This is an optimization exercise on Yosys and OpenROAD, whose aim is small area, a short achievable clock period and few clock cycles per item, not a production implementation. Where RTL was checked, it was by simulation tests only, not by an equivalence proof against the original. Some runs may be left out. An edit can pass the tests and still lose a function that they never use. For runs 2 to 13 and 20, only the layout was checked, not whether the RTL still works. Power figures rest on the tool's default switching activity, not on a simulated workload.

$ cat run.sh
#!/bin/bash
# synth_recipe.tcl (not shown) runs the flow's synth.tcl, then flattens the netlist and writes it again
# the make line also repeats each setting of config.mk as NAME=value (left out here)
make -C /OpenROAD-flow-scripts/flow DESIGN_CONFIG=/design/flow/config.mk WORK_HOME=/design/flow/orfs CLKGATE_MAP_FILE= SYNTH_SCRIPT=/design/flow/synth_recipe.tcl finish
$ cat config.mk
export PLATFORM = sky130hd
export DESIGN_NAME = Optical_8x8ctrl_top
export DESIGN_NICKNAME = Optical_8x8ctrl_top
export VERILOG_FILES = /design/flow/design.v
export SDC_FILE = /design/flow/constraint.sdc
export NUM_CORES = 4
export LEC_CHECK = 0
export CAP_MARGIN = 20
export CORE_MARGIN = 2
export CORE_UTILIZATION = 40
export SLEW_MARGIN = 20
$ cat constraint.sdc
create_clock -name core_clock -period 19.0 [get_ports {i_clk}]
set_input_delay 3.8000 -clock core_clock [delete_from_list [all_inputs] [get_ports {i_clk}]]
set_output_delay 3.8000 -clock core_clock [all_outputs]
set_load 0.01 [all_outputs]
$ cat design.v
`timescale 1ns / 1ps
module FIXED_Arbiter#(
    parameter       P_CHANNEL_NUM   =   8
)(
    input                           i_clk               ,
    input                           i_rst               ,
    input  [P_CHANNEL_NUM - 1 : 0]  i_req               ,
    input  [P_CHANNEL_NUM - 1 : 0]  i_first_priority    ,
    input                           i_req_valid         ,
    output [P_CHANNEL_NUM - 1 : 0]  o_grant             ,
    output                          o_grant_valid       
);
reg  [P_CHANNEL_NUM - 1 : 0]    ro_grant        ;
reg                             ro_grant_valid  ;
wire [2*P_CHANNEL_NUM - 1 : 0]  req_sub_first_priority  ;
wire [2*P_CHANNEL_NUM - 1 : 0]  w_double_req    ;
wire [2*P_CHANNEL_NUM - 1 : 0]  w_double_grant  ;
assign req_sub_first_priority = w_double_req - i_first_priority;
assign w_double_req = {i_req,i_req};
assign w_double_grant = w_double_req & (~req_sub_first_priority);
assign o_grant = ro_grant;
assign o_grant_valid = i_req_valid ? 1'b1 : 1'b0;
always @(*)begin
    if(i_rst)
        ro_grant = 'd0;
    else if(i_req_valid)
        ro_grant = w_double_grant[P_CHANNEL_NUM - 1 : 0] | w_double_grant[2*P_CHANNEL_NUM - 1 : P_CHANNEL_NUM];
    else
        ro_grant = 'd0;   
end
always @(posedge i_clk or posedge i_rst)begin
    if(i_rst)
        ro_grant_valid <= 'd0;
    else if(i_req_valid)
        ro_grant_valid <= 1'b1;
    else
        ro_grant_valid <= 'd0;   
end
endmodule
`timescale 1ns / 1ps
module Optical_4x4ctrl_module#(
    parameter       P_BAR   =   1'b0,
    parameter       P_CROSS =   1'b1   
)(
    input           i_clk           ,
    input           i_rst           ,
    input  [7 :0]   i_4x4_req       ,
    input           i_4x4_valid     ,
    output [5 :0]   o_switch_grant  ,
    output          o_grant_valid   ,
    input           i_config_end   
);
reg         ro_grant_valid  ;
reg  [5 :0] ro_switch_grant ;
reg  [5 :0] ro_switch_grant_reg ;
wire [7 :0] w_4x4_req       ;  
assign o_switch_grant = {ro_switch_grant[0],ro_switch_grant[1],ro_switch_grant[2],ro_switch_grant[3],ro_switch_grant[4],ro_switch_grant[5]} ;
assign o_grant_valid  = i_4x4_valid ? 1'b1 : 1'b0  ;
assign w_4x4_req = {i_4x4_req[1:0],i_4x4_req[3:2],i_4x4_req[5:4],i_4x4_req[7:6]};
always @(*)begin
    ro_switch_grant = 'd0;
    if(i_4x4_valid)
        case (w_4x4_req)
            {2'd0,2'd1,2'd2,2'd3}   :   ro_switch_grant = {P_BAR,P_BAR,P_BAR,P_BAR,P_CROSS,P_CROSS}; 
            {2'd0,2'd1,2'd3,2'd2}   :   ro_switch_grant = {P_BAR,P_BAR,P_BAR,P_BAR,P_CROSS,P_BAR}; 
            {2'd0,2'd2,2'd1,2'd3}   :   ro_switch_grant = {P_BAR,P_CROSS,P_BAR,P_BAR,P_CROSS,P_CROSS}; 
            {2'd0,2'd2,2'd3,2'd1}   :   ro_switch_grant = {P_BAR,P_CROSS,P_BAR,P_CROSS,P_CROSS,P_CROSS}; 
            {2'd0,2'd3,2'd1,2'd2}   :   ro_switch_grant = {P_BAR,P_CROSS,P_BAR,P_BAR,P_CROSS,P_BAR}; 
            {2'd0,2'd3,2'd2,2'd1}   :   ro_switch_grant = {P_BAR,P_CROSS,P_BAR,P_CROSS,P_CROSS,P_BAR}; 
            {2'd1,2'd0,2'd2,2'd3}   :   ro_switch_grant = {P_CROSS,P_BAR,P_BAR,P_CROSS,P_CROSS,P_BAR}; 
            {2'd1,2'd0,2'd3,2'd2}   :   ro_switch_grant = {P_CROSS,P_BAR,P_BAR,P_BAR,P_CROSS,P_BAR}; 
            {2'd1,2'd2,2'd0,2'd3}   :   ro_switch_grant = {P_CROSS,P_CROSS,P_BAR,P_BAR,P_CROSS,P_CROSS}; 
            {2'd1,2'd2,2'd3,2'd0}   :   ro_switch_grant = {P_CROSS,P_CROSS,P_BAR,P_CROSS,P_CROSS,P_CROSS}; 
            {2'd1,2'd3,2'd0,2'd2}   :   ro_switch_grant = {P_CROSS,P_CROSS,P_BAR,P_BAR,P_CROSS,P_BAR}; 
            {2'd1,2'd3,2'd2,2'd0}   :   ro_switch_grant = {P_CROSS,P_CROSS,P_BAR,P_CROSS,P_CROSS,P_BAR}; 
            {2'd2,2'd0,2'd1,2'd3}   :   ro_switch_grant = {P_CROSS,P_BAR,P_CROSS,P_CROSS,P_CROSS,P_BAR}; 
            {2'd2,2'd0,2'd3,2'd1}   :   ro_switch_grant = {P_CROSS,P_BAR,P_CROSS,P_BAR,P_CROSS,P_BAR}; 
            {2'd2,2'd1,2'd0,2'd3}   :   ro_switch_grant = {P_CROSS,P_CROSS,P_CROSS,P_BAR,P_BAR,P_BAR}; 
            {2'd2,2'd1,2'd3,2'd0}   :   ro_switch_grant = {P_CROSS,P_CROSS,P_CROSS,P_CROSS,P_BAR,P_BAR}; 
            {2'd2,2'd3,2'd0,2'd1}   :   ro_switch_grant = {P_CROSS,P_CROSS,P_CROSS,P_BAR,P_CROSS,P_BAR}; 
            {2'd2,2'd3,2'd1,2'd0}   :   ro_switch_grant = {P_CROSS,P_CROSS,P_CROSS,P_CROSS,P_CROSS,P_BAR}; 
            {2'd3,2'd0,2'd1,2'd2}   :   ro_switch_grant = {P_CROSS,P_BAR,P_CROSS,P_CROSS,P_CROSS,P_CROSS}; 
            {2'd3,2'd0,2'd2,2'd1}   :   ro_switch_grant = {P_CROSS,P_BAR,P_CROSS,P_BAR,P_CROSS,P_CROSS}; 
            {2'd3,2'd1,2'd0,2'd2}   :   ro_switch_grant = {P_CROSS,P_CROSS,P_CROSS,P_BAR,P_BAR,P_CROSS}; 
            {2'd3,2'd1,2'd2,2'd0}   :   ro_switch_grant = {P_CROSS,P_CROSS,P_CROSS,P_CROSS,P_BAR,P_CROSS}; 
            {2'd3,2'd2,2'd0,2'd1}   :   ro_switch_grant = {P_CROSS,P_CROSS,P_CROSS,P_BAR,P_CROSS,P_CROSS}; 
            {2'd3,2'd2,2'd1,2'd0}   :   ro_switch_grant = {P_CROSS,P_CROSS,P_CROSS,P_CROSS,P_CROSS,P_CROSS}; 
        endcase
    else
        ro_switch_grant = ro_switch_grant_reg;
end
always @(posedge i_clk)begin
    ro_switch_grant_reg <= ro_switch_grant;
end
always @(*)begin
    ro_grant_valid = 'd0;
    if(i_4x4_valid)
        ro_grant_valid = 'd1;
end
endmodule
`timescale 1ns / 1ps
module Optical_8x8ctrl_OUT#(
    parameter       P_BAR       =   1'b0,
    parameter       P_CROSS     =   1'b1,
    parameter       P_DSTWIDTH  =   3   ,
    parameter       P_PORTNUM   =   8   ,
    parameter       P_SWITCHNUM =   4      
)(
    input                                   i_clk           ,
    input                                   i_rst           ,
    input  [P_DSTWIDTH*P_PORTNUM - 1:0]     i_8x8out_req    ,
    input                                   i_8x8out_valid  ,
    output [P_SWITCHNUM - 1:0]              o_switch_grant  ,
    output                                  o_grant_valid   ,
    input                                   i_config_end             
);
reg  [P_DSTWIDTH*P_PORTNUM - 1:0]   ri_8x8out_req   ;
reg                                 ri_8x8out_valid ;
reg  [P_SWITCHNUM - 1:0]            ro_switch_grant ;
reg                                 ro_grant_valid  ;
assign o_switch_grant = ro_switch_grant;
assign o_grant_valid  = i_8x8out_valid ? 1'b1 : 1'b0 ;
always @(posedge i_clk or posedge i_rst)begin
    if(i_rst)begin
        ri_8x8out_req   <= 'd0;
        ri_8x8out_valid <= 'd0;
    end
    else begin
        ri_8x8out_req   <= i_8x8out_req  ;
        ri_8x8out_valid <= i_8x8out_valid;        
    end
end
genvar i;
generate
    for(i = 0 ; i < P_SWITCHNUM ; i = i + 1)begin
        always @(*)begin
            if(i_rst)
                ro_switch_grant[i] = 'd0;
            else if(i_8x8out_valid && (i_8x8out_req[3*2*i +: 3] == (2*i)))
                ro_switch_grant[i] = P_BAR;
            else
                ro_switch_grant[i] = P_CROSS;
        end
    end
endgenerate
always @(posedge i_clk or posedge i_rst)begin
    if(i_rst)
        ro_grant_valid <= 'd0;
    else if(i_config_end)
        ro_grant_valid <= 'd0;
    else if(ri_8x8out_valid)
        ro_grant_valid <= 'd1;    
    else
        ro_grant_valid <= 'd0;
end
endmodule
`timescale 1ns / 1ps
module Optical_8x8ctrl_IN#(
    parameter       P_BAR       =   1'b0,
    parameter       P_CROSS     =   1'b1,
    parameter       P_DSTWIDTH  =   3   ,
    parameter       P_PORTNUM   =   8   ,
    parameter       P_SWITCHNUM =   4   ,
    parameter       P_INTER     =   4   
)(
    input                                   i_clk           ,
    input                                   i_rst           ,
    input  [P_DSTWIDTH*P_PORTNUM - 1:0]     i_8x8in_req     ,
    input                                   i_8x8in_valid   ,
    output [P_SWITCHNUM - 1:0]              o_switch_grant  ,
    output                                  o_grant_valid   ,
    output [P_DSTWIDTH*P_PORTNUM - 1:0]     o_8x8out_req    ,
    output                                  o_8x8out_valid  ,
    output [7 :0]                           o_4x4_req_1     ,
    output [7 :0]                           o_4x4_req_2     ,
    output                                  o_4x4_valid     ,
    input                                   i_config_end    
);
reg  [P_SWITCHNUM - 1:0]            r_switch_grant      ;
reg                                 r_grant_valid       ;
reg  [P_SWITCHNUM - 1:0]            ro_switch_grant [P_INTER - 1 : 0]   ;
reg  [P_SWITCHNUM - 1:0]            ro_switch_grant_reg  [P_INTER - 1 : 0];
reg                                 ro_grant_valid  [P_INTER - 1 : 0]    ;
reg                                 ro_grant_valid_1d   ;
reg                                 r_config_continue [P_INTER - 1 : 0]  ;
reg                                 r_config_continue_reg [P_INTER - 1 : 0]  ;
reg  [P_DSTWIDTH*P_PORTNUM - 1:0]   ro_8x8out_req       ;
reg  [P_DSTWIDTH*P_PORTNUM - 1:0]   ro_8x8out_req_reg      ;
reg                                 ro_8x8out_valid     ;
reg  [7 :0]                         ro_4x4_req_1     [P_INTER - 1 : 0]   ;
reg  [7 :0]                         ro_4x4_req_2     [P_INTER - 1 : 0]   ;
reg  [7 :0]                         ro_4x4_req_1_reg [P_INTER - 1 : 0]   ;
reg  [7 :0]                         ro_4x4_req_2_reg [P_INTER - 1 : 0]   ;
reg                                 ro_4x4_valid        ;
reg  [7 :0]                         ro_4x4_req_1_1d     ;
reg  [7 :0]                         ro_4x4_req_2_1d     ;
reg                                 ro_4x4_valid_1d        ;
reg                                 ri_8x8in_valid      ;
reg                                 ri_8x8in_valid_1d   ;
reg  [P_DSTWIDTH*P_PORTNUM - 1:0]   ri_8x8in_req        ;   
reg  [P_DSTWIDTH-1 :0]  dstOf_8x8port [P_PORTNUM - 1 :0];
reg  [P_DSTWIDTH-1 :0]  dstOf_8x8port_reg [P_PORTNUM - 1 :0];
reg  [P_DSTWIDTH-1 :0]  dstOf_8x8endport [P_PORTNUM - 1 :0];
reg  [P_DSTWIDTH-1 :0]  dstOf_8x8endport_reg [P_PORTNUM - 1 :0];
reg  [P_DSTWIDTH-2 :0]  dstOf_4x4port [P_PORTNUM - 1 :0];   
reg  [P_DSTWIDTH-2 :0]  dstOf_4x4port_reg [P_PORTNUM - 1 :0];
reg                     r_req_4x4module_out_valid [P_INTER - 1 : 0]      ;
reg  [3 :0]             r_first_priority  [P_INTER - 1 : 0]               ;
reg  [3 :0]             r_first_priority_reg  [P_INTER - 1 : 0]               ;
reg  [3 :0]             r_req_4x4module_out0  [P_INTER - 1 : 0]          ;
reg  [3 :0]             r_req_4x4module_out1  [P_INTER - 1 : 0]          ;
reg  [3 :0]             r_req_4x4module_out2  [P_INTER - 1 : 0]          ;
reg  [3 :0]             r_req_4x4module_out3  [P_INTER - 1 : 0]          ;
reg  [3 :0]             r_req_4x4module_out0_reg [P_INTER - 1 : 0]       ;
reg  [3 :0]             r_req_4x4module_out1_reg [P_INTER - 1 : 0]       ;
reg  [3 :0]             r_req_4x4module_out2_reg [P_INTER - 1 : 0]       ;
reg  [3 :0]             r_req_4x4module_out3_reg [P_INTER - 1 : 0]       ;
reg  [2 :0]             r_config_cnt [P_INTER - 1 : 0];
reg  [2 :0]             r_config_cnt_reg [P_INTER - 1 : 0];
wire [3 :0]             w_grant_4x4module_out0       [P_INTER - 1 : 0]  ;
wire [3 :0]             w_grant_4x4module_out1       [P_INTER - 1 : 0]  ;
wire [3 :0]             w_grant_4x4module_out2       [P_INTER - 1 : 0]  ;
wire [3 :0]             w_grant_4x4module_out3       [P_INTER - 1 : 0]  ;
wire [3 :0]             w_grant_4x4module_out_valid  [P_INTER - 1 : 0]  ; 
assign o_switch_grant   = r_switch_grant    ;
assign o_grant_valid    = r_grant_valid     ;
assign o_8x8out_req     = ro_8x8out_req     ;
assign o_8x8out_valid   = ro_4x4_valid_1d   ;
assign o_4x4_req_1      = ro_4x4_req_1_1d   ;
assign o_4x4_req_2      = ro_4x4_req_2_1d   ;
assign o_4x4_valid      = ro_4x4_valid_1d   ;
integer i;
always @(*)begin
    if(i_rst)begin
        for(i = 0 ; i < P_PORTNUM ; i = i + 1)
            dstOf_8x8port[i] = 'd0;
    end
    else if(i_8x8in_valid)begin
        for(i = 0 ; i < P_PORTNUM ; i = i + 1)
            dstOf_8x8port[i] = i_8x8in_req[P_DSTWIDTH*i +: P_DSTWIDTH];
    end
    else if(i_config_end)begin
        for(i = 0 ; i < P_PORTNUM ; i = i + 1)
            dstOf_8x8port[i] = 'd0;
    end
    else begin
        for(i = 0 ; i < P_PORTNUM ; i = i + 1)
            dstOf_8x8port[i] = dstOf_8x8port_reg[i];
    end
end
always @(posedge i_clk or posedge i_rst) begin
    if(i_rst)begin
        for(i = 0 ; i < P_PORTNUM ; i = i + 1)
            dstOf_8x8port_reg[i] <= 'd0;
    end
    else begin
        for(i = 0 ; i < P_PORTNUM ; i = i + 1)
            dstOf_8x8port_reg[i] <= dstOf_8x8port[i];
    end
end
integer j;
always @(*)begin
    if(i_rst)begin
        for(j = 0 ; j < P_PORTNUM ; j = j + 1)
            dstOf_4x4port[j] = 'd0;
    end
    else if(i_8x8in_valid)begin
        for(j = 0 ; j < P_PORTNUM ; j = j + 1)
            dstOf_4x4port[j] = dstOf_8x8port[j] >> 1;
    end
    else if(i_config_end)begin
        for(j = 0 ; j < P_PORTNUM ; j = j + 1)
            dstOf_4x4port[j] = 'd0;
    end
    else begin
        for(j = 0 ; j < P_PORTNUM ; j = j + 1)
            dstOf_4x4port[j] = dstOf_4x4port_reg[j];
    end
end
always @(posedge i_clk or posedge i_rst) begin
    if(i_rst)begin
        for(j = 0 ; j < P_PORTNUM ; j = j + 1)
            dstOf_4x4port_reg[j] <= 'd0;
    end
    else begin
        for(j = 0 ; j < P_PORTNUM ; j = j + 1)
            dstOf_4x4port_reg[j] <= dstOf_4x4port[j];
    end
end
genvar m;
genvar gen_i;
generate
    for(gen_i = 0 ; gen_i < P_INTER ; gen_i = gen_i + 1)begin
        always @(*)begin
            if(i_rst)
                r_first_priority[gen_i] = 4'b0001;
            else if(r_grant_valid)
                r_first_priority[gen_i] = 4'b0001;
            else if(i_8x8in_valid && gen_i == 0)
                r_first_priority[gen_i] = 4'b0001;
            else if(r_config_continue[gen_i - 1] && (ro_switch_grant[gen_i][0] != ro_switch_grant[gen_i - 1][0]) && gen_i > 0)
                r_first_priority[gen_i] = 4'b0001;
            else if(r_config_continue[gen_i - 1] && (ro_switch_grant[gen_i][1] != ro_switch_grant[gen_i - 1][1]) && gen_i > 0)
                r_first_priority[gen_i] = 4'b0010;
            else if(r_config_continue[gen_i - 1] && (ro_switch_grant[gen_i][2] != ro_switch_grant[gen_i - 1][2]) && gen_i > 0)
                r_first_priority[gen_i] = 4'b0100;
            else if(r_config_continue[gen_i - 1] && (ro_switch_grant[gen_i][3] != ro_switch_grant[gen_i - 1][3]) && gen_i > 0)
                r_first_priority[gen_i] = 4'b1000;
            else
                r_first_priority[gen_i] = 4'b0001;
        end
        always @(posedge i_clk or posedge i_rst)begin
            if(i_rst)
                r_first_priority_reg[gen_i] <= 4'b0001;
            else
                r_first_priority_reg[gen_i] <= r_first_priority[gen_i];
        end
        for(m = 0 ; m < 4 ; m = m + 1)begin
            always @(*)begin
                if(i_rst || r_grant_valid)
                    ro_switch_grant[gen_i][m] = P_BAR;
                else if(gen_i == 0)
                    ro_switch_grant[gen_i][m] = P_BAR;
                else if(gen_i > 0 && r_req_4x4module_out0[gen_i-1][m] && !w_grant_4x4module_out0[gen_i-1][m] && w_grant_4x4module_out_valid[gen_i-1][0])
                    ro_switch_grant[gen_i][m] = ~ro_switch_grant[gen_i-1][m];
                else if(gen_i > 0 && r_req_4x4module_out1[gen_i-1][m] && !w_grant_4x4module_out1[gen_i-1][m] && w_grant_4x4module_out_valid[gen_i-1][1])
                    ro_switch_grant[gen_i][m] = ~ro_switch_grant[gen_i-1][m];
                else if(gen_i > 0 && r_req_4x4module_out2[gen_i-1][m] && !w_grant_4x4module_out2[gen_i-1][m] && w_grant_4x4module_out_valid[gen_i-1][2])
                    ro_switch_grant[gen_i][m] = ~ro_switch_grant[gen_i-1][m];
                else if(gen_i > 0 && r_req_4x4module_out3[gen_i-1][m] && !w_grant_4x4module_out3[gen_i-1][m] && w_grant_4x4module_out_valid[gen_i-1][3])
                    ro_switch_grant[gen_i][m] = ~ro_switch_grant[gen_i-1][m];
                else
                    ro_switch_grant[gen_i][m] = ro_switch_grant[gen_i-1][m];
            end
            always @(posedge i_clk)begin
                if(i_rst)
                    ro_switch_grant_reg[gen_i][m] <= 'd0;
                else
                    ro_switch_grant_reg[gen_i][m] <= ro_switch_grant[gen_i][m];
            end
        end
        for(m = 0 ; m < 4 ; m = m + 1)begin
            always @(*)begin
                if(i_rst || r_grant_valid)begin
                    r_req_4x4module_out0[gen_i][m] = 'd0;
                    r_req_4x4module_out1[gen_i][m] = 'd0;
                    r_req_4x4module_out2[gen_i][m] = 'd0;
                    r_req_4x4module_out3[gen_i][m] = 'd0;
                end
                else if(i_8x8in_valid && gen_i == 0)begin
                    r_req_4x4module_out0[gen_i][m] = (dstOf_4x4port[2*m] == 0) ? 1'b1 : 1'b0;
                    r_req_4x4module_out1[gen_i][m] = (dstOf_4x4port[2*m] == 1) ? 1'b1 : 1'b0;
                    r_req_4x4module_out2[gen_i][m] = (dstOf_4x4port[2*m] == 2) ? 1'b1 : 1'b0;
                    r_req_4x4module_out3[gen_i][m] = (dstOf_4x4port[2*m] == 3) ? 1'b1 : 1'b0;
                end
                else if(r_config_continue[gen_i - 1] && gen_i > 0)begin
                    r_req_4x4module_out0[gen_i][m] = (ro_switch_grant[gen_i][m] == P_BAR) ? (dstOf_4x4port[2*m] == 0) : (dstOf_4x4port[2*m + 1] == 0);
                    r_req_4x4module_out1[gen_i][m] = (ro_switch_grant[gen_i][m] == P_BAR) ? (dstOf_4x4port[2*m] == 1) : (dstOf_4x4port[2*m + 1] == 1);
                    r_req_4x4module_out2[gen_i][m] = (ro_switch_grant[gen_i][m] == P_BAR) ? (dstOf_4x4port[2*m] == 2) : (dstOf_4x4port[2*m + 1] == 2);
                    r_req_4x4module_out3[gen_i][m] = (ro_switch_grant[gen_i][m] == P_BAR) ? (dstOf_4x4port[2*m] == 3) : (dstOf_4x4port[2*m + 1] == 3);         
                end
                else if(!r_config_continue[gen_i - 1] && gen_i > 0) begin
                    r_req_4x4module_out0[gen_i][m] = r_req_4x4module_out0[gen_i-1][m];
                    r_req_4x4module_out1[gen_i][m] = r_req_4x4module_out1[gen_i-1][m];
                    r_req_4x4module_out2[gen_i][m] = r_req_4x4module_out2[gen_i-1][m];
                    r_req_4x4module_out3[gen_i][m] = r_req_4x4module_out3[gen_i-1][m];
                end
                else begin
                    r_req_4x4module_out0[gen_i][m] = r_req_4x4module_out0_reg[gen_i][m];
                    r_req_4x4module_out1[gen_i][m] = r_req_4x4module_out1_reg[gen_i][m];
                    r_req_4x4module_out2[gen_i][m] = r_req_4x4module_out2_reg[gen_i][m];
                    r_req_4x4module_out3[gen_i][m] = r_req_4x4module_out3_reg[gen_i][m];                    
                end
            end
            always @(posedge i_clk or posedge i_rst) begin
                if(i_rst)begin
                    r_req_4x4module_out0_reg[gen_i][m] <= 'd0;
                    r_req_4x4module_out1_reg[gen_i][m] <= 'd0;
                    r_req_4x4module_out2_reg[gen_i][m] <= 'd0;
                    r_req_4x4module_out3_reg[gen_i][m] <= 'd0;
                end
                else begin
                    r_req_4x4module_out0_reg[gen_i][m] <= r_req_4x4module_out0[gen_i][m];
                    r_req_4x4module_out1_reg[gen_i][m] <= r_req_4x4module_out1[gen_i][m];
                    r_req_4x4module_out2_reg[gen_i][m] <= r_req_4x4module_out2[gen_i][m];
                    r_req_4x4module_out3_reg[gen_i][m] <= r_req_4x4module_out3[gen_i][m];
                end
            end
        end
        always @(*)begin
            if(i_rst || r_grant_valid)
                r_req_4x4module_out_valid[gen_i] = 'd0;
            else if(i_8x8in_valid && gen_i == 0)
                r_req_4x4module_out_valid[gen_i] = 'd1;
            else if(r_config_continue[gen_i - 1] && gen_i > 0)
                r_req_4x4module_out_valid[gen_i] = 'd1;
            else
                r_req_4x4module_out_valid[gen_i] = 'd0;
        end
        always @(*)begin
            if(i_rst || r_grant_valid)
                ro_grant_valid[gen_i] = 'd0;
            else if(&w_grant_4x4module_out_valid[gen_i])
                ro_grant_valid[gen_i] = 'd1;
            else
                ro_grant_valid[gen_i] = 'd0;
        end
        always @(*)begin
            if(i_rst || r_grant_valid)
                r_config_continue[gen_i] = 'd0;
            else if(ro_grant_valid[gen_i] && (ro_4x4_req_1[gen_i][1:0] + ro_4x4_req_1[gen_i][3:2] + ro_4x4_req_1[gen_i][5:4] + ro_4x4_req_1[gen_i][7:6] != 'd6))
                r_config_continue[gen_i] = 'd1;
            else if((ro_4x4_req_1[gen_i][1:0] + ro_4x4_req_1[gen_i][3:2] + ro_4x4_req_1[gen_i][5:4] + ro_4x4_req_1[gen_i][7:6] == 'd6) 
                    && ((ro_4x4_req_1[gen_i][1:0] == ro_4x4_req_1[gen_i][3:2]) || (ro_4x4_req_1[gen_i][1:0] == ro_4x4_req_1[gen_i][5:4])
                    ||  (ro_4x4_req_1[gen_i][1:0] == ro_4x4_req_1[gen_i][7:6]) || (ro_4x4_req_1[gen_i][3:2] == ro_4x4_req_1[gen_i][5:4])
                    ||  (ro_4x4_req_1[gen_i][3:2] == ro_4x4_req_1[gen_i][7:6]) || (ro_4x4_req_1[gen_i][5:4] == ro_4x4_req_1[gen_i][7:6])))
                r_config_continue[gen_i] = 'd1;
            else
                r_config_continue[gen_i] = r_config_continue_reg[gen_i];
        end
        always @(posedge i_clk or posedge i_rst)begin
            if(i_rst)
                r_config_continue_reg[gen_i] <= 'd0;
            else
                r_config_continue_reg[gen_i] <= r_config_continue[gen_i];
        end
        always @(*)begin
            if(i_rst || r_grant_valid)
                r_config_cnt[gen_i] = 'd0;
            else if(gen_i == 0)
                r_config_cnt[gen_i] = 'd0;
            else if(gen_i > 0 && r_config_continue[gen_i - 1] && ro_grant_valid[gen_i - 1])
                r_config_cnt[gen_i] = r_config_cnt[gen_i - 1] + 1;
            else if(gen_i > 0 && !r_config_continue[gen_i - 1] && ro_grant_valid[gen_i - 1])
                r_config_cnt[gen_i] = r_config_cnt[gen_i - 1];
            else
                r_config_cnt[gen_i] = r_config_cnt[gen_i - 1];
        end
        always @(posedge i_clk or posedge i_rst)begin
            if(i_rst)
                r_config_cnt_reg[gen_i] <= 'd0;
            else
                r_config_cnt_reg[gen_i] <= r_config_cnt[gen_i];
        end
        for(m = 0 ; m < 4 ; m = m + 1)begin
            always @(*)begin
                if(i_rst || r_grant_valid)
                    ro_4x4_req_1[gen_i][2*m +: 2] = 'd0;
                else if(ro_switch_grant[gen_i][m] == P_BAR && ro_grant_valid[gen_i])
                    ro_4x4_req_1[gen_i][2*m +: 2] = dstOf_4x4port[2*m];
                else if(ro_switch_grant[gen_i][m] != P_BAR && ro_grant_valid[gen_i])
                    ro_4x4_req_1[gen_i][2*m +: 2] = dstOf_4x4port[2*m + 1];
                else
                    ro_4x4_req_1[gen_i][2*m +: 2] = ro_4x4_req_1_reg[gen_i][2*m +: 2];
            end
            always @(posedge i_clk)begin
                ro_4x4_req_1_reg[gen_i][2*m +: 2] <= ro_4x4_req_1[gen_i][2*m +: 2];
            end
            always @(*)begin
                if(i_rst || r_grant_valid)
                    ro_4x4_req_2[gen_i][2*m +: 2] = 'd0;
                else if(ro_switch_grant[gen_i][m] == P_BAR && ro_grant_valid[gen_i])
                    ro_4x4_req_2[gen_i][2*m +: 2] = dstOf_4x4port[2*m + 1];
                else if(ro_switch_grant[gen_i][m] != P_BAR && ro_grant_valid[gen_i])
                    ro_4x4_req_2[gen_i][2*m +: 2] = dstOf_4x4port[2*m];
                else
                    ro_4x4_req_2[gen_i][2*m +: 2] = ro_4x4_req_2_reg[gen_i][2*m +: 2];
            end
            always @(posedge i_clk)begin
                ro_4x4_req_2_reg[gen_i][2*m +: 2] <= ro_4x4_req_2[gen_i][2*m +: 2];
            end
        end
        FIXED_Arbiter#(
            .P_CHANNEL_NUM      (4                                      )
        )FIXED_Arbiter_u0(      
            .i_clk              (i_clk                                  ),
            .i_rst              (i_rst                                  ),
            .i_req              (r_req_4x4module_out0[gen_i]            ),
            .i_first_priority   (r_first_priority[gen_i]                ),
            .i_req_valid        (r_req_4x4module_out_valid[gen_i]       ),
            .o_grant            (w_grant_4x4module_out0[gen_i]          ),
            .o_grant_valid      (w_grant_4x4module_out_valid[gen_i][0]  )  
        );
        FIXED_Arbiter#(
            .P_CHANNEL_NUM      (4                          )
        )FIXED_Arbiter_u1(
            .i_clk              (i_clk                      ),
            .i_rst              (i_rst                      ),
            .i_req              (r_req_4x4module_out1[gen_i]            ),
            .i_first_priority   (r_first_priority[gen_i]                ),
            .i_req_valid        (r_req_4x4module_out_valid[gen_i]       ),
            .o_grant            (w_grant_4x4module_out1[gen_i]          ),
            .o_grant_valid      (w_grant_4x4module_out_valid[gen_i][1]  ) 
        );
        FIXED_Arbiter#(
            .P_CHANNEL_NUM      (4                          )
        )FIXED_Arbiter_u2(
            .i_clk              (i_clk                      ),
            .i_rst              (i_rst                      ),
            .i_req              (r_req_4x4module_out2[gen_i]            ),
            .i_first_priority   (r_first_priority[gen_i]                ),
            .i_req_valid        (r_req_4x4module_out_valid[gen_i]       ),
            .o_grant            (w_grant_4x4module_out2[gen_i]          ),
            .o_grant_valid      (w_grant_4x4module_out_valid[gen_i][2]  ) 
        );
        FIXED_Arbiter#(
            .P_CHANNEL_NUM      (4                          )
        )FIXED_Arbiter_u3(
            .i_clk              (i_clk                      ),
            .i_rst              (i_rst                      ),
            .i_req              (r_req_4x4module_out3[gen_i]            ),
            .i_first_priority   (r_first_priority[gen_i]                ),
            .i_req_valid        (r_req_4x4module_out_valid[gen_i]       ),
            .o_grant            (w_grant_4x4module_out3[gen_i]          ),
            .o_grant_valid      (w_grant_4x4module_out_valid[gen_i][3]  ) 
        );
    end
endgenerate
always @(posedge i_clk or posedge i_rst)begin
    if(i_rst)begin
        ri_8x8in_valid <= 'd0;
        ri_8x8in_valid_1d <= 'd0;
        ri_8x8in_req <= 'd0;     
    end
    else begin
        ri_8x8in_valid <= i_8x8in_valid; 
        ri_8x8in_valid_1d <= ri_8x8in_valid;
        ri_8x8in_req <= i_8x8in_req;      
    end
end
always @(posedge i_clk or posedge i_rst)begin
    if(i_rst)
        ro_grant_valid_1d <= 'd0;
    else if(ro_grant_valid[r_config_cnt[P_INTER - 1]] && !r_config_continue[r_config_cnt[P_INTER - 1]])
        ro_grant_valid_1d  <= ro_grant_valid[r_config_cnt[P_INTER - 1]];
    else
        ro_grant_valid_1d <= 'd0;
end
always @(posedge i_clk or posedge i_rst)begin
    if(i_rst)begin
        r_switch_grant <= 'd0;
        r_grant_valid  <= 'd0;
    end
    else if(!r_config_continue[r_config_cnt[P_INTER - 1]] && ro_grant_valid[r_config_cnt[P_INTER - 1]])begin
        r_switch_grant <= ro_switch_grant[r_config_cnt[P_INTER - 1]];
        r_grant_valid  <= ro_grant_valid[r_config_cnt[P_INTER - 1]] ;
    end
    else begin
        r_switch_grant <= 'd0;
        r_grant_valid  <= 'd0;
    end
end
always @(*)begin
    if(i_rst)
        ro_4x4_valid = 'd0;
    else if(!r_config_continue[r_config_cnt[P_INTER - 1]] && ro_grant_valid[r_config_cnt[P_INTER - 1]])
        ro_4x4_valid = 'd1;
    else
        ro_4x4_valid = 'd0;
end
always @(posedge i_clk or posedge i_rst)begin
    if(i_rst)
        ro_4x4_valid_1d <= 'd0;
    else
        ro_4x4_valid_1d <= ro_4x4_valid;
end
always @(posedge i_clk)begin
    ro_4x4_req_1_1d <= ro_4x4_req_1 [r_config_cnt[P_INTER - 1]];
    ro_4x4_req_2_1d <= ro_4x4_req_2 [r_config_cnt[P_INTER - 1]];
end
integer t;
always @(posedge i_clk or posedge i_rst)begin
    if(i_rst)begin
        for(t = 0 ; t < 4 ; t = t + 1)begin
            dstOf_8x8endport[2*t] <= 'd0;
            dstOf_8x8endport[2*t + 1] <= 'd0;
        end
    end   
    else if(ro_grant_valid[r_config_cnt[P_INTER - 1]] && (!r_config_continue[r_config_cnt[P_INTER - 1]]))begin
        for(t = 0 ; t < 4 ; t = t + 1)begin
            if(ro_switch_grant[r_config_cnt[P_INTER - 1]][t] == P_BAR)begin
                if(dstOf_4x4port[2*t] == 0)
                    dstOf_8x8endport[0] <= dstOf_8x8port[2*t];            
                else if(dstOf_4x4port[2*t] == 1)
                    dstOf_8x8endport[2] <= dstOf_8x8port[2*t];             
                else if(dstOf_4x4port[2*t] == 2)
                    dstOf_8x8endport[4] <= dstOf_8x8port[2*t];          
                else if(dstOf_4x4port[2*t] == 3)
                    dstOf_8x8endport[6] <= dstOf_8x8port[2*t];   
            end
            else begin
                if(dstOf_4x4port[2*t + 1] == 0)
                    dstOf_8x8endport[0] <= dstOf_8x8port[2*t + 1];            
                else if(dstOf_4x4port[2*t + 1] == 1)
                    dstOf_8x8endport[2] <= dstOf_8x8port[2*t + 1];             
                else if(dstOf_4x4port[2*t + 1] == 2)
                    dstOf_8x8endport[4] <= dstOf_8x8port[2*t + 1];          
                else if(dstOf_4x4port[2*t + 1] == 3)
                    dstOf_8x8endport[6] <= dstOf_8x8port[2*t + 1];
            end
        end
    end
    else begin
        for(t = 0 ; t < 4 ; t = t + 1)begin
            dstOf_8x8endport[2*t] <= 'd0;
            dstOf_8x8endport[2*t + 1] <= 'd0;
        end           
    end   
end
integer out_n;
always @(*)begin
    if(i_rst)begin
        for(out_n = 0 ; out_n < P_PORTNUM ; out_n = out_n + 1)begin
            ro_8x8out_req[P_DSTWIDTH*out_n +: P_DSTWIDTH] = 'd0;
        end
    end
    else if(ro_grant_valid_1d)begin
        for(out_n = 0 ; out_n < P_PORTNUM ; out_n = out_n + 1)begin
            ro_8x8out_req[P_DSTWIDTH*out_n +: P_DSTWIDTH] = dstOf_8x8endport[out_n];
        end        
    end
    else begin
        for(out_n = 0 ; out_n < P_PORTNUM ; out_n = out_n + 1)begin
            ro_8x8out_req[P_DSTWIDTH*out_n +: P_DSTWIDTH] = ro_8x8out_req_reg[P_DSTWIDTH*out_n +: P_DSTWIDTH];
        end        
    end
end
always @(posedge i_clk)begin
    ro_8x8out_req_reg <= ro_8x8out_req;
end
endmodule
`timescale 1ns / 1ps
module Optical_8x8ctrl_top#(
    parameter       P_BAR       =   1'b0,
    parameter       P_CROSS     =   1'b1,
    parameter       P_DSTWIDTH  =   3   ,
    parameter       P_PORTNUM   =   8   ,
    parameter       P_SWITCHNUM =   4      
)(
    input                                   i_clk           ,
    input                                   i_rst           ,
    input  [P_DSTWIDTH*P_PORTNUM - 1:0]     i_8x8_req       ,
    input                                   i_8x8_valid     ,
    output [19:0]                           o_grant_8x8     ,
    output                                  o_grant_valid   
);
wire                                r_config_end        ;
reg                                 r_8x8in_grant_valid ;
reg                                 r_4x4_grant_valid_1 ;
reg                                 r_4x4_grant_valid_2 ;
reg                                 r_8x8out_grant_valid;
reg  [3 :0]                         r_grant_8x8in       ;
reg  [3 :0]                         r_grant_8x8out      ;
reg  [5 :0]                         r_grant_4x4_1       ;
reg  [5 :0]                         r_grant_4x4_2       ;
wire [3 :0]                         w_grant_8x8in       ;
wire [3 :0]                         w_grant_8x8out      ;
wire [5 :0]                         w_grant_4x4_1       ;
wire [5 :0]                         w_grant_4x4_2       ;
wire                                w_8x8in_grant_valid ;
wire                                w_4x4_grant_valid_1 ;
wire                                w_4x4_grant_valid_2 ;
wire                                w_8x8out_grant_valid;
wire [P_DSTWIDTH*P_PORTNUM - 1:0]   w_8x8out_req        ;
wire                                w_8x8out_valid      ;
wire [7 :0]                         w_4x4_req_1         ;
wire [7 :0]                         w_4x4_req_2         ;
wire                                w_4x4_valid         ;
Optical_8x8ctrl_IN#(
    .P_BAR              (P_BAR              ),
    .P_CROSS            (P_CROSS            ),
    .P_DSTWIDTH         (P_DSTWIDTH         ),
    .P_PORTNUM          (P_PORTNUM          ),
    .P_SWITCHNUM        (P_SWITCHNUM        )   
)Optical_8x8ctrl_IN_u0(
    .i_clk              (i_clk              ),
    .i_rst              (i_rst              ),
    .i_8x8in_req        (i_8x8_req          ),
    .i_8x8in_valid      (i_8x8_valid        ),
    .o_switch_grant     (w_grant_8x8in      ),
    .o_grant_valid      (w_8x8in_grant_valid),
    .o_8x8out_req       (w_8x8out_req       ),
    .o_8x8out_valid     (w_8x8out_valid     ),
    .o_4x4_req_1        (w_4x4_req_1        ),
    .o_4x4_req_2        (w_4x4_req_2        ),
    .o_4x4_valid        (w_4x4_valid        ),
    .i_config_end       (r_config_end       ) 
);
Optical_4x4ctrl_module#(
    .P_BAR              (P_BAR              ),
    .P_CROSS            (P_CROSS            )   
)Optical_4x4ctrl_module_u0(
    .i_clk              (i_clk              ),
    .i_rst              (i_rst              ),
    .i_4x4_req          (w_4x4_req_1        ),
    .i_4x4_valid        (w_4x4_valid        ),
    .o_switch_grant     (w_grant_4x4_1      ),
    .o_grant_valid      (w_4x4_grant_valid_1),
    .i_config_end       (r_config_end       ) 
);
Optical_4x4ctrl_module#(
    .P_BAR              (P_BAR              ),
    .P_CROSS            (P_CROSS            )   
)Optical_4x4ctrl_module_u1(
    .i_clk              (i_clk              ),
    .i_rst              (i_rst              ),
    .i_4x4_req          (w_4x4_req_2        ),
    .i_4x4_valid        (w_4x4_valid        ),
    .o_switch_grant     (w_grant_4x4_2      ),
    .o_grant_valid      (w_4x4_grant_valid_2),
    .i_config_end       (r_config_end       ) 
);
Optical_8x8ctrl_OUT#(
    .P_BAR              (P_BAR              ),
    .P_CROSS            (P_CROSS            ),
    .P_DSTWIDTH         (P_DSTWIDTH         ),
    .P_PORTNUM          (P_PORTNUM          ),
    .P_SWITCHNUM        (P_SWITCHNUM        )     
)Optical_8x8ctrl_OUT_u0(
    .i_clk              (i_clk              ),
    .i_rst              (i_rst              ),
    .i_8x8out_req       (w_8x8out_req       ),
    .i_8x8out_valid     (w_8x8out_valid     ),
    .o_switch_grant     (w_grant_8x8out     ),
    .o_grant_valid      (w_8x8out_grant_valid),
    .i_config_end       (r_config_end       ) 
);
assign r_config_end = o_grant_valid;
assign o_grant_8x8 = {r_grant_8x8out,r_grant_8x8in,r_grant_4x4_2,r_grant_4x4_1};
assign o_grant_valid = r_8x8in_grant_valid & r_4x4_grant_valid_1 & r_4x4_grant_valid_2 & r_8x8out_grant_valid;
always @(posedge i_clk or posedge i_rst)begin
    if(i_rst)begin
        r_8x8in_grant_valid <= 'd0;
        r_grant_8x8in       <= 'd0;
    end
    else if(r_config_end)begin
        r_8x8in_grant_valid <= 'd0;
        r_grant_8x8in       <= r_grant_8x8in;  
    end
    else if(w_8x8in_grant_valid)begin
        r_8x8in_grant_valid <= w_8x8in_grant_valid;
        r_grant_8x8in       <= w_grant_8x8in;      
    end
    else begin
        r_8x8in_grant_valid <= r_8x8in_grant_valid;
        r_grant_8x8in       <= r_grant_8x8in      ;        
    end
end
always @(posedge i_clk or posedge i_rst)begin
    if(i_rst)begin
        r_4x4_grant_valid_1 <= 'd0;
        r_grant_4x4_1       <= 'd0;
    end
    else if(r_config_end)begin
        r_4x4_grant_valid_1 <= 'd0;
        r_grant_4x4_1       <= r_grant_4x4_1;  
    end
    else if(w_4x4_grant_valid_1)begin
        r_4x4_grant_valid_1 <= w_4x4_grant_valid_1;
        r_grant_4x4_1       <= w_grant_4x4_1      ;
    end
    else begin
        r_4x4_grant_valid_1 <= r_4x4_grant_valid_1;
        r_grant_4x4_1       <= r_grant_4x4_1      ;        
    end
end
always @(posedge i_clk or posedge i_rst)begin
    if(i_rst)begin
        r_4x4_grant_valid_2 <= 'd0;
        r_grant_4x4_2       <= 'd0;
    end
    else if(r_config_end)begin
        r_4x4_grant_valid_2 <= 'd0;
        r_grant_4x4_2       <= r_grant_4x4_2;  
    end
    else if(w_4x4_grant_valid_2)begin
        r_4x4_grant_valid_2 <= w_4x4_grant_valid_2;
        r_grant_4x4_2       <= w_grant_4x4_2;      
    end
    else begin
        r_4x4_grant_valid_2 <= r_4x4_grant_valid_2;
        r_grant_4x4_2       <= r_grant_4x4_2      ;        
    end
end
always @(posedge i_clk or posedge i_rst)begin
    if(i_rst)begin
        r_8x8out_grant_valid <= 'd0;
        r_grant_8x8out       <= 'd0;
    end
    else if(r_config_end)begin
        r_8x8out_grant_valid <= 'd0;
        r_grant_8x8out       <= r_grant_8x8out;  
    end
    else if(w_8x8out_grant_valid)begin
        r_8x8out_grant_valid <= w_8x8out_grant_valid;
        r_grant_8x8out       <= w_grant_8x8out      ;
    end
    else begin
        r_8x8out_grant_valid <= r_8x8out_grant_valid;
        r_grant_8x8out       <= r_grant_8x8out      ;        
    end
end
endmodule
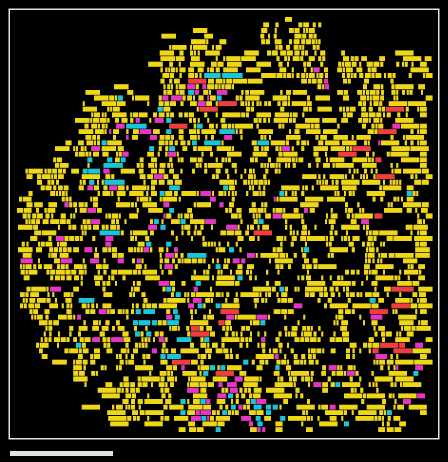
Run 1: sizing map
Bar = 50 um.
Key: _2 cells = magenta [cells 106, share 5.0%]; _3 and _4 cells = cyan [cells 92, share 4.3%]; _6 and larger = red [cells 25, share 1.2%]; _0 and _1 cells = yellow [cells 1,905, share 90%]

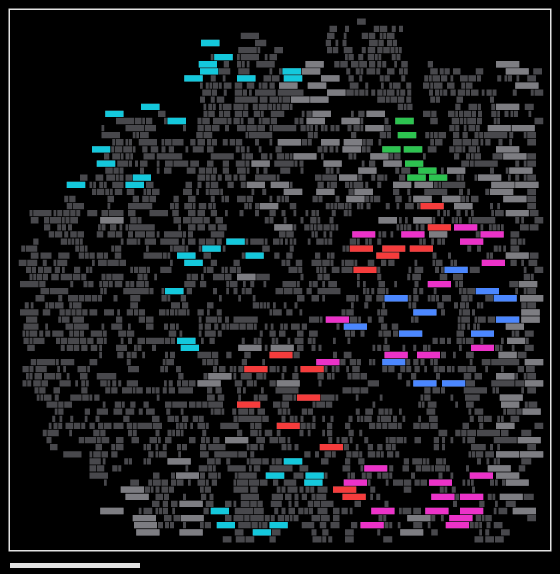
Run 1: sequential cells grouped by signal name
Bar = 50 um. Other sequential cells in the stronger gray, the rest of the logic in the fainter gray.
Key: Optical_8x8ctrl_IN_u0.ro_4x4_req_1_reg = cyan [placed flops 32]; Optical_8x8ctrl_IN_u0.dstOf_8x8port_reg = magenta [placed flops 24]; Optical_8x8ctrl_IN_u0.dstOf_4x4port_reg = red [placed flops 16]; Optical_8x8ctrl_IN_u0.ro_4x4_req_2_1d = green [placed flops 8, where top right]; Optical_8x8ctrl_IN_u0.dstOf_8x8endport = blue [placed flops 12, where right middle]

==> run_results.csv, run 1 <==
group,metric,value,unit
status,outcome,"timing/DRC/antenna clean",
power_and_ir_drop,proportion_of_power_drawn_by_the_clock_network,21.3,%
power_and_ir_drop,combinational_share_of_power,50.8,%
critical_path,reg2reg_depth,60,
power_and_ir_drop,seqPwrFrac,27.9,%
logic_synthesis,postSynthRegisterBits,192,
final_layout,area.growth.synth_to_final,9.84,%
place,dp_hpwl,51.7,mm
hold_path,worst_hold_path_type,"reg -> reg",
logic_synthesis,synth_cell_types,118,
critical_path,rr_startpoint,"Optical_8x8ctrl_IN_u0.r_grant_valid",
critical_path,worst_setup_path_start_kind,"input port",
route,postRouteAntennaNets,0,
logic_synthesis,ys.warnings.count,59,
sta,hold-worst-slack,0.463,ns
logic_synthesis,synthArstFlopShare,52.1,%
global_route,grt_start_max_net_pins,59,
final_layout,nNetsFinal,2203,
critical_path,timing_worst_setup_path_type,"in -> reg",
floorplanning,die_area,42900,sq um
clock_network,worst_setup_hold_path_clk_slew,0.08,ns
clock_network,cts_root_buffer,"clkbuf_16",
final_layout,mostFrequentLayoutCells,"248 x nor2_1, 242 x nand2_1, 128 x a21oi_1",
power_and_ir_drop,power_switching,0.000790,W
clock_network,hold_buffers,0,
critical_path,cp.arrival,18.71,ns
clock_network,ctsLongestPathBuffers,2,
logic_synthesis,ys.flop_type,"dfrtp_1",
critical_path,critical_path_peak_fanout,16,
hold_path,min_delay_path_depth,2,
place,gpl.final_weighted_congestion,1.01,
logic_synthesis,synthDominantCellAreaShare,15.2,%
clock_network,cts_tree,"yes",
final_layout,num_antenna_cells,0,
sta,maxSlewViolCount,0,
place,numPortBuffers,47,
global_route,grt_pass1_vias,15900,
final_layout,drive_above_1_share,10.5,%
sta,hold_viol_final,0,
sta,timing.clock.skew,0.0174,ns
route,firstDrtPassIters,7,
floorplanning,die_height,207,um
clock_network,cts_made_buffers,17,
Testbench counts for the RTL of run 1, summed over its fixed seeds: cycles 4,096, items 2,048.
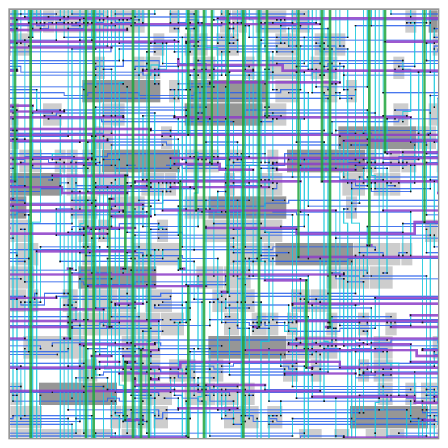
Run 1: close-up of the layout
Region (79, 37) to (129, 87) um. Cells in gray, sequential cells in the stronger gray; small squares are vias.
Key: metal 4 = green; metal 1 = blue; metal 2 = cyan; metal 3 = purple
150 logic cells have their middle in the window. Most frequent: nand2_1 (22), nor2_1 (21), dfrtp_1 (13). Netlist names of flops here include Optical_8x8ctrl_IN_u0.dstOf_4x4port_reg (7), Optical_8x8ctrl_IN_u0.r_req_4x4module_out3_reg (3). Sequential cells in the window: 13.

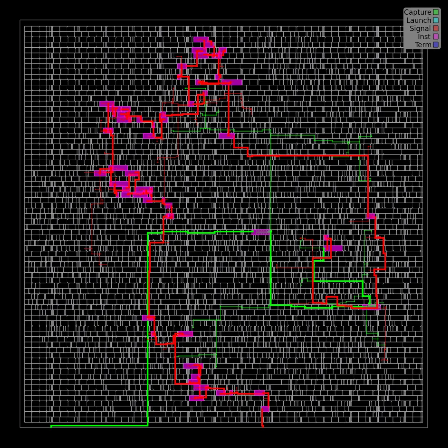
Run 1: the worst timing path
final-layout setup total negative slack: 0 ns
final core utilization: 44.5%
post-layout instance count excluding filler cells: 2,660
post-route minimum period: 18.34 ns
worst-case setup margin in the final layout: 0.655 ns

==> run 1: critical path: cells and delay by family <==
kind / cells / cell delay, ns
multiplexers: 1 / 0.22
AND/OR/NAND/NOR: 14 / 2.38
AO/OA/AOI/OAI: 17 / 3.96
buffers and inverters: 9 / 1.19
adder cells (fa/ha/maj): 19 / 7.14
==> run 1: power groups by stage <==
stage	clock [W]	sequential, W	combinational, W
floorplan	0	0.000469	0.000614
global placement	0	0.000490	0.000836
detailed placement	0	0.000491	0.000844
CTS	0.000371	0.000483	0.000847
global route	0.000388	0.000489	0.000945
finish	0.000368	0.000483	0.000881
==> run 1: per-layer routing <==
metal | up-vias | global-route usage, % | share of wire (%)
met3 | 174 | 6.67 | 9.7
met5 | - | 0 | 0.012
li1 | 7720 | - | -
met4 | 2 | 14.1 | 4.9
met1 | 8319 | 42.6 | 42
met2 | 953 | 46.0 | 43
==> run 1: synthesized netlist by cell type, types with 26 or more instances <==
cell / instances
a211oi_1: 31
o211ai_1: 39
o21ai_0: 102
xnor2_1: 36
a21oi_1: 129
mux2i_1: 57
nor2_1: 251
ha_1: 37
xor2_1: 31
nand2_1: 243
dfrtp_1: 100
dfxtp_1: 92
nand3_1: 83
a31oi_1: 26
nor3_1: 51
and3_1: 26
inv_1: 85
clkbuf_1: 67
nand2b_1: 30
==> run 1: cell families after synthesis <==
group	after synthesis	synth area share (%)
muxes	86	5.56
AOI/OAI and AO/OA	630	28.0
DFF	192	26.3
buffers and inverters	237	6.48
xor gates and xnor gates	68	3.72
adders and majority gates	61	5.72
and+or+nand+nor	843	24.2
==> run 1: layout make-up <==
cell class	count	area [sq um]
clock buffers	20	458
clock inverters	12	124
fillers	4117	22600
inverters	101	382
multi-input cells	1688	11200
flip-flops and latches	192	4340
well taps	532	666
repair buffers	115	975
==> run 1: stage by stage <==
stage	utilization (%)	setup slack, ns	instance area [sq um]	total power [W]
floorplan	-	0.0133	16500	0.00108
global placement	42.8	0.100	17400	0.00133
detailed placement	42.8	-0.235	17400	0.00134
CTS	44.2	0.241	18000	0.00170
global route	44.5	-0.0114	18100	0.00182
finish	44.5	0.655	18100	0.00173
==> run 1: timing repair <==
action	in CTS	in global routing
endpoints found under the hold margin	0	0
setup endpoints to repair	0	19
buffers inserted	0	3
resized for setup	0	13
Run 1, signal wires on met2:
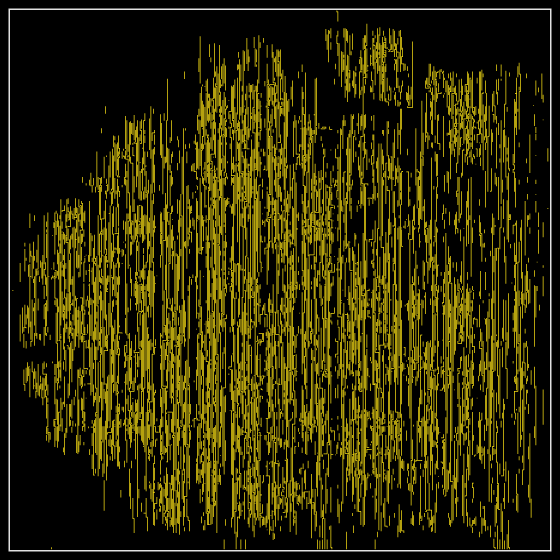

## Run 2: files that changed since run 1, shown whole
==> design.v <==
`timescale 1ns / 1ps
module Optical_8x8ctrl_top#(
    parameter       P_BAR       =   1'b0,
    parameter       P_CROSS     =   1'b1,
    parameter       P_DSTWIDTH  =   3   ,
    parameter       P_PORTNUM   =   8   ,
    parameter       P_SWITCHNUM =   4
)(
    input                                   i_clk           ,
    input                                   i_rst           ,
    input  [P_DSTWIDTH*P_PORTNUM - 1:0]     i_8x8_req       ,
    input                                   i_8x8_valid     ,
    output [19:0]                           o_grant_8x8     ,
    output                                  o_grant_valid
);
wire [19:0] w_grant;
reg  [19:0] r_grant;
reg         r_valid;
benes8_route u_route (.i_req(i_8x8_req), .o_grant(w_grant));
assign o_grant_8x8   = r_grant;
assign o_grant_valid = r_valid;
always @(posedge i_clk)
    r_grant <= w_grant;
always @(posedge i_clk or posedge i_rst) begin
    if (i_rst) r_valid <= 1'b0;
    else       r_valid <= i_8x8_valid;
end
endmodule
module benes4_route(
    input  [7:0] d,
    output [5:0] g
);
wire [3:0] z0, z1, z2, z3;    
wire [3:0] hi;                
genvar i;
generate
    for (i = 0; i < 4; i = i + 1) begin : g_dec
        assign z0[i] = d[2*i +: 2] == 2'd0;
        assign z1[i] = d[2*i +: 2] == 2'd1;
        assign z2[i] = d[2*i +: 2] == 2'd2;
        assign z3[i] = d[2*i +: 2] == 2'd3;
        assign hi[i] = d[2*i+1];
    end
endgenerate
assign g[0] = ~z0[0];
assign g[1] = z0[2] | z0[3];
assign g[3] = z0[3];
assign g[2] = (hi[0] & (z1[1] | z1[2] | z1[3])) | (hi[1] & (z1[2] | z1[3])) | (hi[2] & z1[3]);
assign g[4] = ~((z1[0] & (hi[1] | hi[2] | hi[3])) | (z1[1] & (hi[2] | hi[3])) | (z1[2] & hi[3]));
assign g[5] = (z3[0] & (z2[1] | z2[2] | z2[3])) | (z3[1] & (z2[2] | z2[3])) | (z3[2] & z2[3]);
endmodule
module benes8_route(
    input  [23:0] i_req,
    output [19:0] o_grant
);
wire [2:0] dst [0:7];
wire [1:0] D   [0:7];
genvar gi;
generate
    for (gi = 0; gi < 8; gi = gi + 1) begin : g_in
        assign dst[gi] = i_req[3*gi +: 3];
        assign D[gi]   = i_req[3*gi+1 +: 2];
    end
endgenerate
wire x1_01 = (D[0] == D[2]) | (D[1] == D[3]);
wire x0_01 = (D[0] == D[3]) | (D[1] == D[2]);
wire x1_02 = (D[0] == D[4]) | (D[1] == D[5]);
wire x0_02 = (D[0] == D[5]) | (D[1] == D[4]);
wire x1_03 = (D[0] == D[6]) | (D[1] == D[7]);
wire x0_03 = (D[0] == D[7]) | (D[1] == D[6]);
wire x1_12 = (D[2] == D[4]) | (D[3] == D[5]);
wire x0_12 = (D[2] == D[5]) | (D[3] == D[4]);
wire x1_13 = (D[2] == D[6]) | (D[3] == D[7]);
wire x0_13 = (D[2] == D[7]) | (D[3] == D[6]);
wire x1_23 = (D[4] == D[6]) | (D[5] == D[7]);
wire x0_23 = (D[4] == D[7]) | (D[5] == D[6]);
wire [3:0] s;
assign s[0] = 1'b0;
assign s[1] = (D[1] == D[3]) | (D[0] == D[2]) |
              ((D[1] == D[5]) & (D[3] == D[4])) | ((D[1] == D[4]) & (D[3] == D[5])) |
              ((D[1] == D[7]) & (D[3] == D[6])) | ((D[1] == D[6]) & (D[3] == D[7]));
assign s[2] = x1_02 | (x1_12 & ~s[1]) | (x0_12 & s[1]);
assign s[3] = x1_03 | (x1_13 & ~s[1]) | (x0_13 & s[1]) | (x1_23 & ~s[2]) | (x0_23 & s[2]);
wire [2:0] e0 [0:3];
wire [7:0] d0, d1;
generate
    for (gi = 0; gi < 4; gi = gi + 1) begin : g_sub
        assign e0[gi] = s[gi] ? dst[2*gi+1] : dst[2*gi];
        assign d0[2*gi +: 2] = e0[gi][2:1];
        assign d1[2*gi +: 2] = s[gi] ? D[2*gi] : D[2*gi+1];
    end
endgenerate
wire [5:0] g0, g1;
benes4_route u_sub0 (.d(d0), .g(g0));
benes4_route u_sub1 (.d(d1), .g(g1));
wire [3:0] go;
generate
    for (gi = 0; gi < 4; gi = gi + 1) begin : g_out
        assign go[gi] = ((e0[0][2:1] == gi) & e0[0][0]) | ((e0[1][2:1] == gi) & e0[1][0]) |
                        ((e0[2][2:1] == gi) & e0[2][0]) | ((e0[3][2:1] == gi) & e0[3][0]);
    end
endgenerate
assign o_grant = {go, s, g1, g0};
endmodule
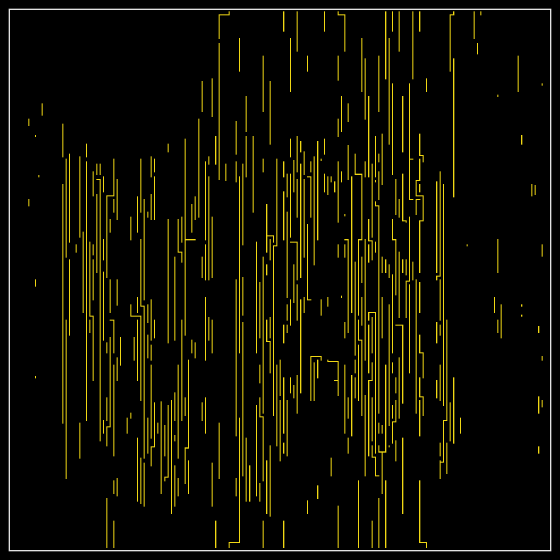
Run 2: signal wires on met2
232 nets have wire on it. The longest straight run is 35.4 um. The layer carries 2,300 um of wire. The wires run mostly vertical. The layer holds 48% of the routed length.

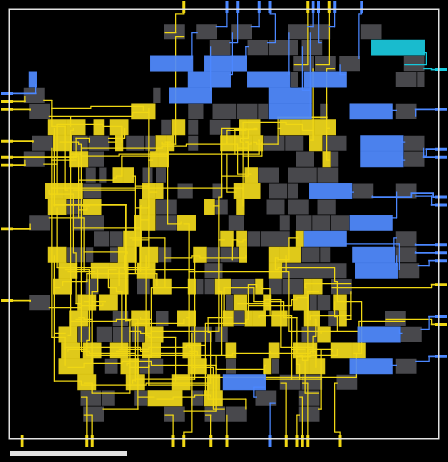
Run 2: wires at chosen ports, followed through buffers
Bar = 20 um.
Key: o_grant_8x8 = blue [bits 20, direction output, edge 10 right, 8 top, 1 left, 1 bottom, end cells 20, buffers 19, wire 196 um]; i_8x8_req = yellow [bits 24, direction input, edge 12 bottom, 7 left, 3 top, 2 right, end cells 107, buffers 23, wire 1,910 um]; o_grant_valid = cyan [bits 1, direction output, edge right, end cells 1, buffers 1, wire 8.40 um]

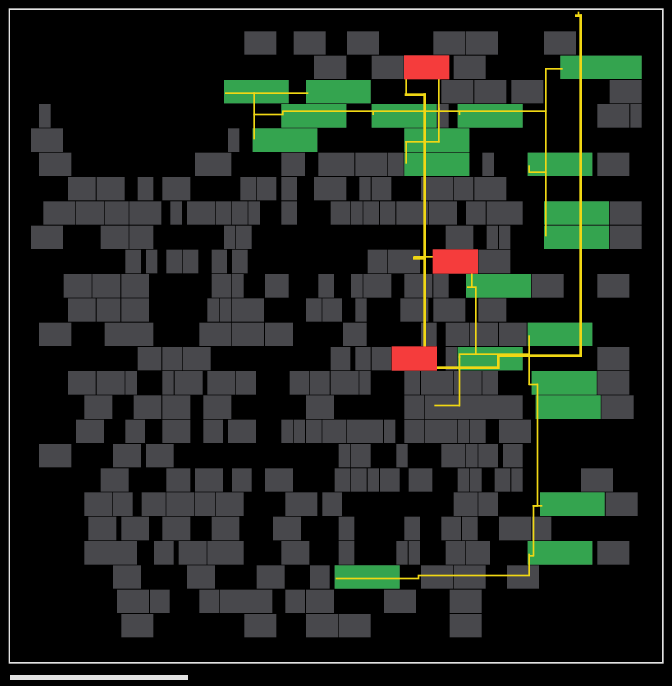
Run 2: clock distribution
Bar = 20 um.
Key: flip-flops = green [count 20]; clock wires = yellow [length 269 um]; clock drivers = red [count 3]
There are 4 routed clock nets.
power dissipated in the clock network: 0.0000422 W
proportion of power drawn by the clock network: 22.9%

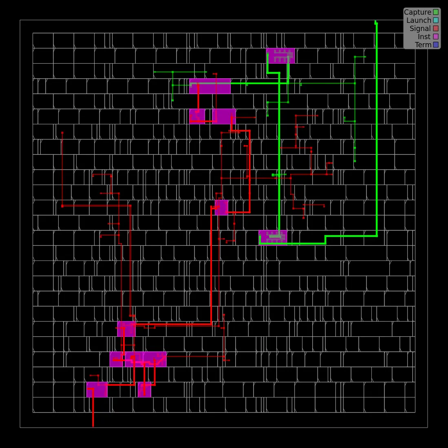
Run 2: the worst timing path
post-layout instance count excluding filler cells: 315
worst-case setup margin in the final layout: 11.79 ns
post-route minimum period: 7.21 ns

==> run 2 against run 1 <==
Non-clock buffer count down 69. Area after synthesis down 88%. Routed wire length is 93% lower. Final cell count shrank 88%. Combinational power fell by about 90%. Sequential power is 89% lower. Sequential share of layout area shrank 6.6 points. Still clean on timing, DRC and antenna. Largest power group unchanged. Clock power decreased by 89%. Flip-flop and latch count is 172 lower.
==> run_results.csv, run 2 <==
group,metric,value,unit
clock_network,hold_buffers,0,
place,gpl.final_weighted_congestion,0.866,
clock_network,worst_setup_hold_path_clk_slew,0.07,ns
logic_synthesis,ys.flop_type,"dfxtp_1",
power_and_ir_drop,overall_power_after_layout,0.000185,W
final_layout,area.growth.synth_to_final,22.1,%
clock_network,cts_made_buffers,3,
final_layout,nNetsFinal,289,
logic_synthesis,postSynthRegisterBits,20,
power_and_ir_drop,seqPwrFrac,28.8,%
floorplanning,die_area,5340,sq um
route,postRouteAntennaNets,0,
place,post-place-ws,11.52,ns
critical_path,cpLargestDelayFamily,"simple AND/OR/NAND/NOR gates",
place,numPortBuffers,45,
final_layout,num_antenna_cells,0,
power_and_ir_drop,power_switching,0.0000611,W
logic_synthesis,synth_top_cells_by_count,"28 x xor2_1, 19 x dfxtp_1, 16 x o21ai_0",
status,outcome,"timing/DRC/antenna clean",
clock_network,cts.repair_timing.setup_buffer_count,0,
final_layout,mostFrequentLayoutCells,"45 x clkdlybuf4s50_1, 28 x xor2_1, 19 x dfxtp_1",
critical_path,timing.critical_path.buf_inv,1,
final_layout,drive_above_1_share,6.13,%
place,dp_hpwl,3.61,mm
sta,setup-tns-final,0,ns
critical_path,critical_path_peak_fanout,17,
## run 2: cell types whose count changed in the layout (fill, tap and decap cells not counted), sizes merged, moves of 49 or more
cell	previous run	this run
a21oi	137	6
nand3	83	6
inv	98	13
dfxtp	92	19
buf	70	1
nor3	53	4
dfrtp	100	1
nor2	256	12
nand2	244	9
o21ai	128	16
## run 2: cells by family (layout without fill, tap and decap cells)
family / count (synthesis) / after routing / share of synthesized area (%)
AND/OR/NAND/NOR: 65 / 65 / 19.0
AO/OA/AOI/OAI: 57 / 57 / 20.7
XOR/XNOR: 40 / 40 / 19.1
buffers and inverters: 36 / 63 / 11.7
flip-flops: 20 / 20 / 21.2
multiplexers: 15 / 15 / 8.07
other: 1 / 1 / 0.197
## run 2: worst max path at each step
stage                     cells past startpoint  slack, ns     endpoint     startpoint
after floorplan                              12      12.74  r_grant[17]   i_8x8_req[2]
after global placement                        9      11.55   r_grant[7]  i_8x8_req[20]
after detailed placement                      9      11.52   r_grant[7]  i_8x8_req[20]
after CTS                                     9      11.80   r_grant[7]  i_8x8_req[20]
after global routing                          9      11.59   r_grant[7]  i_8x8_req[11]
final                                         9      11.79   r_grant[7]  i_8x8_req[20]
## run 2: area by class of cell
class | instances | area [sq um]
clock buffers | 3 | 41.3
clock inverters | 1 | 30.0
fillers | 441 | 2330
inverters | 13 | 48.8
multi-input cells | 178 | 1280
flip-flops and latches | 20 | 405
well taps | 54 | 67.6
repair buffers | 46 | 458
## run 2: stage by stage
stage / utilization, % / instance area [sq um] / cells
4_1_cts: 50.0 / 2330 / 315
3_3_place_gp: 48.5 / 2260 / 311
3_5_place_dp: 48.5 / 2260 / 311
5_1_grt: 50.0 / 2330 / 315
2_1_floorplan: - / 1910 / 234
6_report: 50.0 / 2330 / 315
## run 2: power groups by stage
stage	Combinational, W	Clock (W)	Sequential, W
floorplan	0.0000563	0	0.0000595
global placement	0.0000884	0	0.0000542
detailed placement	0.0000888	0	0.0000545
CTS	0.0000891	0.0000436	0.0000535
global route	0.0000971	0.0000444	0.0000541
finish	0.0000892	0.0000422	0.0000533
## run 2: metal layers
layer / vias to the layer above / GRT usage (%) / wire [um]
met5: - / 0 / 0
li1: 872 / - / -
met2: 41 / 32.0 / 2300
met1: 799 / 23.8 / 2230
met3: 7 / 1.66 / 174
met4: 0 / 6.79 / 87
Run 2, sizing map:
Bar = 20 um.
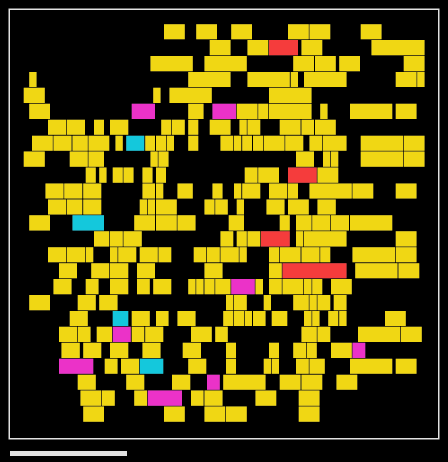

--- run 3 (diff from run 2) ---
--- a/design.v
+++ b/design.v
@@ -14,12 +14,19 @@
     output                                  o_grant_valid
 );
-wire [19:0] w_grant;
-reg  [19:0] r_grant;
+wire [3:0]  w_s;
+wire [11:0] w_e0;
+wire [7:0]  w_d1;
+reg  [3:1]  r_s;
+reg  [11:0] r_e0;
+reg  [7:0]  r_d1;
 reg         r_valid;
-benes8_route u_route (.i_req(i_8x8_req), .o_grant(w_grant));
-assign o_grant_8x8   = r_grant;
+benes8_route u_route (.i_req(i_8x8_req), .o_s(w_s), .o_e0(w_e0), .o_d1(w_d1));
+benes8_finish u_fin (.i_s({r_s, 1'b0}), .i_e0(r_e0), .i_d1(r_d1), .o_grant(o_grant_8x8));
 assign o_grant_valid = r_valid;
-always @(posedge i_clk)
-    r_grant <= w_grant;
+always @(posedge i_clk) begin
+    r_s  <= w_s[3:1];
+    r_e0 <= w_e0;
+    r_d1 <= w_d1;
+end
 always @(posedge i_clk or posedge i_rst) begin
     if (i_rst) r_valid <= 1'b0;
@@ -52,5 +59,7 @@
 module benes8_route(
     input  [23:0] i_req,
-    output [19:0] o_grant
+    output [3:0]  o_s,
+    output [11:0] o_e0,
+    output [7:0]  o_d1
 );
 wire [2:0] dst [0:7];
@@ -82,16 +91,30 @@
 assign s[2] = x1_02 | (x1_12 & ~s[1]) | (x0_12 & s[1]);
 assign s[3] = x1_03 | (x1_13 & ~s[1]) | (x0_13 & s[1]) | (x1_23 & ~s[2]) | (x0_23 & s[2]);
-wire [2:0] e0 [0:3];
-wire [7:0] d0, d1;
 generate
     for (gi = 0; gi < 4; gi = gi + 1) begin : g_sub
-        assign e0[gi] = s[gi] ? dst[2*gi+1] : dst[2*gi];
+        assign o_e0[3*gi +: 3] = s[gi] ? dst[2*gi+1] : dst[2*gi];
+        assign o_d1[2*gi +: 2] = s[gi] ? D[2*gi] : D[2*gi+1];
+    end
+endgenerate
+assign o_s = s;
+endmodule
+module benes8_finish(
+    input  [3:0]  i_s,
+    input  [11:0] i_e0,
+    input  [7:0]  i_d1,
+    output [19:0] o_grant
+);
+genvar gi;
+wire [2:0] e0 [0:3];
+wire [7:0] d0;
+generate
+    for (gi = 0; gi < 4; gi = gi + 1) begin : g_sub
+        assign e0[gi] = i_e0[3*gi +: 3];
         assign d0[2*gi +: 2] = e0[gi][2:1];
-        assign d1[2*gi +: 2] = s[gi] ? D[2*gi] : D[2*gi+1];
     end
 endgenerate
 wire [5:0] g0, g1;
 benes4_route u_sub0 (.d(d0), .g(g0));
-benes4_route u_sub1 (.d(d1), .g(g1));
+benes4_route u_sub1 (.d(i_d1), .g(g1));
 wire [3:0] go;
 generate
@@ -101,4 +124,4 @@
     end
 endgenerate
-assign o_grant = {go, s, g1, g0};
+assign o_grant = {go, i_s, g1, g0};
 endmodule
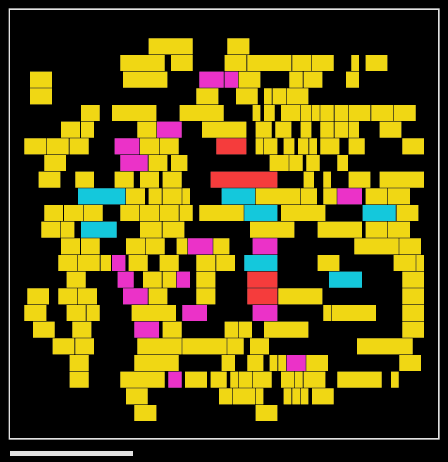
Run 3: sizing map
Bar = 20 um.
Key: _0 and _1 cells = yellow [cells 183, share 87%]; _3 and _4 cells = cyan [cells 7, share 3.3%]; _6 and larger = red [cells 4, share 1.9%]; _2 cells = magenta [cells 17, share 8.1%]
worst-case setup margin in the final layout: 12.61 ns
buffer count excluding the clock tree in the final layout: 45
area added between synthesis and finish: 24.0%

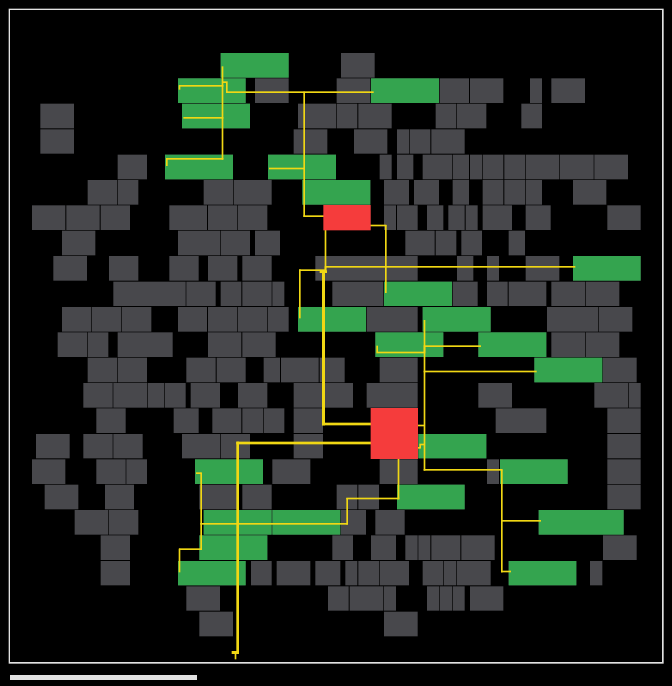
Run 3: clock distribution
Bar = 20 um.
Key: clock wires = yellow [length 293 um]; flip-flops = green [count 24]; clock drivers = red [count 3]
There are 4 routed clock nets.

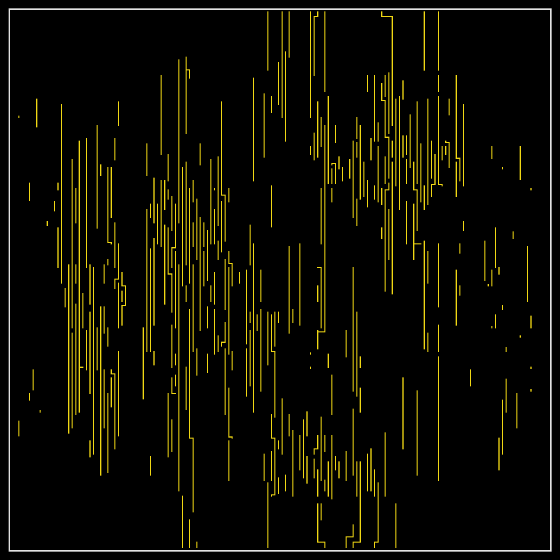
Run 3: signal wires on met2
The layer holds 48% of the routed length. The longest straight run is 35.0 um. The wires run mostly vertical.

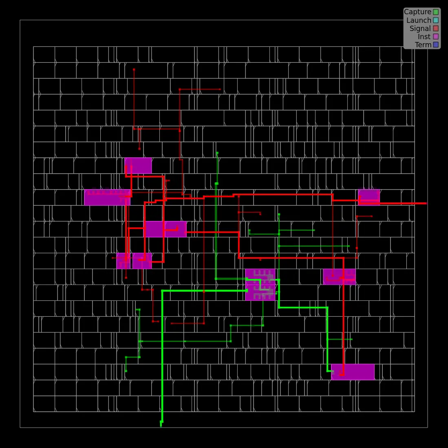
Run 3: the worst timing path
post-route minimum period: 6.39 ns
post-layout instance count excluding filler cells: 261
final core utilization: 52.6%

==> run 3 against run 2 <==
Still clean. Synthesized cell count decreased by 23%. Critical path depth decreased by 1. Clock power increased by 5.2%. Final area decreased by 7.7%. Combinational power decreased by 15%. Largest cell class unchanged. Largest power group unchanged.
==> run_results.csv, run 3 <==
group,metric,value,unit
clock_network,cts_made_buffers,3,
route,postRouteAntennaNets,0,
sta,setup-tns-final,0,ns
critical_path,critical_path_peak_fanout,8,
floorplanning,rows,23,
logic_synthesis,synth_top_cells_by_count,"24 x xnor2_1, 23 x dfxtp_1, 16 x xor2_1",
floorplanning,die_height,69.8,um
final_layout,num_antenna_cells,0,
clock_network,cts.repair_timing.setup_buffer_count,0,
clock_network,worst_setup_hold_path_clk_slew,0.08,ns
global_route,grt.overflow.total,0,
place,placedInstanceArea,2080,sq um
route,iteration_0_drc_count_of_the_detailed_router,125,
global_route,grt_pass1_wl,6.57,mm
clock_network,hold_buffers,0,
place,gpl.final_weighted_congestion,0.902,
route,firstDrtPassIters,5,
floorplanning,floorplan.initialDensity,42.4,%
logic_synthesis,post-synth-top-count-cell,"xnor2_1",
place,numPortBuffers,45,
final_layout,mostFrequentLayoutCells,"45 x clkdlybuf4s50_1, 24 x xnor2_1, 23 x dfxtp_1",
floorplanning,die_area,4880,sq um
floorplanning,core_area,4090,sq um
logic_synthesis,ys.flop_type,"dfxtp_1",
power_and_ir_drop,peakVddDrop,26.9,uV
final_layout,nNetsFinal,239,
route,wl_per_cell,14.9,um
clock_network,cts_root_buffer,"clkbuf_8",
final_layout,multi_input_gate_area_in_the_final_layout,1050,sq um
logic_synthesis,synthArstFlopShare,4.17,%
route,postRouteWirelength,3.90,mm
final_layout,drive_above_1_share,13.3,%
final_layout,fillers,383,
power_and_ir_drop,static-leakage-power,0.829,nW
status,outcome,"timing/DRC/antenna clean",
logic_synthesis,postSynthRegisterBits,24,
logic_synthesis,synth_top_area_cell,"dfxtp_1",
power_and_ir_drop,overall_power_after_layout,0.000187,W
floorplanning,die_width,69.8,um
place,dp_hpwl,2.99,mm
route,route.detailed.drc,0,
final_layout,final_instance_area,2150,sq um
final_layout,seq_area,485,sq um
[run 3: worst max-delay path: cells and delay by family]
kind                   cells  cell delay, ns
AO/OA/AOI/OAI              2            0.75
AND/OR/NAND/NOR            3            0.67
multiplexers               1            0.34
XOR/XNOR                   1            0.26
buffers and inverters      1            0.72
[run 3: how the worst max path moves through the flow]
stage | start | end | slack, ns | cells after the start
after floorplan | i_8x8_req[22] | r_d1[6] | 13.13 | 9
final | i_8x8_req[22] | r_d1[6] | 12.61 | 8
after global routing | i_8x8_req[22] | r_e0[9] | 12.47 | 8
after detailed placement | i_8x8_req[19] | r_d1[6] | 12.30 | 8
after CTS | i_8x8_req[19] | r_d1[6] | 12.59 | 8
after global placement | i_8x8_req[19] | r_d1[6] | 12.33 | 8
[run 3: metrics by stage]
step / setup WS (ns) / instances
2_1_floorplan: 13.13 / 181
3_3_place_gp: 12.33 / 257
3_5_place_dp: 12.30 / 257
4_1_cts: 12.59 / 261
5_1_grt: 12.47 / 261
6_report: 12.61 / 261
[run 3: final cells by class]
cell class | count | share of cell area [%]
Clock inverter | 1 | 1.40
Timing Repair Buffer | 45 | 20.9
Inverter | 7 | 1.22
Sequential cell | 24 | 22.6
Multi-Input combinational cell | 131 | 49.0
Tap cell | 50 | 2.91
Clock buffer | 3 | 1.92
[run 3: metal layers]
metal  part of all wire [%]  global-route usage (%)  wire, um
met5                      0                       0         0
met3                    4.3                    2.33       168
met2                     48                    27.3      1860
met1                     47                    21.6      1830
met4                   0.97                    4.27        38
[run 3: logic make-up (layout without fill, tap and decap cells)]
logic type	count (synthesis)	in the layout	share of synthesized area, %
multiplexers	15	15	10.8
AND/OR/NAND/NOR	39	39	14.2
other	1	1	0.216
XOR/XNOR	40	40	20.2
flip-flops	24	24	28.0
AO/OA/AOI/OAI	36	36	15.4
buffers and inverters	26	56	11.2
[run 3: power by group]
group | switching, W | total [W] | internal, W
combinational | 0.0000316 | 0.0000759 | 0.0000443
sequential | 0.00000822 | 0.0000663 | 0.0000581
clock | 0.0000162 | 0.0000444 | 0.0000282
Run 3, sequential cells grouped by signal name:
Bar = 20 um. Other sequential cells in the stronger gray, the rest of the logic in the fainter gray.
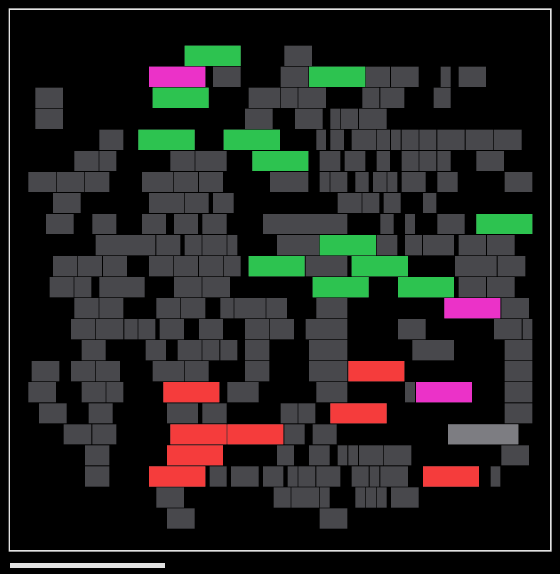

--- run 4 (diff from run 3) ---
==> flow/run.sh (new file) <==
#!/bin/bash
# Standard ORFS layout, with plain buffers (instead of delay buffers) on the
# ports and a smaller clock tree. Each tool's output goes to flow.log here;
# ORFS's per-step logs stay under orfs/logs/.
set -euo pipefail
cd "$(dirname "$0")/.."
export BUFFER_PORTS_ARGS="-buffer_cell sky130_fd_sc_hd__buf_2"
bash standard.sh > flow.log 2>&1
==> standard.sh (new file) <==
#!/bin/bash
# synth_recipe.tcl (not shown) runs the flow's synth.tcl, then flattens the netlist and writes it again
# the make line also repeats each setting of config.mk as NAME=value (left out here)
make -C /OpenROAD-flow-scripts/flow DESIGN_CONFIG=/design/flow/config.mk WORK_HOME=/design/flow/orfs CLKGATE_MAP_FILE= SYNTH_SCRIPT=/design/flow/synth_recipe.tcl "${@:-finish}"
removed: run.sh
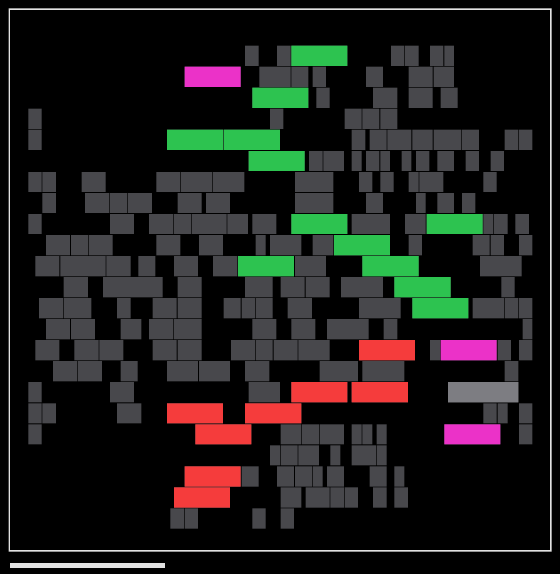
Run 4: sequential cells grouped by signal name
Bar = 20 um. Other sequential cells in the stronger gray, the rest of the logic in the fainter gray.
Key: r_d1 = red [placed flops 8, where bottom middle]; r_e0 = green [placed flops 12]; r_s = magenta [placed flops 3]
Another 1 sequential cells are not colored.

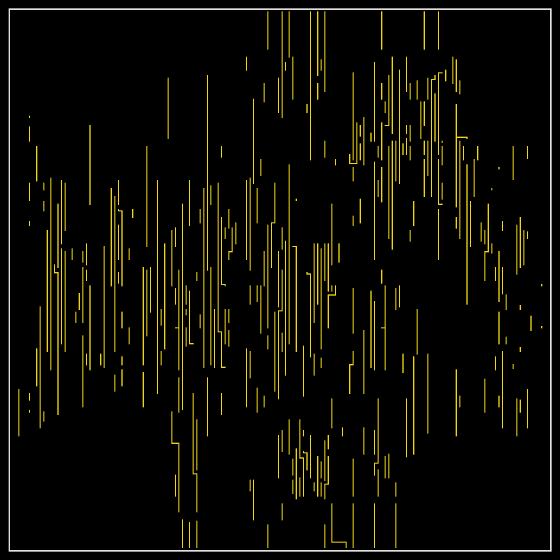
Run 4: signal wires on met2
The longest straight run is 27.5 um. The layer carries 1,650 um of wire. The wires run mostly vertical. 203 nets have wire on it.

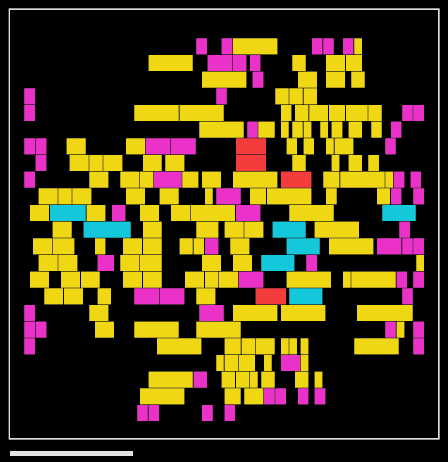
Run 4: sizing map
Bar = 20 um.
Key: _3 and _4 cells = cyan [cells 7, share 3.3%]; _0 and _1 cells = yellow [cells 138, share 65%]; _6 and larger = red [cells 4, share 1.9%]; _2 cells = magenta [cells 62, share 29%]

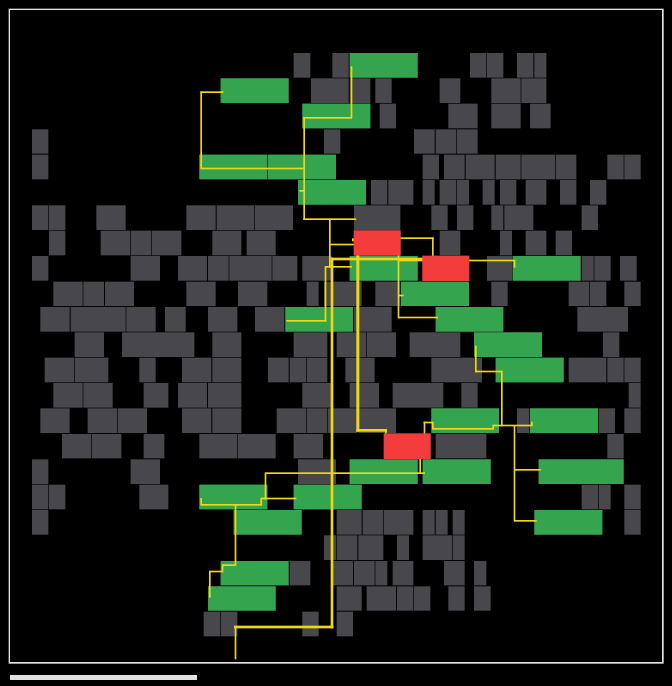
Run 4: clock distribution
Bar = 20 um.
Key: flip-flops = green [count 24]; clock drivers = red [count 3]; clock wires = yellow [length 292 um]
There are 4 routed clock nets.
proportion of power drawn by the clock network: 20.6%
power dissipated in the clock network: 0.0000336 W

==> run 4 against run 3 <==
Count of clock-buffer cells in the layout increased by 1. Global-route usage down 1.4 points. Largest cell class unchanged. Still clean. Total power fell by 13%. Sequential power about the same.
==> run_results.csv, run 4 <==
group,metric,value,unit
status,outcome,"timing/DRC/antenna clean",
route,iteration_0_drc_count_of_the_detailed_router,72,
logic_synthesis,yosys.area_share.adder,0,%
sta,period_share,31.0,%
route,vias_per_cell,5.25,
critical_path,critical_path_peak_fanout,8,
clock_network,cts_made_buffers,3,
sta,period_minus_slack,5.89,ns
logic_synthesis,postSynthRegisterBits,24,
route,wl_per_cell,14.2,um
place,numPortBuffers,45,
power_and_ir_drop,overall_power_after_layout,0.000163,W
sta,fmax,170,MHz
clock_network,cts_root_buffer,"clkbuf_8",
floorplanning,die_height,69.8,um
logic_synthesis,synth_top_cells_by_count,"24 x xnor2_1, 23 x dfxtp_1, 16 x xor2_1",
logic_synthesis,synthArstFlopShare,4.17,%
place,gpl.final_weighted_congestion,0.791,
final_layout,max_flop_register,"r_e0",
clock_network,worst_setup_hold_path_clk_slew,0.08,ns
clock_network,hold_buffers,0,
final_layout,mostFrequentLayoutCells,"45 x buf_2, 24 x xnor2_1, 23 x dfxtp_1",
route,firstDrtPassIters,4,
logic_synthesis,post_synth_inst_count,181,
place,dp_hpwl,2.77,mm
floorplanning,die_area,4880,sq um
critical_path,cp.arrival,6.04,ns
global_route,grt.overflow.total,0,
clock_network,cts.repair_timing.setup_buffer_count,0,
floorplanning,floorplan.initialDensity,42.4,%
floorplanning,rows,23,
global_route,grt_start_max_net_pins,14,
final_layout,drive_above_1_share,34.6,%
route,route.detailed.drc,0,
logic_synthesis,synth_top_area_cell,"dfxtp_1",
logic_synthesis,combinational_family_with_the_most_area_after_synthesis,"XOR/XNOR gates",
power_and_ir_drop,peakVddDrop,35.7,uV
logic_synthesis,synth_xor_xnor_area_share,20.2,%
route,postRouteWirelength,3.72,mm
clock_network,ctsLongestPathBuffers,2,
logic_synthesis,post-synth-top-count-cell,"xnor2_1",
final_layout,area.growth.synth_to_final,10.1,%
sta,setup-tns-final,0,ns
final_layout,num_antenna_cells,0,
logic_synthesis,mean_instance_size_in_the_synthesized_netlist,9.58,sq um
logic_synthesis,synth_simple_gate_area_share,14.2,%
floorplanning,core_area,4090,sq um
logic_synthesis,ys.flop_type,"dfxtp_1",
logic_synthesis,synth_compound_area_share,15.4,%
final_layout,fillers,412,
logic_synthesis,share_of_synthesized_area_spent_on_multiplexers,10.8,%
global_route,grt_pass1_wl,5.89,mm
logic_synthesis,number_of_nets_produced_by_synthesis,208,
floorplanning,die_width,69.8,um
route,postRouteAntennaNets,0,
final_layout,nNetsFinal,239,
power_and_ir_drop,static-leakage-power,0.825,nW
==> run 4: critical path, stage by stage <==
cell and delay, ns:
buf_2 0.20, xor2_1 0.20, and4bb_4 0.26, nor4_4 0.26, nand2_2 0.19, a221o_1 0.31
a221o_1 0.47, mux2_4 0.35
==> run 4: logic make-up (layout without fill, tap and decap cells) <==
family / count (synthesis) / in the layout
simple gates: 39 / 39
flops: 24 / 24
mux: 15 / 15
xor+xnor: 40 / 40
compound gates: 36 / 36
other cells: 1 / 1
buf+inv: 26 / 56
==> run 4: worst max-delay path by stage <==
stage	end	cells after the start	start	slack, ns
6_report	r_e0[9]	8	i_8x8_req[16]	13.11
5_1_grt	r_e0[9]	8	i_8x8_req[16]	13.03
4_1_cts	r_e0[9]	8	i_8x8_req[16]	13.11
3_5_place_dp	r_d1[7]	8	i_8x8_req[16]	12.83
3_3_place_gp	r_e0[9]	8	i_8x8_req[16]	12.86
2_1_floorplan	r_d1[6]	9	i_8x8_req[22]	13.13
==> run 4: layout make-up <==
class / count / area, sq um / area share (%)
Clock buffer: 4 / 55.1 / 2.88
Inverter: 7 / 26.3 / 1.38
Multi-Input combinational cell: 131 / 1050 / 55.2
Sequential cell: 24 / 485 / 25.4
Tap cell: 50 / 62.6 / 3.28
Timing Repair Buffer: 45 / 225 / 11.8
==> run 4: power by group <==
group	switching [W]	total (W)	internal, W
Clock	0.0000151	0.0000336	0.0000185
Combinational	0.0000309	0.0000635	0.0000326
Sequential	0.00000804	0.0000661	0.0000580
==> run 4: through the flow <==
stage	setup WS (ns)	utilization (%)	cell area, sq um	cells
6_report	13.11	46.7	1910	261
5_1_grt	13.03	46.7	1910	261
4_1_cts	13.11	46.7	1910	261
3_5_place_dp	12.83	45.4	1850	257
3_3_place_gp	12.86	45.4	1850	257
2_1_floorplan	13.13	-	1730	181
==> run 4: metal layers <==
layer / global-route usage [%] / up-vias / share of wire (%)
met4: 6.62 / 0 / 1.6
met3: 2.03 / 4 / 3.5
met5: 0 / - / 0
li1: - / 687 / -
met2: 22.3 / 35 / 44
met1: 21.0 / 644 / 51
Run 4, the worst timing path:
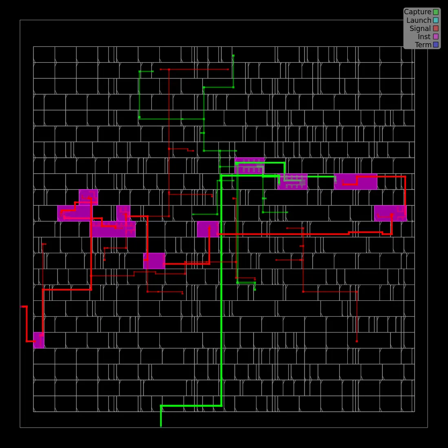

--- run 5 (diff from run 4) ---
--- a/design.v
+++ b/design.v
@@ -72,23 +72,15 @@
     end
 endgenerate
-wire x1_01 = (D[0] == D[2]) | (D[1] == D[3]);
-wire x0_01 = (D[0] == D[3]) | (D[1] == D[2]);
-wire x1_02 = (D[0] == D[4]) | (D[1] == D[5]);
-wire x0_02 = (D[0] == D[5]) | (D[1] == D[4]);
-wire x1_03 = (D[0] == D[6]) | (D[1] == D[7]);
-wire x0_03 = (D[0] == D[7]) | (D[1] == D[6]);
-wire x1_12 = (D[2] == D[4]) | (D[3] == D[5]);
-wire x0_12 = (D[2] == D[5]) | (D[3] == D[4]);
-wire x1_13 = (D[2] == D[6]) | (D[3] == D[7]);
-wire x0_13 = (D[2] == D[7]) | (D[3] == D[6]);
-wire x1_23 = (D[4] == D[6]) | (D[5] == D[7]);
-wire x0_23 = (D[4] == D[7]) | (D[5] == D[6]);
+wire e02 = D[0] == D[2], e04 = D[0] == D[4];
+wire e13 = D[1] == D[3], e14 = D[1] == D[4], e15 = D[1] == D[5];
+wire e16 = D[1] == D[6], e17 = D[1] == D[7];
+wire e24 = D[2] == D[4], e25 = D[2] == D[5], e27 = D[2] == D[7];
+wire e34 = D[3] == D[4], e35 = D[3] == D[5], e36 = D[3] == D[6], e37 = D[3] == D[7];
+wire e47 = D[4] == D[7], e57 = D[5] == D[7];
 wire [3:0] s;
 assign s[0] = 1'b0;
-assign s[1] = (D[1] == D[3]) | (D[0] == D[2]) |
-              ((D[1] == D[5]) & (D[3] == D[4])) | ((D[1] == D[4]) & (D[3] == D[5])) |
-              ((D[1] == D[7]) & (D[3] == D[6])) | ((D[1] == D[6]) & (D[3] == D[7]));
-assign s[2] = x1_02 | (x1_12 & ~s[1]) | (x0_12 & s[1]);
-assign s[3] = x1_03 | (x1_13 & ~s[1]) | (x0_13 & s[1]) | (x1_23 & ~s[2]) | (x0_23 & s[2]);
+assign s[1] = e13 | e02 | (e15 & e34) | (e14 & e35) | (e17 & e36) | (e16 & e37);
+assign s[2] = e04 | e15 | ((e24 | e35) & ~s[1]) | ((e34 | e25) & s[1]);
+assign s[3] = e17 | (e27 & s[1]) | (e37 & ~s[1]) | (e47 & s[2]) | (e57 & ~s[2]);
 generate
     for (gi = 0; gi < 4; gi = gi + 1) begin : g_sub
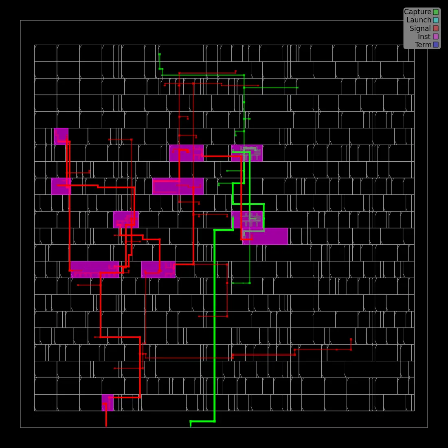
Run 5: the worst timing path
post-route minimum period: 5.90 ns
final core utilization: 49.5%
post-layout instance count excluding filler cells: 252
worst-case setup margin in the final layout: 13.10 ns

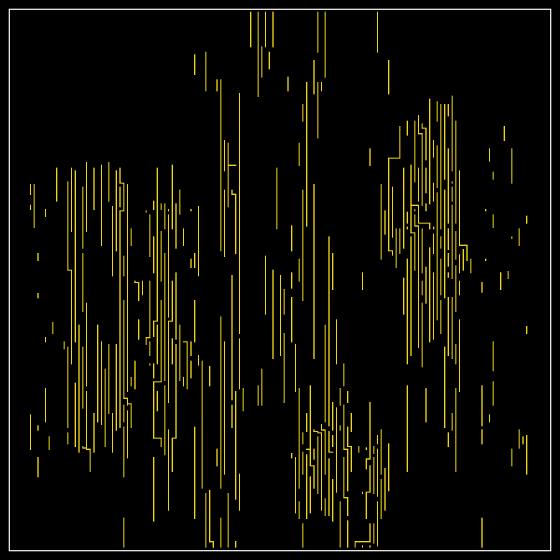
Run 5: signal wires on met2
The layer carries 1,770 um of wire. 198 nets have wire on it. The layer holds 50% of the routed length.

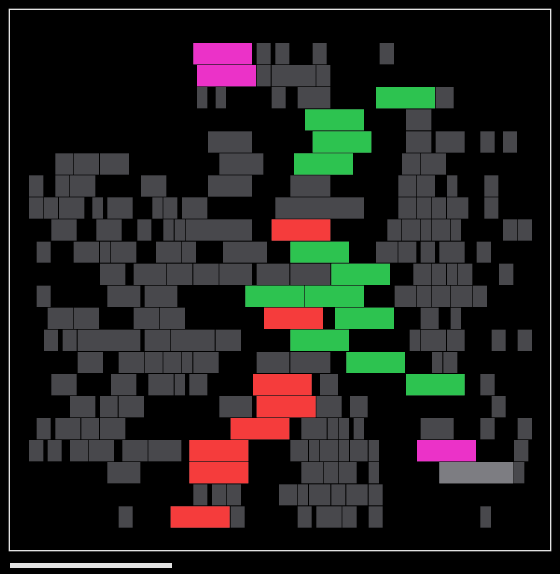
Run 5: sequential cells grouped by signal name
Bar = 20 um. Other sequential cells in the stronger gray, the rest of the logic in the fainter gray.
Key: r_e0 = green [placed flops 12, where middle]; r_d1 = red [placed flops 8]; r_s = magenta [placed flops 3]
share of the final layout cell area in sequential cells: 26.4%
sequential cell area in the final layout: 485 sq um
power dissipated in sequential cells: 0.0000686 W

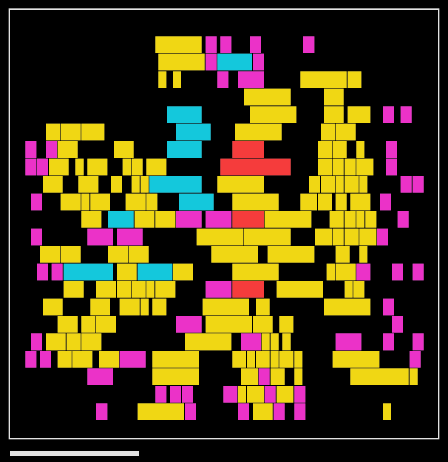
Run 5: sizing map
Bar = 20 um.
Key: _2 cells = magenta [cells 58, share 28%]; _6 and larger = red [cells 4, share 2.0%]; _0 and _1 cells = yellow [cells 133, share 65%]; _3 and _4 cells = cyan [cells 9, share 4.4%]
area added between synthesis and finish: 17.3%
final instance area: 1840 sq um

==> run 5 against run 4 <==
Sequential power rose by 3.8%. Setup slack got worse by 0.014 ns. Non-clock buffer count stayed put. Critical path type unchanged. Still clean on timing, DRC and antenna. Total power increased by 11%. Sequential share of layout area rose by 0.99 points. Via count fell by 1.2%. Worst hold slack gained 0.0022 ns. First-iteration DRC count shrank 9.7%. Synthesized cell count decreased by 6.1%. Final cell count fell by 3.4%.
==> run_results.csv, run 5 <==
group,metric,value,unit
sta,setup-tns-final,0,ns
place,numPortBuffers,45,
floorplanning,rows,22,
power_and_ir_drop,peakVddDrop,41.3,uV
logic_synthesis,synth_top_cells_by_count,"26 x xor2_1, 23 x dfxtp_1, 10 x mux2_2",
critical_path,slowest_stage,"nor4_1",
final_layout,drive_above_1_share,34.8,%
route,vias_per_cell,5.37,
global_route,grt.overflow.total,0,
final_layout,max_flop_register,"r_e0",
logic_synthesis,postSynthRegisterBits,24,
status,outcome,"timing/DRC/antenna clean",
place,dp_hpwl,2.80,mm
critical_path,ordered_cell_list_for_the_critical_path,"buf_2 > xor2_1 > nor4_1 > nor4_4 > nand2_4 > mux2_4 > mux2i_4 > mux2_4",
logic_synthesis,number_of_nets_produced_by_synthesis,197,
clock_network,cts.repair_timing.setup_buffer_count,0,
critical_path,timing.critical_path.buf_inv,1,
global_route,grt_start_max_net_pins,15,
final_layout,nNetsFinal,232,
floorplanning,die_area,4430,sq um
clock_network,ctsLongestPathBuffers,2,
floorplanning,die_width,66.6,um
floorplanning,core_area,3720,sq um
floorplanning,floorplan.initialDensity,42.2,%
route,firstDrtPassIters,5,
global_route,grt_pass1_wl,5.72,mm
run 5: path summary, 6_finish.rpt:
| path | slack [ns] | endpoint | cells past startpoint | startpoint |
|---|---|---|---|---|
| max | 13.10 | r_e0[11] | 8 | i_8x8_req[11] |
| min | 3.36 | r_valid | 2 | i_rst |
| max in group asynchronous | 15.56 | r_valid | 2 | i_rst |
| min in group core_clock | 3.64 | r_e0[0] | 1 | i_8x8_req[0] |
run 5: final cells by class:
type / instances / area share [%]
repair buffers: 45 / 12.3
clock buffers: 3 / 2.25
well taps: 48 / 3.27
clock inverters: 1 / 1.63
multi-input cells: 123 / 52.6
inverters: 8 / 1.63
flip-flops and latches: 24 / 26.4
run 5: per-layer routing:
| metal | wire (um) | up-vias | share of wire (%) | global-route usage (%) |
|---|---|---|---|---|
| met3 | 206 | 2 | 5.9 | 0.507 |
| met2 | 1770 | 68 | 50 | 29.8 |
| li1 | - | 647 | - | - |
| met4 | 31 | 0 | 0.88 | 6.12 |
| met5 | 0 | - | 0 | 0 |
| met1 | 1500 | 637 | 43 | 20.8 |
run 5: stage by stage:
stage	power (W)	std cells	cell area, sq um	setup WS (ns)	hold WS, ns
global placement	0.000137	248	1770	12.91	3.63
CTS	0.000183	252	1840	13.08	3.35
global route	0.000192	252	1840	12.98	3.35
finish	0.000182	252	1840	13.10	3.36
floorplan	0.000119	170	1570	13.13	3.53
detailed placement	0.000140	248	1770	12.82	3.64
run 5: cell families (layout without fill, tap and decap cells):
kind of cell	after synthesis	in the layout	synth area share (%)
other	1	1	0.239
buffers and inverters	23	57	7.35
muxes	18	18	15.0
xor gates and xnor gates	32	32	17.9
and+or+nand+nor	42	42	14.9
AOI/OAI and AO/OA	30	30	13.6
DFF	24	24	31.0
run 5: report_power, final:
| part | switching (W) | internal (W) | total [W] |
|---|---|---|---|
| Clock | 0.0000149 | 0.0000281 | 0.0000430 |
| Combinational | 0.0000348 | 0.0000354 | 0.0000701 |
| Sequential | 0.00000941 | 0.0000592 | 0.0000686 |
Run 5, clock distribution:
Bar = 20 um.
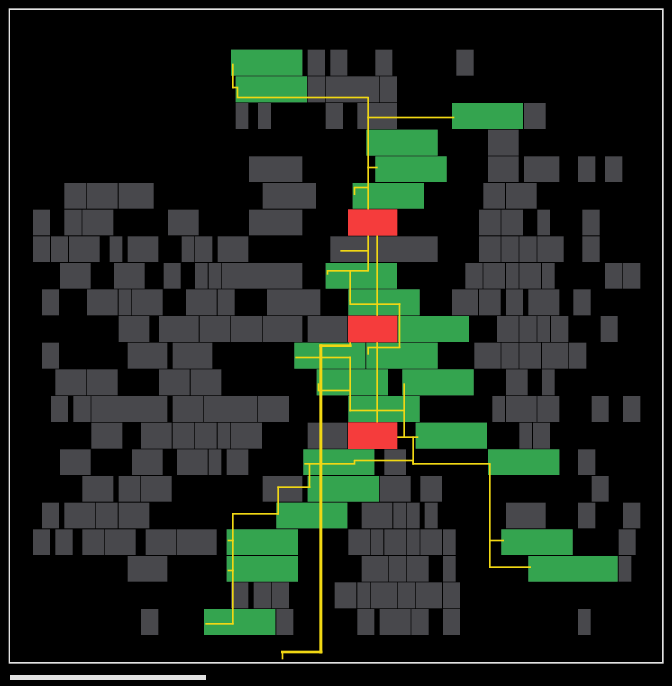

--- run 6 (diff from run 5) ---
--- a/flow/run.sh
+++ b/flow/run.sh
@@ -6,3 +6,4 @@
 cd "$(dirname "$0")/.."
 export BUFFER_PORTS_ARGS="-buffer_cell sky130_fd_sc_hd__buf_2"
+export SETUP_SLACK_MARGIN=13.8
 bash standard.sh > flow.log 2>&1
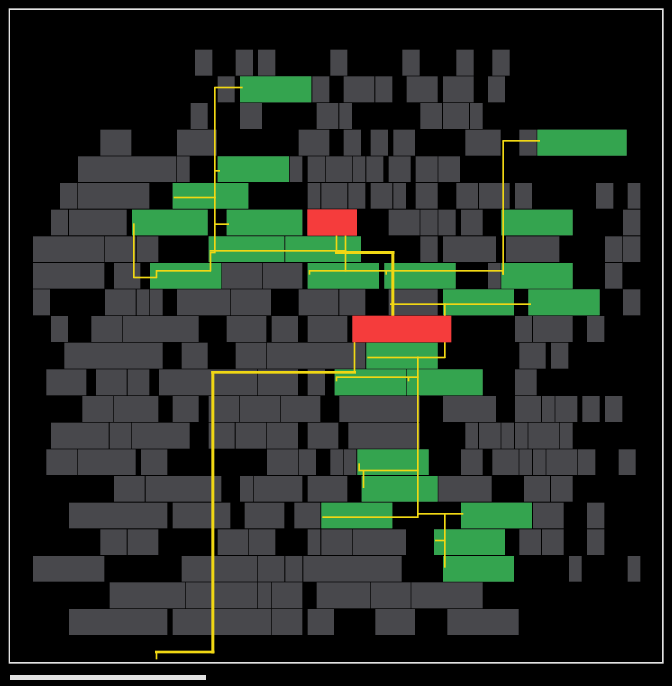
Run 6: clock distribution
Bar = 20 um.
Key: flip-flops = green [count 24]; clock wires = yellow [length 255 um]; clock drivers = red [count 3]
There are 4 routed clock nets.
power dissipated in the clock network: 0.0000330 W
proportion of power drawn by the clock network: 17.1%

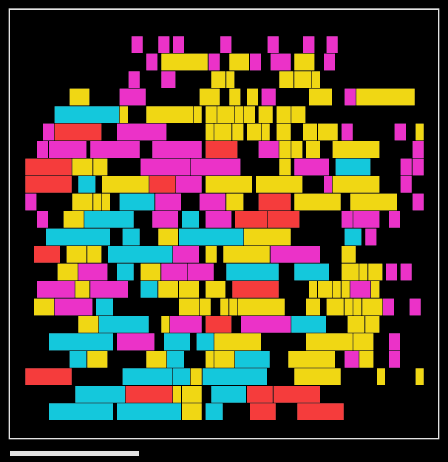
Run 6: sizing map
Bar = 20 um.
Key: _0 and _1 cells = yellow [cells 103, share 47%]; _6 and larger = red [cells 17, share 7.8%]; _3 and _4 cells = cyan [cells 32, share 15%]; _2 cells = magenta [cells 65, share 30%]
area added between synthesis and finish: 49.0%
final instance area: 2330 sq um

==> run 6 against run 5 <==
Final cell count rose by 5.2%. Area after synthesis unchanged. Combinational power increased by 29%. Still clean. Flip-flop and latch count is the same. Largest power group unchanged. Critical endpoint unchanged.
==> run_results.csv, run 6 <==
group,metric,value,unit
status,outcome,"timing/DRC/antenna clean",
floorplanning,rows,22,
logic_synthesis,synth_top_cells_by_count,"26 x xor2_1, 23 x dfxtp_1, 10 x mux2_2",
clock_network,number_of_h_tree_levels,1,
logic_synthesis,postSynthRegisterBits,24,
logic_synthesis,seq_area_frac_synth,31.0,%
floorplanning,die_area,4430,sq um
final_layout,nNetsFinal,245,
global_route,groute.usage.overall,19.4,%
critical_path,critical_path_end_type,"flip-flop",
clock_network,clock_sinks,24,
floorplanning,boundaryPins,48,
final_layout,mostFrequentLayoutCells,"33 x buf_2, 16 x dfxtp_1, 13 x xor2_1",
final_layout,max_flop_register,"r_e0",
sta,grt_setup_unrepaired,"true",
place,numPortBuffers,45,
global_route,grt_start_max_net_pins,14,
sta,period_share,29.0,%
final_layout,num_antenna_cells,0,
sta,setup-tns-final,0,ns
critical_path,worst-endpoint-required,19.15,ns
logic_synthesis,ys.warnings.count,3,
route,wl_per_cell,15.3,um
floorplanning,die_width,66.6,um
place,dp_hpwl,2.83,mm
final_layout,multi_input_gate_area_in_the_final_layout,1220,sq um
place,placedInstanceArea,1820,sq um
power_and_ir_drop,peakVddDrop,41.8,uV
floorplanning,core_area,3720,sq um
final_layout,seq_area,494,sq um
logic_synthesis,synthDominantCellAreaShare,29.4,%
logic_synthesis,synth_area_leaders,"dfxtp_1 29%, xor2_1 15%, mux2_2 7.2%, mux2_4 5.8%, xnor2_1 3.4%",
global_route,grt_pass1_wl,6.49,mm
final_layout,largest_reg_flops,12,
final_layout,fillers,297,
clock_network,cts_tree,"yes",
global_route,grt.overflow.total,0,
logic_synthesis,number_of_nets_produced_by_synthesis,197,
power_and_ir_drop,overall_power_after_layout,0.000193,W
logic_synthesis,post_synth_inst_count,170,
route,firstDrtPassIters,4,
floorplanning,floorplan.initialDensity,42.2,%
floorplanning,die_height,66.6,um
route,iteration_0_drc_count_of_the_detailed_router,73,
clock_network,ctsLongestPathBuffers,2,
critical_path,worst_setup_path_start_kind,"input port",
power_and_ir_drop,static-leakage-power,0.987,nW
route,vias_per_cell,5.29,
final_layout,drive_above_1_share,52.5,%
place,post-place-ws,12.93,ns
critical_path,worstSetupStartpoint,"i_8x8_req[11]",
logic_synthesis,post-synth-top-count-cell,"xor2_1",
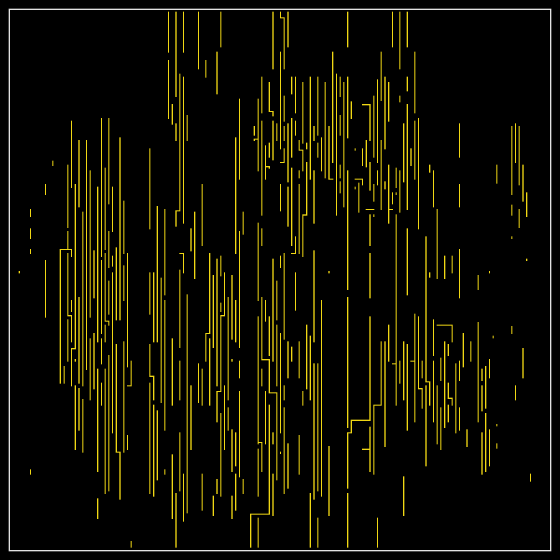
Run 6: signal wires on met2
The layer holds 53% of the routed length. 221 nets have wire on it.

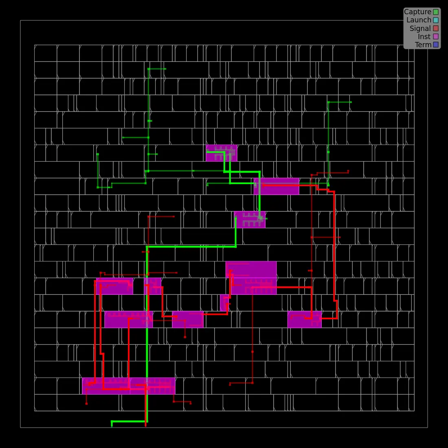
Run 6: the worst timing path
post-layout instance count excluding filler cells: 265
post-route minimum period: 5.52 ns
worst-case setup margin in the final layout: 13.48 ns
final core utilization: 62.8%

[run 6: changes by cell type in the layout (fill, tap and decap cells not counted), sizes merged]
cell / previous run / this run
clkbuf: 3 / 4
buf: 45 / 58
bufinv: 1 / 0
[run 6: logic make-up (layout without fill, tap and decap cells)]
kind of cell    Yosys count  count (layout)  share of synthesized area [%]
buf+inv                  23              70                           7.35
simple gates             42              42                           14.9
xor+xnor                 32              32                           17.9
compound gates           30              30                           13.6
other cells               1               1                          0.239
mux                      18              18                           15.0
flops                    24              24                           31.0
[run 6: path summary, 6_finish.rpt]
| path | end | slack (ns) |
|---|---|---|
| setup / recovery | r_e0[11] | 13.48 |
| hold / removal | r_valid | 3.36 |
| max in group asynchronous | r_valid | 15.55 |
| min in group core_clock | r_e0[0] | 3.64 |
[run 6: area by class of cell]
type	instances	share of cell area, %
Inverter	8	1.29
Tap cell	48	2.57
Sequential cell	24	21.2
Timing Repair Buffer	58	20.2
Multi-Input combinational cell	123	52.4
Clock buffer	4	2.36
[run 6: timing repair]
item                                    CTS  global route
pin swaps                                15             3
resized for setup                        61            10
buffers inserted                         10             3
gates cloned                              0             0
endpoints found under the setup margin   13            17
[run 6: metal layers]
layer	up-vias	part of all wire, %	GRT usage, %
met3	8	6.3	2.87
met1	666	39	23.1
li1	673	-	-
met4	0	1.7	6.89
met5	-	0	0
met2	55	53	35.0
[run 6: critical path, cell delays in order]
cell and delay (ns):
buf_12 0.13, xor2_2 0.24, nor4_4 0.09, nor4_4 0.29, buf_4 0.18, mux2i_2 0.21
nand2_1 0.11, mux2i_4 0.17, buf_12 0.14, mux2_4 0.30
[run 6: stage by stage]
step	std cells	hold slack, ns
finish	265	3.36
global route	265	3.36
CTS	262	3.36
detailed placement	248	3.64
global placement	248	3.63
floorplan	170	3.53
[run 6: where the power goes]
part / switching, W / internal (W) / leakage, nW
combinational: 0.0000415 / 0.0000488 / 0.752
sequential: 0.0000101 / 0.0000596 / 0.206
clock: 0.0000146 / 0.0000184 / 0.0288
total: 0.0000661 / 0.000127 / 0.987
Run 6, sequential cells grouped by signal name:
Bar = 20 um. Other sequential cells in the stronger gray, the rest of the logic in the fainter gray.
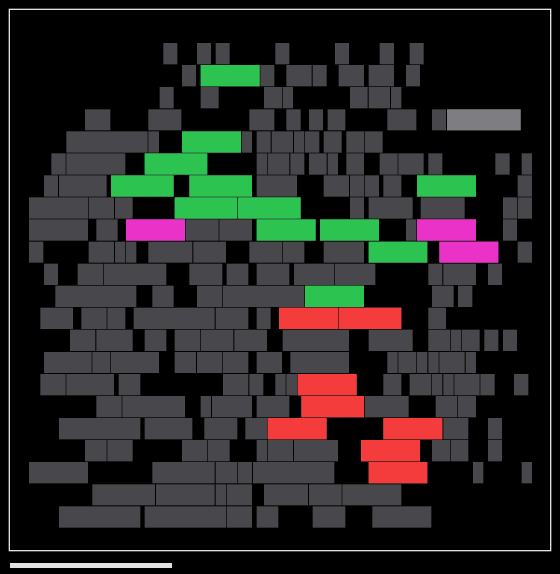

--- run 7 (diff from run 6) ---
--- a/flow/run.sh
+++ b/flow/run.sh
@@ -6,4 +6,4 @@
 cd "$(dirname "$0")/.."
 export BUFFER_PORTS_ARGS="-buffer_cell sky130_fd_sc_hd__buf_2"
-export SETUP_SLACK_MARGIN=13.8
+export SETUP_SLACK_MARGIN=13.3
 bash standard.sh > flow.log 2>&1
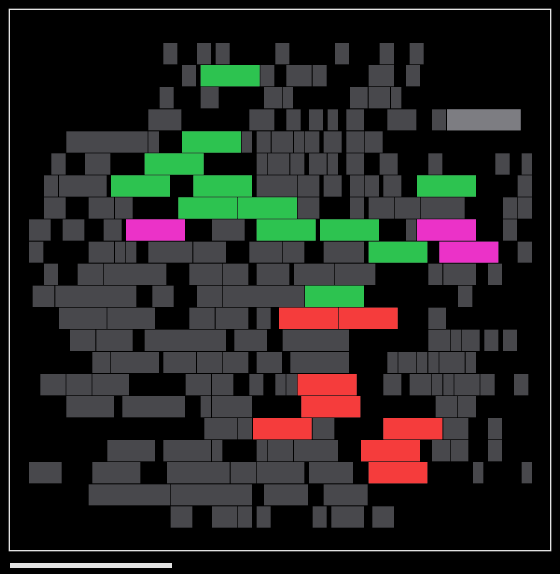
Run 7: sequential cells grouped by signal name
Bar = 20 um. Other sequential cells in the stronger gray, the rest of the logic in the fainter gray.
Key: r_e0 = green [placed flops 12]; r_s = magenta [placed flops 3]; r_d1 = red [placed flops 8]
share of the final layout cell area in sequential cells: 22.8%
final core utilization: 57.3%
power dissipated in sequential cells: 0.0000689 W

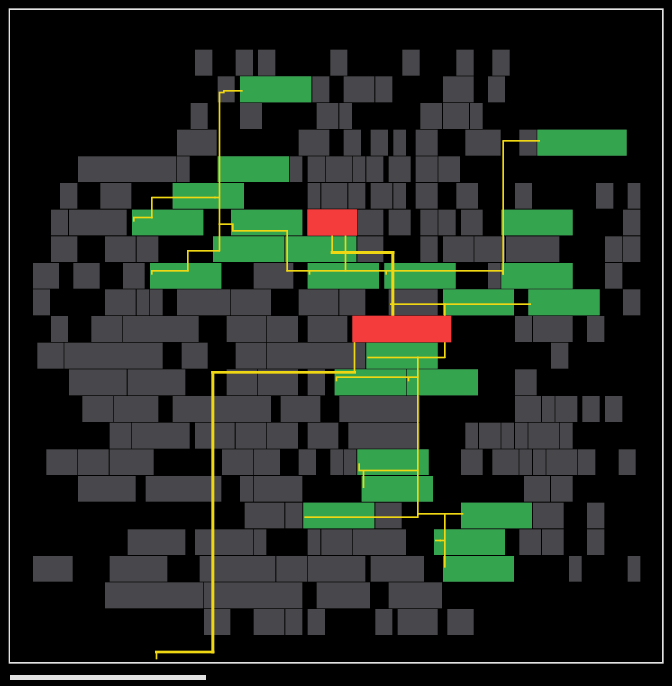
Run 7: clock distribution
Bar = 20 um.
Key: flip-flops = green [count 24]; clock wires = yellow [length 254 um]; clock drivers = red [count 3]
There are 4 routed clock nets.

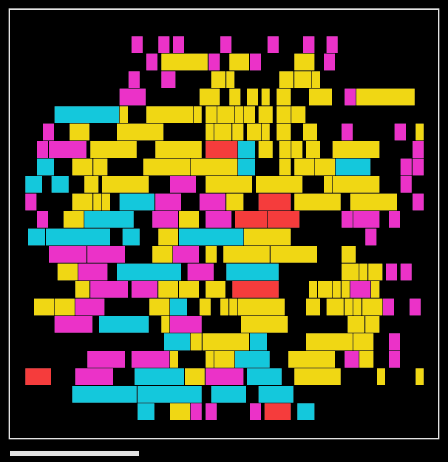
Run 7: sizing map
Bar = 20 um.
Key: _3 and _4 cells = cyan [cells 28, share 13%]; _0 and _1 cells = yellow [cells 113, share 54%]; _6 and larger = red [cells 7, share 3.3%]; _2 cells = magenta [cells 61, share 29%]
final instance area: 2130 sq um
area added between synthesis and finish: 35.9%
worst-case setup margin in the final layout: 13.33 ns
buffer count excluding the clock tree in the final layout: 50

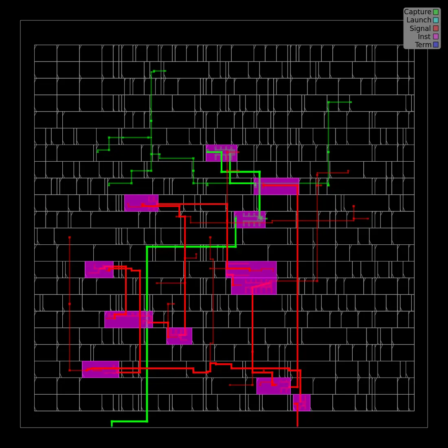
Run 7: the worst timing path
post-layout instance count excluding filler cells: 257
post-route minimum period: 5.67 ns

==> run 7 against run 6 <==
Still clean on timing, DRC and antenna. Total power decreased by 4.0%. Sequential power fell by 1%. Maximum frequency is 2.7% lower. Critical path type unchanged. Largest cell class unchanged. Highest routed layer unchanged.
==> run_results.csv, run 7 <==
group,metric,value,unit
logic_synthesis,synth_area_leaders,"dfxtp_1 29%, xor2_1 15%, mux2_2 7.2%, mux2_4 5.8%, xnor2_1 3.4%",
logic_synthesis,number_of_nets_produced_by_synthesis,197,
floorplanning,die_area,4430,sq um
floorplanning,core_area,3720,sq um
sta,setup-tns-final,0,ns
route,wl_per_cell,14.6,um
power_and_ir_drop,static-leakage-power,0.902,nW
final_layout,drive_above_1_share,45.9,%
final_layout,mostFrequentLayoutCells,"36 x buf_2, 23 x dfxtp_1, 11 x xor2_1",
clock_network,ctsLongestPathBuffers,2,
critical_path,worst-endpoint-required,19.15,ns
floorplanning,floorplan.initialDensity,42.2,%
sta,grt_setup_unrepaired,"false",
global_route,groute.usage.overall,18.1,%
clock_network,cts_tree,"yes",
route,met2WireLength,1.87,mm
global_route,grt_pass1_wl,6.11,mm
logic_synthesis,post_synth_inst_count,170,
floorplanning,die_width,66.6,um
logic_synthesis,seq_area_frac_synth,31.0,%
final_layout,nNetsFinal,237,
sta,period_share,29.8,%
clock_network,number_of_h_tree_levels,1,
logic_synthesis,post-synth-top-count-cell,"xor2_1",
clock_network,clock_sinks,24,
floorplanning,rows,22,
logic_synthesis,postSynthRegisterBits,24,
place,dp_hpwl,2.83,mm
final_layout,max_flop_register,"r_e0",
logic_synthesis,ys.warnings.count,3,
status,outcome,"timing/DRC/antenna clean",
route,firstDrtPassIters,4,
sta,hold-worst-slack,3.36,ns
final_layout,multi_input_gate_area_in_the_final_layout,1190,sq um
global_route,grt.overflow.total,0,
route,vias_per_cell,5.16,
final_layout,fillers,316,
power_and_ir_drop,peakVddDrop,41.9,uV
route,top_layer_in_use,"met4",
logic_synthesis,synth_top_cells_by_count,"26 x xor2_1, 23 x dfxtp_1, 10 x mux2_2",
final_layout,largest_reg_flops,12,
final_layout,num_antenna_cells,0,
critical_path,worst_setup_path_start_kind,"input port",
place,numPortBuffers,45,
logic_synthesis,synthDominantCellAreaShare,29.4,%
global_route,grt_start_max_net_pins,14,
critical_path,critical_path_end_type,"flip-flop",
-- run 7: cells by family after synthesis --
family,Yosys count,share of synthesized area [%]
and+or+nand+nor,42,14.9
xor gates and xnor gates,32,17.9
AOI/OAI and AO/OA,30,13.6
DFF,24,31.0
buffers and inverters,23,7.35
muxes,18,15.0
other,1,0.239
-- run 7: report_power, final --
group	switching [W]	total (W)	internal, W
Clock	0.0000148	0.0000332	0.0000184
Sequential	0.00000969	0.0000689	0.0000592
Combinational	0.0000397	0.0000831	0.0000435
Total	0.0000641	0.000185	0.000121
-- run 7: path summary, 6_finish.rpt --
check,from,to,depth (start not counted)
worst min-delay path,i_rst,r_valid,2
worst max-delay path,i_8x8_req[4],r_e0[11],9
min in group core_clock,i_8x8_req[0],r_e0[0],1
max in group asynchronous,i_rst,r_valid,2
-- run 7: layout make-up --
cell class	count	area share (%)
Multi-Input combinational cell	123	56.0
Sequential cell	24	22.8
Timing Repair Buffer	50	14.3
Tap cell	48	2.82
Clock buffer	4	2.59
Inverter	8	1.41
-- run 7: metal layers --
layer  global-route usage [%]  up-vias
li1                         -      652
met1                     22.0      619
met4                     6.89        0
met5                        0        -
met3                     2.87       10
met2                     31.8       46
-- run 7: critical path: stages --
cell	delay, ns
buf_4	0.20
xor2_2	0.19
o22ai_2	0.13
nor4_4	0.35
nand2_4	0.14
mux2_4	0.36
mux2i_4	0.20
buf_12	0.14
mux2_4	0.30
-- run 7: per-stage QoR --
step,util [%],cell area [sq um],total power (W),worst slack [ns]
finish,57.3,2130,0.000185,13.33
floorplan,-,1670,0.000122,13.25
detailed placement,49.0,1820,0.000142,12.93
global placement,49.0,1820,0.000140,12.97
global route,57.3,2130,0.000197,13.28
CTS,52.2,1940,0.000180,13.30
-- run 7: what timing repair did --
action / 4_1_cts / 5_1_grt
gates resized for setup: 6 / 27
setup buffers: 2 / 3
pin swaps: 3 / 3
setup endpoints to repair: 5 / 5
Run 7, signal wires on met2:
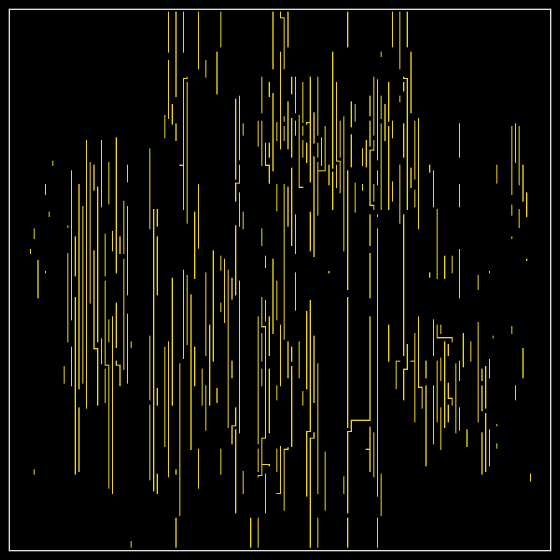

--- run 8 (diff from run 7) ---
--- a/flow/run.sh
+++ b/flow/run.sh
@@ -6,4 +6,3 @@
 cd "$(dirname "$0")/.."
 export BUFFER_PORTS_ARGS="-buffer_cell sky130_fd_sc_hd__buf_2"
-export SETUP_SLACK_MARGIN=13.3
 bash standard.sh > flow.log 2>&1
--- a/config.mk
+++ b/config.mk
@@ -6,4 +6,5 @@
 export NUM_CORES = 4
 export LEC_CHECK = 0
+export ABC_AREA = 1
 export CAP_MARGIN = 20
 export CORE_MARGIN = 2
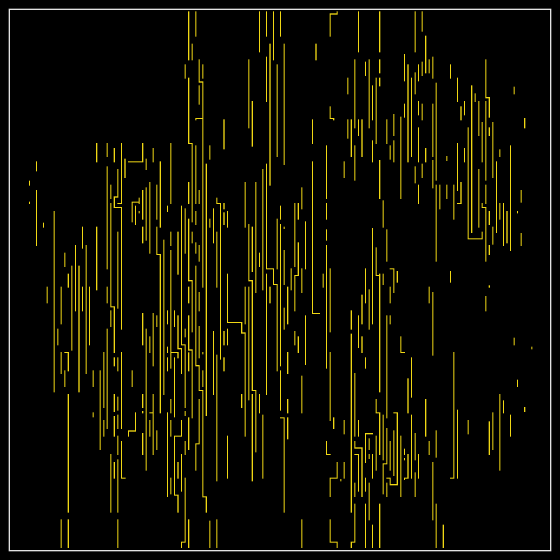
Run 8: signal wires on met2
The layer holds 48% of the routed length. The wires run mostly vertical. The longest straight run is 32.6 um.

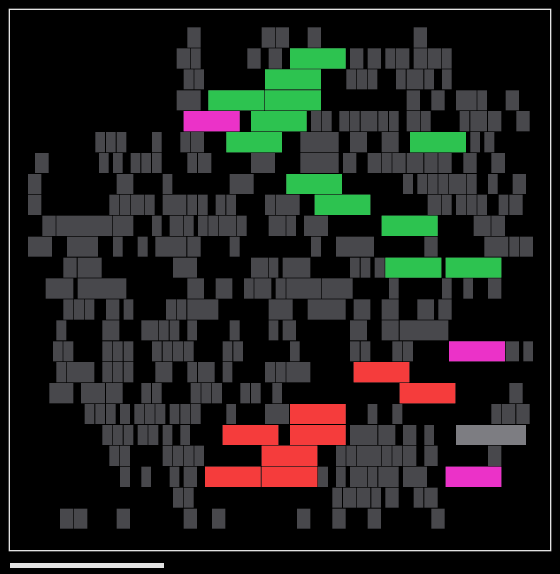
Run 8: sequential cells grouped by signal name
Bar = 20 um. Other sequential cells in the stronger gray, the rest of the logic in the fainter gray.
Key: r_e0 = green [placed flops 12]; r_d1 = red [placed flops 8, where bottom middle]; r_s = magenta [placed flops 3]
power dissipated in sequential cells: 0.0000661 W
share of the final layout cell area in sequential cells: 23.7%
final core utilization: 47.7%

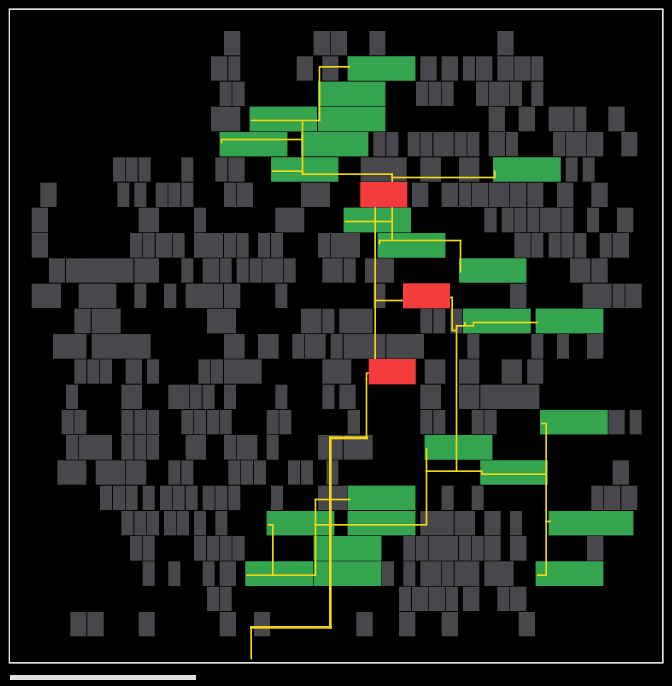
Run 8: clock distribution
Bar = 20 um.
Key: flip-flops = green [count 24]; clock wires = yellow [length 260 um]; clock drivers = red [count 3]
There are 4 routed clock nets.

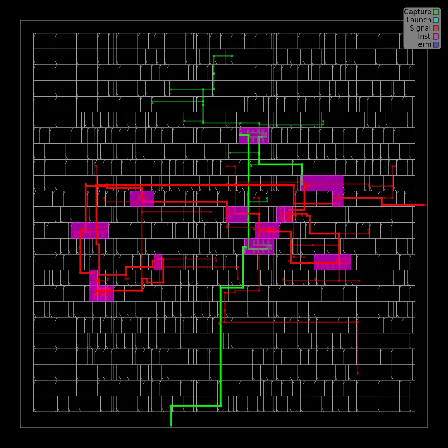
Run 8: the worst timing path
post-layout instance count excluding filler cells: 369
post-route minimum period: 5.28 ns
worst-case setup margin in the final layout: 13.72 ns

==> run 8 against run 7 <==
Synthesized cell count rose by 63%. Final area fell by 3.8%. Via count rose by 35%. Flip-flop and latch count unchanged. Clock power about the same. Count of clock-buffer cells in the layout unchanged. Sequential power down 4.1%. Die area increased by 11%. Still clean on timing, DRC and antenna. Maximum frequency up 7.4%. First-iteration DRC count is 22% higher. Final cell count increased by 44%. Core utilization fell by 9.6 points.
==> run_results.csv, run 8 <==
group,metric,value,unit
logic_synthesis,yosys.area_share.adder,0,%
critical_path,slowest_stage,"nand3_2",
power_and_ir_drop,netSwitchingFraction,38.2,%
power_and_ir_drop,internal-power,0.000104,W
floorplanning,rows,24,
clock_network,number_of_h_tree_levels,1,
logic_synthesis,synth_compound_area_share,11.8,%
power_and_ir_drop,power_switching,0.0000641,W
critical_path,critical_path.most_common_cell,"nand2_1",
global_route,grt.overflow.total,0,
logic_synthesis,ys.warnings.count,3,
final_layout,drive_above_1_share,26.5,%
clock_network,cts_tree,"yes",
final_layout,fillers,462,
critical_path,ordered_cell_list_for_the_critical_path,"buf_2 > inv_2 > nand2_1 > nand2_1 > nor2_1 > nand2_1 > nand3_4 > o21bai_2 > nand3_2 > nand2_4 > nand3_4 > nand2_1 > nand2_1",
clock_network,clock_sinks,24,
logic_synthesis,synth_top_cells_by_count,"103 x nand2_1, 31 x inv_1, 23 x dfxtp_1",
power_and_ir_drop,powerClk,0.0000332,W
power_and_ir_drop,proportion_of_power_drawn_by_the_clock_network,19.8,%
power_and_ir_drop,peakVddDrop,29.0,uV
power_and_ir_drop,static-leakage-power,1.14,nW
route,wl_per_cell,11.8,um
power_and_ir_drop,seqPwrFrac,39.4,%
critical_path,critPathMaxStageDelay,0.31,ns
logic_synthesis,synthDominantCellAreaShare,26.2,%
logic_synthesis,share_of_synthesized_area_spent_on_multiplexers,0,%
logic_synthesis,post-synth-top-count-cell,"nand2_1",
clock_network,cts.repair_timing.setup_buffer_count,0,
status,outcome,"timing/DRC/antenna clean",
critical_path,timing.critical_path.buf_inv,2,
logic_synthesis,postSynthRegisterBits,24,
route,vias_per_cell,4.87,
logic_synthesis,post_synth_inst_count,277,
final_layout,num_antenna_cells,0,
final_layout,area.growth.synth_to_final,16.7,%
logic_synthesis,seq_area_frac_synth,27.7,%
final_layout,max_flop_register,"r_e0",
power_and_ir_drop,pwr.group.combinational,0.0000686,W
critical_path,worst-endpoint-required,19.16,ns
-- run 8: cell types whose count changed after synthesis, moves of 5 or more --
cell | before | now
nand3_1 | 5 | 12
mux2_2 | 10 | 0
nor2b_1 | 7 | 0
inv_1 | 8 | 31
inv_2 | 0 | 9
mux2_4 | 6 | 0
xor2_1 | 26 | 5
nand2_1 | 8 | 103
o21ai_0 | 1 | 8
nor2_1 | 9 | 18
nand4_1 | 0 | 10
o21ai_2 | 0 | 5
-- run 8: worst max-delay path by stage --
stage                             start  endpoint  slack [ns]  cells past startpoint
after CTS                 i_8x8_req[22]  r_e0[11]       13.71                     13
after floorplan           i_8x8_req[22]   r_d1[4]       13.93                     12
after global placement    i_8x8_req[10]  r_e0[11]       13.45                     13
after detailed placement  i_8x8_req[10]  r_e0[11]       13.43                     13
after global routing      i_8x8_req[22]  r_e0[10]       13.52                     13
final                     i_8x8_req[22]  r_e0[11]       13.72                     13
-- run 8: cell families (layout without fill, tap and decap cells) --
| kind of cell | count (synthesis) | in the layout |
|---|---|---|
| compound gates | 30 | 30 |
| xor+xnor | 9 | 9 |
| buf+inv | 51 | 91 |
| flops | 24 | 24 |
| other cells | 1 | 1 |
| simple gates | 162 | 162 |
-- run 8: metrics by stage --
step	hold slack [ns]	instances	worst slack [ns]	total power (W)	cell area (sq um)
CTS	3.35	369	13.71	0.000170	2050
global placement	3.63	365	13.45	0.000136	1990
global route	3.36	369	13.52	0.000181	2050
detailed placement	3.64	365	13.43	0.000136	1990
floorplan	3.53	277	13.93	0.000115	1750
finish	3.36	369	13.72	0.000168	2050
-- run 8: layout make-up --
| type | count | area (sq um) | share of cell area (%) |
|---|---|---|---|
| tap | 52 | 65.1 | 3.18 |
| inverter | 42 | 164 | 8.01 |
| sequential | 24 | 485 | 23.7 |
| clock buffer | 4 | 55.1 | 2.69 |
| timing repair buffer | 45 | 225 | 11.0 |
| multi-input combinational | 202 | 1050 | 51.4 |
-- run 8: routing by layer --
metal  vias to the layer above  global-route usage [%]  part of all wire [%]  routed length (um)
li1                        948                       -                     -                   -
met1                       802                    25.4                    47                2040
met2                        44                    31.0                    48                2100
met3                         2                    1.59                   4.8                 211
met4                         0                    4.49                  0.46                  20
met5                         -                       0                     0                   0
Run 8, sizing map:
Bar = 20 um.
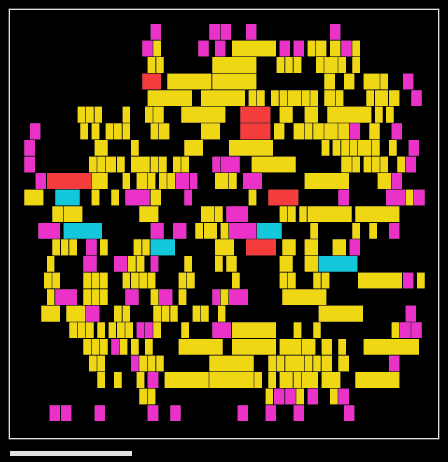

--- run 9 (diff from run 8) ---
==> flow/run.sh (replaced) <==
#!/bin/bash
# Standard ORFS layout (standard.sh) with plain buffers instead of delay
# buffers on the ports and small clock-tree buffers. All tool output goes to
# flow.log in the work folder; ORFS's per-step logs stay under orfs/logs/.
set -euo pipefail
cd "$(dirname "$0")/.."
W=$(pwd)
export DONT_BUFFER_PORTS=1
export PRE_GLOBAL_PLACE_TCL=$W/flow/ports.tcl
export CTS_ARGS="-sink_clustering_enable -repair_clock_nets -buf_list {sky130_fd_sc_hd__clkbuf_2 sky130_fd_sc_hd__clkbuf_4} -root_buf sky130_fd_sc_hd__clkbuf_4 -dont_use_dummy_load"
bash standard.sh > flow.log 2>&1
==> flow/ports.tcl (new file) <==
# Port buffers: a plain buffer on every input and a minimum-size one on every output.
buffer_ports -inputs -buffer_cell sky130_fd_sc_hd__buf_2
buffer_ports -outputs -buffer_cell sky130_fd_sc_hd__buf_1
--- a/config.mk
+++ b/config.mk
@@ -6,5 +6,4 @@
 export NUM_CORES = 4
 export LEC_CHECK = 0
-export ABC_AREA = 1
 export CAP_MARGIN = 20
 export CORE_MARGIN = 2
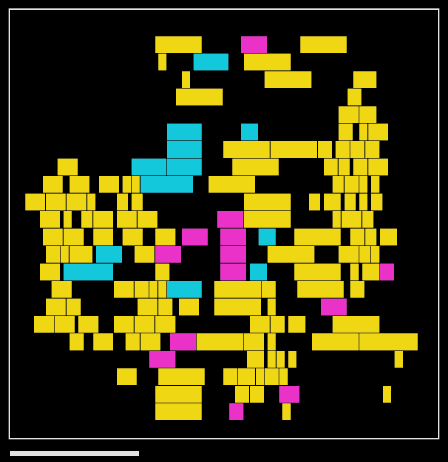
Run 9: sizing map
Bar = 20 um.
Key: _0 and _1 cells = yellow [cells 133, share 84%]; _2 cells = magenta [cells 13, share 8.2%]; _3 and _4 cells = cyan [cells 12, share 7.6%]
area added between synthesis and finish: -0.160%
worst-case setup margin in the final layout: 13.47 ns
final instance area: 1560 sq um
buffer count excluding the clock tree in the final layout: 0

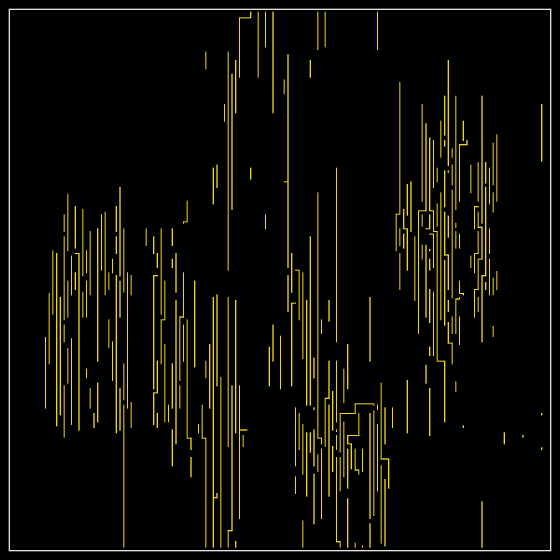
Run 9: signal wires on met2
The longest straight run is 30.8 um. 164 nets have wire on it. The wires run mostly vertical.
vias after detailed routing: 1,126
met2 usage: 25.3%
final wirelength: 3.33 mm

==> run 9 against run 8 <==
Worst hold slack got worse by 0.16 ns. Critical path depth down 6. Largest power group is now sequential cells. Die area down 10%. Largest cell class unchanged.
==> run_results.csv, run 9 <==
group,metric,value,unit
place,place.detailed.instances,203,
critical_path,worst-endpoint-required,19.19,ns
logic_synthesis,ys.flop_type,"dfxtp_1",
clock_network,cts_tree,"yes",
sta,finalSetupViolCount,0,
final_layout,max_flop_register,"r_e0",
critical_path,critical_path_peak_fanout,7,
final_layout,fillers,389,
hold_path,worst_hold_path_type,"in -> async",
sta,hold_viol_final,0,
power_and_ir_drop,netSwitchingFraction,35.3,%
sta,hold-worst-slack,3.19,ns
route,firstDrtPassIters,4,
status,outcome,"timing/DRC/antenna clean",
logic_synthesis,synthesized_area,1570,sq um
power_and_ir_drop,internal-power,0.0000934,W
clock_network,clock_sinks,24,
final_layout,stdcell_count,206,
floorplanning,floorplan.initialDensity,42.2,%
route,vias_per_cell,5.47,
power_and_ir_drop,static-leakage-power,0.635,nW
power_and_ir_drop,peakVddDrop,22.9,uV
clock_network,worst_setup_hold_path_clk_slew,0.12,ns
final_layout,num_antenna_cells,0,
floorplanning,rows,22,
logic_synthesis,postSynthRegisterBits,24,
floorplanning,core_area,3720,sq um
clock_network,number_of_h_tree_levels,1,
power_and_ir_drop,overall_power_after_layout,0.000144,W
floorplanning,die_area,4430,sq um
sta,grt_setup_unrepaired,"false",
critical_path,timing_worst_setup_path_type,"in -> reg",
place,post-place-ws,13.16,ns
place,placedInstanceArea,1540,sq um
route,wl_per_cell,16.2,um
clock_network,ctsLongestPathBuffers,2,
global_route,grt.overflow.total,0,
final_layout,multi_input_gate_area_in_the_final_layout,966,sq um
final_layout,seq_area,485,sq um
floorplanning,boundaryPins,48,
power_and_ir_drop,power_switching,0.0000510,W
power_and_ir_drop,proportion_of_power_drawn_by_the_clock_network,14.5,%
logic_synthesis,synth_top_cells_by_count,"26 x xor2_1, 23 x dfxtp_1, 10 x mux2_2",
clock_network,hold_buffers,0,
logic_synthesis,post-synth-top-count-cell,"xor2_1",
place,numPortBuffers,35,
power_and_ir_drop,seqPwrFrac,48.4,%
logic_synthesis,seq_area_frac_synth,31.0,%
logic_synthesis,synthDominantCellAreaShare,29.4,%
clock_network,cts.repair_timing.setup_buffer_count,0,
sta,period_minus_slack,5.53,ns
final_layout,drive_above_1_share,15.8,%
logic_synthesis,ys.warnings.count,3,
global_route,grt_pass1_wl,4.96,mm
logic_synthesis,post_synth_inst_count,170,
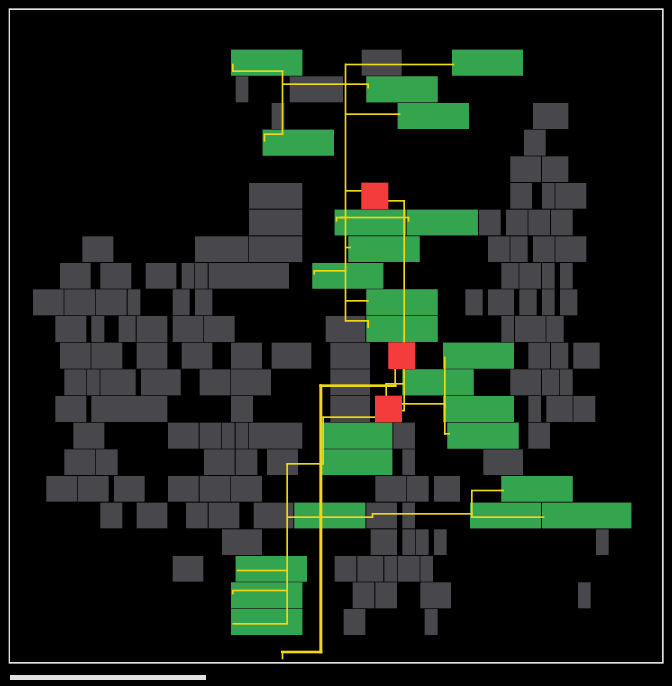
Run 9: clock distribution
Bar = 20 um.
Key: flip-flops = green [count 24]; clock wires = yellow [length 254 um]; clock drivers = red [count 3]
There are 4 routed clock nets.

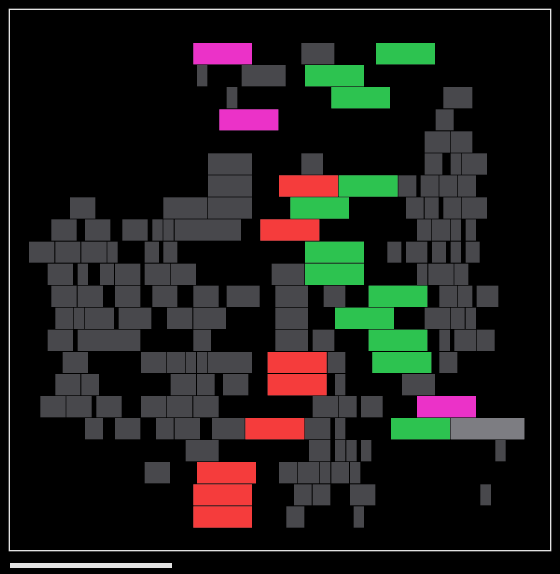
Run 9: sequential cells grouped by signal name
Bar = 20 um. Other sequential cells in the stronger gray, the rest of the logic in the fainter gray.
Key: r_d1 = red [placed flops 8]; r_s = magenta [placed flops 3]; r_e0 = green [placed flops 12]
Another 1 sequential cells are not colored.
final core utilization: 42.1%
share of the final layout cell area in sequential cells: 31.0%
power dissipated in sequential cells: 0.0000698 W

-- run 9: changes by cell type in the layout (fill, tap and decap cells not counted), sizes merged, moves of 3 or more --
cell | before | now
a21oi | 1 | 4
a22oi | 0 | 4
buf | 45 | 0
inv | 41 | 8
mux2 | 0 | 16
nand2 | 109 | 9
nand2b | 0 | 3
nand3 | 17 | 5
nand4 | 11 | 0
nor2 | 24 | 9
nor2b | 0 | 7
nor4 | 0 | 4
o21ai | 13 | 1
xor2 | 5 | 26
-- run 9: power by group through the flow --
stage | Clock, W | Sequential [W] | Combinational (W)
finish | 0.0000209 | 0.0000698 | 0.0000537
global route | 0.0000236 | 0.0000711 | 0.0000582
CTS | 0.0000212 | 0.0000696 | 0.0000537
detailed placement | 0 | 0.0000709 | 0.0000535
global placement | 0 | 0.0000704 | 0.0000520
floorplan | 0 | 0.0000672 | 0.0000519
-- run 9: cells by family (layout without fill, tap and decap cells) --
logic type	Yosys count	after routing	share of synthesized area, %
AND/OR/NAND/NOR	42	42	14.9
XOR/XNOR	32	32	17.9
AO/OA/AOI/OAI	30	30	13.6
flip-flops	24	24	31.0
buffers and inverters	23	11	7.35
multiplexers	18	18	15.0
other	1	1	0.239
-- run 9: worst max-delay path, stage by stage --
cell	delay (ns)
xor2_1	0.15
nor4_1	0.48
nor4_4	0.11
nand2_4	0.14
mux2_4	0.38
mux2i_4	0.33
mux2_4	0.34
-- run 9: worst max-delay path by stage --
stage	to	startpoint	slack, ns
global route	r_e0[10]	i_8x8_req[11]	13.34
floorplan	r_d1[6]	i_8x8_req[11]	13.13
finish	r_e0[10]	i_8x8_req[11]	13.47
CTS	r_e0[10]	i_8x8_req[11]	13.48
detailed placement	r_e0[10]	i_8x8_req[11]	13.16
global placement	r_e0[9]	i_8x8_req[11]	13.13
-- run 9: final cells by class --
class / instances / share of cell area (%)
well taps: 48 / 3.84
clock buffers: 3 / 1.44
multi-input cells: 123 / 61.8
flip-flops and latches: 24 / 31.0
inverters: 8 / 1.92
-- run 9: routing by layer --
layer / routed length (um) / vias up / GRT usage [%]
met2: 1610 / 36 / 25.3
li1: - / 561 / -
met4: 27 / 0 / 5.36
met5: 0 / - / 0
met3: 240 / 2 / 3.72
met1: 1450 / 527 / 17.5
Run 9, the worst timing path:
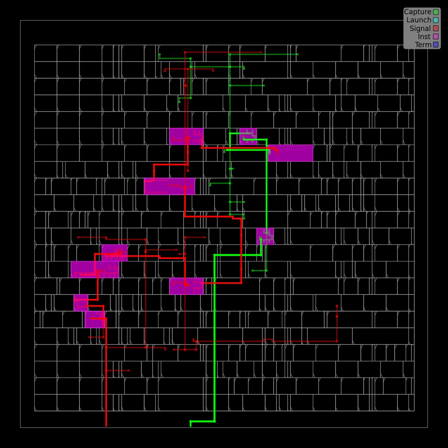

--- run 10 (diff from run 9) ---
==> flow/run.sh (replaced) <==
#!/bin/bash
# Standard ORFS layout (standard.sh) with plain buffers instead of delay
# buffers on the ports, minimum-size output-port buffers and smaller clock-tree
# buffers. All tool output goes to flow.log in the work folder; ORFS's per-step
# logs stay under orfs/logs/.
set -euo pipefail
cd "$(dirname "$0")/.."
W=$(pwd)
export BUFFER_PORTS_ARGS="-buffer_cell sky130_fd_sc_hd__buf_2"
export POST_GLOBAL_PLACE_TCL=$W/flow/outbuf.tcl
export CTS_ARGS="-sink_clustering_enable -repair_clock_nets -buf_list {${CTSBUF:-sky130_fd_sc_hd__clkbuf_8}} -root_buf ${CTSROOT:-sky130_fd_sc_hd__clkbuf_4} -dont_use_dummy_load"
bash standard.sh > flow.log 2>&1
==> flow/outbuf.tcl (new file) <==
# After port buffering and global placement: shrink each output port's buffer
# to the minimum size (it drives only the port's load).
foreach inst [get_cells output*] {
  set cell [get_property $inst ref_name]
  if {$cell eq "sky130_fd_sc_hd__buf_2"} {
    replace_cell $inst sky130_fd_sc_hd__buf_1
  }
}
removed: flow/ports.tcl
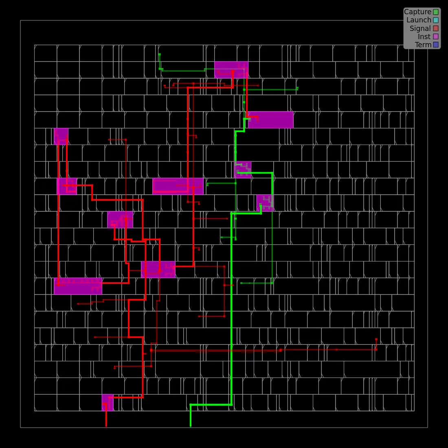
Run 10: the worst timing path
post-layout instance count excluding filler cells: 251
final core utilization: 47.5%
worst-case setup margin in the final layout: 13.17 ns
post-route minimum period: 5.83 ns

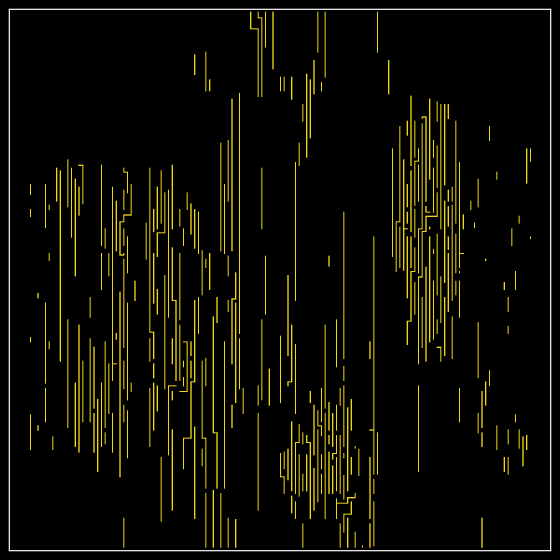
Run 10: signal wires on met2
The wires run mostly vertical. The layer carries 1,730 um of wire.
vias after detailed routing: 1,339
met2 usage: 29.1%
final wirelength: 3.50 mm

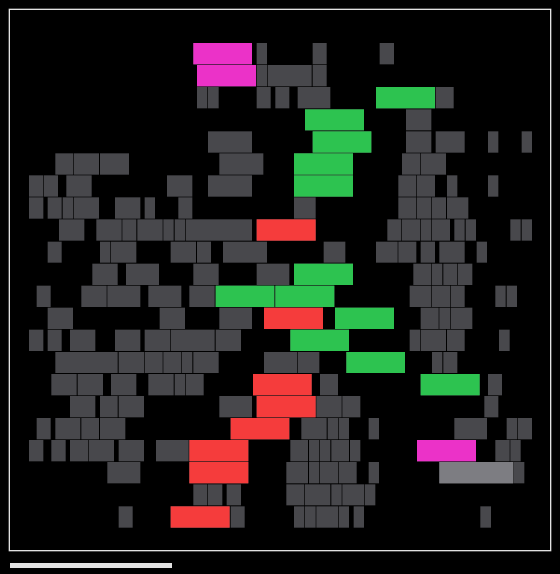
Run 10: sequential cells grouped by signal name
Bar = 20 um. Other sequential cells in the stronger gray, the rest of the logic in the fainter gray.
Key: r_d1 = red [placed flops 8]; r_e0 = green [placed flops 12, where middle]; r_s = magenta [placed flops 3]
Another 1 sequential cells are not colored.
power dissipated in sequential cells: 0.0000688 W
share of the final layout cell area in sequential cells: 27.5%

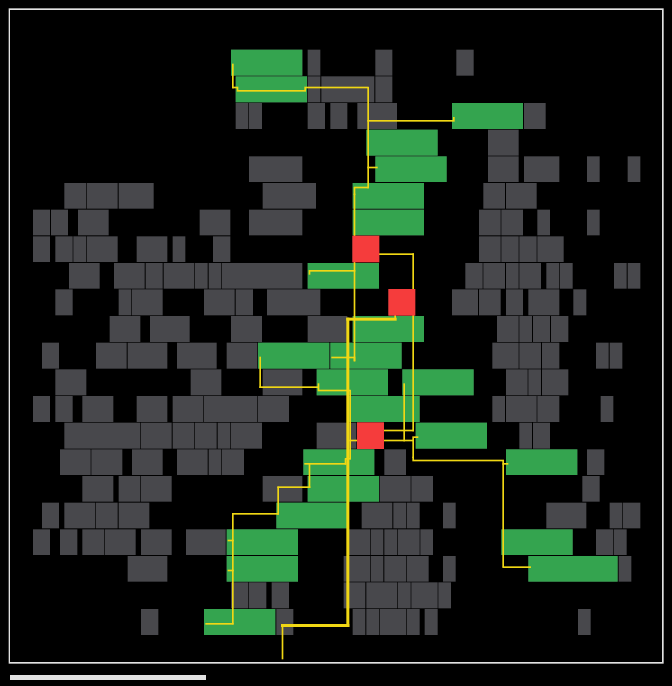
Run 10: clock distribution
Bar = 20 um.
Key: clock wires = yellow [length 232 um]; clock drivers = red [count 3]; flip-flops = green [count 24]
There are 4 routed clock nets.
proportion of power drawn by the clock network: 12.7%
power dissipated in the clock network: 0.0000199 W

==> run 10 against run 9 <==
Count of clock-buffer cells in the layout unchanged. Flip-flop and latch count unchanged. Critical path depth increased by 1. Worst hold slack improved by 0.10 ns. Maximum frequency decreased by 5.2%. Final area increased by 13%. Critical endpoint is now r_e0[9]. Largest cell class unchanged.
==> run_results.csv, run 10 <==
group,metric,value,unit
sta,grt_setup_unrepaired,"false",
clock_network,cts_tree,"yes",
clock_network,worst_setup_hold_path_clk_slew,0.12,ns
floorplanning,die_area,4430,sq um
logic_synthesis,postSynthRegisterBits,24,
power_and_ir_drop,internal-power,0.0000990,W
logic_synthesis,post-synth-top-count-cell,"xor2_1",
final_layout,num_antenna_cells,0,
power_and_ir_drop,power_switching,0.0000568,W
clock_network,ctsLongestPathBuffers,2,
status,outcome,"timing/DRC/antenna clean",
route,vias_per_cell,5.33,
final_layout,seq_area,485,sq um
global_route,grt.overflow.total,0,
place,post-place-ws,12.81,ns
sta,hold_viol_final,0,
clock_network,hold_buffers,0,
final_layout,max_flop_register,"r_e0",
final_layout,area.growth.synth_to_final,12.6,%
power_and_ir_drop,seqPwrFrac,44.2,%
final_layout,multi_input_gate_area_in_the_final_layout,966,sq um
logic_synthesis,post_synth_inst_count,170,
logic_synthesis,ys.flop_type,"dfxtp_1",
critical_path,timing_worst_setup_path_type,"in -> reg",
sta,finalSetupViolCount,0,
floorplanning,floorplan.initialDensity,42.2,%
clock_network,clock_sinks,24,
place,numPortBuffers,45,
clock_network,number_of_h_tree_levels,1,
clock_network,cts.repair_timing.setup_buffer_count,0,
route,wl_per_cell,13.9,um
final_layout,drive_above_1_share,24.6,%
critical_path,worst-endpoint-required,19.18,ns
final_layout,fillers,363,
power_and_ir_drop,static-leakage-power,0.757,nW
critical_path,critical_path_peak_fanout,7,
run 10: final cells by class:
type	instances	area share [%]
flip-flops and latches	24	27.5
clock buffers	3	1.28
well taps	48	3.40
multi-input cells	123	54.8
inverters	8	1.70
repair buffers	45	11.3
run 10: power groups by stage:
stage | combinational, W | clock [W] | sequential [W]
detailed placement | 0.0000673 | 0 | 0.0000696
finish | 0.0000671 | 0.0000199 | 0.0000688
global placement | 0.0000682 | 0 | 0.0000691
floorplan | 0.0000519 | 0 | 0.0000672
global route | 0.0000736 | 0.0000235 | 0.0000699
CTS | 0.0000676 | 0.0000212 | 0.0000684
run 10: logic make-up after synthesis:
kind of cell	Yosys count	synth area share, %
buf+inv	23	7.35
other cells	1	0.239
compound gates	30	13.6
mux	18	15.0
xor+xnor	32	17.9
simple gates	42	14.9
flops	24	31.0
run 10: worst paths after layout:
check	cells past startpoint	to	slack, ns
min	2	r_valid	3.30
max in group asynchronous	2	r_valid	15.61
max	8	r_e0[9]	13.17
min in group core_clock	1	r_valid	3.59
run 10: metal layers:
metal  track usage [%]  part of all wire [%]  vias to the layer above  wire [um]
met4              6.63                   1.1                        0         39
met5                 0                     0                        -          0
met3             0.507                   5.1                        4        177
met2              29.1                    49                       50       1730
met1              21.1                    44                      640       1560
li1                  -                     -                      645          -
run 10: metrics by stage:
step / total power (W) / area (sq um)
after floorplan: 0.000119 / 1570
after global placement: 0.000137 / 1770
after detailed placement: 0.000137 / 1740
after CTS: 0.000157 / 1760
after global routing: 0.000167 / 1760
final: 0.000156 / 1760
run 10: critical path, cell delays in order:
cell and delay [ns]:
buf_2 0.16, xor2_1 0.19, nor4_1 0.52, nor4_4 0.14
nand2_4 0.15, mux2_4 0.38, mux2i_4 0.33, mux2_4 0.33
Run 10, sizing map:
Bar = 20 um.
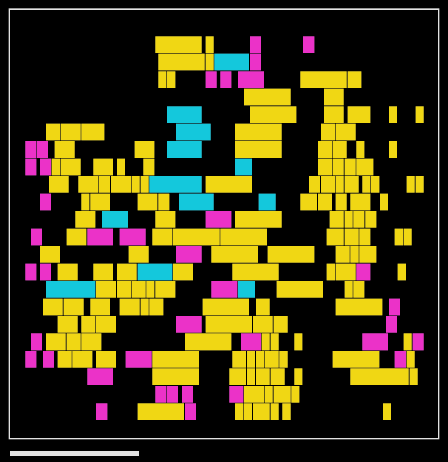

--- run 11 (diff from run 10) ---
--- a/flow/run.sh
+++ b/flow/run.sh
@@ -9,4 +9,4 @@
 export BUFFER_PORTS_ARGS="-buffer_cell sky130_fd_sc_hd__buf_2"
 export POST_GLOBAL_PLACE_TCL=$W/flow/outbuf.tcl
-export CTS_ARGS="-sink_clustering_enable -repair_clock_nets -buf_list {${CTSBUF:-sky130_fd_sc_hd__clkbuf_8}} -root_buf ${CTSROOT:-sky130_fd_sc_hd__clkbuf_4} -dont_use_dummy_load"
+export CTS_ARGS="-sink_clustering_enable -repair_clock_nets -buf_list {${CTSBUF:-sky130_fd_sc_hd__clkbuf_8}} -root_buf ${CTSROOT:-sky130_fd_sc_hd__clkbuf_8} -dont_use_dummy_load"
 bash standard.sh > flow.log 2>&1
--- a/config.mk
+++ b/config.mk
@@ -8,4 +8,4 @@
 export CAP_MARGIN = 20
 export CORE_MARGIN = 2
-export CORE_UTILIZATION = 40
+export CORE_UTILIZATION = 60
 export SLEW_MARGIN = 20
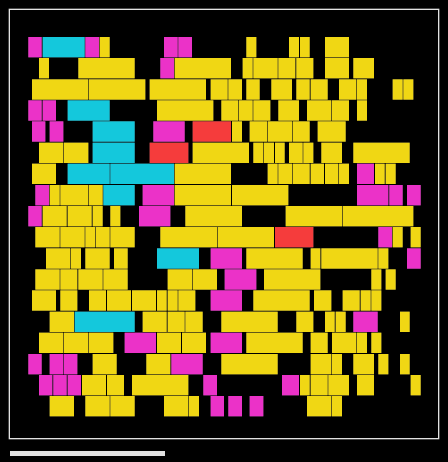
Run 11: sizing map
Bar = 20 um.
Key: _6 and larger = red [cells 3, share 1.5%]; _2 cells = magenta [cells 38, share 19%]; _0 and _1 cells = yellow [cells 153, share 75%]; _3 and _4 cells = cyan [cells 9, share 4.4%]

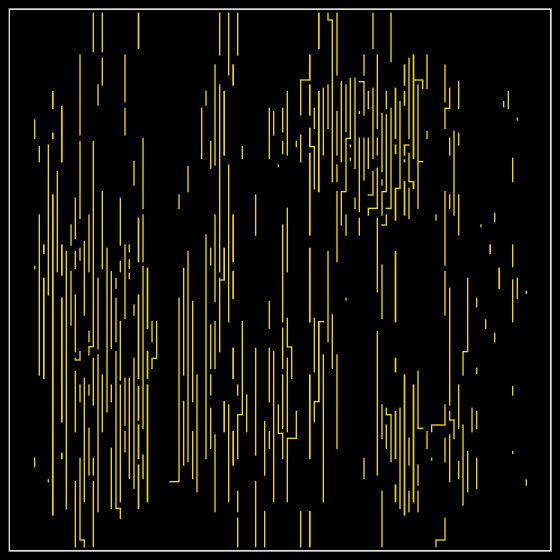
Run 11: signal wires on met2
The longest straight run is 32.6 um. The layer holds 50% of the routed length. The wires run mostly vertical. 189 nets have wire on it. The layer carries 1,570 um of wire.

==> run 11 against run 10 <==
Clock power up 39%. Sequential power about the same. Combinational power down 1%. Routed wire length down 11%. Worst hold slack better by 0.062 ns. Count of clock-buffer cells in the layout unchanged. Final cell count down 7.2%. Core utilization up 24 points. Via count down 2.3%. Die area down 32%. Critical endpoint is now r_d1[6]. Largest cell class unchanged. Highest routed layer unchanged.
==> run_results.csv, run 11 <==
group,metric,value,unit
critical_path,cp.arrival,5.93,ns
status,outcome,"timing/DRC/antenna clean",
critical_path,worst_setup_path_start_kind,"input port",
route,vias_after_detailed_routing,1308,
route,postRouteWirelength,3.13,mm
final_layout,num_antenna_cells,0,
logic_synthesis,synthArstFlopShare,4.17,%
logic_synthesis,post-synth-top-count-cell,"xor2_1",
final_layout,max_flop_register,"r_e0",
logic_synthesis,ys.warnings.count,3,
place,place.detailed.instances,230,
place,numPortBuffers,45,
power_and_ir_drop,peakVddDrop,71.5,uV
clock_network,number_of_h_tree_levels,1,
critical_path,worst-endpoint-required,19.14,ns
clock_network,worst_setup_hold_path_clk_slew,0.07,ns
clock_network,cts.repair_timing.setup_buffer_count,0,
hold_path,worst_hold_path_type,"in -> async",
sta,setup-tns-final,0,ns
clock_network,cts_tree,"yes",
sta,hold_viol_final,0,
logic_synthesis,ys.flop_type,"dfxtp_1",
final_layout,nNetsFinal,232,
place,post-place-ws,12.93,ns
route,vias_per_cell,5.61,
final_layout,seq_area,485,sq um
logic_synthesis,post_synth_inst_count,170,
final_layout,fillers,218,
clock_network,ctsResizeCount,0,
clock_network,clock_sinks,24,
sta,grt_setup_unrepaired,"false",
clock_network,hold_buffers,0,
power_and_ir_drop,power_per_cell_area,92.3,nW/um^2
clock_network,ctsLongestPathBuffers,2,
critical_path,critical_path_end_type,"flip-flop",
power_and_ir_drop,static-leakage-power,0.764,nW
floorplanning,floorplan.initialDensity,63.2,%
final_layout,drive_above_1_share,24.6,%
logic_synthesis,number_of_nets_produced_by_synthesis,197,
logic_synthesis,seq_area_frac_synth,31.0,%
logic_synthesis,postSynthRegisterBits,24,
final_layout,area.growth.synth_to_final,12.4,%
critical_path,timing_worst_setup_path_type,"in -> reg",
global_route,grt.overflow.total,0,
route,wl_per_cell,13.4,um
critical_path,critical_path_peak_fanout,7,
final_layout,multi_input_gate_area_in_the_final_layout,966,sq um
floorplanning,die_area,3040,sq um
sta,finalSetupViolCount,0,
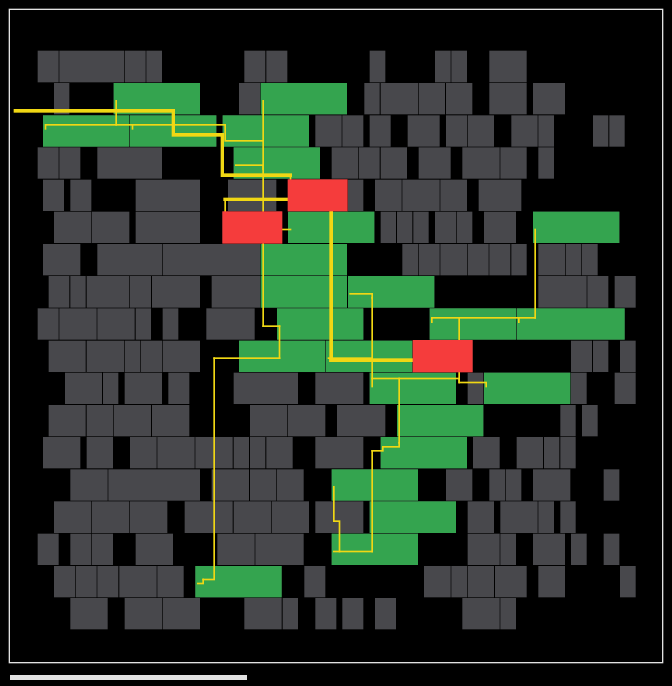
Run 11: clock distribution
Bar = 20 um.
Key: clock wires = yellow [length 211 um]; flip-flops = green [count 24]; clock drivers = red [count 3]
There are 4 routed clock nets.
proportion of power drawn by the clock network: 17.0%
power dissipated in the clock network: 0.0000277 W

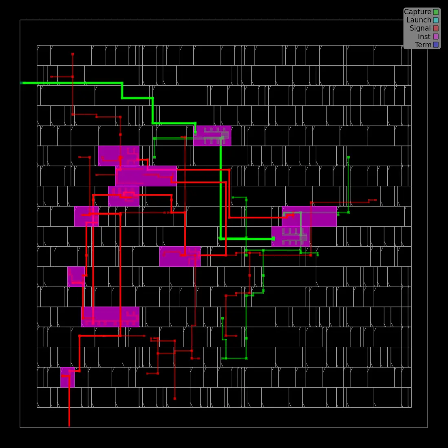
Run 11: the worst timing path
worst-case setup margin in the final layout: 13.21 ns
post-layout instance count excluding filler cells: 233
post-route minimum period: 5.79 ns
final core utilization: 71.1%

run 11: cell counts after synthesis:
No cell type changed its count.
run 11: cell families (layout without fill, tap and decap cells):
family | count (synthesis) | count (layout) | share of synthesized area, %
flops | 24 | 24 | 31.0
simple gates | 42 | 42 | 14.9
buf+inv | 23 | 56 | 7.35
compound gates | 30 | 30 | 13.6
mux | 18 | 18 | 15.0
other cells | 1 | 1 | 0.239
xor+xnor | 32 | 32 | 17.9
run 11: routing by layer:
metal | up-vias | track usage (%) | part of all wire [%]
met1 | 599 | 29.7 | 43
met2 | 55 | 41.1 | 50
met3 | 2 | 4.03 | 6.6
met5 | - | 0 | 0
li1 | 652 | - | -
met4 | 0 | 3.66 | 0.42
run 11: where the power goes:
part | total [W] | leakage [nW] | switching (W) | internal, W
logic | 0.0000662 | 0.537 | 0.0000338 | 0.0000324
clock network | 0.0000277 | 0.0216 | 0.0000136 | 0.0000141
registers | 0.0000686 | 0.206 | 0.00000937 | 0.0000592
total | 0.000162 | 0.764 | 0.0000567 | 0.000106
run 11: worst max-delay path by stage:
stage                        startpoint       to  slack, ns  depth (start not counted)
after floorplan           i_8x8_req[11]  r_d1[6]      13.13                          8
after global placement    i_8x8_req[11]  r_d1[6]      12.95                          8
after detailed placement  i_8x8_req[11]  r_d1[6]      12.93                          8
after CTS                 i_8x8_req[11]  r_d1[6]      13.20                          8
after global routing      i_8x8_req[11]  r_d1[6]      13.14                          8
final                     i_8x8_req[11]  r_d1[6]      13.21                          8
run 11: area by class of cell:
cell class | count | area share [%]
clock buffers | 3 | 2.35
inverters | 8 | 1.71
multi-input cells | 123 | 54.9
flip-flops and latches | 24 | 27.6
well taps | 30 | 2.13
repair buffers | 45 | 11.4
run 11: stage by stage:
stage / cell area, sq um / utilization, % / total power [W]
after global placement: 1740 / 70.4 / 0.000137
after global routing: 1760 / 71.1 / 0.000174
after detailed placement: 1720 / 69.4 / 0.000136
final: 1760 / 71.1 / 0.000162
after CTS: 1760 / 71.1 / 0.000163
after floorplan: 1570 / - / 0.000119
run 11: critical path: stages:
cell and delay (ns):
buf_2 0.16, xor2_1 0.19, nor4_1 0.48, nor4_4 0.13, nand2_4 0.14, mux2_4 0.37
mux2i_4 0.32, mux2_4 0.34
Run 11, sequential cells grouped by signal name:
Bar = 20 um. Other sequential cells in the stronger gray, the rest of the logic in the fainter gray.
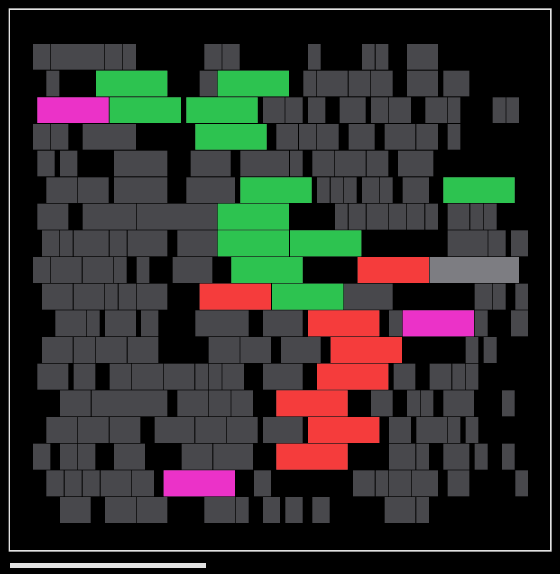

--- run 12 (diff from run 11) ---
--- a/config.mk
+++ b/config.mk
@@ -8,4 +8,4 @@
 export CAP_MARGIN = 20
 export CORE_MARGIN = 2
-export CORE_UTILIZATION = 60
+export CORE_UTILIZATION = 40
 export SLEW_MARGIN = 20
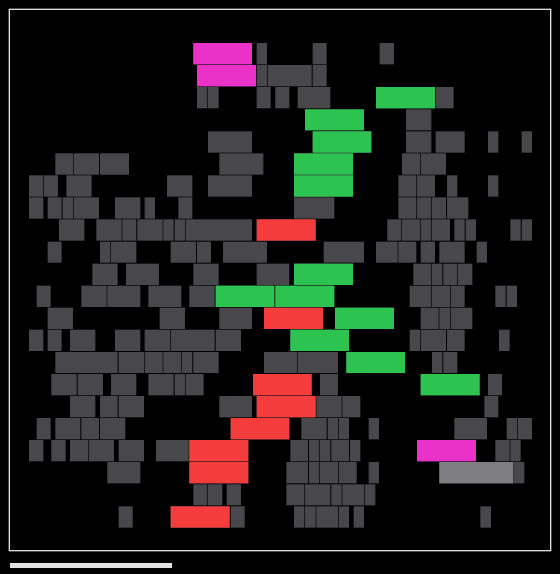
Run 12: sequential cells grouped by signal name
Bar = 20 um. Other sequential cells in the stronger gray, the rest of the logic in the fainter gray.
Key: r_s = magenta [placed flops 3]; r_d1 = red [placed flops 8]; r_e0 = green [placed flops 12, where middle]
share of the final layout cell area in sequential cells: 27.2%
power dissipated in sequential cells: 0.0000689 W
final core utilization: 48.0%

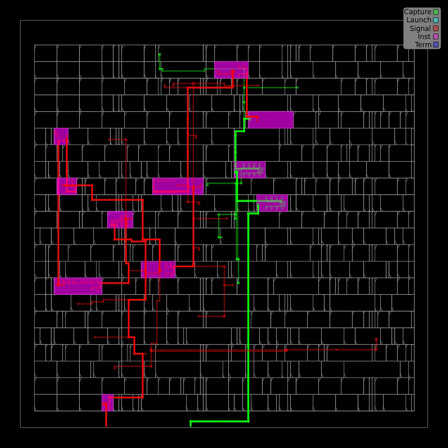
Run 12: the worst timing path
post-layout instance count excluding filler cells: 251
post-route minimum period: 5.87 ns

==> run 12 against run 11 <==
Largest cell class unchanged. First-iteration DRC count increased by 120%. Combinational power rose by 2%. Critical endpoint is now r_e0[9]. Non-clock buffer count unchanged. Via count up 4.5%.
==> run_results.csv, run 12 <==
group,metric,value,unit
status,outcome,"timing/DRC/antenna clean",
clock_network,clock_sinks,24,
sta,slew_headroom,63.8,%
final_layout,commonest_non_fill_non_tap_cell_in_the_layout,"xor2_1",
power_and_ir_drop,peakVddDrop,28.3,uV
logic_synthesis,ys.flop_type,"dfxtp_1",
sta,grt_setup_unrepaired,"false",
logic_synthesis,share_of_synthesized_area_spent_on_multiplexers,15.0,%
logic_synthesis,synthArstFlopShare,4.17,%
global_route,antenna_violations_before_repair,0,
sta,maxSlewViolCount,0,
logic_synthesis,synth_top_area_cell,"dfxtp_1",
power_and_ir_drop,static-leakage-power,0.764,nW
logic_synthesis,combinational_family_with_the_most_area_after_synthesis,"XOR/XNOR gates",
final_layout,max_flop_register,"r_e0",
logic_synthesis,synth_simple_gate_area_share,14.9,%
clock_network,worst_setup_hold_path_clk_slew,0.08,ns
hold_path,worst_hold_path_type,"in -> async",
clock_network,cts_tree,"yes",
critical_path,worst_setup_path_start_kind,"input port",
clock_network,number_of_h_tree_levels,1,
route,firstDrtPassIters,4,
floorplanning,die_area,4430,sq um
logic_synthesis,synth_compound_area_share,13.6,%
sta,setup-tns-final,0,ns
final_layout,area.growth.synth_to_final,13.8,%
sta,finalSetupViolCount,0,
logic_synthesis,ys.warnings.count,3,
final_layout,fillers,357,
critical_path,worst-endpoint-required,19.14,ns
route,wl_per_cell,14.1,um
logic_synthesis,synth_xor_xnor_area_share,17.9,%
place,place.detailed.instances,248,
logic_synthesis,number_of_nets_produced_by_synthesis,197,
critical_path,cp.arrival,6.01,ns
place,dp_hpwl,2.77,mm
critical_path,critical_path_end_type,"flip-flop",
route,vias_per_cell,5.45,
clock_network,cts.repair_timing.setup_buffer_count,0,
sta,hold_viol_final,0,
final_layout,nNetsFinal,232,
critical_path,timing_worst_setup_path_type,"in -> reg",
logic_synthesis,seq_area_frac_synth,31.0,%
clock_network,ctsLongestPathBuffers,2,
final_layout,num_antenna_cells,0,
clock_network,hold_buffers,0,
global_route,grt.overflow.total,0,
power_and_ir_drop,power_per_cell_area,91.8,nW/um^2
logic_synthesis,post_synth_inst_count,170,
final_layout,multi_input_gate_area_in_the_final_layout,966,sq um
place,numPortBuffers,45,
critical_path,critical_path_peak_fanout,7,
floorplanning,floorplan.initialDensity,42.2,%
clock_network,ctsResizeCount,0,
final_layout,seq_area,485,sq um
logic_synthesis,postSynthRegisterBits,24,
final_layout,drive_above_1_share,24.6,%
logic_synthesis,post-synth-top-count-cell,"xor2_1",
logic_synthesis,yosys.area_share.adder,0,%
sta,worst-slew-pin-transition,0.538,ns
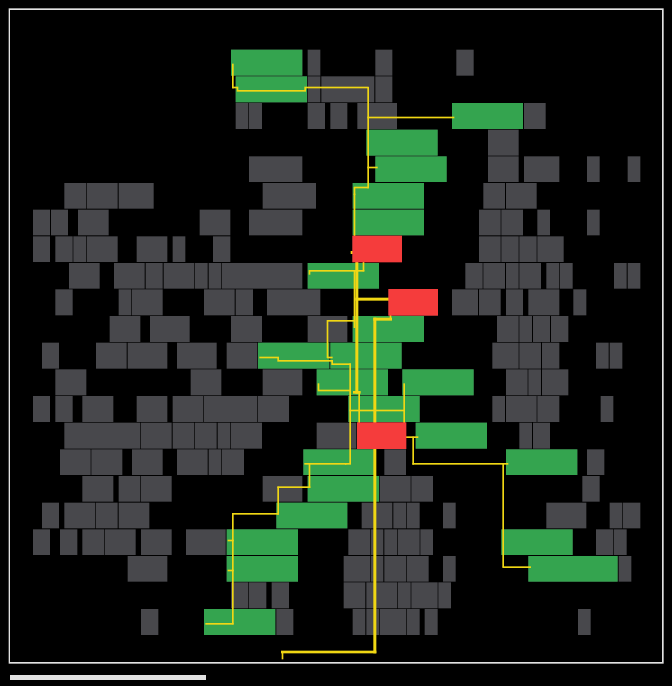
Run 12: clock distribution
Bar = 20 um.
Key: clock drivers = red [count 3]; flip-flops = green [count 24]; clock wires = yellow [length 237 um]
There are 4 routed clock nets.

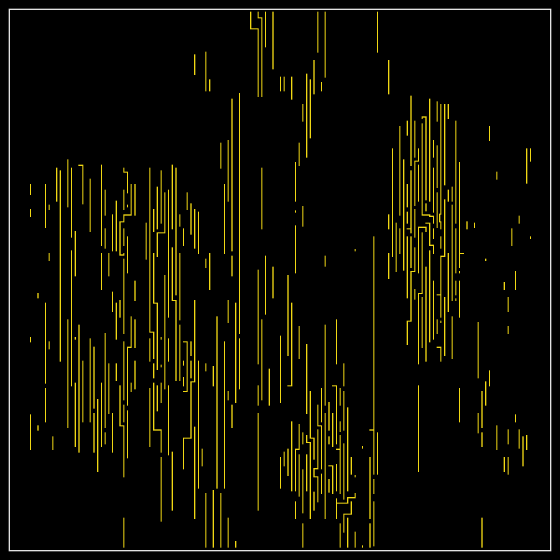
Run 12: signal wires on met2
198 nets have wire on it. The layer carries 1,700 um of wire. The longest straight run is 29.6 um. The wires run mostly vertical. The layer holds 48% of the routed length.
vias after detailed routing: 1,367
met2 usage: 29.0%
final wirelength: 3.53 mm

## run 12: logic make-up after synthesis
| family | Yosys count |
|---|---|
| compound gates | 30 |
| xor+xnor | 32 |
| buf+inv | 23 |
| flops | 24 |
| mux | 18 |
| other cells | 1 |
| simple gates | 42 |
## run 12: per-layer routing
layer	vias up	routed length [um]	global-route usage (%)
met2	71	1700	29.0
met1	640	1520	21.1
met3	11	234	1.01
met4	0	73	6.63
li1	645	-	-
met5	-	0	0
## run 12: area by class of cell
cell class | instances | area share [%]
clock buffer | 3 | 2.32
inverter | 8 | 1.68
multi-input combinational | 123 | 54.2
sequential | 24 | 27.2
tap | 48 | 3.37
timing repair buffer | 45 | 11.2
## run 12: per-stage QoR
step / setup WS [ns] / power (W) / hold slack [ns] / cell area (sq um)
after floorplan: 13.13 / 0.000119 / 3.53 / 1570
after global placement: 12.91 / 0.000137 / 3.63 / 1770
after detailed placement: 12.81 / 0.000137 / 3.64 / 1740
after CTS: 13.08 / 0.000165 / 3.35 / 1780
after global routing: 13.02 / 0.000175 / 3.35 / 1780
final: 13.13 / 0.000164 / 3.36 / 1780
## run 12: report_power, final
group / internal (W) / leakage (nW) / switching (W)
registers: 0.0000592 / 0.206 / 0.00000968
clock network: 0.0000141 / 0.0216 / 0.0000134
logic: 0.0000324 / 0.537 / 0.0000348
## run 12: critical path: stages
cell and delay (ns):
buf_2 0.17, xor2_1 0.19, nor4_1 0.52, nor4_4 0.14, nand2_4 0.15, mux2_4 0.38, mux2i_4 0.33, mux2_4 0.33
## run 12: path summary, 6_finish.rpt
kind                               start  endpoint  slack, ns
worst max-delay path       i_8x8_req[11]   r_e0[9]      13.13
worst min-delay path               i_rst   r_valid       3.36
max in group asynchronous          i_rst   r_valid      15.56
min in group core_clock      i_8x8_valid   r_valid       3.64
Run 12, sizing map:
Bar = 20 um.
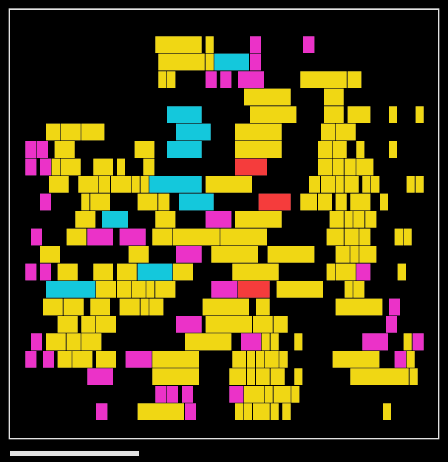

--- run 13 (diff from run 12) ---
==> flow/run.sh (replaced) <==
#!/bin/bash
# The standard layout (standard.sh), changed in four ways:
#  - synthesis maps the logic with this flow's ABC script (flow/abc.script),
#    otherwise it is the standard flow's synthesis script unchanged;
#  - ports get plain buffers (buf_2) instead of delay buffers, and output
#    port buffers are then shrunk to buf_1 (flow/outbuf.tcl);
#  - the clock tree uses clkbuf_8 without dummy loads.
# All tool output goes to flow.log in the work folder; ORFS's per-step logs
# stay under orfs/logs/.
set -euo pipefail
cd "$(dirname "$0")/.."
W=$(pwd)
{ head -n 1 synth_recipe.tcl; cat flow/abc_override.tcl; tail -n +2 synth_recipe.tcl; } > own_synth.tcl
sed "s#SYNTH_SCRIPT=[^ ]*#SYNTH_SCRIPT=$W/own_synth.tcl#" standard.sh > own_standard.sh
grep -q "SYNTH_SCRIPT=$W/own_synth.tcl" own_standard.sh
export OWN_ABC_SCRIPT=$W/flow/abc.script
export BUFFER_PORTS_ARGS="-buffer_cell sky130_fd_sc_hd__buf_2"
export POST_GLOBAL_PLACE_TCL=$W/flow/outbuf.tcl
export CTS_ARGS="-sink_clustering_enable -repair_clock_nets -buf_list {sky130_fd_sc_hd__clkbuf_8} -root_buf sky130_fd_sc_hd__clkbuf_8 -dont_use_dummy_load"
bash own_standard.sh > flow.log 2>&1
==> flow/abc.script (new file) <==
&get -n
&st
&dch
&nf
&st
&syn2
&if -g -K 6
&synch2
&nf
&st
&syn2
&if -g -K 6
&synch2
&nf
&put
==> flow/abc_override.tcl (new file) <==
# Technology mapping with this flow's own ABC script (flow/abc.script) in place
# of ORFS's; everything else in the standard flow's synthesis stays as it is.
proc abc {args} {
  set i [lsearch -exact $args -script]
  if {$i >= 0} { lset args [expr {$i + 1}] $::env(OWN_ABC_SCRIPT) }
  yosys abc {*}$args
}
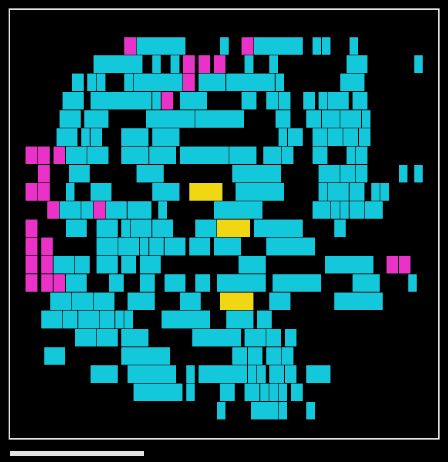
Run 13: sizing map
Bar = 20 um.
Key: _6 and larger = yellow [cells 3, share 1.5%]; _0 and _1 cells = cyan [cells 174, share 86%]; _2 cells = magenta [cells 25, share 12%]

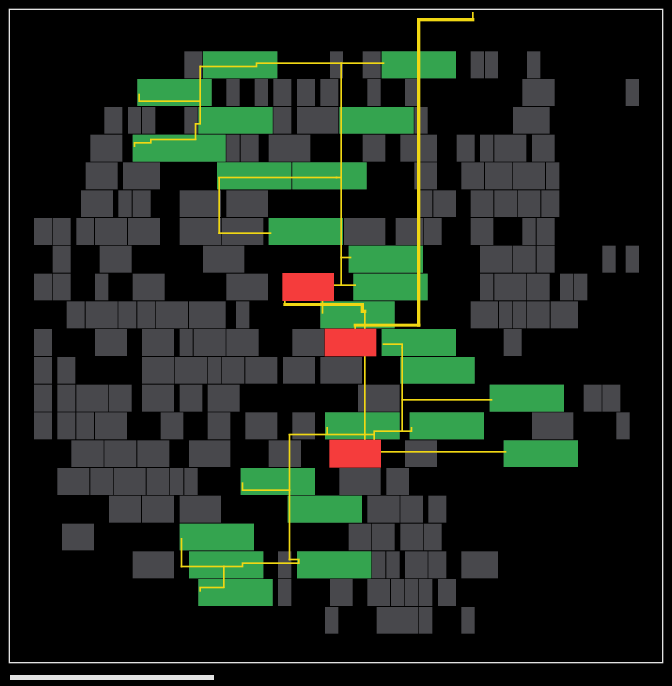
Run 13: clock distribution
Bar = 20 um.
Key: flip-flops = green [count 24]; clock drivers = red [count 3]; clock wires = yellow [length 249 um]
There are 4 routed clock nets.
proportion of power drawn by the clock network: 17.9%
power dissipated in the clock network: 0.0000280 W

==> run 13 against run 12 <==
Global-route usage rose by 1.1 points. Final cell count is 1.2% lower. Sequential power barely moved.
==> run_results.csv, run 13 <==
group,metric,value,unit
final_layout,final_instance_area,1720,sq um
route,firstDrtPassIters,4,
place,dp_hpwl,2.73,mm
final_layout,nNetsFinal,231,
logic_synthesis,ys.flop_type,"dfxtp_1",
global_route,grt.overflow.total,0,
power_and_ir_drop,static-leakage-power,0.704,nW
final_layout,num_antenna_cells,0,
sta,period_minus_slack,6.52,ns
critical_path,cp.arrival,6.65,ns
floorplanning,die_area,4080,sq um
logic_synthesis,synthArstFlopShare,4.17,%
critical_path,timing_worst_setup_path_type,"in -> reg",
clock_network,clock_sinks,24,
sta,slew_headroom,57.3,%
logic_synthesis,ys.warnings.count,3,
logic_synthesis,number_of_nets_produced_by_synthesis,182,
route,vias_per_cell,5.34,
sta,setup-tns-final,0,ns
floorplanning,floorplan.initialDensity,42.3,%
critical_path,worstSetupStartpoint,"i_8x8_req[11]",
global_route,grtUsageMet3,2.46,%
logic_synthesis,post_synth_inst_count,155,
power_and_ir_drop,peakVddDrop,29.6,uV
global_route,antenna_violations_before_repair,0,
clock_network,cts.repair_timing.setup_buffer_count,0,
clock_network,number_of_h_tree_levels,1,
global_route,globalRoute.busiestLayer,"met2",
power_and_ir_drop,overall_power_after_layout,0.000156,W
global_route,gr-usage-met1,21.8,%
route,wl_per_cell,14.2,um
sta,grt_setup_unrepaired,"false",
final_layout,area.growth.synth_to_final,20.3,%
critical_path,worst-endpoint-required,19.13,ns
clock_network,ctsResizeCount,0,
critical_path,worst_setup_path_start_kind,"input port",
sta,hold_viol_final,0,
final_layout,drive_above_1_share,13.9,%
status,outcome,"timing/DRC/antenna clean",
final_layout,commonest_non_fill_non_tap_cell_in_the_layout,"xor2_1",
place,post-place-ws,12.26,ns
final_layout,final_util,50.9,%
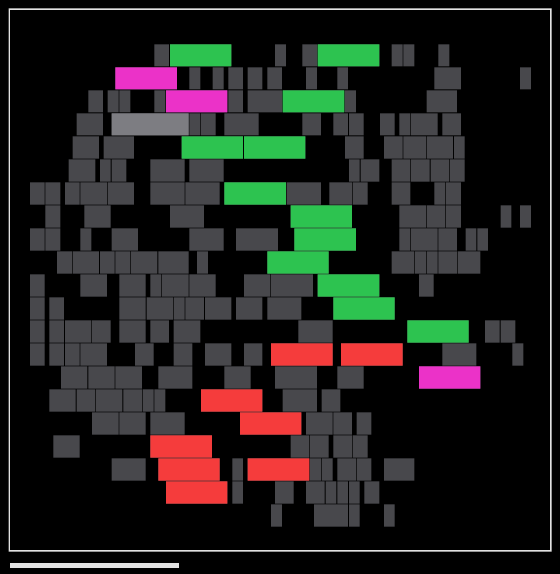
Run 13: sequential cells grouped by signal name
Bar = 20 um. Other sequential cells in the stronger gray, the rest of the logic in the fainter gray.
Key: r_s = magenta [placed flops 3]; r_d1 = red [placed flops 8, where bottom middle]; r_e0 = green [placed flops 12]

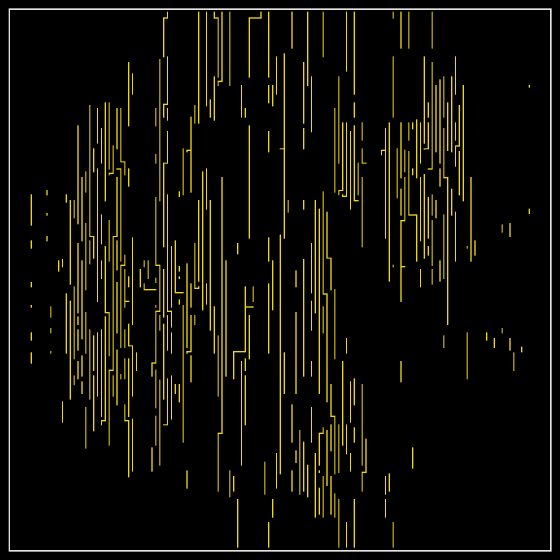
Run 13: signal wires on met2
198 nets have wire on it. The wires run mostly vertical. The layer holds 49% of the routed length.
vias after detailed routing: 1,325
final wirelength: 3.53 mm
met2 usage: 30.6%

==> run 13: path summary, 6_finish.rpt <==
check | cells past startpoint | to
worst max-delay path | 8 | r_d1[6]
worst min-delay path | 2 | r_valid
max in group asynchronous | 2 | r_valid
min in group core_clock | 1 | r_e0[0]
==> run 13: layout make-up <==
class	count	area [sq um]
inverter	7	26.3
multi-input combinational	123	913
timing repair buffer	45	200
sequential	24	485
clock buffer	3	41.3
fill	324	1670
tap	46	57.6
==> run 13: through the flow <==
stage | cells | hold slack [ns]
after floorplan | 155 | 3.52
after global placement | 245 | 3.63
after detailed placement | 245 | 3.64
after CTS | 248 | 3.36
after global routing | 248 | 3.34
final | 248 | 3.36
==> run 13: layer usage <==
metal  share of wire (%)  wire, um
met1                  45      1570
met2                  49      1720
met3                 4.7       167
met4                 1.9        66
met5                   0         0
==> run 13: power by group <==
group	internal, W	leakage, nW	switching, W
logic	0.0000264	0.477	0.0000327
registers	0.0000592	0.206	0.00000985
clock network	0.0000141	0.0216	0.0000139
==> run 13: critical path: stages <==
cell and delay (ns):
buf_2 0.21, xor2_1 0.22, nor4_1 0.10, nor4_1 0.46
nand2_1 0.34, mux2_1 0.51, mux2i_1 0.60, mux2_1 0.41
==> run 13: kinds of logic (layout without fill, tap and decap cells) <==
| group | count (synthesis) | count (layout) | synth area share, % |
|---|---|---|---|
| simple gates | 41 | 41 | 14.8 |
| xor+xnor | 32 | 32 | 19.6 |
| compound gates | 30 | 30 | 14.5 |
| flops | 24 | 24 | 33.9 |
| mux | 19 | 19 | 14.7 |
| buf+inv | 8 | 55 | 2.36 |
| other cells | 1 | 1 | 0.262 |
Run 13, the worst timing path:
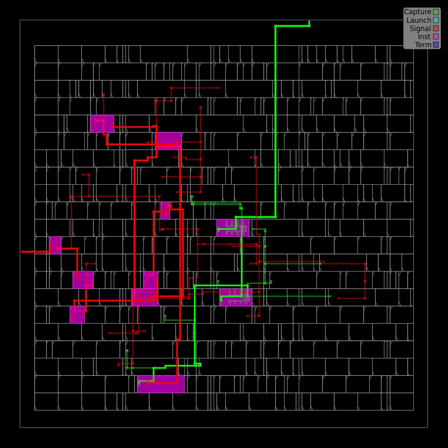

==> run 14: a larger rewrite; changed files in full <==
removed: flow/run.sh
removed: flow/abc.script
removed: flow/abc_override.tcl
removed: flow/outbuf.tcl
removed: standard.sh
==> design.v <==
`timescale 1ns / 1ps
module Optical_8x8ctrl_top#(
    parameter       P_BAR       =   1'b0,
    parameter       P_CROSS     =   1'b1,
    parameter       P_DSTWIDTH  =   3   ,
    parameter       P_PORTNUM   =   8   ,
    parameter       P_SWITCHNUM =   4
)(
    input                                   i_clk           ,
    input                                   i_rst           ,
    input  [P_DSTWIDTH*P_PORTNUM - 1:0]     i_8x8_req       ,
    input                                   i_8x8_valid     ,
    output [19:0]                           o_grant_8x8     ,
    output                                  o_grant_valid
);
wire [19:0] w_grant;
reg  [19:0] r_grant;
reg         r_valid;
benes8_route u_route (.i_req(i_8x8_req), .o_grant(w_grant));
assign o_grant_8x8   = r_grant;
assign o_grant_valid = r_valid;
always @(posedge i_clk)
    r_grant <= w_grant;
always @(posedge i_clk or posedge i_rst) begin
    if (i_rst) r_valid <= 1'b0;
    else       r_valid <= i_8x8_valid;
end
endmodule
module benes4_route(
    input  [7:0] d,
    output [5:0] g
);
wire [3:0] z0, z1, z2, z3;    
wire [3:0] hi;                
genvar i;
generate
    for (i = 0; i < 4; i = i + 1) begin : g_dec
        assign z0[i] = d[2*i +: 2] == 2'd0;
        assign z1[i] = d[2*i +: 2] == 2'd1;
        assign z2[i] = d[2*i +: 2] == 2'd2;
        assign z3[i] = d[2*i +: 2] == 2'd3;
        assign hi[i] = d[2*i+1];
    end
endgenerate
assign g[0] = ~z0[0];
assign g[1] = z0[2] | z0[3];
assign g[3] = z0[3];
assign g[2] = (hi[0] & (z1[1] | z1[2] | z1[3])) | (hi[1] & (z1[2] | z1[3])) | (hi[2] & z1[3]);
assign g[4] = ~((z1[0] & (hi[1] | hi[2] | hi[3])) | (z1[1] & (hi[2] | hi[3])) | (z1[2] & hi[3]));
assign g[5] = (z3[0] & (z2[1] | z2[2] | z2[3])) | (z3[1] & (z2[2] | z2[3])) | (z3[2] & z2[3]);
endmodule
module benes8_route(
    input  [23:0] i_req,
    output [19:0] o_grant
);
wire [2:0] dst [0:7];
wire [1:0] D   [0:7];
genvar gi;
generate
    for (gi = 0; gi < 8; gi = gi + 1) begin : g_in
        assign dst[gi] = i_req[3*gi +: 3];
        assign D[gi]   = i_req[3*gi+1 +: 2];
    end
endgenerate
wire x1_01 = (D[0] == D[2]) | (D[1] == D[3]);
wire x0_01 = (D[0] == D[3]) | (D[1] == D[2]);
wire x1_02 = (D[0] == D[4]) | (D[1] == D[5]);
wire x0_02 = (D[0] == D[5]) | (D[1] == D[4]);
wire x1_03 = (D[0] == D[6]) | (D[1] == D[7]);
wire x0_03 = (D[0] == D[7]) | (D[1] == D[6]);
wire x1_12 = (D[2] == D[4]) | (D[3] == D[5]);
wire x0_12 = (D[2] == D[5]) | (D[3] == D[4]);
wire x1_13 = (D[2] == D[6]) | (D[3] == D[7]);
wire x0_13 = (D[2] == D[7]) | (D[3] == D[6]);
wire x1_23 = (D[4] == D[6]) | (D[5] == D[7]);
wire x0_23 = (D[4] == D[7]) | (D[5] == D[6]);
wire l_01 = x1_01 | x0_01, l_02 = x1_02 | x0_02, l_03 = x1_03 | x0_03;
wire l_12 = x1_12 | x0_12, l_13 = x1_13 | x0_13, l_23 = x1_23 | x0_23;
wire p_10 = x1_01 | (x1_02 & x0_12) | (x0_02 & x1_12) | (x1_03 & x0_13) | (x0_03 & x1_13);
wire p_20 = x1_02 | (x1_01 & x0_12) | (x0_01 & x1_12) | (x1_03 & x0_23) | (x0_03 & x1_23);
wire c_20 = l_02 | (l_01 & l_12) | (l_03 & l_23);
wire p_21 = x1_12 | (x1_13 & x0_23) | (x0_13 & x1_23);
wire p_30 = x1_03 | (x1_01 & x0_13) | (x0_01 & x1_13) | (x1_02 & x0_23) | (x0_02 & x1_23);
wire c_30 = l_03 | (l_01 & l_13) | (l_02 & l_23);
wire p_31 = x1_13 | (x1_12 & x0_23) | (x0_12 & x1_23);
wire c_31 = l_13 | (l_12 & l_23);
wire [3:0] s;
assign s[0] = 1'b0;
assign s[1] = p_10;
assign s[2] = p_20 | (~c_20 & p_21);
assign s[3] = p_30 | (~c_30 & (p_31 | (~c_31 & x1_23)));
wire [2:0] e0 [0:3];
wire [7:0] d0, d1;
generate
    for (gi = 0; gi < 4; gi = gi + 1) begin : g_sub
        assign e0[gi] = s[gi] ? dst[2*gi+1] : dst[2*gi];
        assign d0[2*gi +: 2] = e0[gi][2:1];
        assign d1[2*gi +: 2] = s[gi] ? D[2*gi] : D[2*gi+1];
    end
endgenerate
wire [5:0] g0, g1;
benes4_route u_sub0 (.d(d0), .g(g0));
benes4_route u_sub1 (.d(d1), .g(g1));
wire [3:0] go;
generate
    for (gi = 0; gi < 4; gi = gi + 1) begin : g_out
        assign go[gi] = ((e0[0][2:1] == gi) & e0[0][0]) | ((e0[1][2:1] == gi) & e0[1][0]) |
                        ((e0[2][2:1] == gi) & e0[2][0]) | ((e0[3][2:1] == gi) & e0[3][0]);
    end
endgenerate
assign o_grant = {go, s, g1, g0};
endmodule
==> run.sh <==
#!/bin/bash
# synth_recipe.tcl (not shown) runs the flow's synth.tcl, then flattens the netlist and writes it again
# the make line also repeats each setting of config.mk as NAME=value (left out here)
make -C /OpenROAD-flow-scripts/flow DESIGN_CONFIG=/design/flow/config.mk WORK_HOME=/design/flow/orfs CLKGATE_MAP_FILE= SYNTH_SCRIPT=/design/flow/synth_recipe.tcl finish
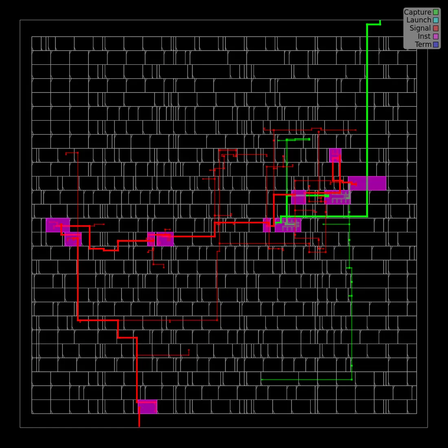
Run 14: the worst timing path
post-layout instance count excluding filler cells: 369
worst-case setup margin in the final layout: 11.93 ns
final core utilization: 49.0%

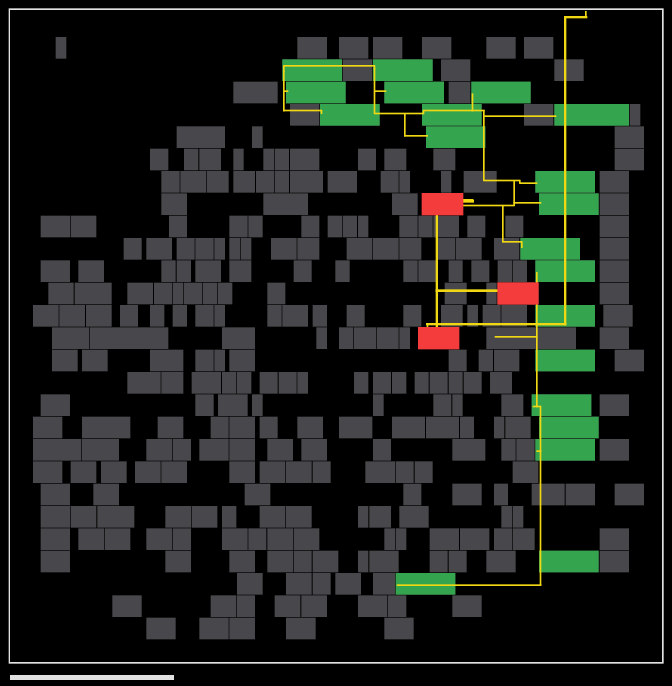
Run 14: clock distribution
Bar = 20 um.
Key: clock wires = yellow [length 255 um]; clock drivers = red [count 3]; flip-flops = green [count 20]
There are 4 routed clock nets.

==> run 14 against run 13 <==
Still clean on timing, DRC and antenna. Final area up 57%. Clock power grew 49%. Routed wire length up 76%. Global-route usage rose by 2.2 points. Total power up 32%. Sequential share of layout area down 13 points. Setup slack got worse by 0.55 ns. Via count rose by 64%. Maximum frequency fell by 7.8%. Largest cell class unchanged. Largest power group is now combinational cells.
==> run_results.csv, run 14 <==
group,metric,value,unit
status,outcome,"timing/DRC/antenna clean",
logic_synthesis,post_synth_inst_count,272,
critical_path,cpLargestDelayFamily,"simple AND/OR/NAND/NOR gates",
floorplanning,die_area,6310,sq um
power_and_ir_drop,power_switching,0.0000774,W
critical_path,worst_setup_path_start_kind,"input port",
sta,slew_headroom,41.7,%
final_layout,fillers,526,
sta,hold_viol_final,0,
power_and_ir_drop,seqPwrFrac,25.7,%
power_and_ir_drop,internal-power,0.000129,W
critical_path,timing_worst_setup_path_type,"in -> reg",
logic_synthesis,combinational_family_with_the_most_area_after_synthesis,"compound AO/OA/AOI/OAI gates",
route,wl_per_cell,16.8,um
final_layout,num_antenna_cells,0,
critical_path,cp.arrival,7.26,ns
clock_network,cts.repair_timing.setup_buffer_count,0,
logic_synthesis,number_of_nets_produced_by_synthesis,299,
clock_network,number_of_h_tree_levels,1,
critical_path,worst-endpoint-required,19.19,ns
logic_synthesis,yosys.area_share.adder,0,%
power_and_ir_drop,combinational_share_of_power,54.1,%
logic_synthesis,synth_xor_xnor_area_share,19.1,%
place,dp_hpwl,4.60,mm
route,firstDrtPassIters,4,
logic_synthesis,synth_compound_area_share,26.3,%
sta,setup-tns-final,0,ns
power_and_ir_drop,proportion_of_power_drawn_by_the_clock_network,20.2,%
sta,period_minus_slack,7.07,ns
critical_path,ordered_cell_list_for_the_critical_path,"clkdlybuf4s50_1 > xor2_1 > o22ai_2 > nor2_1 > o2111ai_1 > nand2_1 > or4_1 > nand4_1",
route,vias_per_cell,5.89,
power_and_ir_drop,peakVddDrop,52.7,uV
logic_synthesis,ys.warnings.count,2,
floorplanning,floorplan.initialDensity,41.3,%
sta,hold-worst-slack,3.67,ns
power_and_ir_drop,netSwitchingFraction,37.4,%
logic_synthesis,ys.flop_type,"dfxtp_1",
logic_synthesis,share_of_synthesized_area_spent_on_multiplexers,7.87,%
logic_synthesis,synth_simple_gate_area_share,19.8,%
route,postRouteWirelength,6.19,mm
critical_path,timing.critical_path.buf_inv,1,
clock_network,ctsResizeCount,0,
critical_path,slowest_stage,"clkdlybuf4s50_1",
sta,grt_setup_unrepaired,"false",
critical_path,critPathMaxStageDelay,0.95,ns
final_layout,commonest_non_fill_non_tap_cell_in_the_layout,"xor2_1",
Testbench counts for the RTL of run 14, summed over its fixed seeds: cycles 2,048, items 2,048.
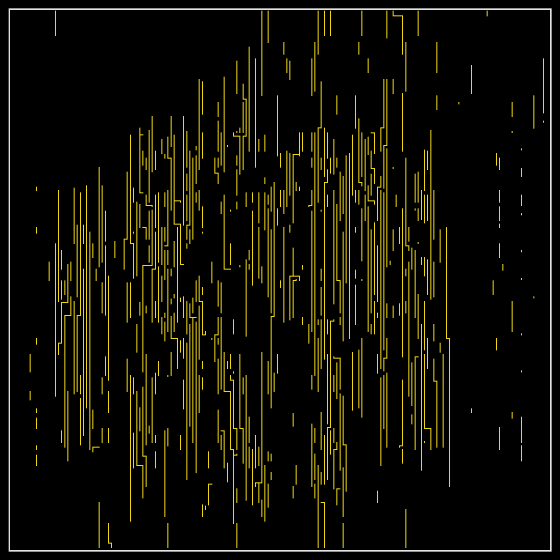
Run 14: signal wires on met2
265 nets have wire on it. The layer holds 45% of the routed length. The wires run mostly vertical. The layer carries 2,760 um of wire.

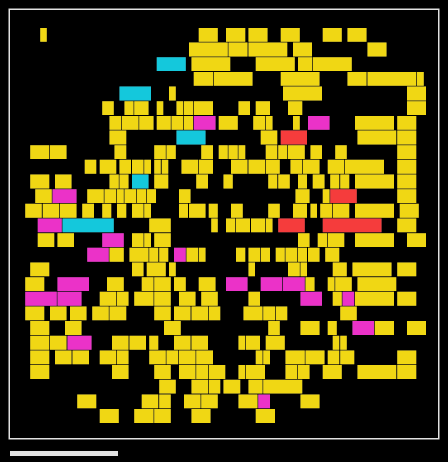
Run 14: sizing map
Bar = 20 um.
Key: _6 and larger = red [cells 4, share 1.3%]; _0 and _1 cells = yellow [cells 270, share 91%]; _3 and _4 cells = cyan [cells 5, share 1.7%]; _2 cells = magenta [cells 18, share 6.1%]
area added between synthesis and finish: 18.6%
final instance area: 2700 sq um
buffer count excluding the clock tree in the final layout: 45

## run 14: worst max-delay path by stage
stage / startpoint / cells after the start / endpoint
global placement: i_8x8_req[23] / 8 / r_grant[16]
global route: i_8x8_req[23] / 8 / r_grant[16]
detailed placement: i_8x8_req[23] / 8 / r_grant[16]
finish: i_8x8_req[16] / 8 / r_grant[16]
CTS: i_8x8_req[16] / 8 / r_grant[16]
floorplan: i_8x8_req[16] / 9 / r_grant[7]
## run 14: routing by layer
metal | global-route usage [%] | vias up | routed length (um)
met3 | 2.04 | 13 | 409
met5 | 0 | - | 0
met4 | 7.41 | 0 | 158
li1 | - | 1062 | -
met1 | 28.1 | 1009 | 2860
met2 | 31.0 | 89 | 2760
## run 14: area by class of cell
type / count / area (sq um) / share of cell area [%]
flip-flops and latches: 20 / 405 / 15.0
well taps: 72 / 90.1 / 3.34
clock inverters: 1 / 30.0 / 1.11
inverters: 4 / 15.0 / 0.556
clock buffers: 3 / 41.3 / 1.53
repair buffers: 45 / 450 / 16.7
multi-input cells: 224 / 1670 / 61.8
## run 14: cell families (layout without fill, tap and decap cells)
family	count (synthesis)	after routing
XOR/XNOR	48	48
AND/OR/NAND/NOR	83	83
buffers and inverters	28	53
flip-flops	20	20
other	1	1
multiplexers	16	16
AO/OA/AOI/OAI	76	76
## run 14: power groups by stage
stage	Sequential, W	Clock [W]	Combinational (W)
CTS	0.0000534	0.0000425	0.000111
floorplan	0.0000594	0	0.0000702
finish	0.0000532	0.0000417	0.000112
detailed placement	0.0000544	0	0.000111
global placement	0.0000541	0	0.000111
global route	0.0000540	0.0000446	0.000121
## run 14: per-stage QoR
stage / cell area [sq um] / utilization (%) / setup slack [ns] / power, W
floorplan: 2270 / - / 13.18 / 0.000130
global placement: 2630 / 47.7 / 11.68 / 0.000165
detailed placement: 2630 / 47.7 / 11.74 / 0.000165
CTS: 2700 / 49.0 / 12.00 / 0.000207
global route: 2700 / 49.0 / 11.64 / 0.000220
finish: 2700 / 49.0 / 11.93 / 0.000207
==> run 15: a larger rewrite; changed files in full <==
removed: run.sh
==> design.v <==
`timescale 1ns / 1ps
module Optical_8x8ctrl_top#(
    parameter       P_BAR       =   1'b0,
    parameter       P_CROSS     =   1'b1,
    parameter       P_DSTWIDTH  =   3   ,
    parameter       P_PORTNUM   =   8   ,
    parameter       P_SWITCHNUM =   4
)(
    input                                   i_clk           ,
    input                                   i_rst           ,
    input  [P_DSTWIDTH*P_PORTNUM - 1:0]     i_8x8_req       ,
    input                                   i_8x8_valid     ,
    output [19:0]                           o_grant_8x8     ,
    output                                  o_grant_valid
);
wire [3:1] w_s;
wire [8:0] w_e0;
wire       w_b3;
wire [5:0] w_d1;
reg  [3:1] r_s;      
reg  [8:0] r_e0;     
reg        r_b3;     
reg  [5:0] r_d1;     
reg        r_valid;
benes8_in u_in (
    .i_req (i_8x8_req),
    .o_s   (w_s),
    .o_e0  (w_e0),
    .o_b3  (w_b3),
    .o_d1  (w_d1)
);
benes8_out u_out (
    .i_s     (r_s),
    .i_e0    (r_e0),
    .i_b3    (r_b3),
    .i_d1    (r_d1),
    .o_grant (o_grant_8x8)
);
assign o_grant_valid = r_valid;
always @(posedge i_clk) begin
    r_s  <= w_s;
    r_e0 <= w_e0;
    r_b3 <= w_b3;
    r_d1 <= w_d1;
end
always @(posedge i_clk or posedge i_rst) begin
    if (i_rst) r_valid <= 1'b0;
    else       r_valid <= i_8x8_valid;
end
endmodule
module benes8_in(
    input  [23:0] i_req,
    output [3:1]  o_s,
    output [8:0]  o_e0,
    output        o_b3,
    output [5:0]  o_d1
);
wire [2:0] dst [0:7];
wire [1:0] D   [0:7];
genvar gi;
generate
    for (gi = 0; gi < 8; gi = gi + 1) begin : g_in
        assign dst[gi] = i_req[3*gi +: 3];
        assign D[gi]   = i_req[3*gi+1 +: 2];
    end
endgenerate
wire e02 = D[0] == D[2], e04 = D[0] == D[4];
wire e13 = D[1] == D[3], e14 = D[1] == D[4], e15 = D[1] == D[5];
wire e16 = D[1] == D[6], e17 = D[1] == D[7];
wire e24 = D[2] == D[4], e25 = D[2] == D[5], e27 = D[2] == D[7];
wire e34 = D[3] == D[4], e35 = D[3] == D[5], e36 = D[3] == D[6], e37 = D[3] == D[7];
wire e47 = D[4] == D[7], e57 = D[5] == D[7];
wire s1 = e13 | e02 | (e15 & e34) | (e14 & e35) | (e17 & e36) | (e16 & e37);
wire s2_0 = e04 | e15 | e24 | e35;
wire s2_1 = e04 | e15 | e34 | e25;
wire s3_0 = e17 | e37 | (e47 & s2_0) | (e57 & ~s2_0);
wire s3_1 = e17 | e27 | (e47 & s2_1) | (e57 & ~s2_1);
wire s2 = s1 ? s2_1 : s2_0;
wire s3 = s1 ? s3_1 : s3_0;
wire [4:0] pass2_0 = s2_0 ? {D[4], dst[5]} : {D[5], dst[4]};
wire [4:0] pass2_1 = s2_1 ? {D[4], dst[5]} : {D[5], dst[4]};
wire [4:0] pass2   = s1 ? pass2_1 : pass2_0;
wire b3_0 = s3_0 ? dst[7][0] : dst[6][0];
wire b3_1 = s3_1 ? dst[7][0] : dst[6][0];
assign o_s     = {s3, s2, s1};
assign o_e0    = {pass2[2:0], s1 ? dst[3] : dst[2], dst[0]};
assign o_d1    = {pass2[4:3], s1 ? D[2] : D[3], D[1]};
assign o_b3    = s1 ? b3_1 : b3_0;
endmodule
module benes4_route(
    input  [5:0] d,
    output [5:0] g,
    output [3:0] z0, z1, z2, z3
);
genvar i;
generate
    for (i = 0; i < 3; i = i + 1) begin : g_dec
        assign z0[i] = d[2*i +: 2] == 2'd0;
        assign z1[i] = d[2*i +: 2] == 2'd1;
        assign z2[i] = d[2*i +: 2] == 2'd2;
        assign z3[i] = d[2*i +: 2] == 2'd3;
    end
endgenerate
assign z0[3] = ~(z0[0] | z0[1] | z0[2]);
assign z1[3] = ~(z1[0] | z1[1] | z1[2]);
assign z2[3] = ~(z2[0] | z2[1] | z2[2]);
assign z3[3] = ~(z3[0] | z3[1] | z3[2]);
wire [3:0] hi = z2 | z3;
assign g[0] = ~z0[0];
assign g[1] = z0[2] | z0[3];
assign g[3] = z0[3];
assign g[2] = (hi[0] & ~z1[0]) | (hi[1] & (z1[2] | z1[3])) | (hi[2] & z1[3]);
assign g[4] = ~((z1[0] & (hi[1] | hi[2] | hi[3])) | (z1[1] & (hi[2] | hi[3])) | (z1[2] & hi[3]));
assign g[5] = z3[0] | (z3[1] & ~z2[0]) | (z3[2] & z2[3]);
endmodule
module benes8_out(
    input  [3:1] i_s,
    input  [8:0] i_e0,
    input        i_b3,
    input  [5:0] i_d1,
    output [19:0] o_grant
);
wire [5:0] g0, g1;
wire [3:0] z0, z1, z2, z3;
wire [3:0] y0, y1, y2, y3;
benes4_route u_sub0 (
    .d  ({i_e0[8:7], i_e0[5:4], i_e0[2:1]}),
    .g  (g0), .z0 (z0), .z1 (z1), .z2 (z2), .z3 (z3)
);
benes4_route u_sub1 (
    .d  (i_d1),
    .g  (g1), .z0 (y0), .z1 (y1), .z2 (y2), .z3 (y3)
);
wire [3:0] b = {i_b3, i_e0[6], i_e0[3], i_e0[0]};
wire [3:0] go;
assign go[0] = |(z0 & b);
assign go[1] = |(z1 & b);
assign go[2] = |(z2 & b);
assign go[3] = |(z3 & b);
assign o_grant = {go, i_s, 1'b0, g1, g0};
endmodule
==> flow/run.sh <==
#!/bin/bash
# Standard ORFS layout (standard.sh) with plain buffers instead of delay
# buffers on the ports, minimum-size output-port buffers and smaller clock-tree
# buffers. All tool output goes to flow.log in the work folder; ORFS's per-step
# logs stay under orfs/logs/.
set -euo pipefail
cd "$(dirname "$0")/.."
W=$(pwd)
export BUFFER_PORTS_ARGS="-buffer_cell sky130_fd_sc_hd__buf_2"
export POST_GLOBAL_PLACE_TCL=$W/flow/outbuf.tcl
export CTS_ARGS="-sink_clustering_enable -repair_clock_nets -buf_list {${CTSBUF:-sky130_fd_sc_hd__clkbuf_8}} -root_buf ${CTSROOT:-sky130_fd_sc_hd__clkbuf_8} -dont_use_dummy_load"
bash standard.sh > flow.log 2>&1
==> flow/outbuf.tcl <==
# After port buffering and global placement: shrink each output port's buffer
# to the minimum size (it drives only the port's load).
foreach inst [get_cells output*] {
  set cell [get_property $inst ref_name]
  if {$cell eq "sky130_fd_sc_hd__buf_2"} {
    replace_cell $inst sky130_fd_sc_hd__buf_1
  }
}
==> standard.sh <==
#!/bin/bash
# synth_recipe.tcl (not shown) runs the flow's synth.tcl, then flattens the netlist and writes it again
# the make line also repeats each setting of config.mk as NAME=value (left out here)
make -C /OpenROAD-flow-scripts/flow DESIGN_CONFIG=/design/flow/config.mk WORK_HOME=/design/flow/orfs CLKGATE_MAP_FILE= SYNTH_SCRIPT=/design/flow/synth_recipe.tcl "${@:-finish}"
==> config.mk <==
export PLATFORM = sky130hd
export DESIGN_NAME = Optical_8x8ctrl_top
export DESIGN_NICKNAME = Optical_8x8ctrl_top
export VERILOG_FILES = /design/flow/design.v
export SDC_FILE = /design/flow/constraint.sdc
export NUM_CORES = 4
export LEC_CHECK = 0
export CAP_MARGIN = 20
export CORE_MARGIN = 2
export CORE_UTILIZATION = 60
export SLEW_MARGIN = 20
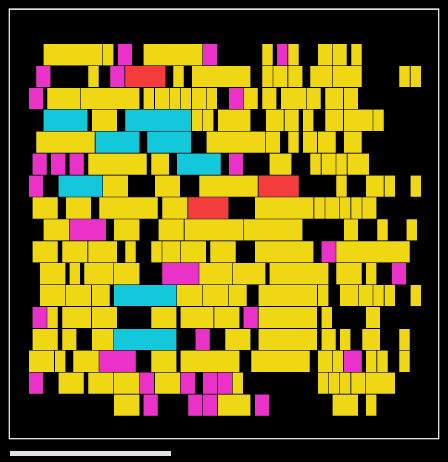
Run 15: sizing map
Bar = 20 um.
Key: _2 cells = magenta [cells 30, share 15%]; _6 and larger = red [cells 3, share 1.5%]; _3 and _4 cells = cyan [cells 8, share 4.1%]; _0 and _1 cells = yellow [cells 156, share 79%]
worst-case setup margin in the final layout: 13.44 ns
final instance area: 1640 sq um
area added between synthesis and finish: 13.0%

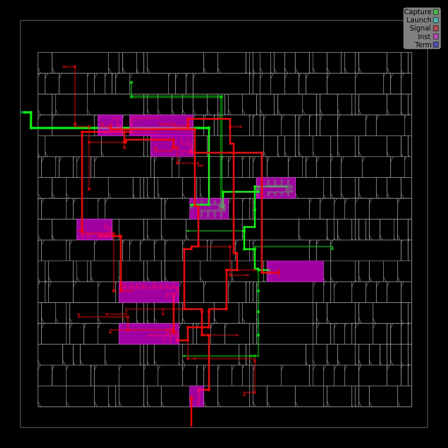
Run 15: the worst timing path
post-route minimum period: 5.56 ns
post-layout instance count excluding filler cells: 225

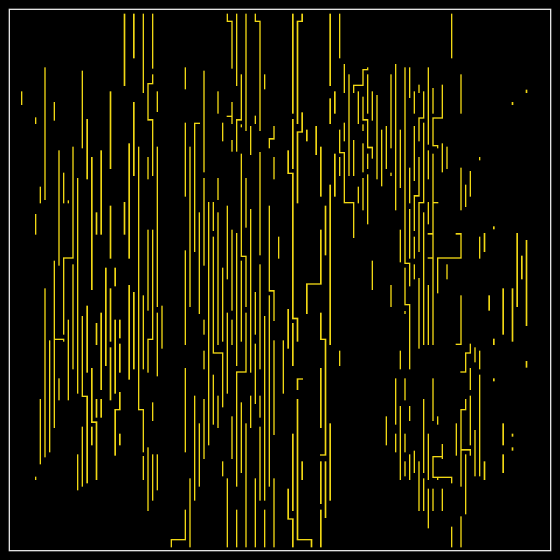
Run 15: signal wires on met2
The wires run mostly vertical. 194 nets have wire on it. The layer carries 1,640 um of wire.

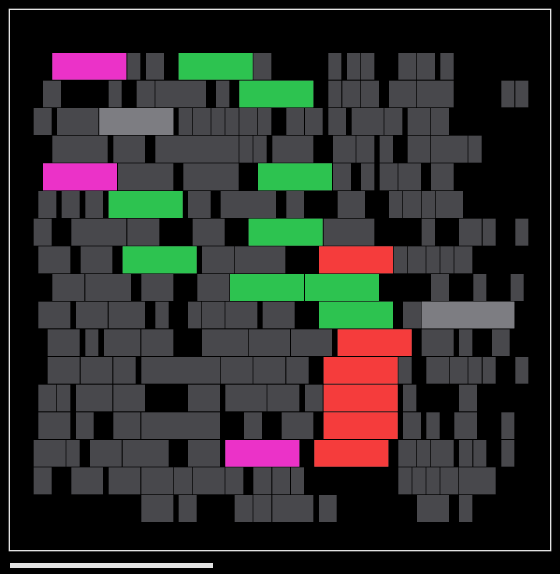
Run 15: sequential cells grouped by signal name
Bar = 20 um. Other sequential cells in the stronger gray, the rest of the logic in the fainter gray.
Key: r_s = magenta [placed flops 3]; r_d1 = red [placed flops 6]; r_e0 = green [placed flops 9]
Another 2 sequential cells are not colored.
final core utilization: 72.6%
share of the final layout cell area in sequential cells: 24.8%

==> run 15 against run 14 <==
Critical path type unchanged. Maximum frequency up 27%. Combinational power is about 50% lower. Core utilization is 24 points higher. Synthesized cell count decreased by 39%. Routed wire length shrank 49%. Still clean.
==> run_results.csv, run 15 <==
group,metric,value,unit
final_layout,num_antenna_cells,0,
status,outcome,"timing/DRC/antenna clean",
place,dp_hpwl,2.43,mm
power_and_ir_drop,peakVddDrop,69.5,uV
logic_synthesis,post_synth_inst_count,165,
route,top_layer_in_use,"met4",
floorplanning,rows,17,
logic_synthesis,ys.warnings.count,2,
power_and_ir_drop,proportion_of_power_drawn_by_the_clock_network,18.9,%
final_layout,largest_reg_flops,9,
critical_path,timing.critical_path.buf_inv,1,
floorplanning,floorplan.initialDensity,64.3,%
power_and_ir_drop,internal-power,0.0000882,W
global_route,groute.usage.overall,25.5,%
floorplanning,die_area,2820,sq um
sta,maxSlewViolCount,0,
critical_path,worstSetupStartpoint,"i_8x8_req[11]",
critical_path,critPathMaxStageDelay,0.39,ns
critical_path,worst-endpoint-required,19.14,ns
final_layout,commonest_non_fill_non_tap_cell_in_the_layout,"xor2_1",
critical_path,slowest_stage,"nor4_4",
critical_path,timing_worst_setup_path_type,"in -> reg",
flow_run,cap_violations,0,
place,post-place-ws,13.19,ns
power_and_ir_drop,netSwitchingFraction,36.1,%
sta,setup-tns-final,0,ns
power_and_ir_drop,seqPwrFrac,40.9,%
sta,grt_setup_unrepaired,"false",
logic_synthesis,synth_area_leaders,"dfxtp_1 26%, xor2_1 16%, mux2_4 5.2%, mux2_1 4.7%, nor2_1 3.6%",
global_route,antenna_violations_before_repair,0,
route,met2WireLength,1.64,mm
route,firstDrtPassIters,4,
route,wl_met1,1.31,mm
sta,hold_viol_final,0,
hold_path,worst_hold_path_type,"in -> async",
critical_path,cp.arrival,5.70,ns
clock_network,cts.repair_timing.setup_buffer_count,0,
critical_path,worst_setup_path_start_kind,"input port",
power_and_ir_drop,power_per_cell_area,84.4,nW/um^2
critical_path,cpLargestDelayFamily,"multiplexers",
logic_synthesis,synth_top_area_cell,"dfxtp_1",
route,wl_per_cell,13.9,um
logic_synthesis,postSynthRegisterBits,20,
logic_synthesis,number_of_nets_produced_by_synthesis,192,
route,postRouteWirelength,3.14,mm
clock_network,number_of_h_tree_levels,1,
sta,hold-worst-slack,3.37,ns
critical_path,timing.critical_path.depth,7,
route,dr_wl_met3,162,um
power_and_ir_drop,power_switching,0.0000499,W
final_layout,fillers,189,
route,vias_per_cell,5.60,
final_layout,max_flop_register,"r_e0",
place,numPortBuffers,45,
critical_path,ordered_cell_list_for_the_critical_path,"buf_2 > xor2_1 > nor4_2 > nor4_4 > o31ai_4 > mux2i_4 > mux2_4",
clock_network,ctsResizeCount,0,
power_and_ir_drop,combinational_share_of_power,40.2,%
logic_synthesis,ys.flop_type,"dfxtp_1",
Testbench counts for the RTL of run 15, summed over its fixed seeds: cycles 2,048, items 2,048.
run 15: cell count changes in the layout (fill, tap and decap cells not counted), sizes merged, moves of 7 or more:
cell / change
a21oi: -7
buf: +45
clkdlybuf4s50: -45
nand4: -13
o22ai: -11
xor2: -22
run 15: path summary, 6_finish.rpt:
check                          end  slack [ns]
min                        r_valid        3.37
max in group asynchronous  r_valid       15.54
min in group core_clock    r_e0[0]        3.65
max                        r_d1[4]       13.44
run 15: cells by family (layout without fill, tap and decap cells):
| group | after synthesis | after routing | synth area share [%] |
|---|---|---|---|
| and+or+nand+nor | 45 | 45 | 16.7 |
| AOI/OAI and AO/OA | 33 | 33 | 15.8 |
| xor gates and xnor gates | 32 | 32 | 19.3 |
| DFF | 20 | 20 | 28.0 |
| buffers and inverters | 20 | 52 | 7.17 |
| muxes | 14 | 14 | 12.8 |
| other | 1 | 1 | 0.259 |
run 15: power groups by stage:
stage / registers, W / logic [W] / clock network [W]
3_3_place_gp: 0.0000568 / 0.0000558 / 0
5_1_grt: 0.0000578 / 0.0000616 / 0.0000276
6_report: 0.0000565 / 0.0000555 / 0.0000261
2_1_floorplan: 0.0000552 / 0.0000433 / 0
3_5_place_dp: 0.0000572 / 0.0000555 / 0
4_1_cts: 0.0000563 / 0.0000558 / 0.0000268
run 15: per-stage QoR:
stage	power [W]	area [sq um]
after global placement	0.000113	1620
after detailed placement	0.000113	1600
after floorplan	0.0000985	1450
final	0.000138	1640
after CTS	0.000139	1640
after global routing	0.000147	1640
run 15: area by class of cell:
| class | instances | area [sq um] | area share [%] |
|---|---|---|---|
| clock buffers | 3 | 41.3 | 2.52 |
| repair buffers | 45 | 200 | 12.2 |
| inverters | 4 | 15.0 | 0.917 |
| well taps | 28 | 35.0 | 2.14 |
| flip-flops and latches | 20 | 405 | 24.8 |
| multi-input cells | 125 | 940 | 57.4 |
run 15: layer usage:
| metal | up-vias | GRT usage (%) |
|---|---|---|
| li1 | 628 | - |
| met1 | 592 | 30.8 |
| met2 | 37 | 46.0 |
| met3 | 2 | 5.37 |
| met4 | 0 | 5.13 |
| met5 | - | 0 |
Run 15, clock distribution:
Bar = 20 um.
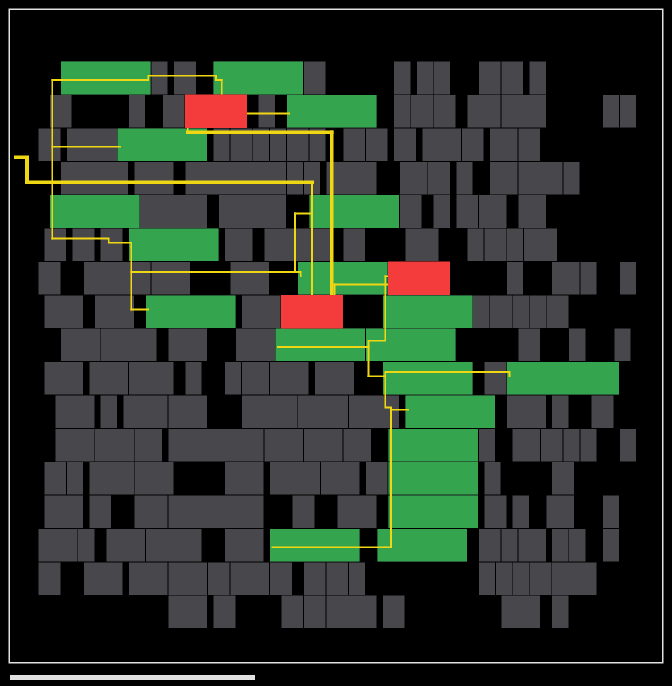

--- run 16 (diff from run 15) ---
--- a/config.mk
+++ b/config.mk
@@ -7,5 +7,5 @@
 export LEC_CHECK = 0
 export CAP_MARGIN = 20
-export CORE_MARGIN = 2
-export CORE_UTILIZATION = 60
+export CORE_AREA = 2 2 64 64
+export DIE_AREA = 0 0 66 66
 export SLEW_MARGIN = 20
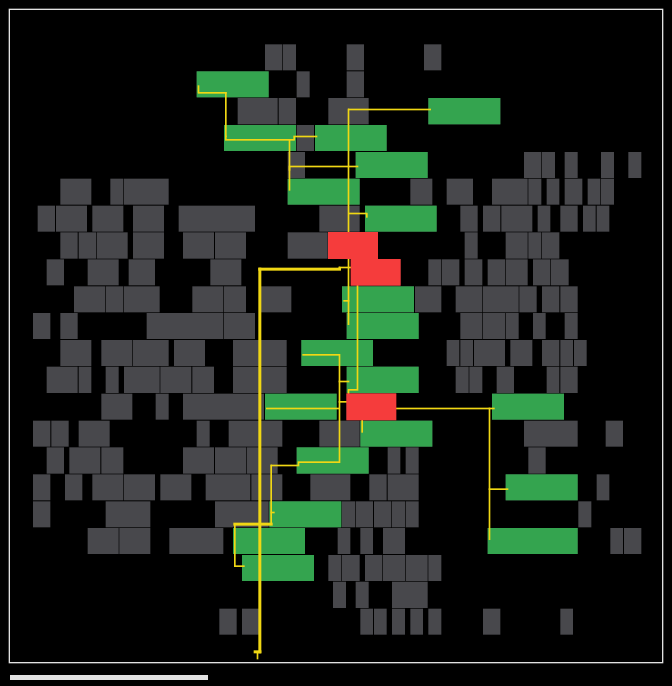
Run 16: clock distribution
Bar = 20 um.
Key: clock drivers = red [count 3]; flip-flops = green [count 20]; clock wires = yellow [length 216 um]
There are 4 routed clock nets.

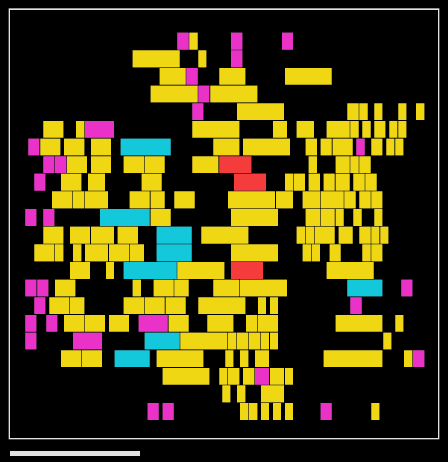
Run 16: sizing map
Bar = 20 um.
Key: _0 and _1 cells = yellow [cells 156, share 79%]; _6 and larger = red [cells 3, share 1.5%]; _3 and _4 cells = cyan [cells 8, share 4.1%]; _2 cells = magenta [cells 30, share 15%]

==> run 16 against run 15 <==
Global-route usage fell by 11 points. Combinational power down 0.7%. Maximum frequency grew 0.26%. Sequential power about the same. Final cell count grew 8.9%. Via count shrank 3.0%. Final area grew 1.5%. Critical path depth stayed put. Critical endpoint is now r_e0[6]. Highest routed layer unchanged.
==> run_results.csv, run 16 <==
group,metric,value,unit
power_and_ir_drop,combinational_share_of_power,40.2,%
final_layout,final_instance_area,1660,sq um
status,outcome,"timing/DRC/antenna clean",
power_and_ir_drop,peakVddDrop,26.0,uV
logic_synthesis,combinational_family_with_the_most_area_after_synthesis,"XOR/XNOR gates",
final_layout,seq_area,405,sq um
final_layout,num_antenna_cells,0,
sta,setup-tns-final,0,ns
hold_path,worst_hold_path_type,"in -> async",
route,postRouteWirelength,3.07,mm
place,placedInstanceArea,1620,sq um
power_and_ir_drop,seqPwrFrac,41.2,%
logic_synthesis,number_of_nets_produced_by_synthesis,192,
final_layout,stdcell_count,245,
global_route,antenna_violations_before_repair,0,
logic_synthesis,synth_top_area_cell,"dfxtp_1",
power_and_ir_drop,internal-power,0.0000882,W
critical_path,worst_setup_path_start_kind,"input port",
logic_synthesis,share_of_synthesized_area_spent_on_multiplexers,12.8,%
logic_synthesis,postSynthRegisterBits,20,
flow_run,cap_violations,0,
logic_synthesis,synth_area_leaders,"dfxtp_1 26%, xor2_1 16%, mux2_4 5.2%, mux2_1 4.7%, nor2_1 3.6%",
route,firstDrtPassIters,4,
logic_synthesis,post_synth_inst_count,165,
clock_network,ctsResizeCount,0,
logic_synthesis,synth_compound_area_share,15.8,%
final_layout,commonest_non_fill_non_tap_cell_in_the_layout,"xor2_1",
power_and_ir_drop,netSwitchingFraction,35.7,%
critical_path,timing_worst_setup_path_type,"in -> reg",
critical_path,worst-endpoint-required,19.14,ns
final_layout,max_flop_register,"r_e0",
place,numPortBuffers,45,
place,dp_hpwl,2.35,mm
clock_network,cts.repair_timing.setup_buffer_count,0,
logic_synthesis,synth_xor_xnor_area_share,19.3,%
route,wl_per_cell,12.5,um
final_layout,fillers,386,
power_and_ir_drop,power_per_cell_area,82.4,nW/um^2
floorplanning,rows,22,
sta,grt_setup_unrepaired,"false",
final_layout,multi_input_gate_area_in_the_final_layout,940,sq um
power_and_ir_drop,proportion_of_power_drawn_by_the_clock_network,18.6,%
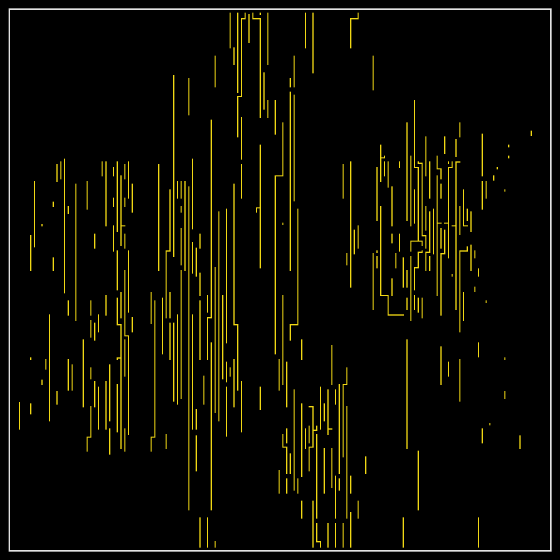
Run 16: signal wires on met2
The layer carries 1,410 um of wire. The longest straight run is 39.4 um.

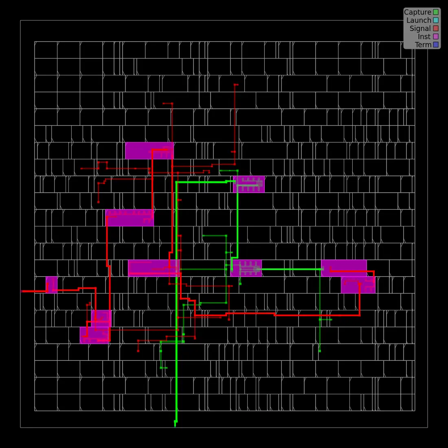
Run 16: the worst timing path
post-route minimum period: 5.54 ns
final core utilization: 45.0%
worst-case setup margin in the final layout: 13.46 ns

==> run 16: cell counts after synthesis <==
No cell type changed its count.
==> run 16: power groups by stage <==
stage	clock [W]	sequential, W	combinational, W
floorplan	0	0.0000552	0.0000433
global placement	0	0.0000574	0.0000573
detailed placement	0	0.0000573	0.0000552
CTS	0.0000267	0.0000563	0.0000554
global route	0.0000293	0.0000577	0.0000607
finish	0.0000255	0.0000564	0.0000551
==> run 16: metal layers <==
layer	vias to the layer above	GRT usage, %	wire length (um)
li1	628	-	-
met1	548	21.0	1440
met2	43	21.8	1410
met3	2	2.04	189
met4	0	6.12	38
met5	-	0	0
==> run 16: critical path: stages <==
cell,delay (ns)
buf_2,0.21
xor2_1,0.24
nor4_2,0.11
nor4_4,0.40
o31ai_4,0.21
mux2i_4,0.38
mux2_4,0.33
==> run 16: cells by family after synthesis <==
kind of cell / count (synthesis)
AO/OA/AOI/OAI: 33
XOR/XNOR: 32
buffers and inverters: 20
flip-flops: 20
multiplexers: 14
other: 1
AND/OR/NAND/NOR: 45
==> run 16: layout make-up <==
class | count | area share (%)
inverters | 4 | 0.904
flip-flops and latches | 20 | 24.4
repair buffers | 45 | 12.0
multi-input cells | 125 | 56.6
clock buffers | 3 | 2.48
well taps | 48 | 3.61
==> run 16: metrics by stage <==
step / worst slack (ns) / hold slack [ns] / total power [W]
finish: 13.46 / 3.37 / 0.000137
global route: 13.38 / 3.37 / 0.000148
CTS: 13.47 / 3.36 / 0.000139
detailed placement: 13.20 / 3.64 / 0.000112
global placement: 13.18 / 3.64 / 0.000115
floorplan: 13.45 / 3.53 / 0.0000985
==> run 16: path summary, 6_finish.rpt <==
check,start,endpoint,slack (ns),cells after the start
min in group core_clock,i_8x8_valid,r_valid,3.66,1
max in group asynchronous,i_rst,r_valid,15.54,2
worst max-delay path,i_8x8_req[11],r_e0[6],13.46,7
worst min-delay path,i_rst,r_valid,3.37,2
--- run 17 (diff from run 16) ---
--- a/flow/run.sh
+++ b/flow/run.sh
@@ -9,4 +9,4 @@
 export BUFFER_PORTS_ARGS="-buffer_cell sky130_fd_sc_hd__buf_2"
 export POST_GLOBAL_PLACE_TCL=$W/flow/outbuf.tcl
-export CTS_ARGS="-sink_clustering_enable -repair_clock_nets -buf_list {${CTSBUF:-sky130_fd_sc_hd__clkbuf_8}} -root_buf ${CTSROOT:-sky130_fd_sc_hd__clkbuf_8} -dont_use_dummy_load"
+export CTS_ARGS="-sink_clustering_enable -sink_clustering_size 30 -sink_clustering_max_diameter 200 -repair_clock_nets -buf_list {sky130_fd_sc_hd__clkbuf_8} -root_buf sky130_fd_sc_hd__clkbuf_8 -dont_use_dummy_load"
 bash standard.sh > flow.log 2>&1
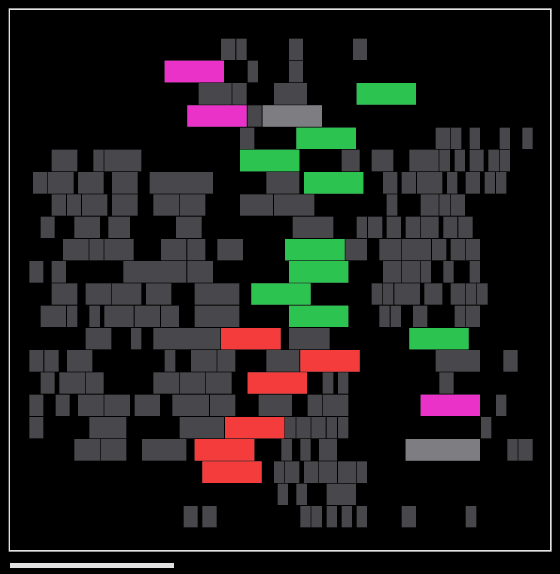
Run 17: sequential cells grouped by signal name
Bar = 20 um. Other sequential cells in the stronger gray, the rest of the logic in the fainter gray.
Key: r_e0 = green [placed flops 9, where middle]; r_d1 = red [placed flops 6, where bottom middle]; r_s = magenta [placed flops 3]
Another 2 sequential cells are not colored.

==> run 17 against run 16 <==
Worst hold slack unchanged. Global-route usage unchanged. Die area unchanged. Maximum frequency unchanged. First-iteration DRC count did not move. Total power unchanged. Routed wire length unchanged. Flip-flop and latch count stayed put. Synthesized cell count is the same. Final area did not move. Largest cell class unchanged.
==> run_results.csv, run 17 <==
group,metric,value,unit
floorplanning,floorplan.initialDensity,39.3,%
place,dp_hpwl,2.35,mm
route,postRouteWirelength,3.07,mm
final_layout,stdcell_count,245,
route,firstDrtPassIters,4,
critical_path,worst-endpoint-required,19.14,ns
critical_path,timing_worst_setup_path_type,"in -> reg",
critical_path,setup.worst_path.end,"r_e0[6]",
power_and_ir_drop,combinational_share_of_power,40.2,%
clock_network,ctsResizeCount,0,
floorplanning,rows,22,
final_layout,fillers,386,
place,numPortBuffers,45,
status,outcome,"timing/DRC/antenna clean",
final_layout,num_antenna_cells,0,
logic_synthesis,synth_area_leaders,"dfxtp_1 26%, xor2_1 16%, mux2_4 5.2%, mux2_1 4.7%, nor2_1 3.6%",
power_and_ir_drop,netSwitchingFraction,35.7,%
logic_synthesis,number_of_nets_produced_by_synthesis,192,
sta,period_minus_slack,5.54,ns
final_layout,commonest_non_fill_non_tap_cell_in_the_layout,"xor2_1",
power_and_ir_drop,internal-power,0.0000882,W
route,wl_per_cell,12.5,um
sta,setup-tns-final,0,ns
critical_path,worst_setup_path_start_kind,"input port",
power_and_ir_drop,seqPwrFrac,41.2,%
hold_path,worst_hold_path_type,"in -> async",
logic_synthesis,postSynthRegisterBits,20,
power_and_ir_drop,power_switching,0.0000488,W
logic_synthesis,synth_top_area_cell,"dfxtp_1",
power_and_ir_drop,peakVddDrop,26.0,uV
critical_path,critical_path_peak_fanout,7,
sta,grt_setup_unrepaired,"false",
sta,fmax,180,MHz
sta,maxSlewViolCount,0,
critical_path,worstSetupStartpoint,"i_8x8_req[11]",
clock_network,cts.repair_timing.setup_buffer_count,0,
global_route,antenna_violations_before_repair,0,
power_and_ir_drop,power_per_cell_area,82.4,nW/um^2
final_layout,max_flop_register,"r_e0",
logic_synthesis,post_synth_inst_count,165,
sta,finalSetupViolCount,0,
[run 17: how the worst min path moves through the flow]
stage,end,cells after the start
2_1_floorplan,r_valid,1
3_3_place_gp,r_valid,2
3_5_place_dp,r_valid,2
4_1_cts,r_valid,2
5_1_grt,r_valid,2
6_report,r_valid,2
[run 17: final cells by class]
class,instances,area [sq um],area share (%)
clock buffer,3,41.3,2.48
timing repair buffer,45,200,12.0
tap,48,60.1,3.61
inverter,4,15.0,0.904
sequential,20,405,24.4
multi-input combinational,125,940,56.6
[run 17: power by group through the flow]
| stage | logic, W | clock network, W | registers (W) |
|---|---|---|---|
| 3_5_place_dp | 0.0000552 | 0 | 0.0000573 |
| 5_1_grt | 0.0000607 | 0.0000293 | 0.0000577 |
| 2_1_floorplan | 0.0000433 | 0 | 0.0000552 |
| 4_1_cts | 0.0000554 | 0.0000267 | 0.0000563 |
| 3_3_place_gp | 0.0000573 | 0 | 0.0000574 |
| 6_report | 0.0000551 | 0.0000255 | 0.0000564 |
[run 17: logic make-up (layout without fill, tap and decap cells)]
kind of cell,after synthesis,in the layout,share of synthesized area (%)
AO/OA/AOI/OAI,33,33,15.8
buffers and inverters,20,52,7.17
XOR/XNOR,32,32,19.3
AND/OR/NAND/NOR,45,45,16.7
other,1,1,0.259
flip-flops,20,20,28.0
multiplexers,14,14,12.8
[run 17: routing by layer]
metal | GRT usage [%] | share of wire [%] | vias up
met5 | 0 | 0 | -
met4 | 6.12 | 1.2 | 0
met3 | 2.04 | 6.2 | 2
met2 | 21.8 | 46 | 43
met1 | 21.0 | 47 | 548
li1 | - | - | 628
[run 17: per-stage QoR]
stage                     util, %  hold slack [ns]   power, W  setup WS (ns)  instance area (sq um)
after floorplan                 -             3.53  0.0000985          13.45                   1450
after global placement       44.6             3.64   0.000115          13.18                   1650
after detailed placement     43.9             3.64   0.000112          13.20                   1620
after CTS                    45.0             3.36   0.000139          13.47                   1660
after global routing         45.0             3.37   0.000148          13.38                   1660
final                        45.0             3.37   0.000137          13.46                   1660
[run 17: critical path, cell delays in order]
cell and delay, ns:
buf_2 0.21, xor2_1 0.24, nor4_2 0.11, nor4_4 0.40, o31ai_4 0.21, mux2i_4 0.38
mux2_4 0.33
--- run 18 (diff from run 17) ---
--- a/flow/run.sh
+++ b/flow/run.sh
@@ -9,4 +9,4 @@
 export BUFFER_PORTS_ARGS="-buffer_cell sky130_fd_sc_hd__buf_2"
 export POST_GLOBAL_PLACE_TCL=$W/flow/outbuf.tcl
-export CTS_ARGS="-sink_clustering_enable -sink_clustering_size 30 -sink_clustering_max_diameter 200 -repair_clock_nets -buf_list {sky130_fd_sc_hd__clkbuf_8} -root_buf sky130_fd_sc_hd__clkbuf_8 -dont_use_dummy_load"
+export CTS_ARGS="-sink_clustering_enable -repair_clock_nets -buf_list {sky130_fd_sc_hd__clkbuf_4} -root_buf sky130_fd_sc_hd__clkbuf_4 -dont_use_dummy_load"
 bash standard.sh > flow.log 2>&1
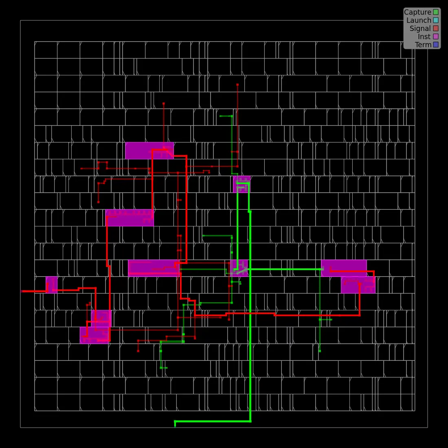
Run 18: the worst timing path
final core utilization: 44.5%
post-route minimum period: 5.49 ns
worst-case setup margin in the final layout: 13.51 ns
post-layout instance count excluding filler cells: 245

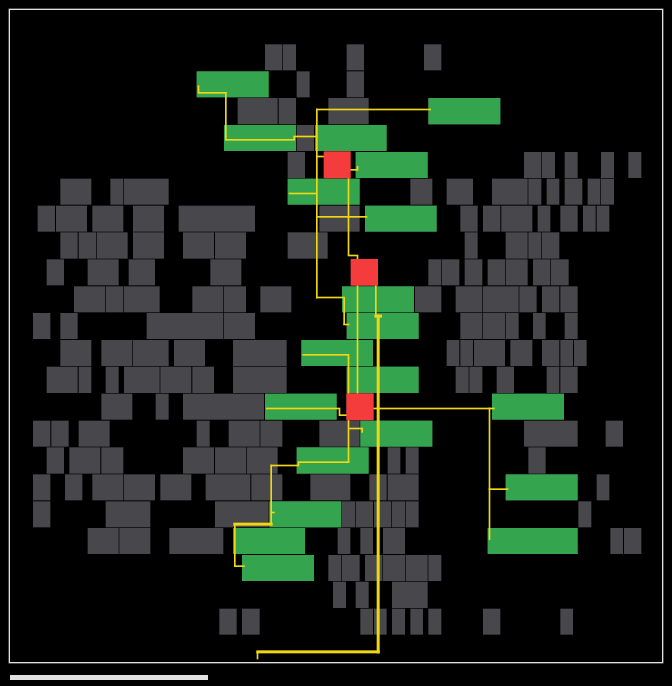
Run 18: clock distribution
Bar = 20 um.
Key: flip-flops = green [count 20]; clock wires = yellow [length 226 um]; clock drivers = red [count 3]
There are 4 routed clock nets.

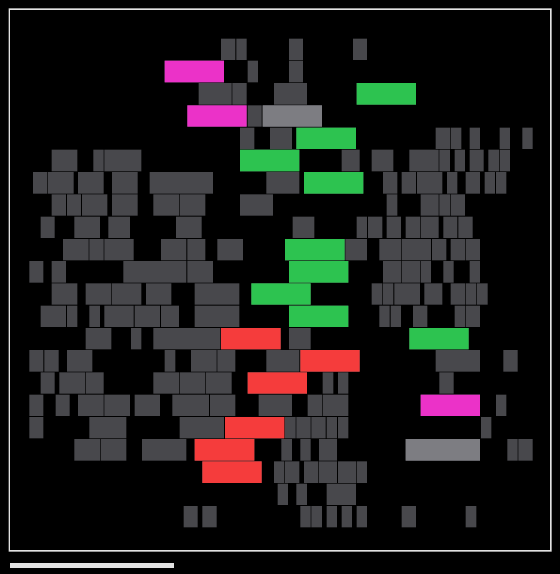
Run 18: sequential cells grouped by signal name
Bar = 20 um. Other sequential cells in the stronger gray, the rest of the logic in the fainter gray.
Key: r_d1 = red [placed flops 6, where bottom middle]; r_s = magenta [placed flops 3]; r_e0 = green [placed flops 9, where middle]
power dissipated in sequential cells: 0.0000564 W
share of the final layout cell area in sequential cells: 24.7%
sequential cell area in the final layout: 405 sq um

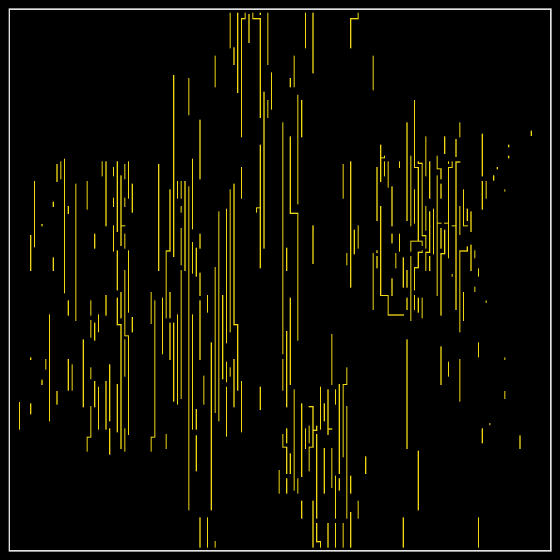
Run 18: signal wires on met2
178 nets have wire on it. The layer carries 1,410 um of wire. The layer holds 46% of the routed length.

==> run 18 against run 17 <==
Still clean on timing, DRC and antenna. Critical path depth did not move. Final cell count did not move. Sequential share of layout area rose by 0.28 points. First-iteration DRC count fell by 2.7%. Sequential power barely moved. Synthesized cell count did not move. Largest power group unchanged.
==> run_results.csv, run 18 <==
group,metric,value,unit
logic_synthesis,number_of_nets_produced_by_synthesis,192,
critical_path,critPathMaxStageDelay,0.40,ns
status,outcome,"timing/DRC/antenna clean",
critical_path,timing_worst_setup_path_type,"in -> reg",
final_layout,num_antenna_cells,0,
place,numPortBuffers,45,
global_route,antenna_violations_before_repair,0,
critical_path,ordered_cell_list_for_the_critical_path,"buf_2 > xor2_1 > nor4_2 > nor4_4 > o31ai_4 > mux2i_4 > mux2_4",
sta,hold-worst-slack,3.32,ns
critical_path,worst_setup_path_start_kind,"input port",
route,firstDrtPassIters,4,
sta,setup-tns-final,0,ns
power_and_ir_drop,power_per_cell_area,79.1,nW/um^2
global_route,globalRoute.busiestLayer,"met2",
critical_path,worst-endpoint-required,19.19,ns
place,post-place-ws,13.20,ns
hold_path,worst_hold_path_type,"in -> async",
place,dp_hpwl,2.35,mm
final_layout,commonest_non_fill_non_tap_cell_in_the_layout,"xor2_1",
final_layout,final_instance_area,1640,sq um
power_and_ir_drop,peakVddDrop,23.6,uV
logic_synthesis,postSynthRegisterBits,20,
final_layout,max_flop_register,"r_e0",
sta,grt_setup_unrepaired,"false",
logic_synthesis,post_synth_inst_count,165,
logic_synthesis,synth_top_area_cell,"dfxtp_1",
place,placedInstanceArea,1620,sq um
route,wl_per_cell,12.6,um
route,postRouteWirelength,3.08,mm
global_route,grtUsageMet3,2.04,%
sta,maxSlewViolCount,0,
clock_network,ctsResizeCount,0,
critical_path,critical_path_peak_fanout,7,
sta,fmax,182,MHz
run 18: layout make-up:
type / instances / area [sq um]
inverter: 4 / 15.0
multi-input combinational: 125 / 940
sequential: 20 / 405
fill: 391 / 2050
timing repair buffer: 45 / 200
tap: 48 / 60.1
clock buffer: 3 / 22.5
run 18: per-layer routing:
layer	vias up	routed length, um
li1	631	-
met1	546	1440
met2	43	1410
met3	2	193
met4	0	34
met5	-	0
run 18: power breakdown:
group | switching, W | leakage [nW] | internal [W] | total (W)
logic | 0.0000297 | 0.495 | 0.0000254 | 0.0000551
registers | 0.00000774 | 0.172 | 0.0000486 | 0.0000564
clock network | 0.0000110 | 0.0138 | 0.00000736 | 0.0000184
run 18: metrics by stage:
stage,utilization (%),total power (W)
after floorplan,-,0.0000985
after global placement,44.6,0.000115
after detailed placement,43.9,0.000112
after CTS,44.5,0.000131
after global routing,44.5,0.000140
final,44.5,0.000130
run 18: cell families after synthesis:
kind of cell,Yosys count,share of synthesized area (%)
flops,20,28.0
simple gates,45,16.7
buf+inv,20,7.17
mux,14,12.8
compound gates,33,15.8
xor+xnor,32,19.3
other cells,1,0.259
run 18: path summary, 6_finish.rpt:
path	depth (start not counted)	start	end	slack, ns
setup / recovery	7	i_8x8_req[11]	r_e0[6]	13.51
hold / removal	2	i_rst	r_valid	3.32
max in group asynchronous	2	i_rst	r_valid	15.59
min in group core_clock	1	i_8x8_valid	r_valid	3.61
run 18: critical path: cells and delay by family:
| kind | cells | cell delay (ns) |
|---|---|---|
| compound gates | 1 | 0.21 |
| xor+xnor | 1 | 0.24 |
| buf+inv | 1 | 0.21 |
| mux | 2 | 0.71 |
| simple gates | 2 | 0.51 |
Run 18, sizing map:
Bar = 20 um.
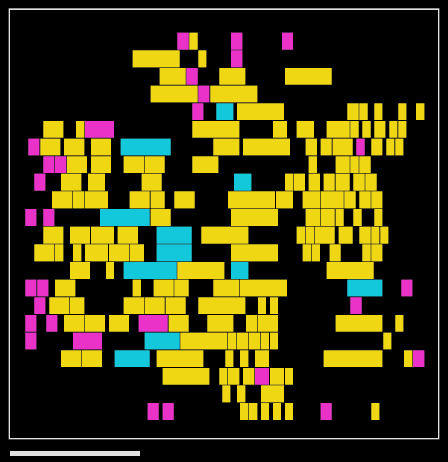

--- run 19 (diff from run 18) ---
--- a/design.v
+++ b/design.v
@@ -78,13 +78,9 @@
 wire s2 = s1 ? s2_1 : s2_0;
 wire s3 = s1 ? s3_1 : s3_0;
-wire [4:0] pass2_0 = s2_0 ? {D[4], dst[5]} : {D[5], dst[4]};
-wire [4:0] pass2_1 = s2_1 ? {D[4], dst[5]} : {D[5], dst[4]};
-wire [4:0] pass2   = s1 ? pass2_1 : pass2_0;
-wire b3_0 = s3_0 ? dst[7][0] : dst[6][0];
-wire b3_1 = s3_1 ? dst[7][0] : dst[6][0];
+wire [4:0] pass2 = s2 ? {D[4], dst[5]} : {D[5], dst[4]};
 assign o_s     = {s3, s2, s1};
 assign o_e0    = {pass2[2:0], s1 ? dst[3] : dst[2], dst[0]};
 assign o_d1    = {pass2[4:3], s1 ? D[2] : D[3], D[1]};
-assign o_b3    = s1 ? b3_1 : b3_0;
+assign o_b3    = s3 ? dst[7][0] : dst[6][0];
 endmodule
 module benes4_route(
--- a/flow/run.sh
+++ b/flow/run.sh
@@ -9,4 +9,4 @@
 export BUFFER_PORTS_ARGS="-buffer_cell sky130_fd_sc_hd__buf_2"
 export POST_GLOBAL_PLACE_TCL=$W/flow/outbuf.tcl
-export CTS_ARGS="-sink_clustering_enable -repair_clock_nets -buf_list {sky130_fd_sc_hd__clkbuf_4} -root_buf sky130_fd_sc_hd__clkbuf_4 -dont_use_dummy_load"
+export CTS_ARGS="-sink_clustering_enable -repair_clock_nets -buf_list {${CTSBUF:-sky130_fd_sc_hd__clkbuf_8}} -root_buf ${CTSROOT:-sky130_fd_sc_hd__clkbuf_8} -dont_use_dummy_load"
 bash standard.sh > flow.log 2>&1
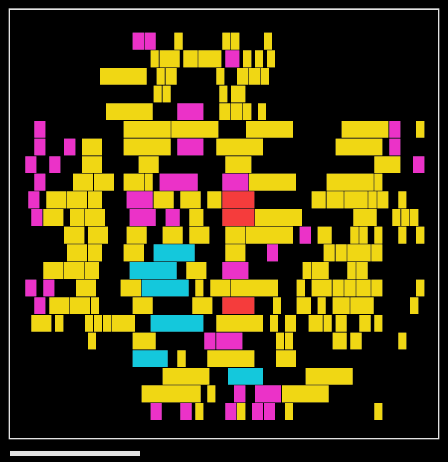
Run 19: sizing map
Bar = 20 um.
Key: _2 cells = magenta [cells 36, share 18%]; _6 and larger = red [cells 3, share 1.5%]; _3 and _4 cells = cyan [cells 6, share 3.0%]; _0 and _1 cells = yellow [cells 153, share 77%]
area added between synthesis and finish: 13.0%
worst-case setup margin in the final layout: 13.55 ns
final instance area: 1660 sq um

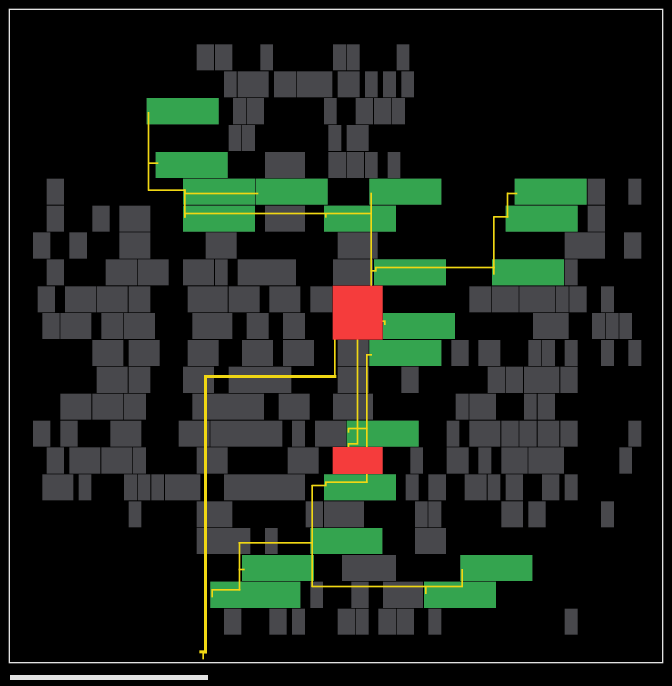
Run 19: clock distribution
Bar = 20 um.
Key: flip-flops = green [count 20]; clock drivers = red [count 3]; clock wires = yellow [length 215 um]
There are 4 routed clock nets.
power dissipated in the clock network: 0.0000259 W
proportion of power drawn by the clock network: 18.7%

==> run 19 against run 18 <==
Still clean on timing, DRC and antenna. Synthesized cell count up 1.2%. Worst hold slack better by 0.064 ns. Flip-flop and latch count is the same. First-iteration DRC count down 46%. Combinational power grew 2%. Final cell count grew 0.41%. Core utilization grew 0.51 points. Final area grew 1.1%. Sequential share of layout area down 0.28 points.
==> run_results.csv, run 19 <==
group,metric,value,unit
status,outcome,"timing/DRC/antenna clean",
floorplanning,core_area,3690,sq um
critical_path,timing.critical_path.depth,7,
critical_path,cp.arrival,5.59,ns
power_and_ir_drop,netSwitchingFraction,35.3,%
power_and_ir_drop,seqPwrFrac,40.7,%
critical_path,worst-endpoint-required,19.14,ns
sta,fmax,184,MHz
final_layout,max_flop_register,"r_e0",
power_and_ir_drop,internal-power,0.0000896,W
logic_synthesis,synth_top_area_cell,"dfxtp_1",
clock_network,hold_buffers,0,
critical_path,cpLargestDelayFamily,"multiplexers",
logic_synthesis,post_synth_inst_count,167,
critical_path,critical_path_peak_fanout,8,
place,numPortBuffers,45,
route,postRouteAntennaNets,0,
floorplanning,die_area,4360,sq um
critical_path,timing.critical_path.buf_inv,1,
sta,grt_setup_unrepaired,"false",
global_route,grt_start_max_net_pins,13,
clock_network,ctsResizeCount,0,
final_layout,num_antenna_cells,0,
power_and_ir_drop,power_switching,0.0000488,W
flow_run,cap_violations,0,
route,firstDrtPassIters,4,
logic_synthesis,number_of_nets_produced_by_synthesis,194,
route,wl_per_cell,12.0,um
place,dp_hpwl,2.33,mm
route,route.detailed.drc,0,
logic_synthesis,postSynthRegisterBits,20,
logic_synthesis,ys.flop_type,"dfxtp_1",
critical_path,slowest_stage,"mux2i_4",
final_layout,largest_reg_flops,9,
logic_synthesis,ys.warnings.count,2,
critical_path,critPathMaxStageDelay,0.39,ns
final_layout,commonest_non_fill_non_tap_cell_in_the_layout,"buf_2",
power_and_ir_drop,power_per_cell_area,83.3,nW/um^2
power_and_ir_drop,peakVddDrop,26.1,uV
clock_network,worst_setup_hold_path_clk_slew,0.07,ns
critical_path,ordered_cell_list_for_the_critical_path,"buf_2 > xor2_1 > nor4_1 > a311oi_1 > nand2_2 > mux2i_4 > mux2_2",
sta,finalSetupViolCount,0,
final_layout,fillers,415,
critical_path,timing_worst_setup_path_type,"in -> reg",
power_and_ir_drop,combinational_share_of_power,40.6,%
critical_path,worstSetupStartpoint,"i_8x8_req[5]",
sta,maxSlewViolCount,0,
sta,hold-worst-slack,3.38,ns
global_route,antenna_violations_before_repair,0,
clock_network,cts_made_buffers,3,
logic_synthesis,synthArstFlopShare,5.00,%
sta,setup-tns-final,0,ns
hold_path,worst_hold_path_type,"in -> async",
critical_path,worst_setup_path_start_kind,"input port",
Testbench counts for the RTL of run 19, summed over its fixed seeds: cycles 2,048, items 2,048.
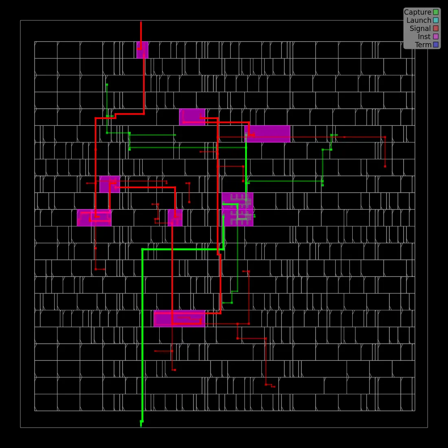
Run 19: the worst timing path
post-route minimum period: 5.45 ns
final core utilization: 45.0%
post-layout instance count excluding filler cells: 246

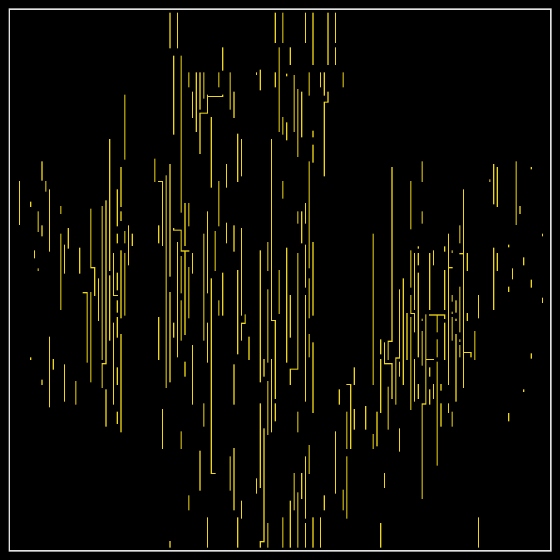
Run 19: signal wires on met2
The longest straight run is 25.8 um. The wires run mostly vertical. 182 nets have wire on it.
final wirelength: 2.95 mm
met2 usage: 25.1%

-- run 19: power groups by stage --
stage / Clock [W] / Sequential, W / Combinational [W]
final: 0.0000259 / 0.0000564 / 0.0000563
after global routing: 0.0000288 / 0.0000576 / 0.0000625
after CTS: 0.0000266 / 0.0000563 / 0.0000569
after detailed placement: 0 / 0.0000573 / 0.0000567
after global placement: 0 / 0.0000573 / 0.0000587
after floorplan: 0 / 0.0000549 / 0.0000457
-- run 19: final cells by class --
| type | instances | area (sq um) | share of cell area (%) |
|---|---|---|---|
| Timing Repair Buffer | 45 | 200 | 12.0 |
| Multi-Input combinational cell | 126 | 940 | 56.6 |
| Sequential cell | 20 | 405 | 24.4 |
| Inverter | 4 | 15.0 | 0.904 |
| Clock buffer | 3 | 41.3 | 2.48 |
| Tap cell | 48 | 60.1 | 3.61 |
-- run 19: per-layer routing --
metal	up-vias	GRT usage, %	wire length (um)
met5	-	0	0
met4	0	5.36	27
met3	2	1.53	135
met2	40	25.1	1370
met1	559	17.9	1420
li1	630	-	-
-- run 19: cells by family (layout without fill, tap and decap cells) --
| kind of cell | after synthesis | count (layout) | synth area share, % |
|---|---|---|---|
| other | 1 | 1 | 0.255 |
| DFF | 20 | 20 | 27.6 |
| buffers and inverters | 21 | 52 | 8.51 |
| and+or+nand+nor | 47 | 47 | 14.5 |
| xor gates and xnor gates | 32 | 32 | 19.6 |
| AOI/OAI and AO/OA | 31 | 31 | 17.0 |
| muxes | 15 | 15 | 12.6 |
-- run 19: path summary, 6_finish.rpt --
path,slack (ns),endpoint
worst max-delay path,13.55,r_e0[8]
worst min-delay path,3.38,r_valid
max in group asynchronous,15.53,r_valid
min in group core_clock,3.65,r_e0[0]
-- run 19: stage by stage --
stage | utilization, % | power [W] | setup slack [ns] | cell area [sq um]
after floorplan | - | 0.000101 | 13.57 | 1470
after global placement | 44.6 | 0.000116 | 13.27 | 1650
after detailed placement | 43.9 | 0.000114 | 13.26 | 1620
after CTS | 45.0 | 0.000140 | 13.52 | 1660
after global routing | 45.0 | 0.000149 | 13.40 | 1660
final | 45.0 | 0.000138 | 13.55 | 1660
Run 19, sequential cells grouped by signal name:
Bar = 20 um. Other sequential cells in the stronger gray, the rest of the logic in the fainter gray.
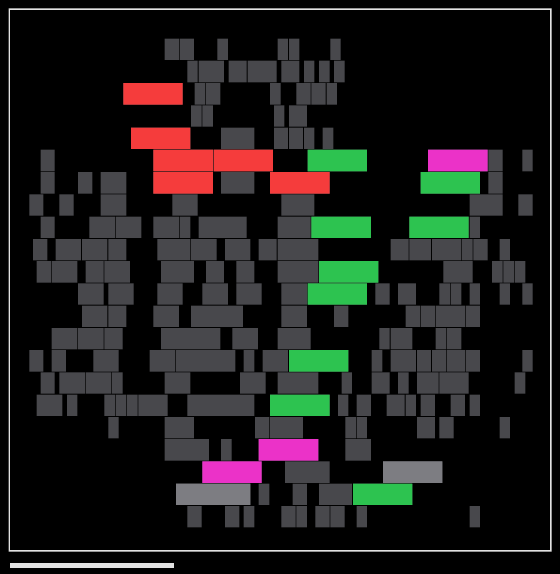

--- run 20 (diff from run 19) ---
--- a/design.v
+++ b/design.v
@@ -72,10 +72,6 @@
 wire e47 = D[4] == D[7], e57 = D[5] == D[7];
 wire s1 = e13 | e02 | (e15 & e34) | (e14 & e35) | (e17 & e36) | (e16 & e37);
-wire s2_0 = e04 | e15 | e24 | e35;
-wire s2_1 = e04 | e15 | e34 | e25;
-wire s3_0 = e17 | e37 | (e47 & s2_0) | (e57 & ~s2_0);
-wire s3_1 = e17 | e27 | (e47 & s2_1) | (e57 & ~s2_1);
-wire s2 = s1 ? s2_1 : s2_0;
-wire s3 = s1 ? s3_1 : s3_0;
+wire s2 = e04 | e15 | ((e24 | e35) & ~s1) | ((e34 | e25) & s1);
+wire s3 = e17 | (e27 & s1) | (e37 & ~s1) | (e47 & s2) | (e57 & ~s2);
 wire [4:0] pass2 = s2 ? {D[4], dst[5]} : {D[5], dst[4]};
 assign o_s     = {s3, s2, s1};
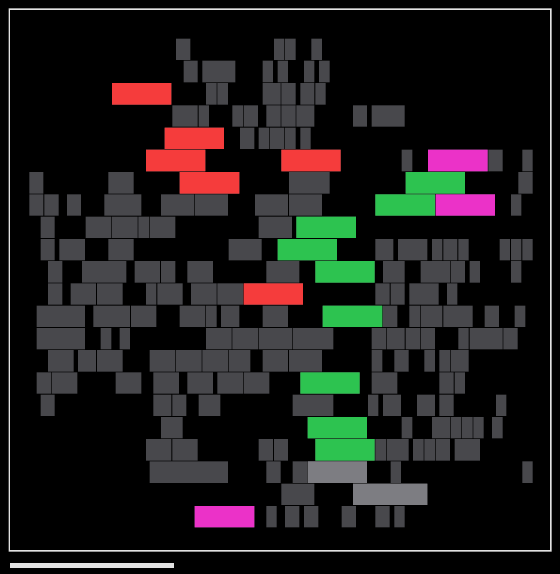
Run 20: sequential cells grouped by signal name
Bar = 20 um. Other sequential cells in the stronger gray, the rest of the logic in the fainter gray.
Key: r_s = magenta [placed flops 3]; r_e0 = green [placed flops 9]; r_d1 = red [placed flops 6]

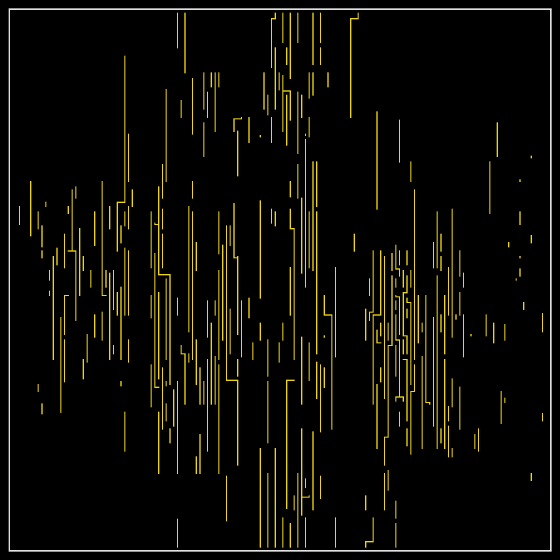
Run 20: signal wires on met2
The longest straight run is 21.1 um. The layer holds 47% of the routed length.
final wirelength: 3.09 mm
vias after detailed routing: 1,220
met2 usage: 25.9%

==> run 20 against run 19 <==
Still clean. Sequential share of layout area up 0.35 points. Total power down 2.6%. Final area down 1.4%. Critical path depth up 1. Area after synthesis down 2.1%. Setup slack worse by 0.27 ns. Critical path type unchanged.
==> run_results.csv, run 20 <==
group,metric,value,unit
status,outcome,"timing/DRC/antenna clean",
power_and_ir_drop,seqPwrFrac,41.4,%
sta,hold-worst-slack,3.38,ns
power_and_ir_drop,power_switching,0.0000480,W
place,dp_hpwl,2.40,mm
clock_network,worst_setup_hold_path_clk_slew,0.06,ns
critical_path,critical_path_peak_fanout,7,
final_layout,num_antenna_cells,0,
critical_path,worst-endpoint-required,19.13,ns
critical_path,setup.worst_path.end,"r_b3",
floorplanning,core_area,3690,sq um
critical_path,timing_worst_setup_path_type,"in -> reg",
sta,period_minus_slack,5.71,ns
global_route,antenna_violations_before_repair,0,
logic_synthesis,synth_top_area_cell,"dfxtp_1",
route,route.detailed.drc,0,
global_route,grt_start_max_net_pins,13,
logic_synthesis,number_of_nets_produced_by_synthesis,192,
sta,fmax,175,MHz
power_and_ir_drop,peakVddDrop,27.6,uV
floorplanning,die_area,4360,sq um
route,firstDrtPassIters,4,
sta,grt_setup_unrepaired,"false",
sta,setup-tns-final,0,ns
flow_run,cap_violations,0,
final_layout,commonest_non_fill_non_tap_cell_in_the_layout,"buf_2",
critical_path,worst_setup_path_start_kind,"input port",
logic_synthesis,post_synth_inst_count,165,
logic_synthesis,synthArstFlopShare,5.00,%
final_layout,largest_reg_flops,9,
critical_path,cp.arrival,5.84,ns
place,numPortBuffers,45,
logic_synthesis,ys.flop_type,"dfxtp_1",
clock_network,ctsResizeCount,0,
clock_network,cts_made_buffers,3,
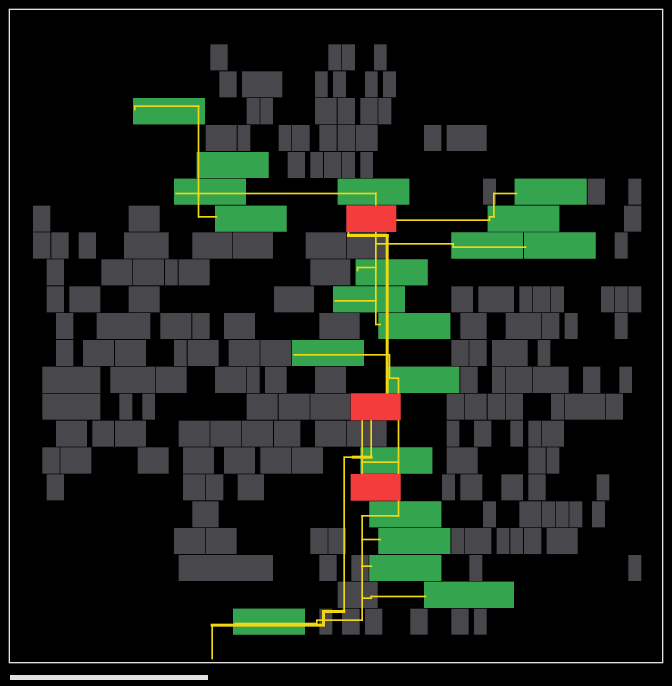
Run 20: clock distribution
Bar = 20 um.
Key: clock drivers = red [count 3]; flip-flops = green [count 20]; clock wires = yellow [length 238 um]
There are 4 routed clock nets.
power dissipated in the clock network: 0.0000264 W
proportion of power drawn by the clock network: 19.5%

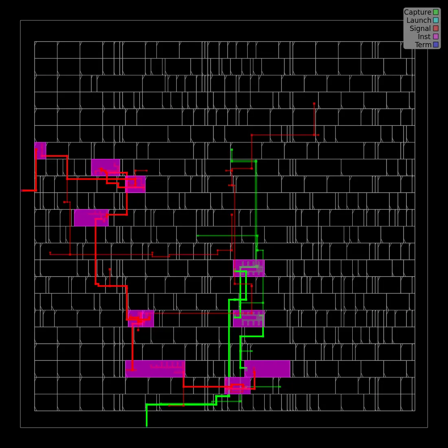
Run 20: the worst timing path
final core utilization: 44.4%
post-layout instance count excluding filler cells: 244

-- run 20: worst min-delay path by stage --
stage                      from      end  slack, ns
after floorplan           i_rst  r_valid       3.53
after global placement    i_rst  r_valid       3.63
after detailed placement  i_rst  r_valid       3.64
after CTS                 i_rst  r_valid       3.37
after global routing      i_rst  r_valid       3.37
final                     i_rst  r_valid       3.38
-- run 20: worst max-delay path, stage by stage --
cell and delay, ns:
buf_2 0.21, xor2_1 0.25, nor4_2 0.09, a311oi_2 0.31, a21oi_1 0.13, or2_1 0.37
o311ai_4 0.34, mux2_1 0.35
-- run 20: cell families (layout without fill, tap and decap cells) --
kind of cell    after synthesis  in the layout  share of synthesized area, %
compound gates               34             34                          18.2
xor+xnor                     33             33                          21.1
buf+inv                      23             54                          8.69
flops                        20             20                          28.2
mux                          11             11                          8.61
other cells                   1              1                         0.261
simple gates                 43             43                          15.0
-- run 20: layout make-up --
class / instances / area [sq um] / share of cell area (%)
flip-flops and latches: 20 / 405 / 24.8
inverters: 6 / 22.5 / 1.38
clock buffers: 3 / 41.3 / 2.52
repair buffers: 45 / 200 / 12.2
well taps: 48 / 60.1 / 3.67
multi-input cells: 122 / 908 / 55.5
-- run 20: metal layers --
| layer | wire, um | share of wire, % | global-route usage, % |
|---|---|---|---|
| met2 | 1440 | 47 | 25.9 |
| met4 | 17 | 0.55 | 5.36 |
| met1 | 1480 | 48 | 20.1 |
| met5 | 0 | 0 | 0 |
| met3 | 147 | 4.8 | 2.21 |
-- run 20: power groups by stage --
stage	Clock (W)	Sequential, W	Combinational (W)
floorplan	0	0.0000548	0.0000420
global placement	0	0.0000568	0.0000551
finish	0.0000264	0.0000559	0.0000526
CTS	0.0000272	0.0000557	0.0000532
global route	0.0000289	0.0000568	0.0000591
detailed placement	0	0.0000566	0.0000530
-- run 20: through the flow --
step / setup WS, ns / cells / util, % / total power, W / area (sq um)
2_1_floorplan: 13.26 / 165 / - / 0.0000968 / 1440
3_3_place_gp: 13.02 / 241 / 44.0 / 0.000112 / 1620
3_5_place_dp: 13.02 / 241 / 43.3 / 0.000110 / 1600
4_1_cts: 13.28 / 244 / 44.4 / 0.000136 / 1640
5_1_grt: 13.09 / 244 / 44.4 / 0.000145 / 1640
6_report: 13.29 / 244 / 44.4 / 0.000135 / 1640
Run 20, sizing map:
Bar = 20 um.
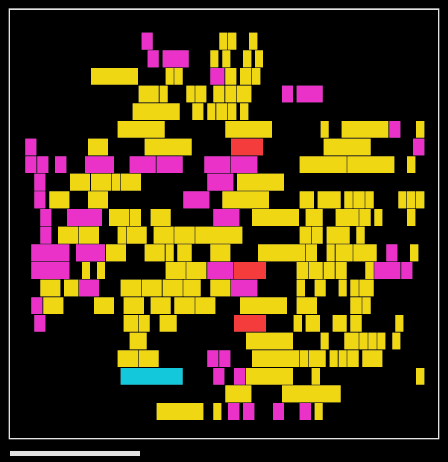

--- run 21 (diff from run 20) ---
--- a/design.v
+++ b/design.v
@@ -72,6 +72,10 @@
 wire e47 = D[4] == D[7], e57 = D[5] == D[7];
 wire s1 = e13 | e02 | (e15 & e34) | (e14 & e35) | (e17 & e36) | (e16 & e37);
-wire s2 = e04 | e15 | ((e24 | e35) & ~s1) | ((e34 | e25) & s1);
-wire s3 = e17 | (e27 & s1) | (e37 & ~s1) | (e47 & s2) | (e57 & ~s2);
+wire s2_0 = e04 | e15 | e24 | e35;
+wire s2_1 = e04 | e15 | e34 | e25;
+wire s3_0 = e17 | e37 | (e47 & s2_0) | (e57 & ~s2_0);
+wire s3_1 = e17 | e27 | (e47 & s2_1) | (e57 & ~s2_1);
+wire s2 = s1 ? s2_1 : s2_0;
+wire s3 = s1 ? s3_1 : s3_0;
 wire [4:0] pass2 = s2 ? {D[4], dst[5]} : {D[5], dst[4]};
 assign o_s     = {s3, s2, s1};
--- a/flow/run.sh
+++ b/flow/run.sh
@@ -9,4 +9,4 @@
 export BUFFER_PORTS_ARGS="-buffer_cell sky130_fd_sc_hd__buf_2"
 export POST_GLOBAL_PLACE_TCL=$W/flow/outbuf.tcl
-export CTS_ARGS="-sink_clustering_enable -repair_clock_nets -buf_list {${CTSBUF:-sky130_fd_sc_hd__clkbuf_8}} -root_buf ${CTSROOT:-sky130_fd_sc_hd__clkbuf_8} -dont_use_dummy_load"
+export CTS_ARGS="-sink_clustering_enable -repair_clock_nets -buf_list {sky130_fd_sc_hd__clkbuf_4} -root_buf sky130_fd_sc_hd__clkbuf_4 -dont_use_dummy_load"
 bash standard.sh > flow.log 2>&1
==> flow/outbuf.tcl (replaced) <==
# After port buffering and global placement: shrink to the minimum size the
# buffers of the output ports (each drives only its port's load) and of the
# inputs that feed no comparison (the destinations' bit 0, valid and reset).
set small {i_8x8_valid i_rst}
for {set i 0} {$i < 8} {incr i} { lappend small "i_8x8_req\[[expr {3 * $i}]\]" }
foreach inst [[ord::get_db_block] getInsts] {
  set name [$inst getName]
  if {[[$inst getMaster] getName] ne "sky130_fd_sc_hd__buf_2"} { continue }
  set a [$inst findITerm A]
  if {$a eq "NULL" || [$a getNet] eq "NULL"} { continue }
  set in [[$a getNet] getName]
  if {[string match output* $name] || ([string match input* $name] && [lsearch -exact $small $in] >= 0)} {
    puts "outbuf.tcl: $name ($in) -> buf_1"
    replace_cell [get_cells $name] sky130_fd_sc_hd__buf_1
  }
}
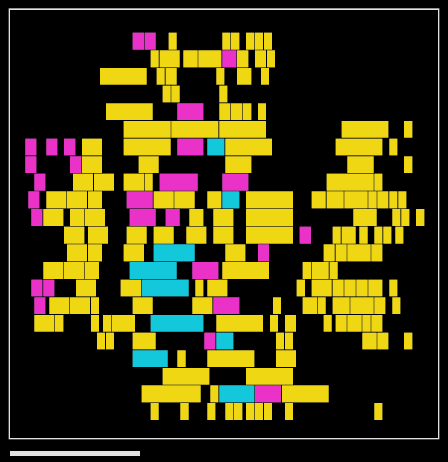
Run 21: sizing map
Bar = 20 um.
Key: _3 and _4 cells = cyan [cells 9, share 4.5%]; _0 and _1 cells = yellow [cells 162, share 82%]; _2 cells = magenta [cells 27, share 14%]

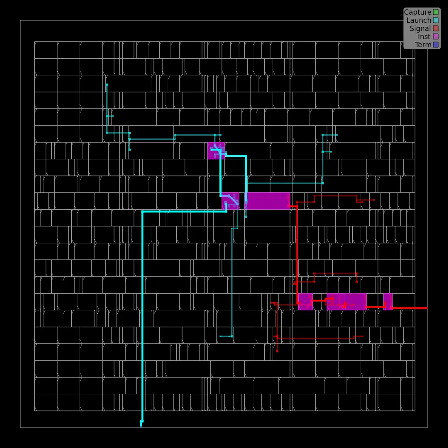
Run 21: the worst timing path
post-route minimum period: 5.44 ns
final core utilization: 44.2%
worst-case setup margin in the final layout: 13.56 ns
post-layout instance count excluding filler cells: 246

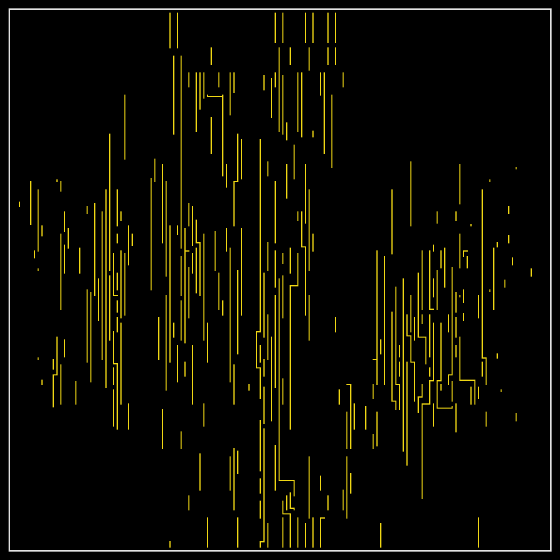
Run 21: signal wires on met2
179 nets have wire on it. The wires run mostly vertical. The layer holds 46% of the routed length.

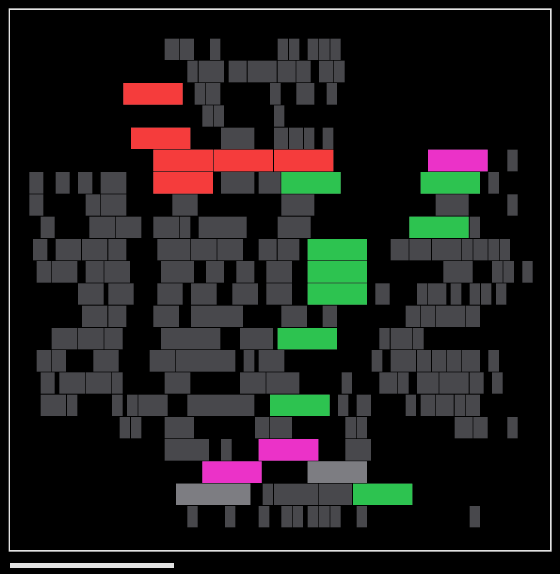
Run 21: sequential cells grouped by signal name
Bar = 20 um. Other sequential cells in the stronger gray, the rest of the logic in the fainter gray.
Key: r_d1 = red [placed flops 6]; r_e0 = green [placed flops 9]; r_s = magenta [placed flops 3]
Another 2 sequential cells are not colored.

==> run 21 against run 20 <==
Maximum frequency rose by 5.1%. Still clean on timing, DRC and antenna. Critical endpoint is now o_grant_8x8[17]. Critical path type is now reg -> out. Largest cell class unchanged. Final area fell by 0.38%. Flip-flop and latch count did not move. Combinational power rose by 6.3%. Synthesized cell count rose by 1.2%. Count of clock-buffer cells in the layout did not move. Critical path depth fell by 4. Largest power group unchanged.
==> run_results.csv, run 21 <==
group,metric,value,unit
logic_synthesis,synth_top_area_cell,"dfxtp_1",
floorplanning,core_area,3690,sq um
flow_run,cap_violations,0,
critical_path,timing.critical_path.depth,4,
clock_network,ctsLongestPathBuffers,2,
final_layout,mostFrequentLayoutCells,"29 x buf_1, 22 x xor2_1, 22 x nor2_1",
sta,setup-tns-final,0,ns
critical_path,worstSetupStartpoint,"r_e0[7]",
route,postRouteWirelength,2.90,mm
sta,finalSetupViolCount,0,
final_layout,num_antenna_cells,0,
place,numPortBuffers,45,
logic_synthesis,number_of_nets_produced_by_synthesis,194,
critical_path,ordered_cell_list_for_the_critical_path,"nor2b_1 > o31ai_1 > a221o_1 > buf_1",
power_and_ir_drop,internal-power,0.0000827,W
global_route,grt.overflow.total,0,
place,place.detailed.instances,243,
logic_synthesis,ys.flop_type,"dfxtp_1",
power_and_ir_drop,seqPwrFrac,43.1,%
sta,maxSlewViolCount,0,
sta,grt_setup_unrepaired,"false",
power_and_ir_drop,peakVddDrop,28.1,uV
critical_path,slowest_stage,"dfxtp_1",
critical_path,worst-endpoint-required,15.20,ns
floorplanning,die_area,4360,sq um
logic_synthesis,postSynthRegisterBits,20,
logic_synthesis,post_synth_inst_count,167,
critical_path,cpLargestDelayFamily,"flip-flops",
power_and_ir_drop,overall_power_after_layout,0.000130,W
critical_path,worst_setup_path_start_kind,"flip-flop",
floorplanning,floorplan.initialDensity,39.9,%
global_route,antenna_violations_before_repair,0,
status,outcome,"timing/DRC/antenna clean",
power_and_ir_drop,power_switching,0.0000478,W
final_layout,largest_reg_flops,9,
critical_path,timing.critical_path.buf_inv,1,
final_layout,commonest_non_fill_non_tap_cell_in_the_layout,"buf_1",
place,dp_hpwl,2.30,mm
critical_path,cp.arrival,1.64,ns
logic_synthesis,mean_instance_size_in_the_synthesized_netlist,8.80,sq um
power_and_ir_drop,power_per_cell_area,80.0,nW/um^2
sta,fmax,184,MHz
clock_network,worst_setup_hold_path_clk_slew,0.11,ns
clock_network,cts_made_buffers,3,
critical_path,timing_worst_setup_path_type,"reg -> out",
clock_network,cts.repair_timing.setup_buffer_count,0,
logic_synthesis,synthArstFlopShare,5.00,%
route,postRouteAntennaNets,0,
critical_path,critPathMaxStageDelay,0.44,ns
floorplanning,rows,22,
route,route.detailed.drc,0,
global_route,grt_start_max_net_pins,13,
critical_path,setup.worst_path.end,"o_grant_8x8[17]",
power_and_ir_drop,proportion_of_power_drawn_by_the_clock_network,14.0,%
route,vias_after_detailed_routing,1208,
route,firstDrtPassIters,4,
clock_network,ctsResizeCount,0,
critical_path,critical_path_peak_fanout,6,
Testbench counts for the RTL of run 21, summed over its fixed seeds: cycles 2,048, items 2,048.
## run 21: per-stage QoR
step / setup WS, ns / area [sq um] / hold slack, ns
2_1_floorplan: 13.57 / 1470 / 3.53
3_5_place_dp: 13.27 / 1610 / 3.62
4_1_cts: 13.56 / 1630 / 3.31
5_1_grt: 13.41 / 1630 / 3.30
3_3_place_gp: 13.27 / 1650 / 3.63
6_report: 13.56 / 1630 / 3.32
## run 21: cell type report
class                      count  area [sq um]  share of cell area, %
multi-input combinational    126           940                   57.6
sequential                    20           405                   24.8
timing repair buffer          45           189                   11.6
tap                           48          60.1                   3.68
clock buffer                   3          22.5                   1.38
inverter                       4          15.0                  0.920
## run 21: power by group through the flow
| stage | clock, W | combinational [W] | sequential [W] |
|---|---|---|---|
| final | 0.0000183 | 0.0000559 | 0.0000563 |
| after global routing | 0.0000215 | 0.0000621 | 0.0000576 |
| after CTS | 0.0000195 | 0.0000565 | 0.0000563 |
| after detailed placement | 0 | 0.0000563 | 0.0000573 |
| after global placement | 0 | 0.0000587 | 0.0000573 |
| after floorplan | 0 | 0.0000457 | 0.0000549 |
## run 21: cell families (layout without fill, tap and decap cells)
| family | count (synthesis) | count (layout) | share of synthesized area, % |
|---|---|---|---|
| xor+xnor | 32 | 32 | 19.6 |
| simple gates | 47 | 47 | 14.5 |
| compound gates | 31 | 31 | 17.0 |
| other cells | 1 | 1 | 0.255 |
| buf+inv | 21 | 52 | 8.51 |
| flops | 20 | 20 | 27.6 |
| mux | 15 | 15 | 12.6 |
## run 21: per-layer routing
metal	wire, um	part of all wire (%)	track usage (%)	vias to the layer above
li1	-	-	-	634
met1	1370	47	18.3	540
met4	34	1.2	6.89	0
met5	0	0	0	-
met3	154	5.3	1.19	2
met2	1340	46	23.9	32
## run 21: worst min path at each step
| stage | startpoint | end | depth (start not counted) |
|---|---|---|---|
| 5_1_grt | i_rst | r_valid | 2 |
| 2_1_floorplan | i_rst | r_valid | 1 |
| 6_report | i_rst | r_valid | 2 |
| 4_1_cts | i_rst | r_valid | 2 |
| 3_3_place_gp | i_rst | r_valid | 2 |
| 3_5_place_dp | i_rst | r_valid | 2 |

Setup slack of run 21, layout unchanged: 13.564 ns with ideal ports, 13.540 ns with driving cells assumed (clock clkbuf_16, inputs buf_2), 13.296 ns with port delays also shifted by the 0.306 ns mid clock arrival.
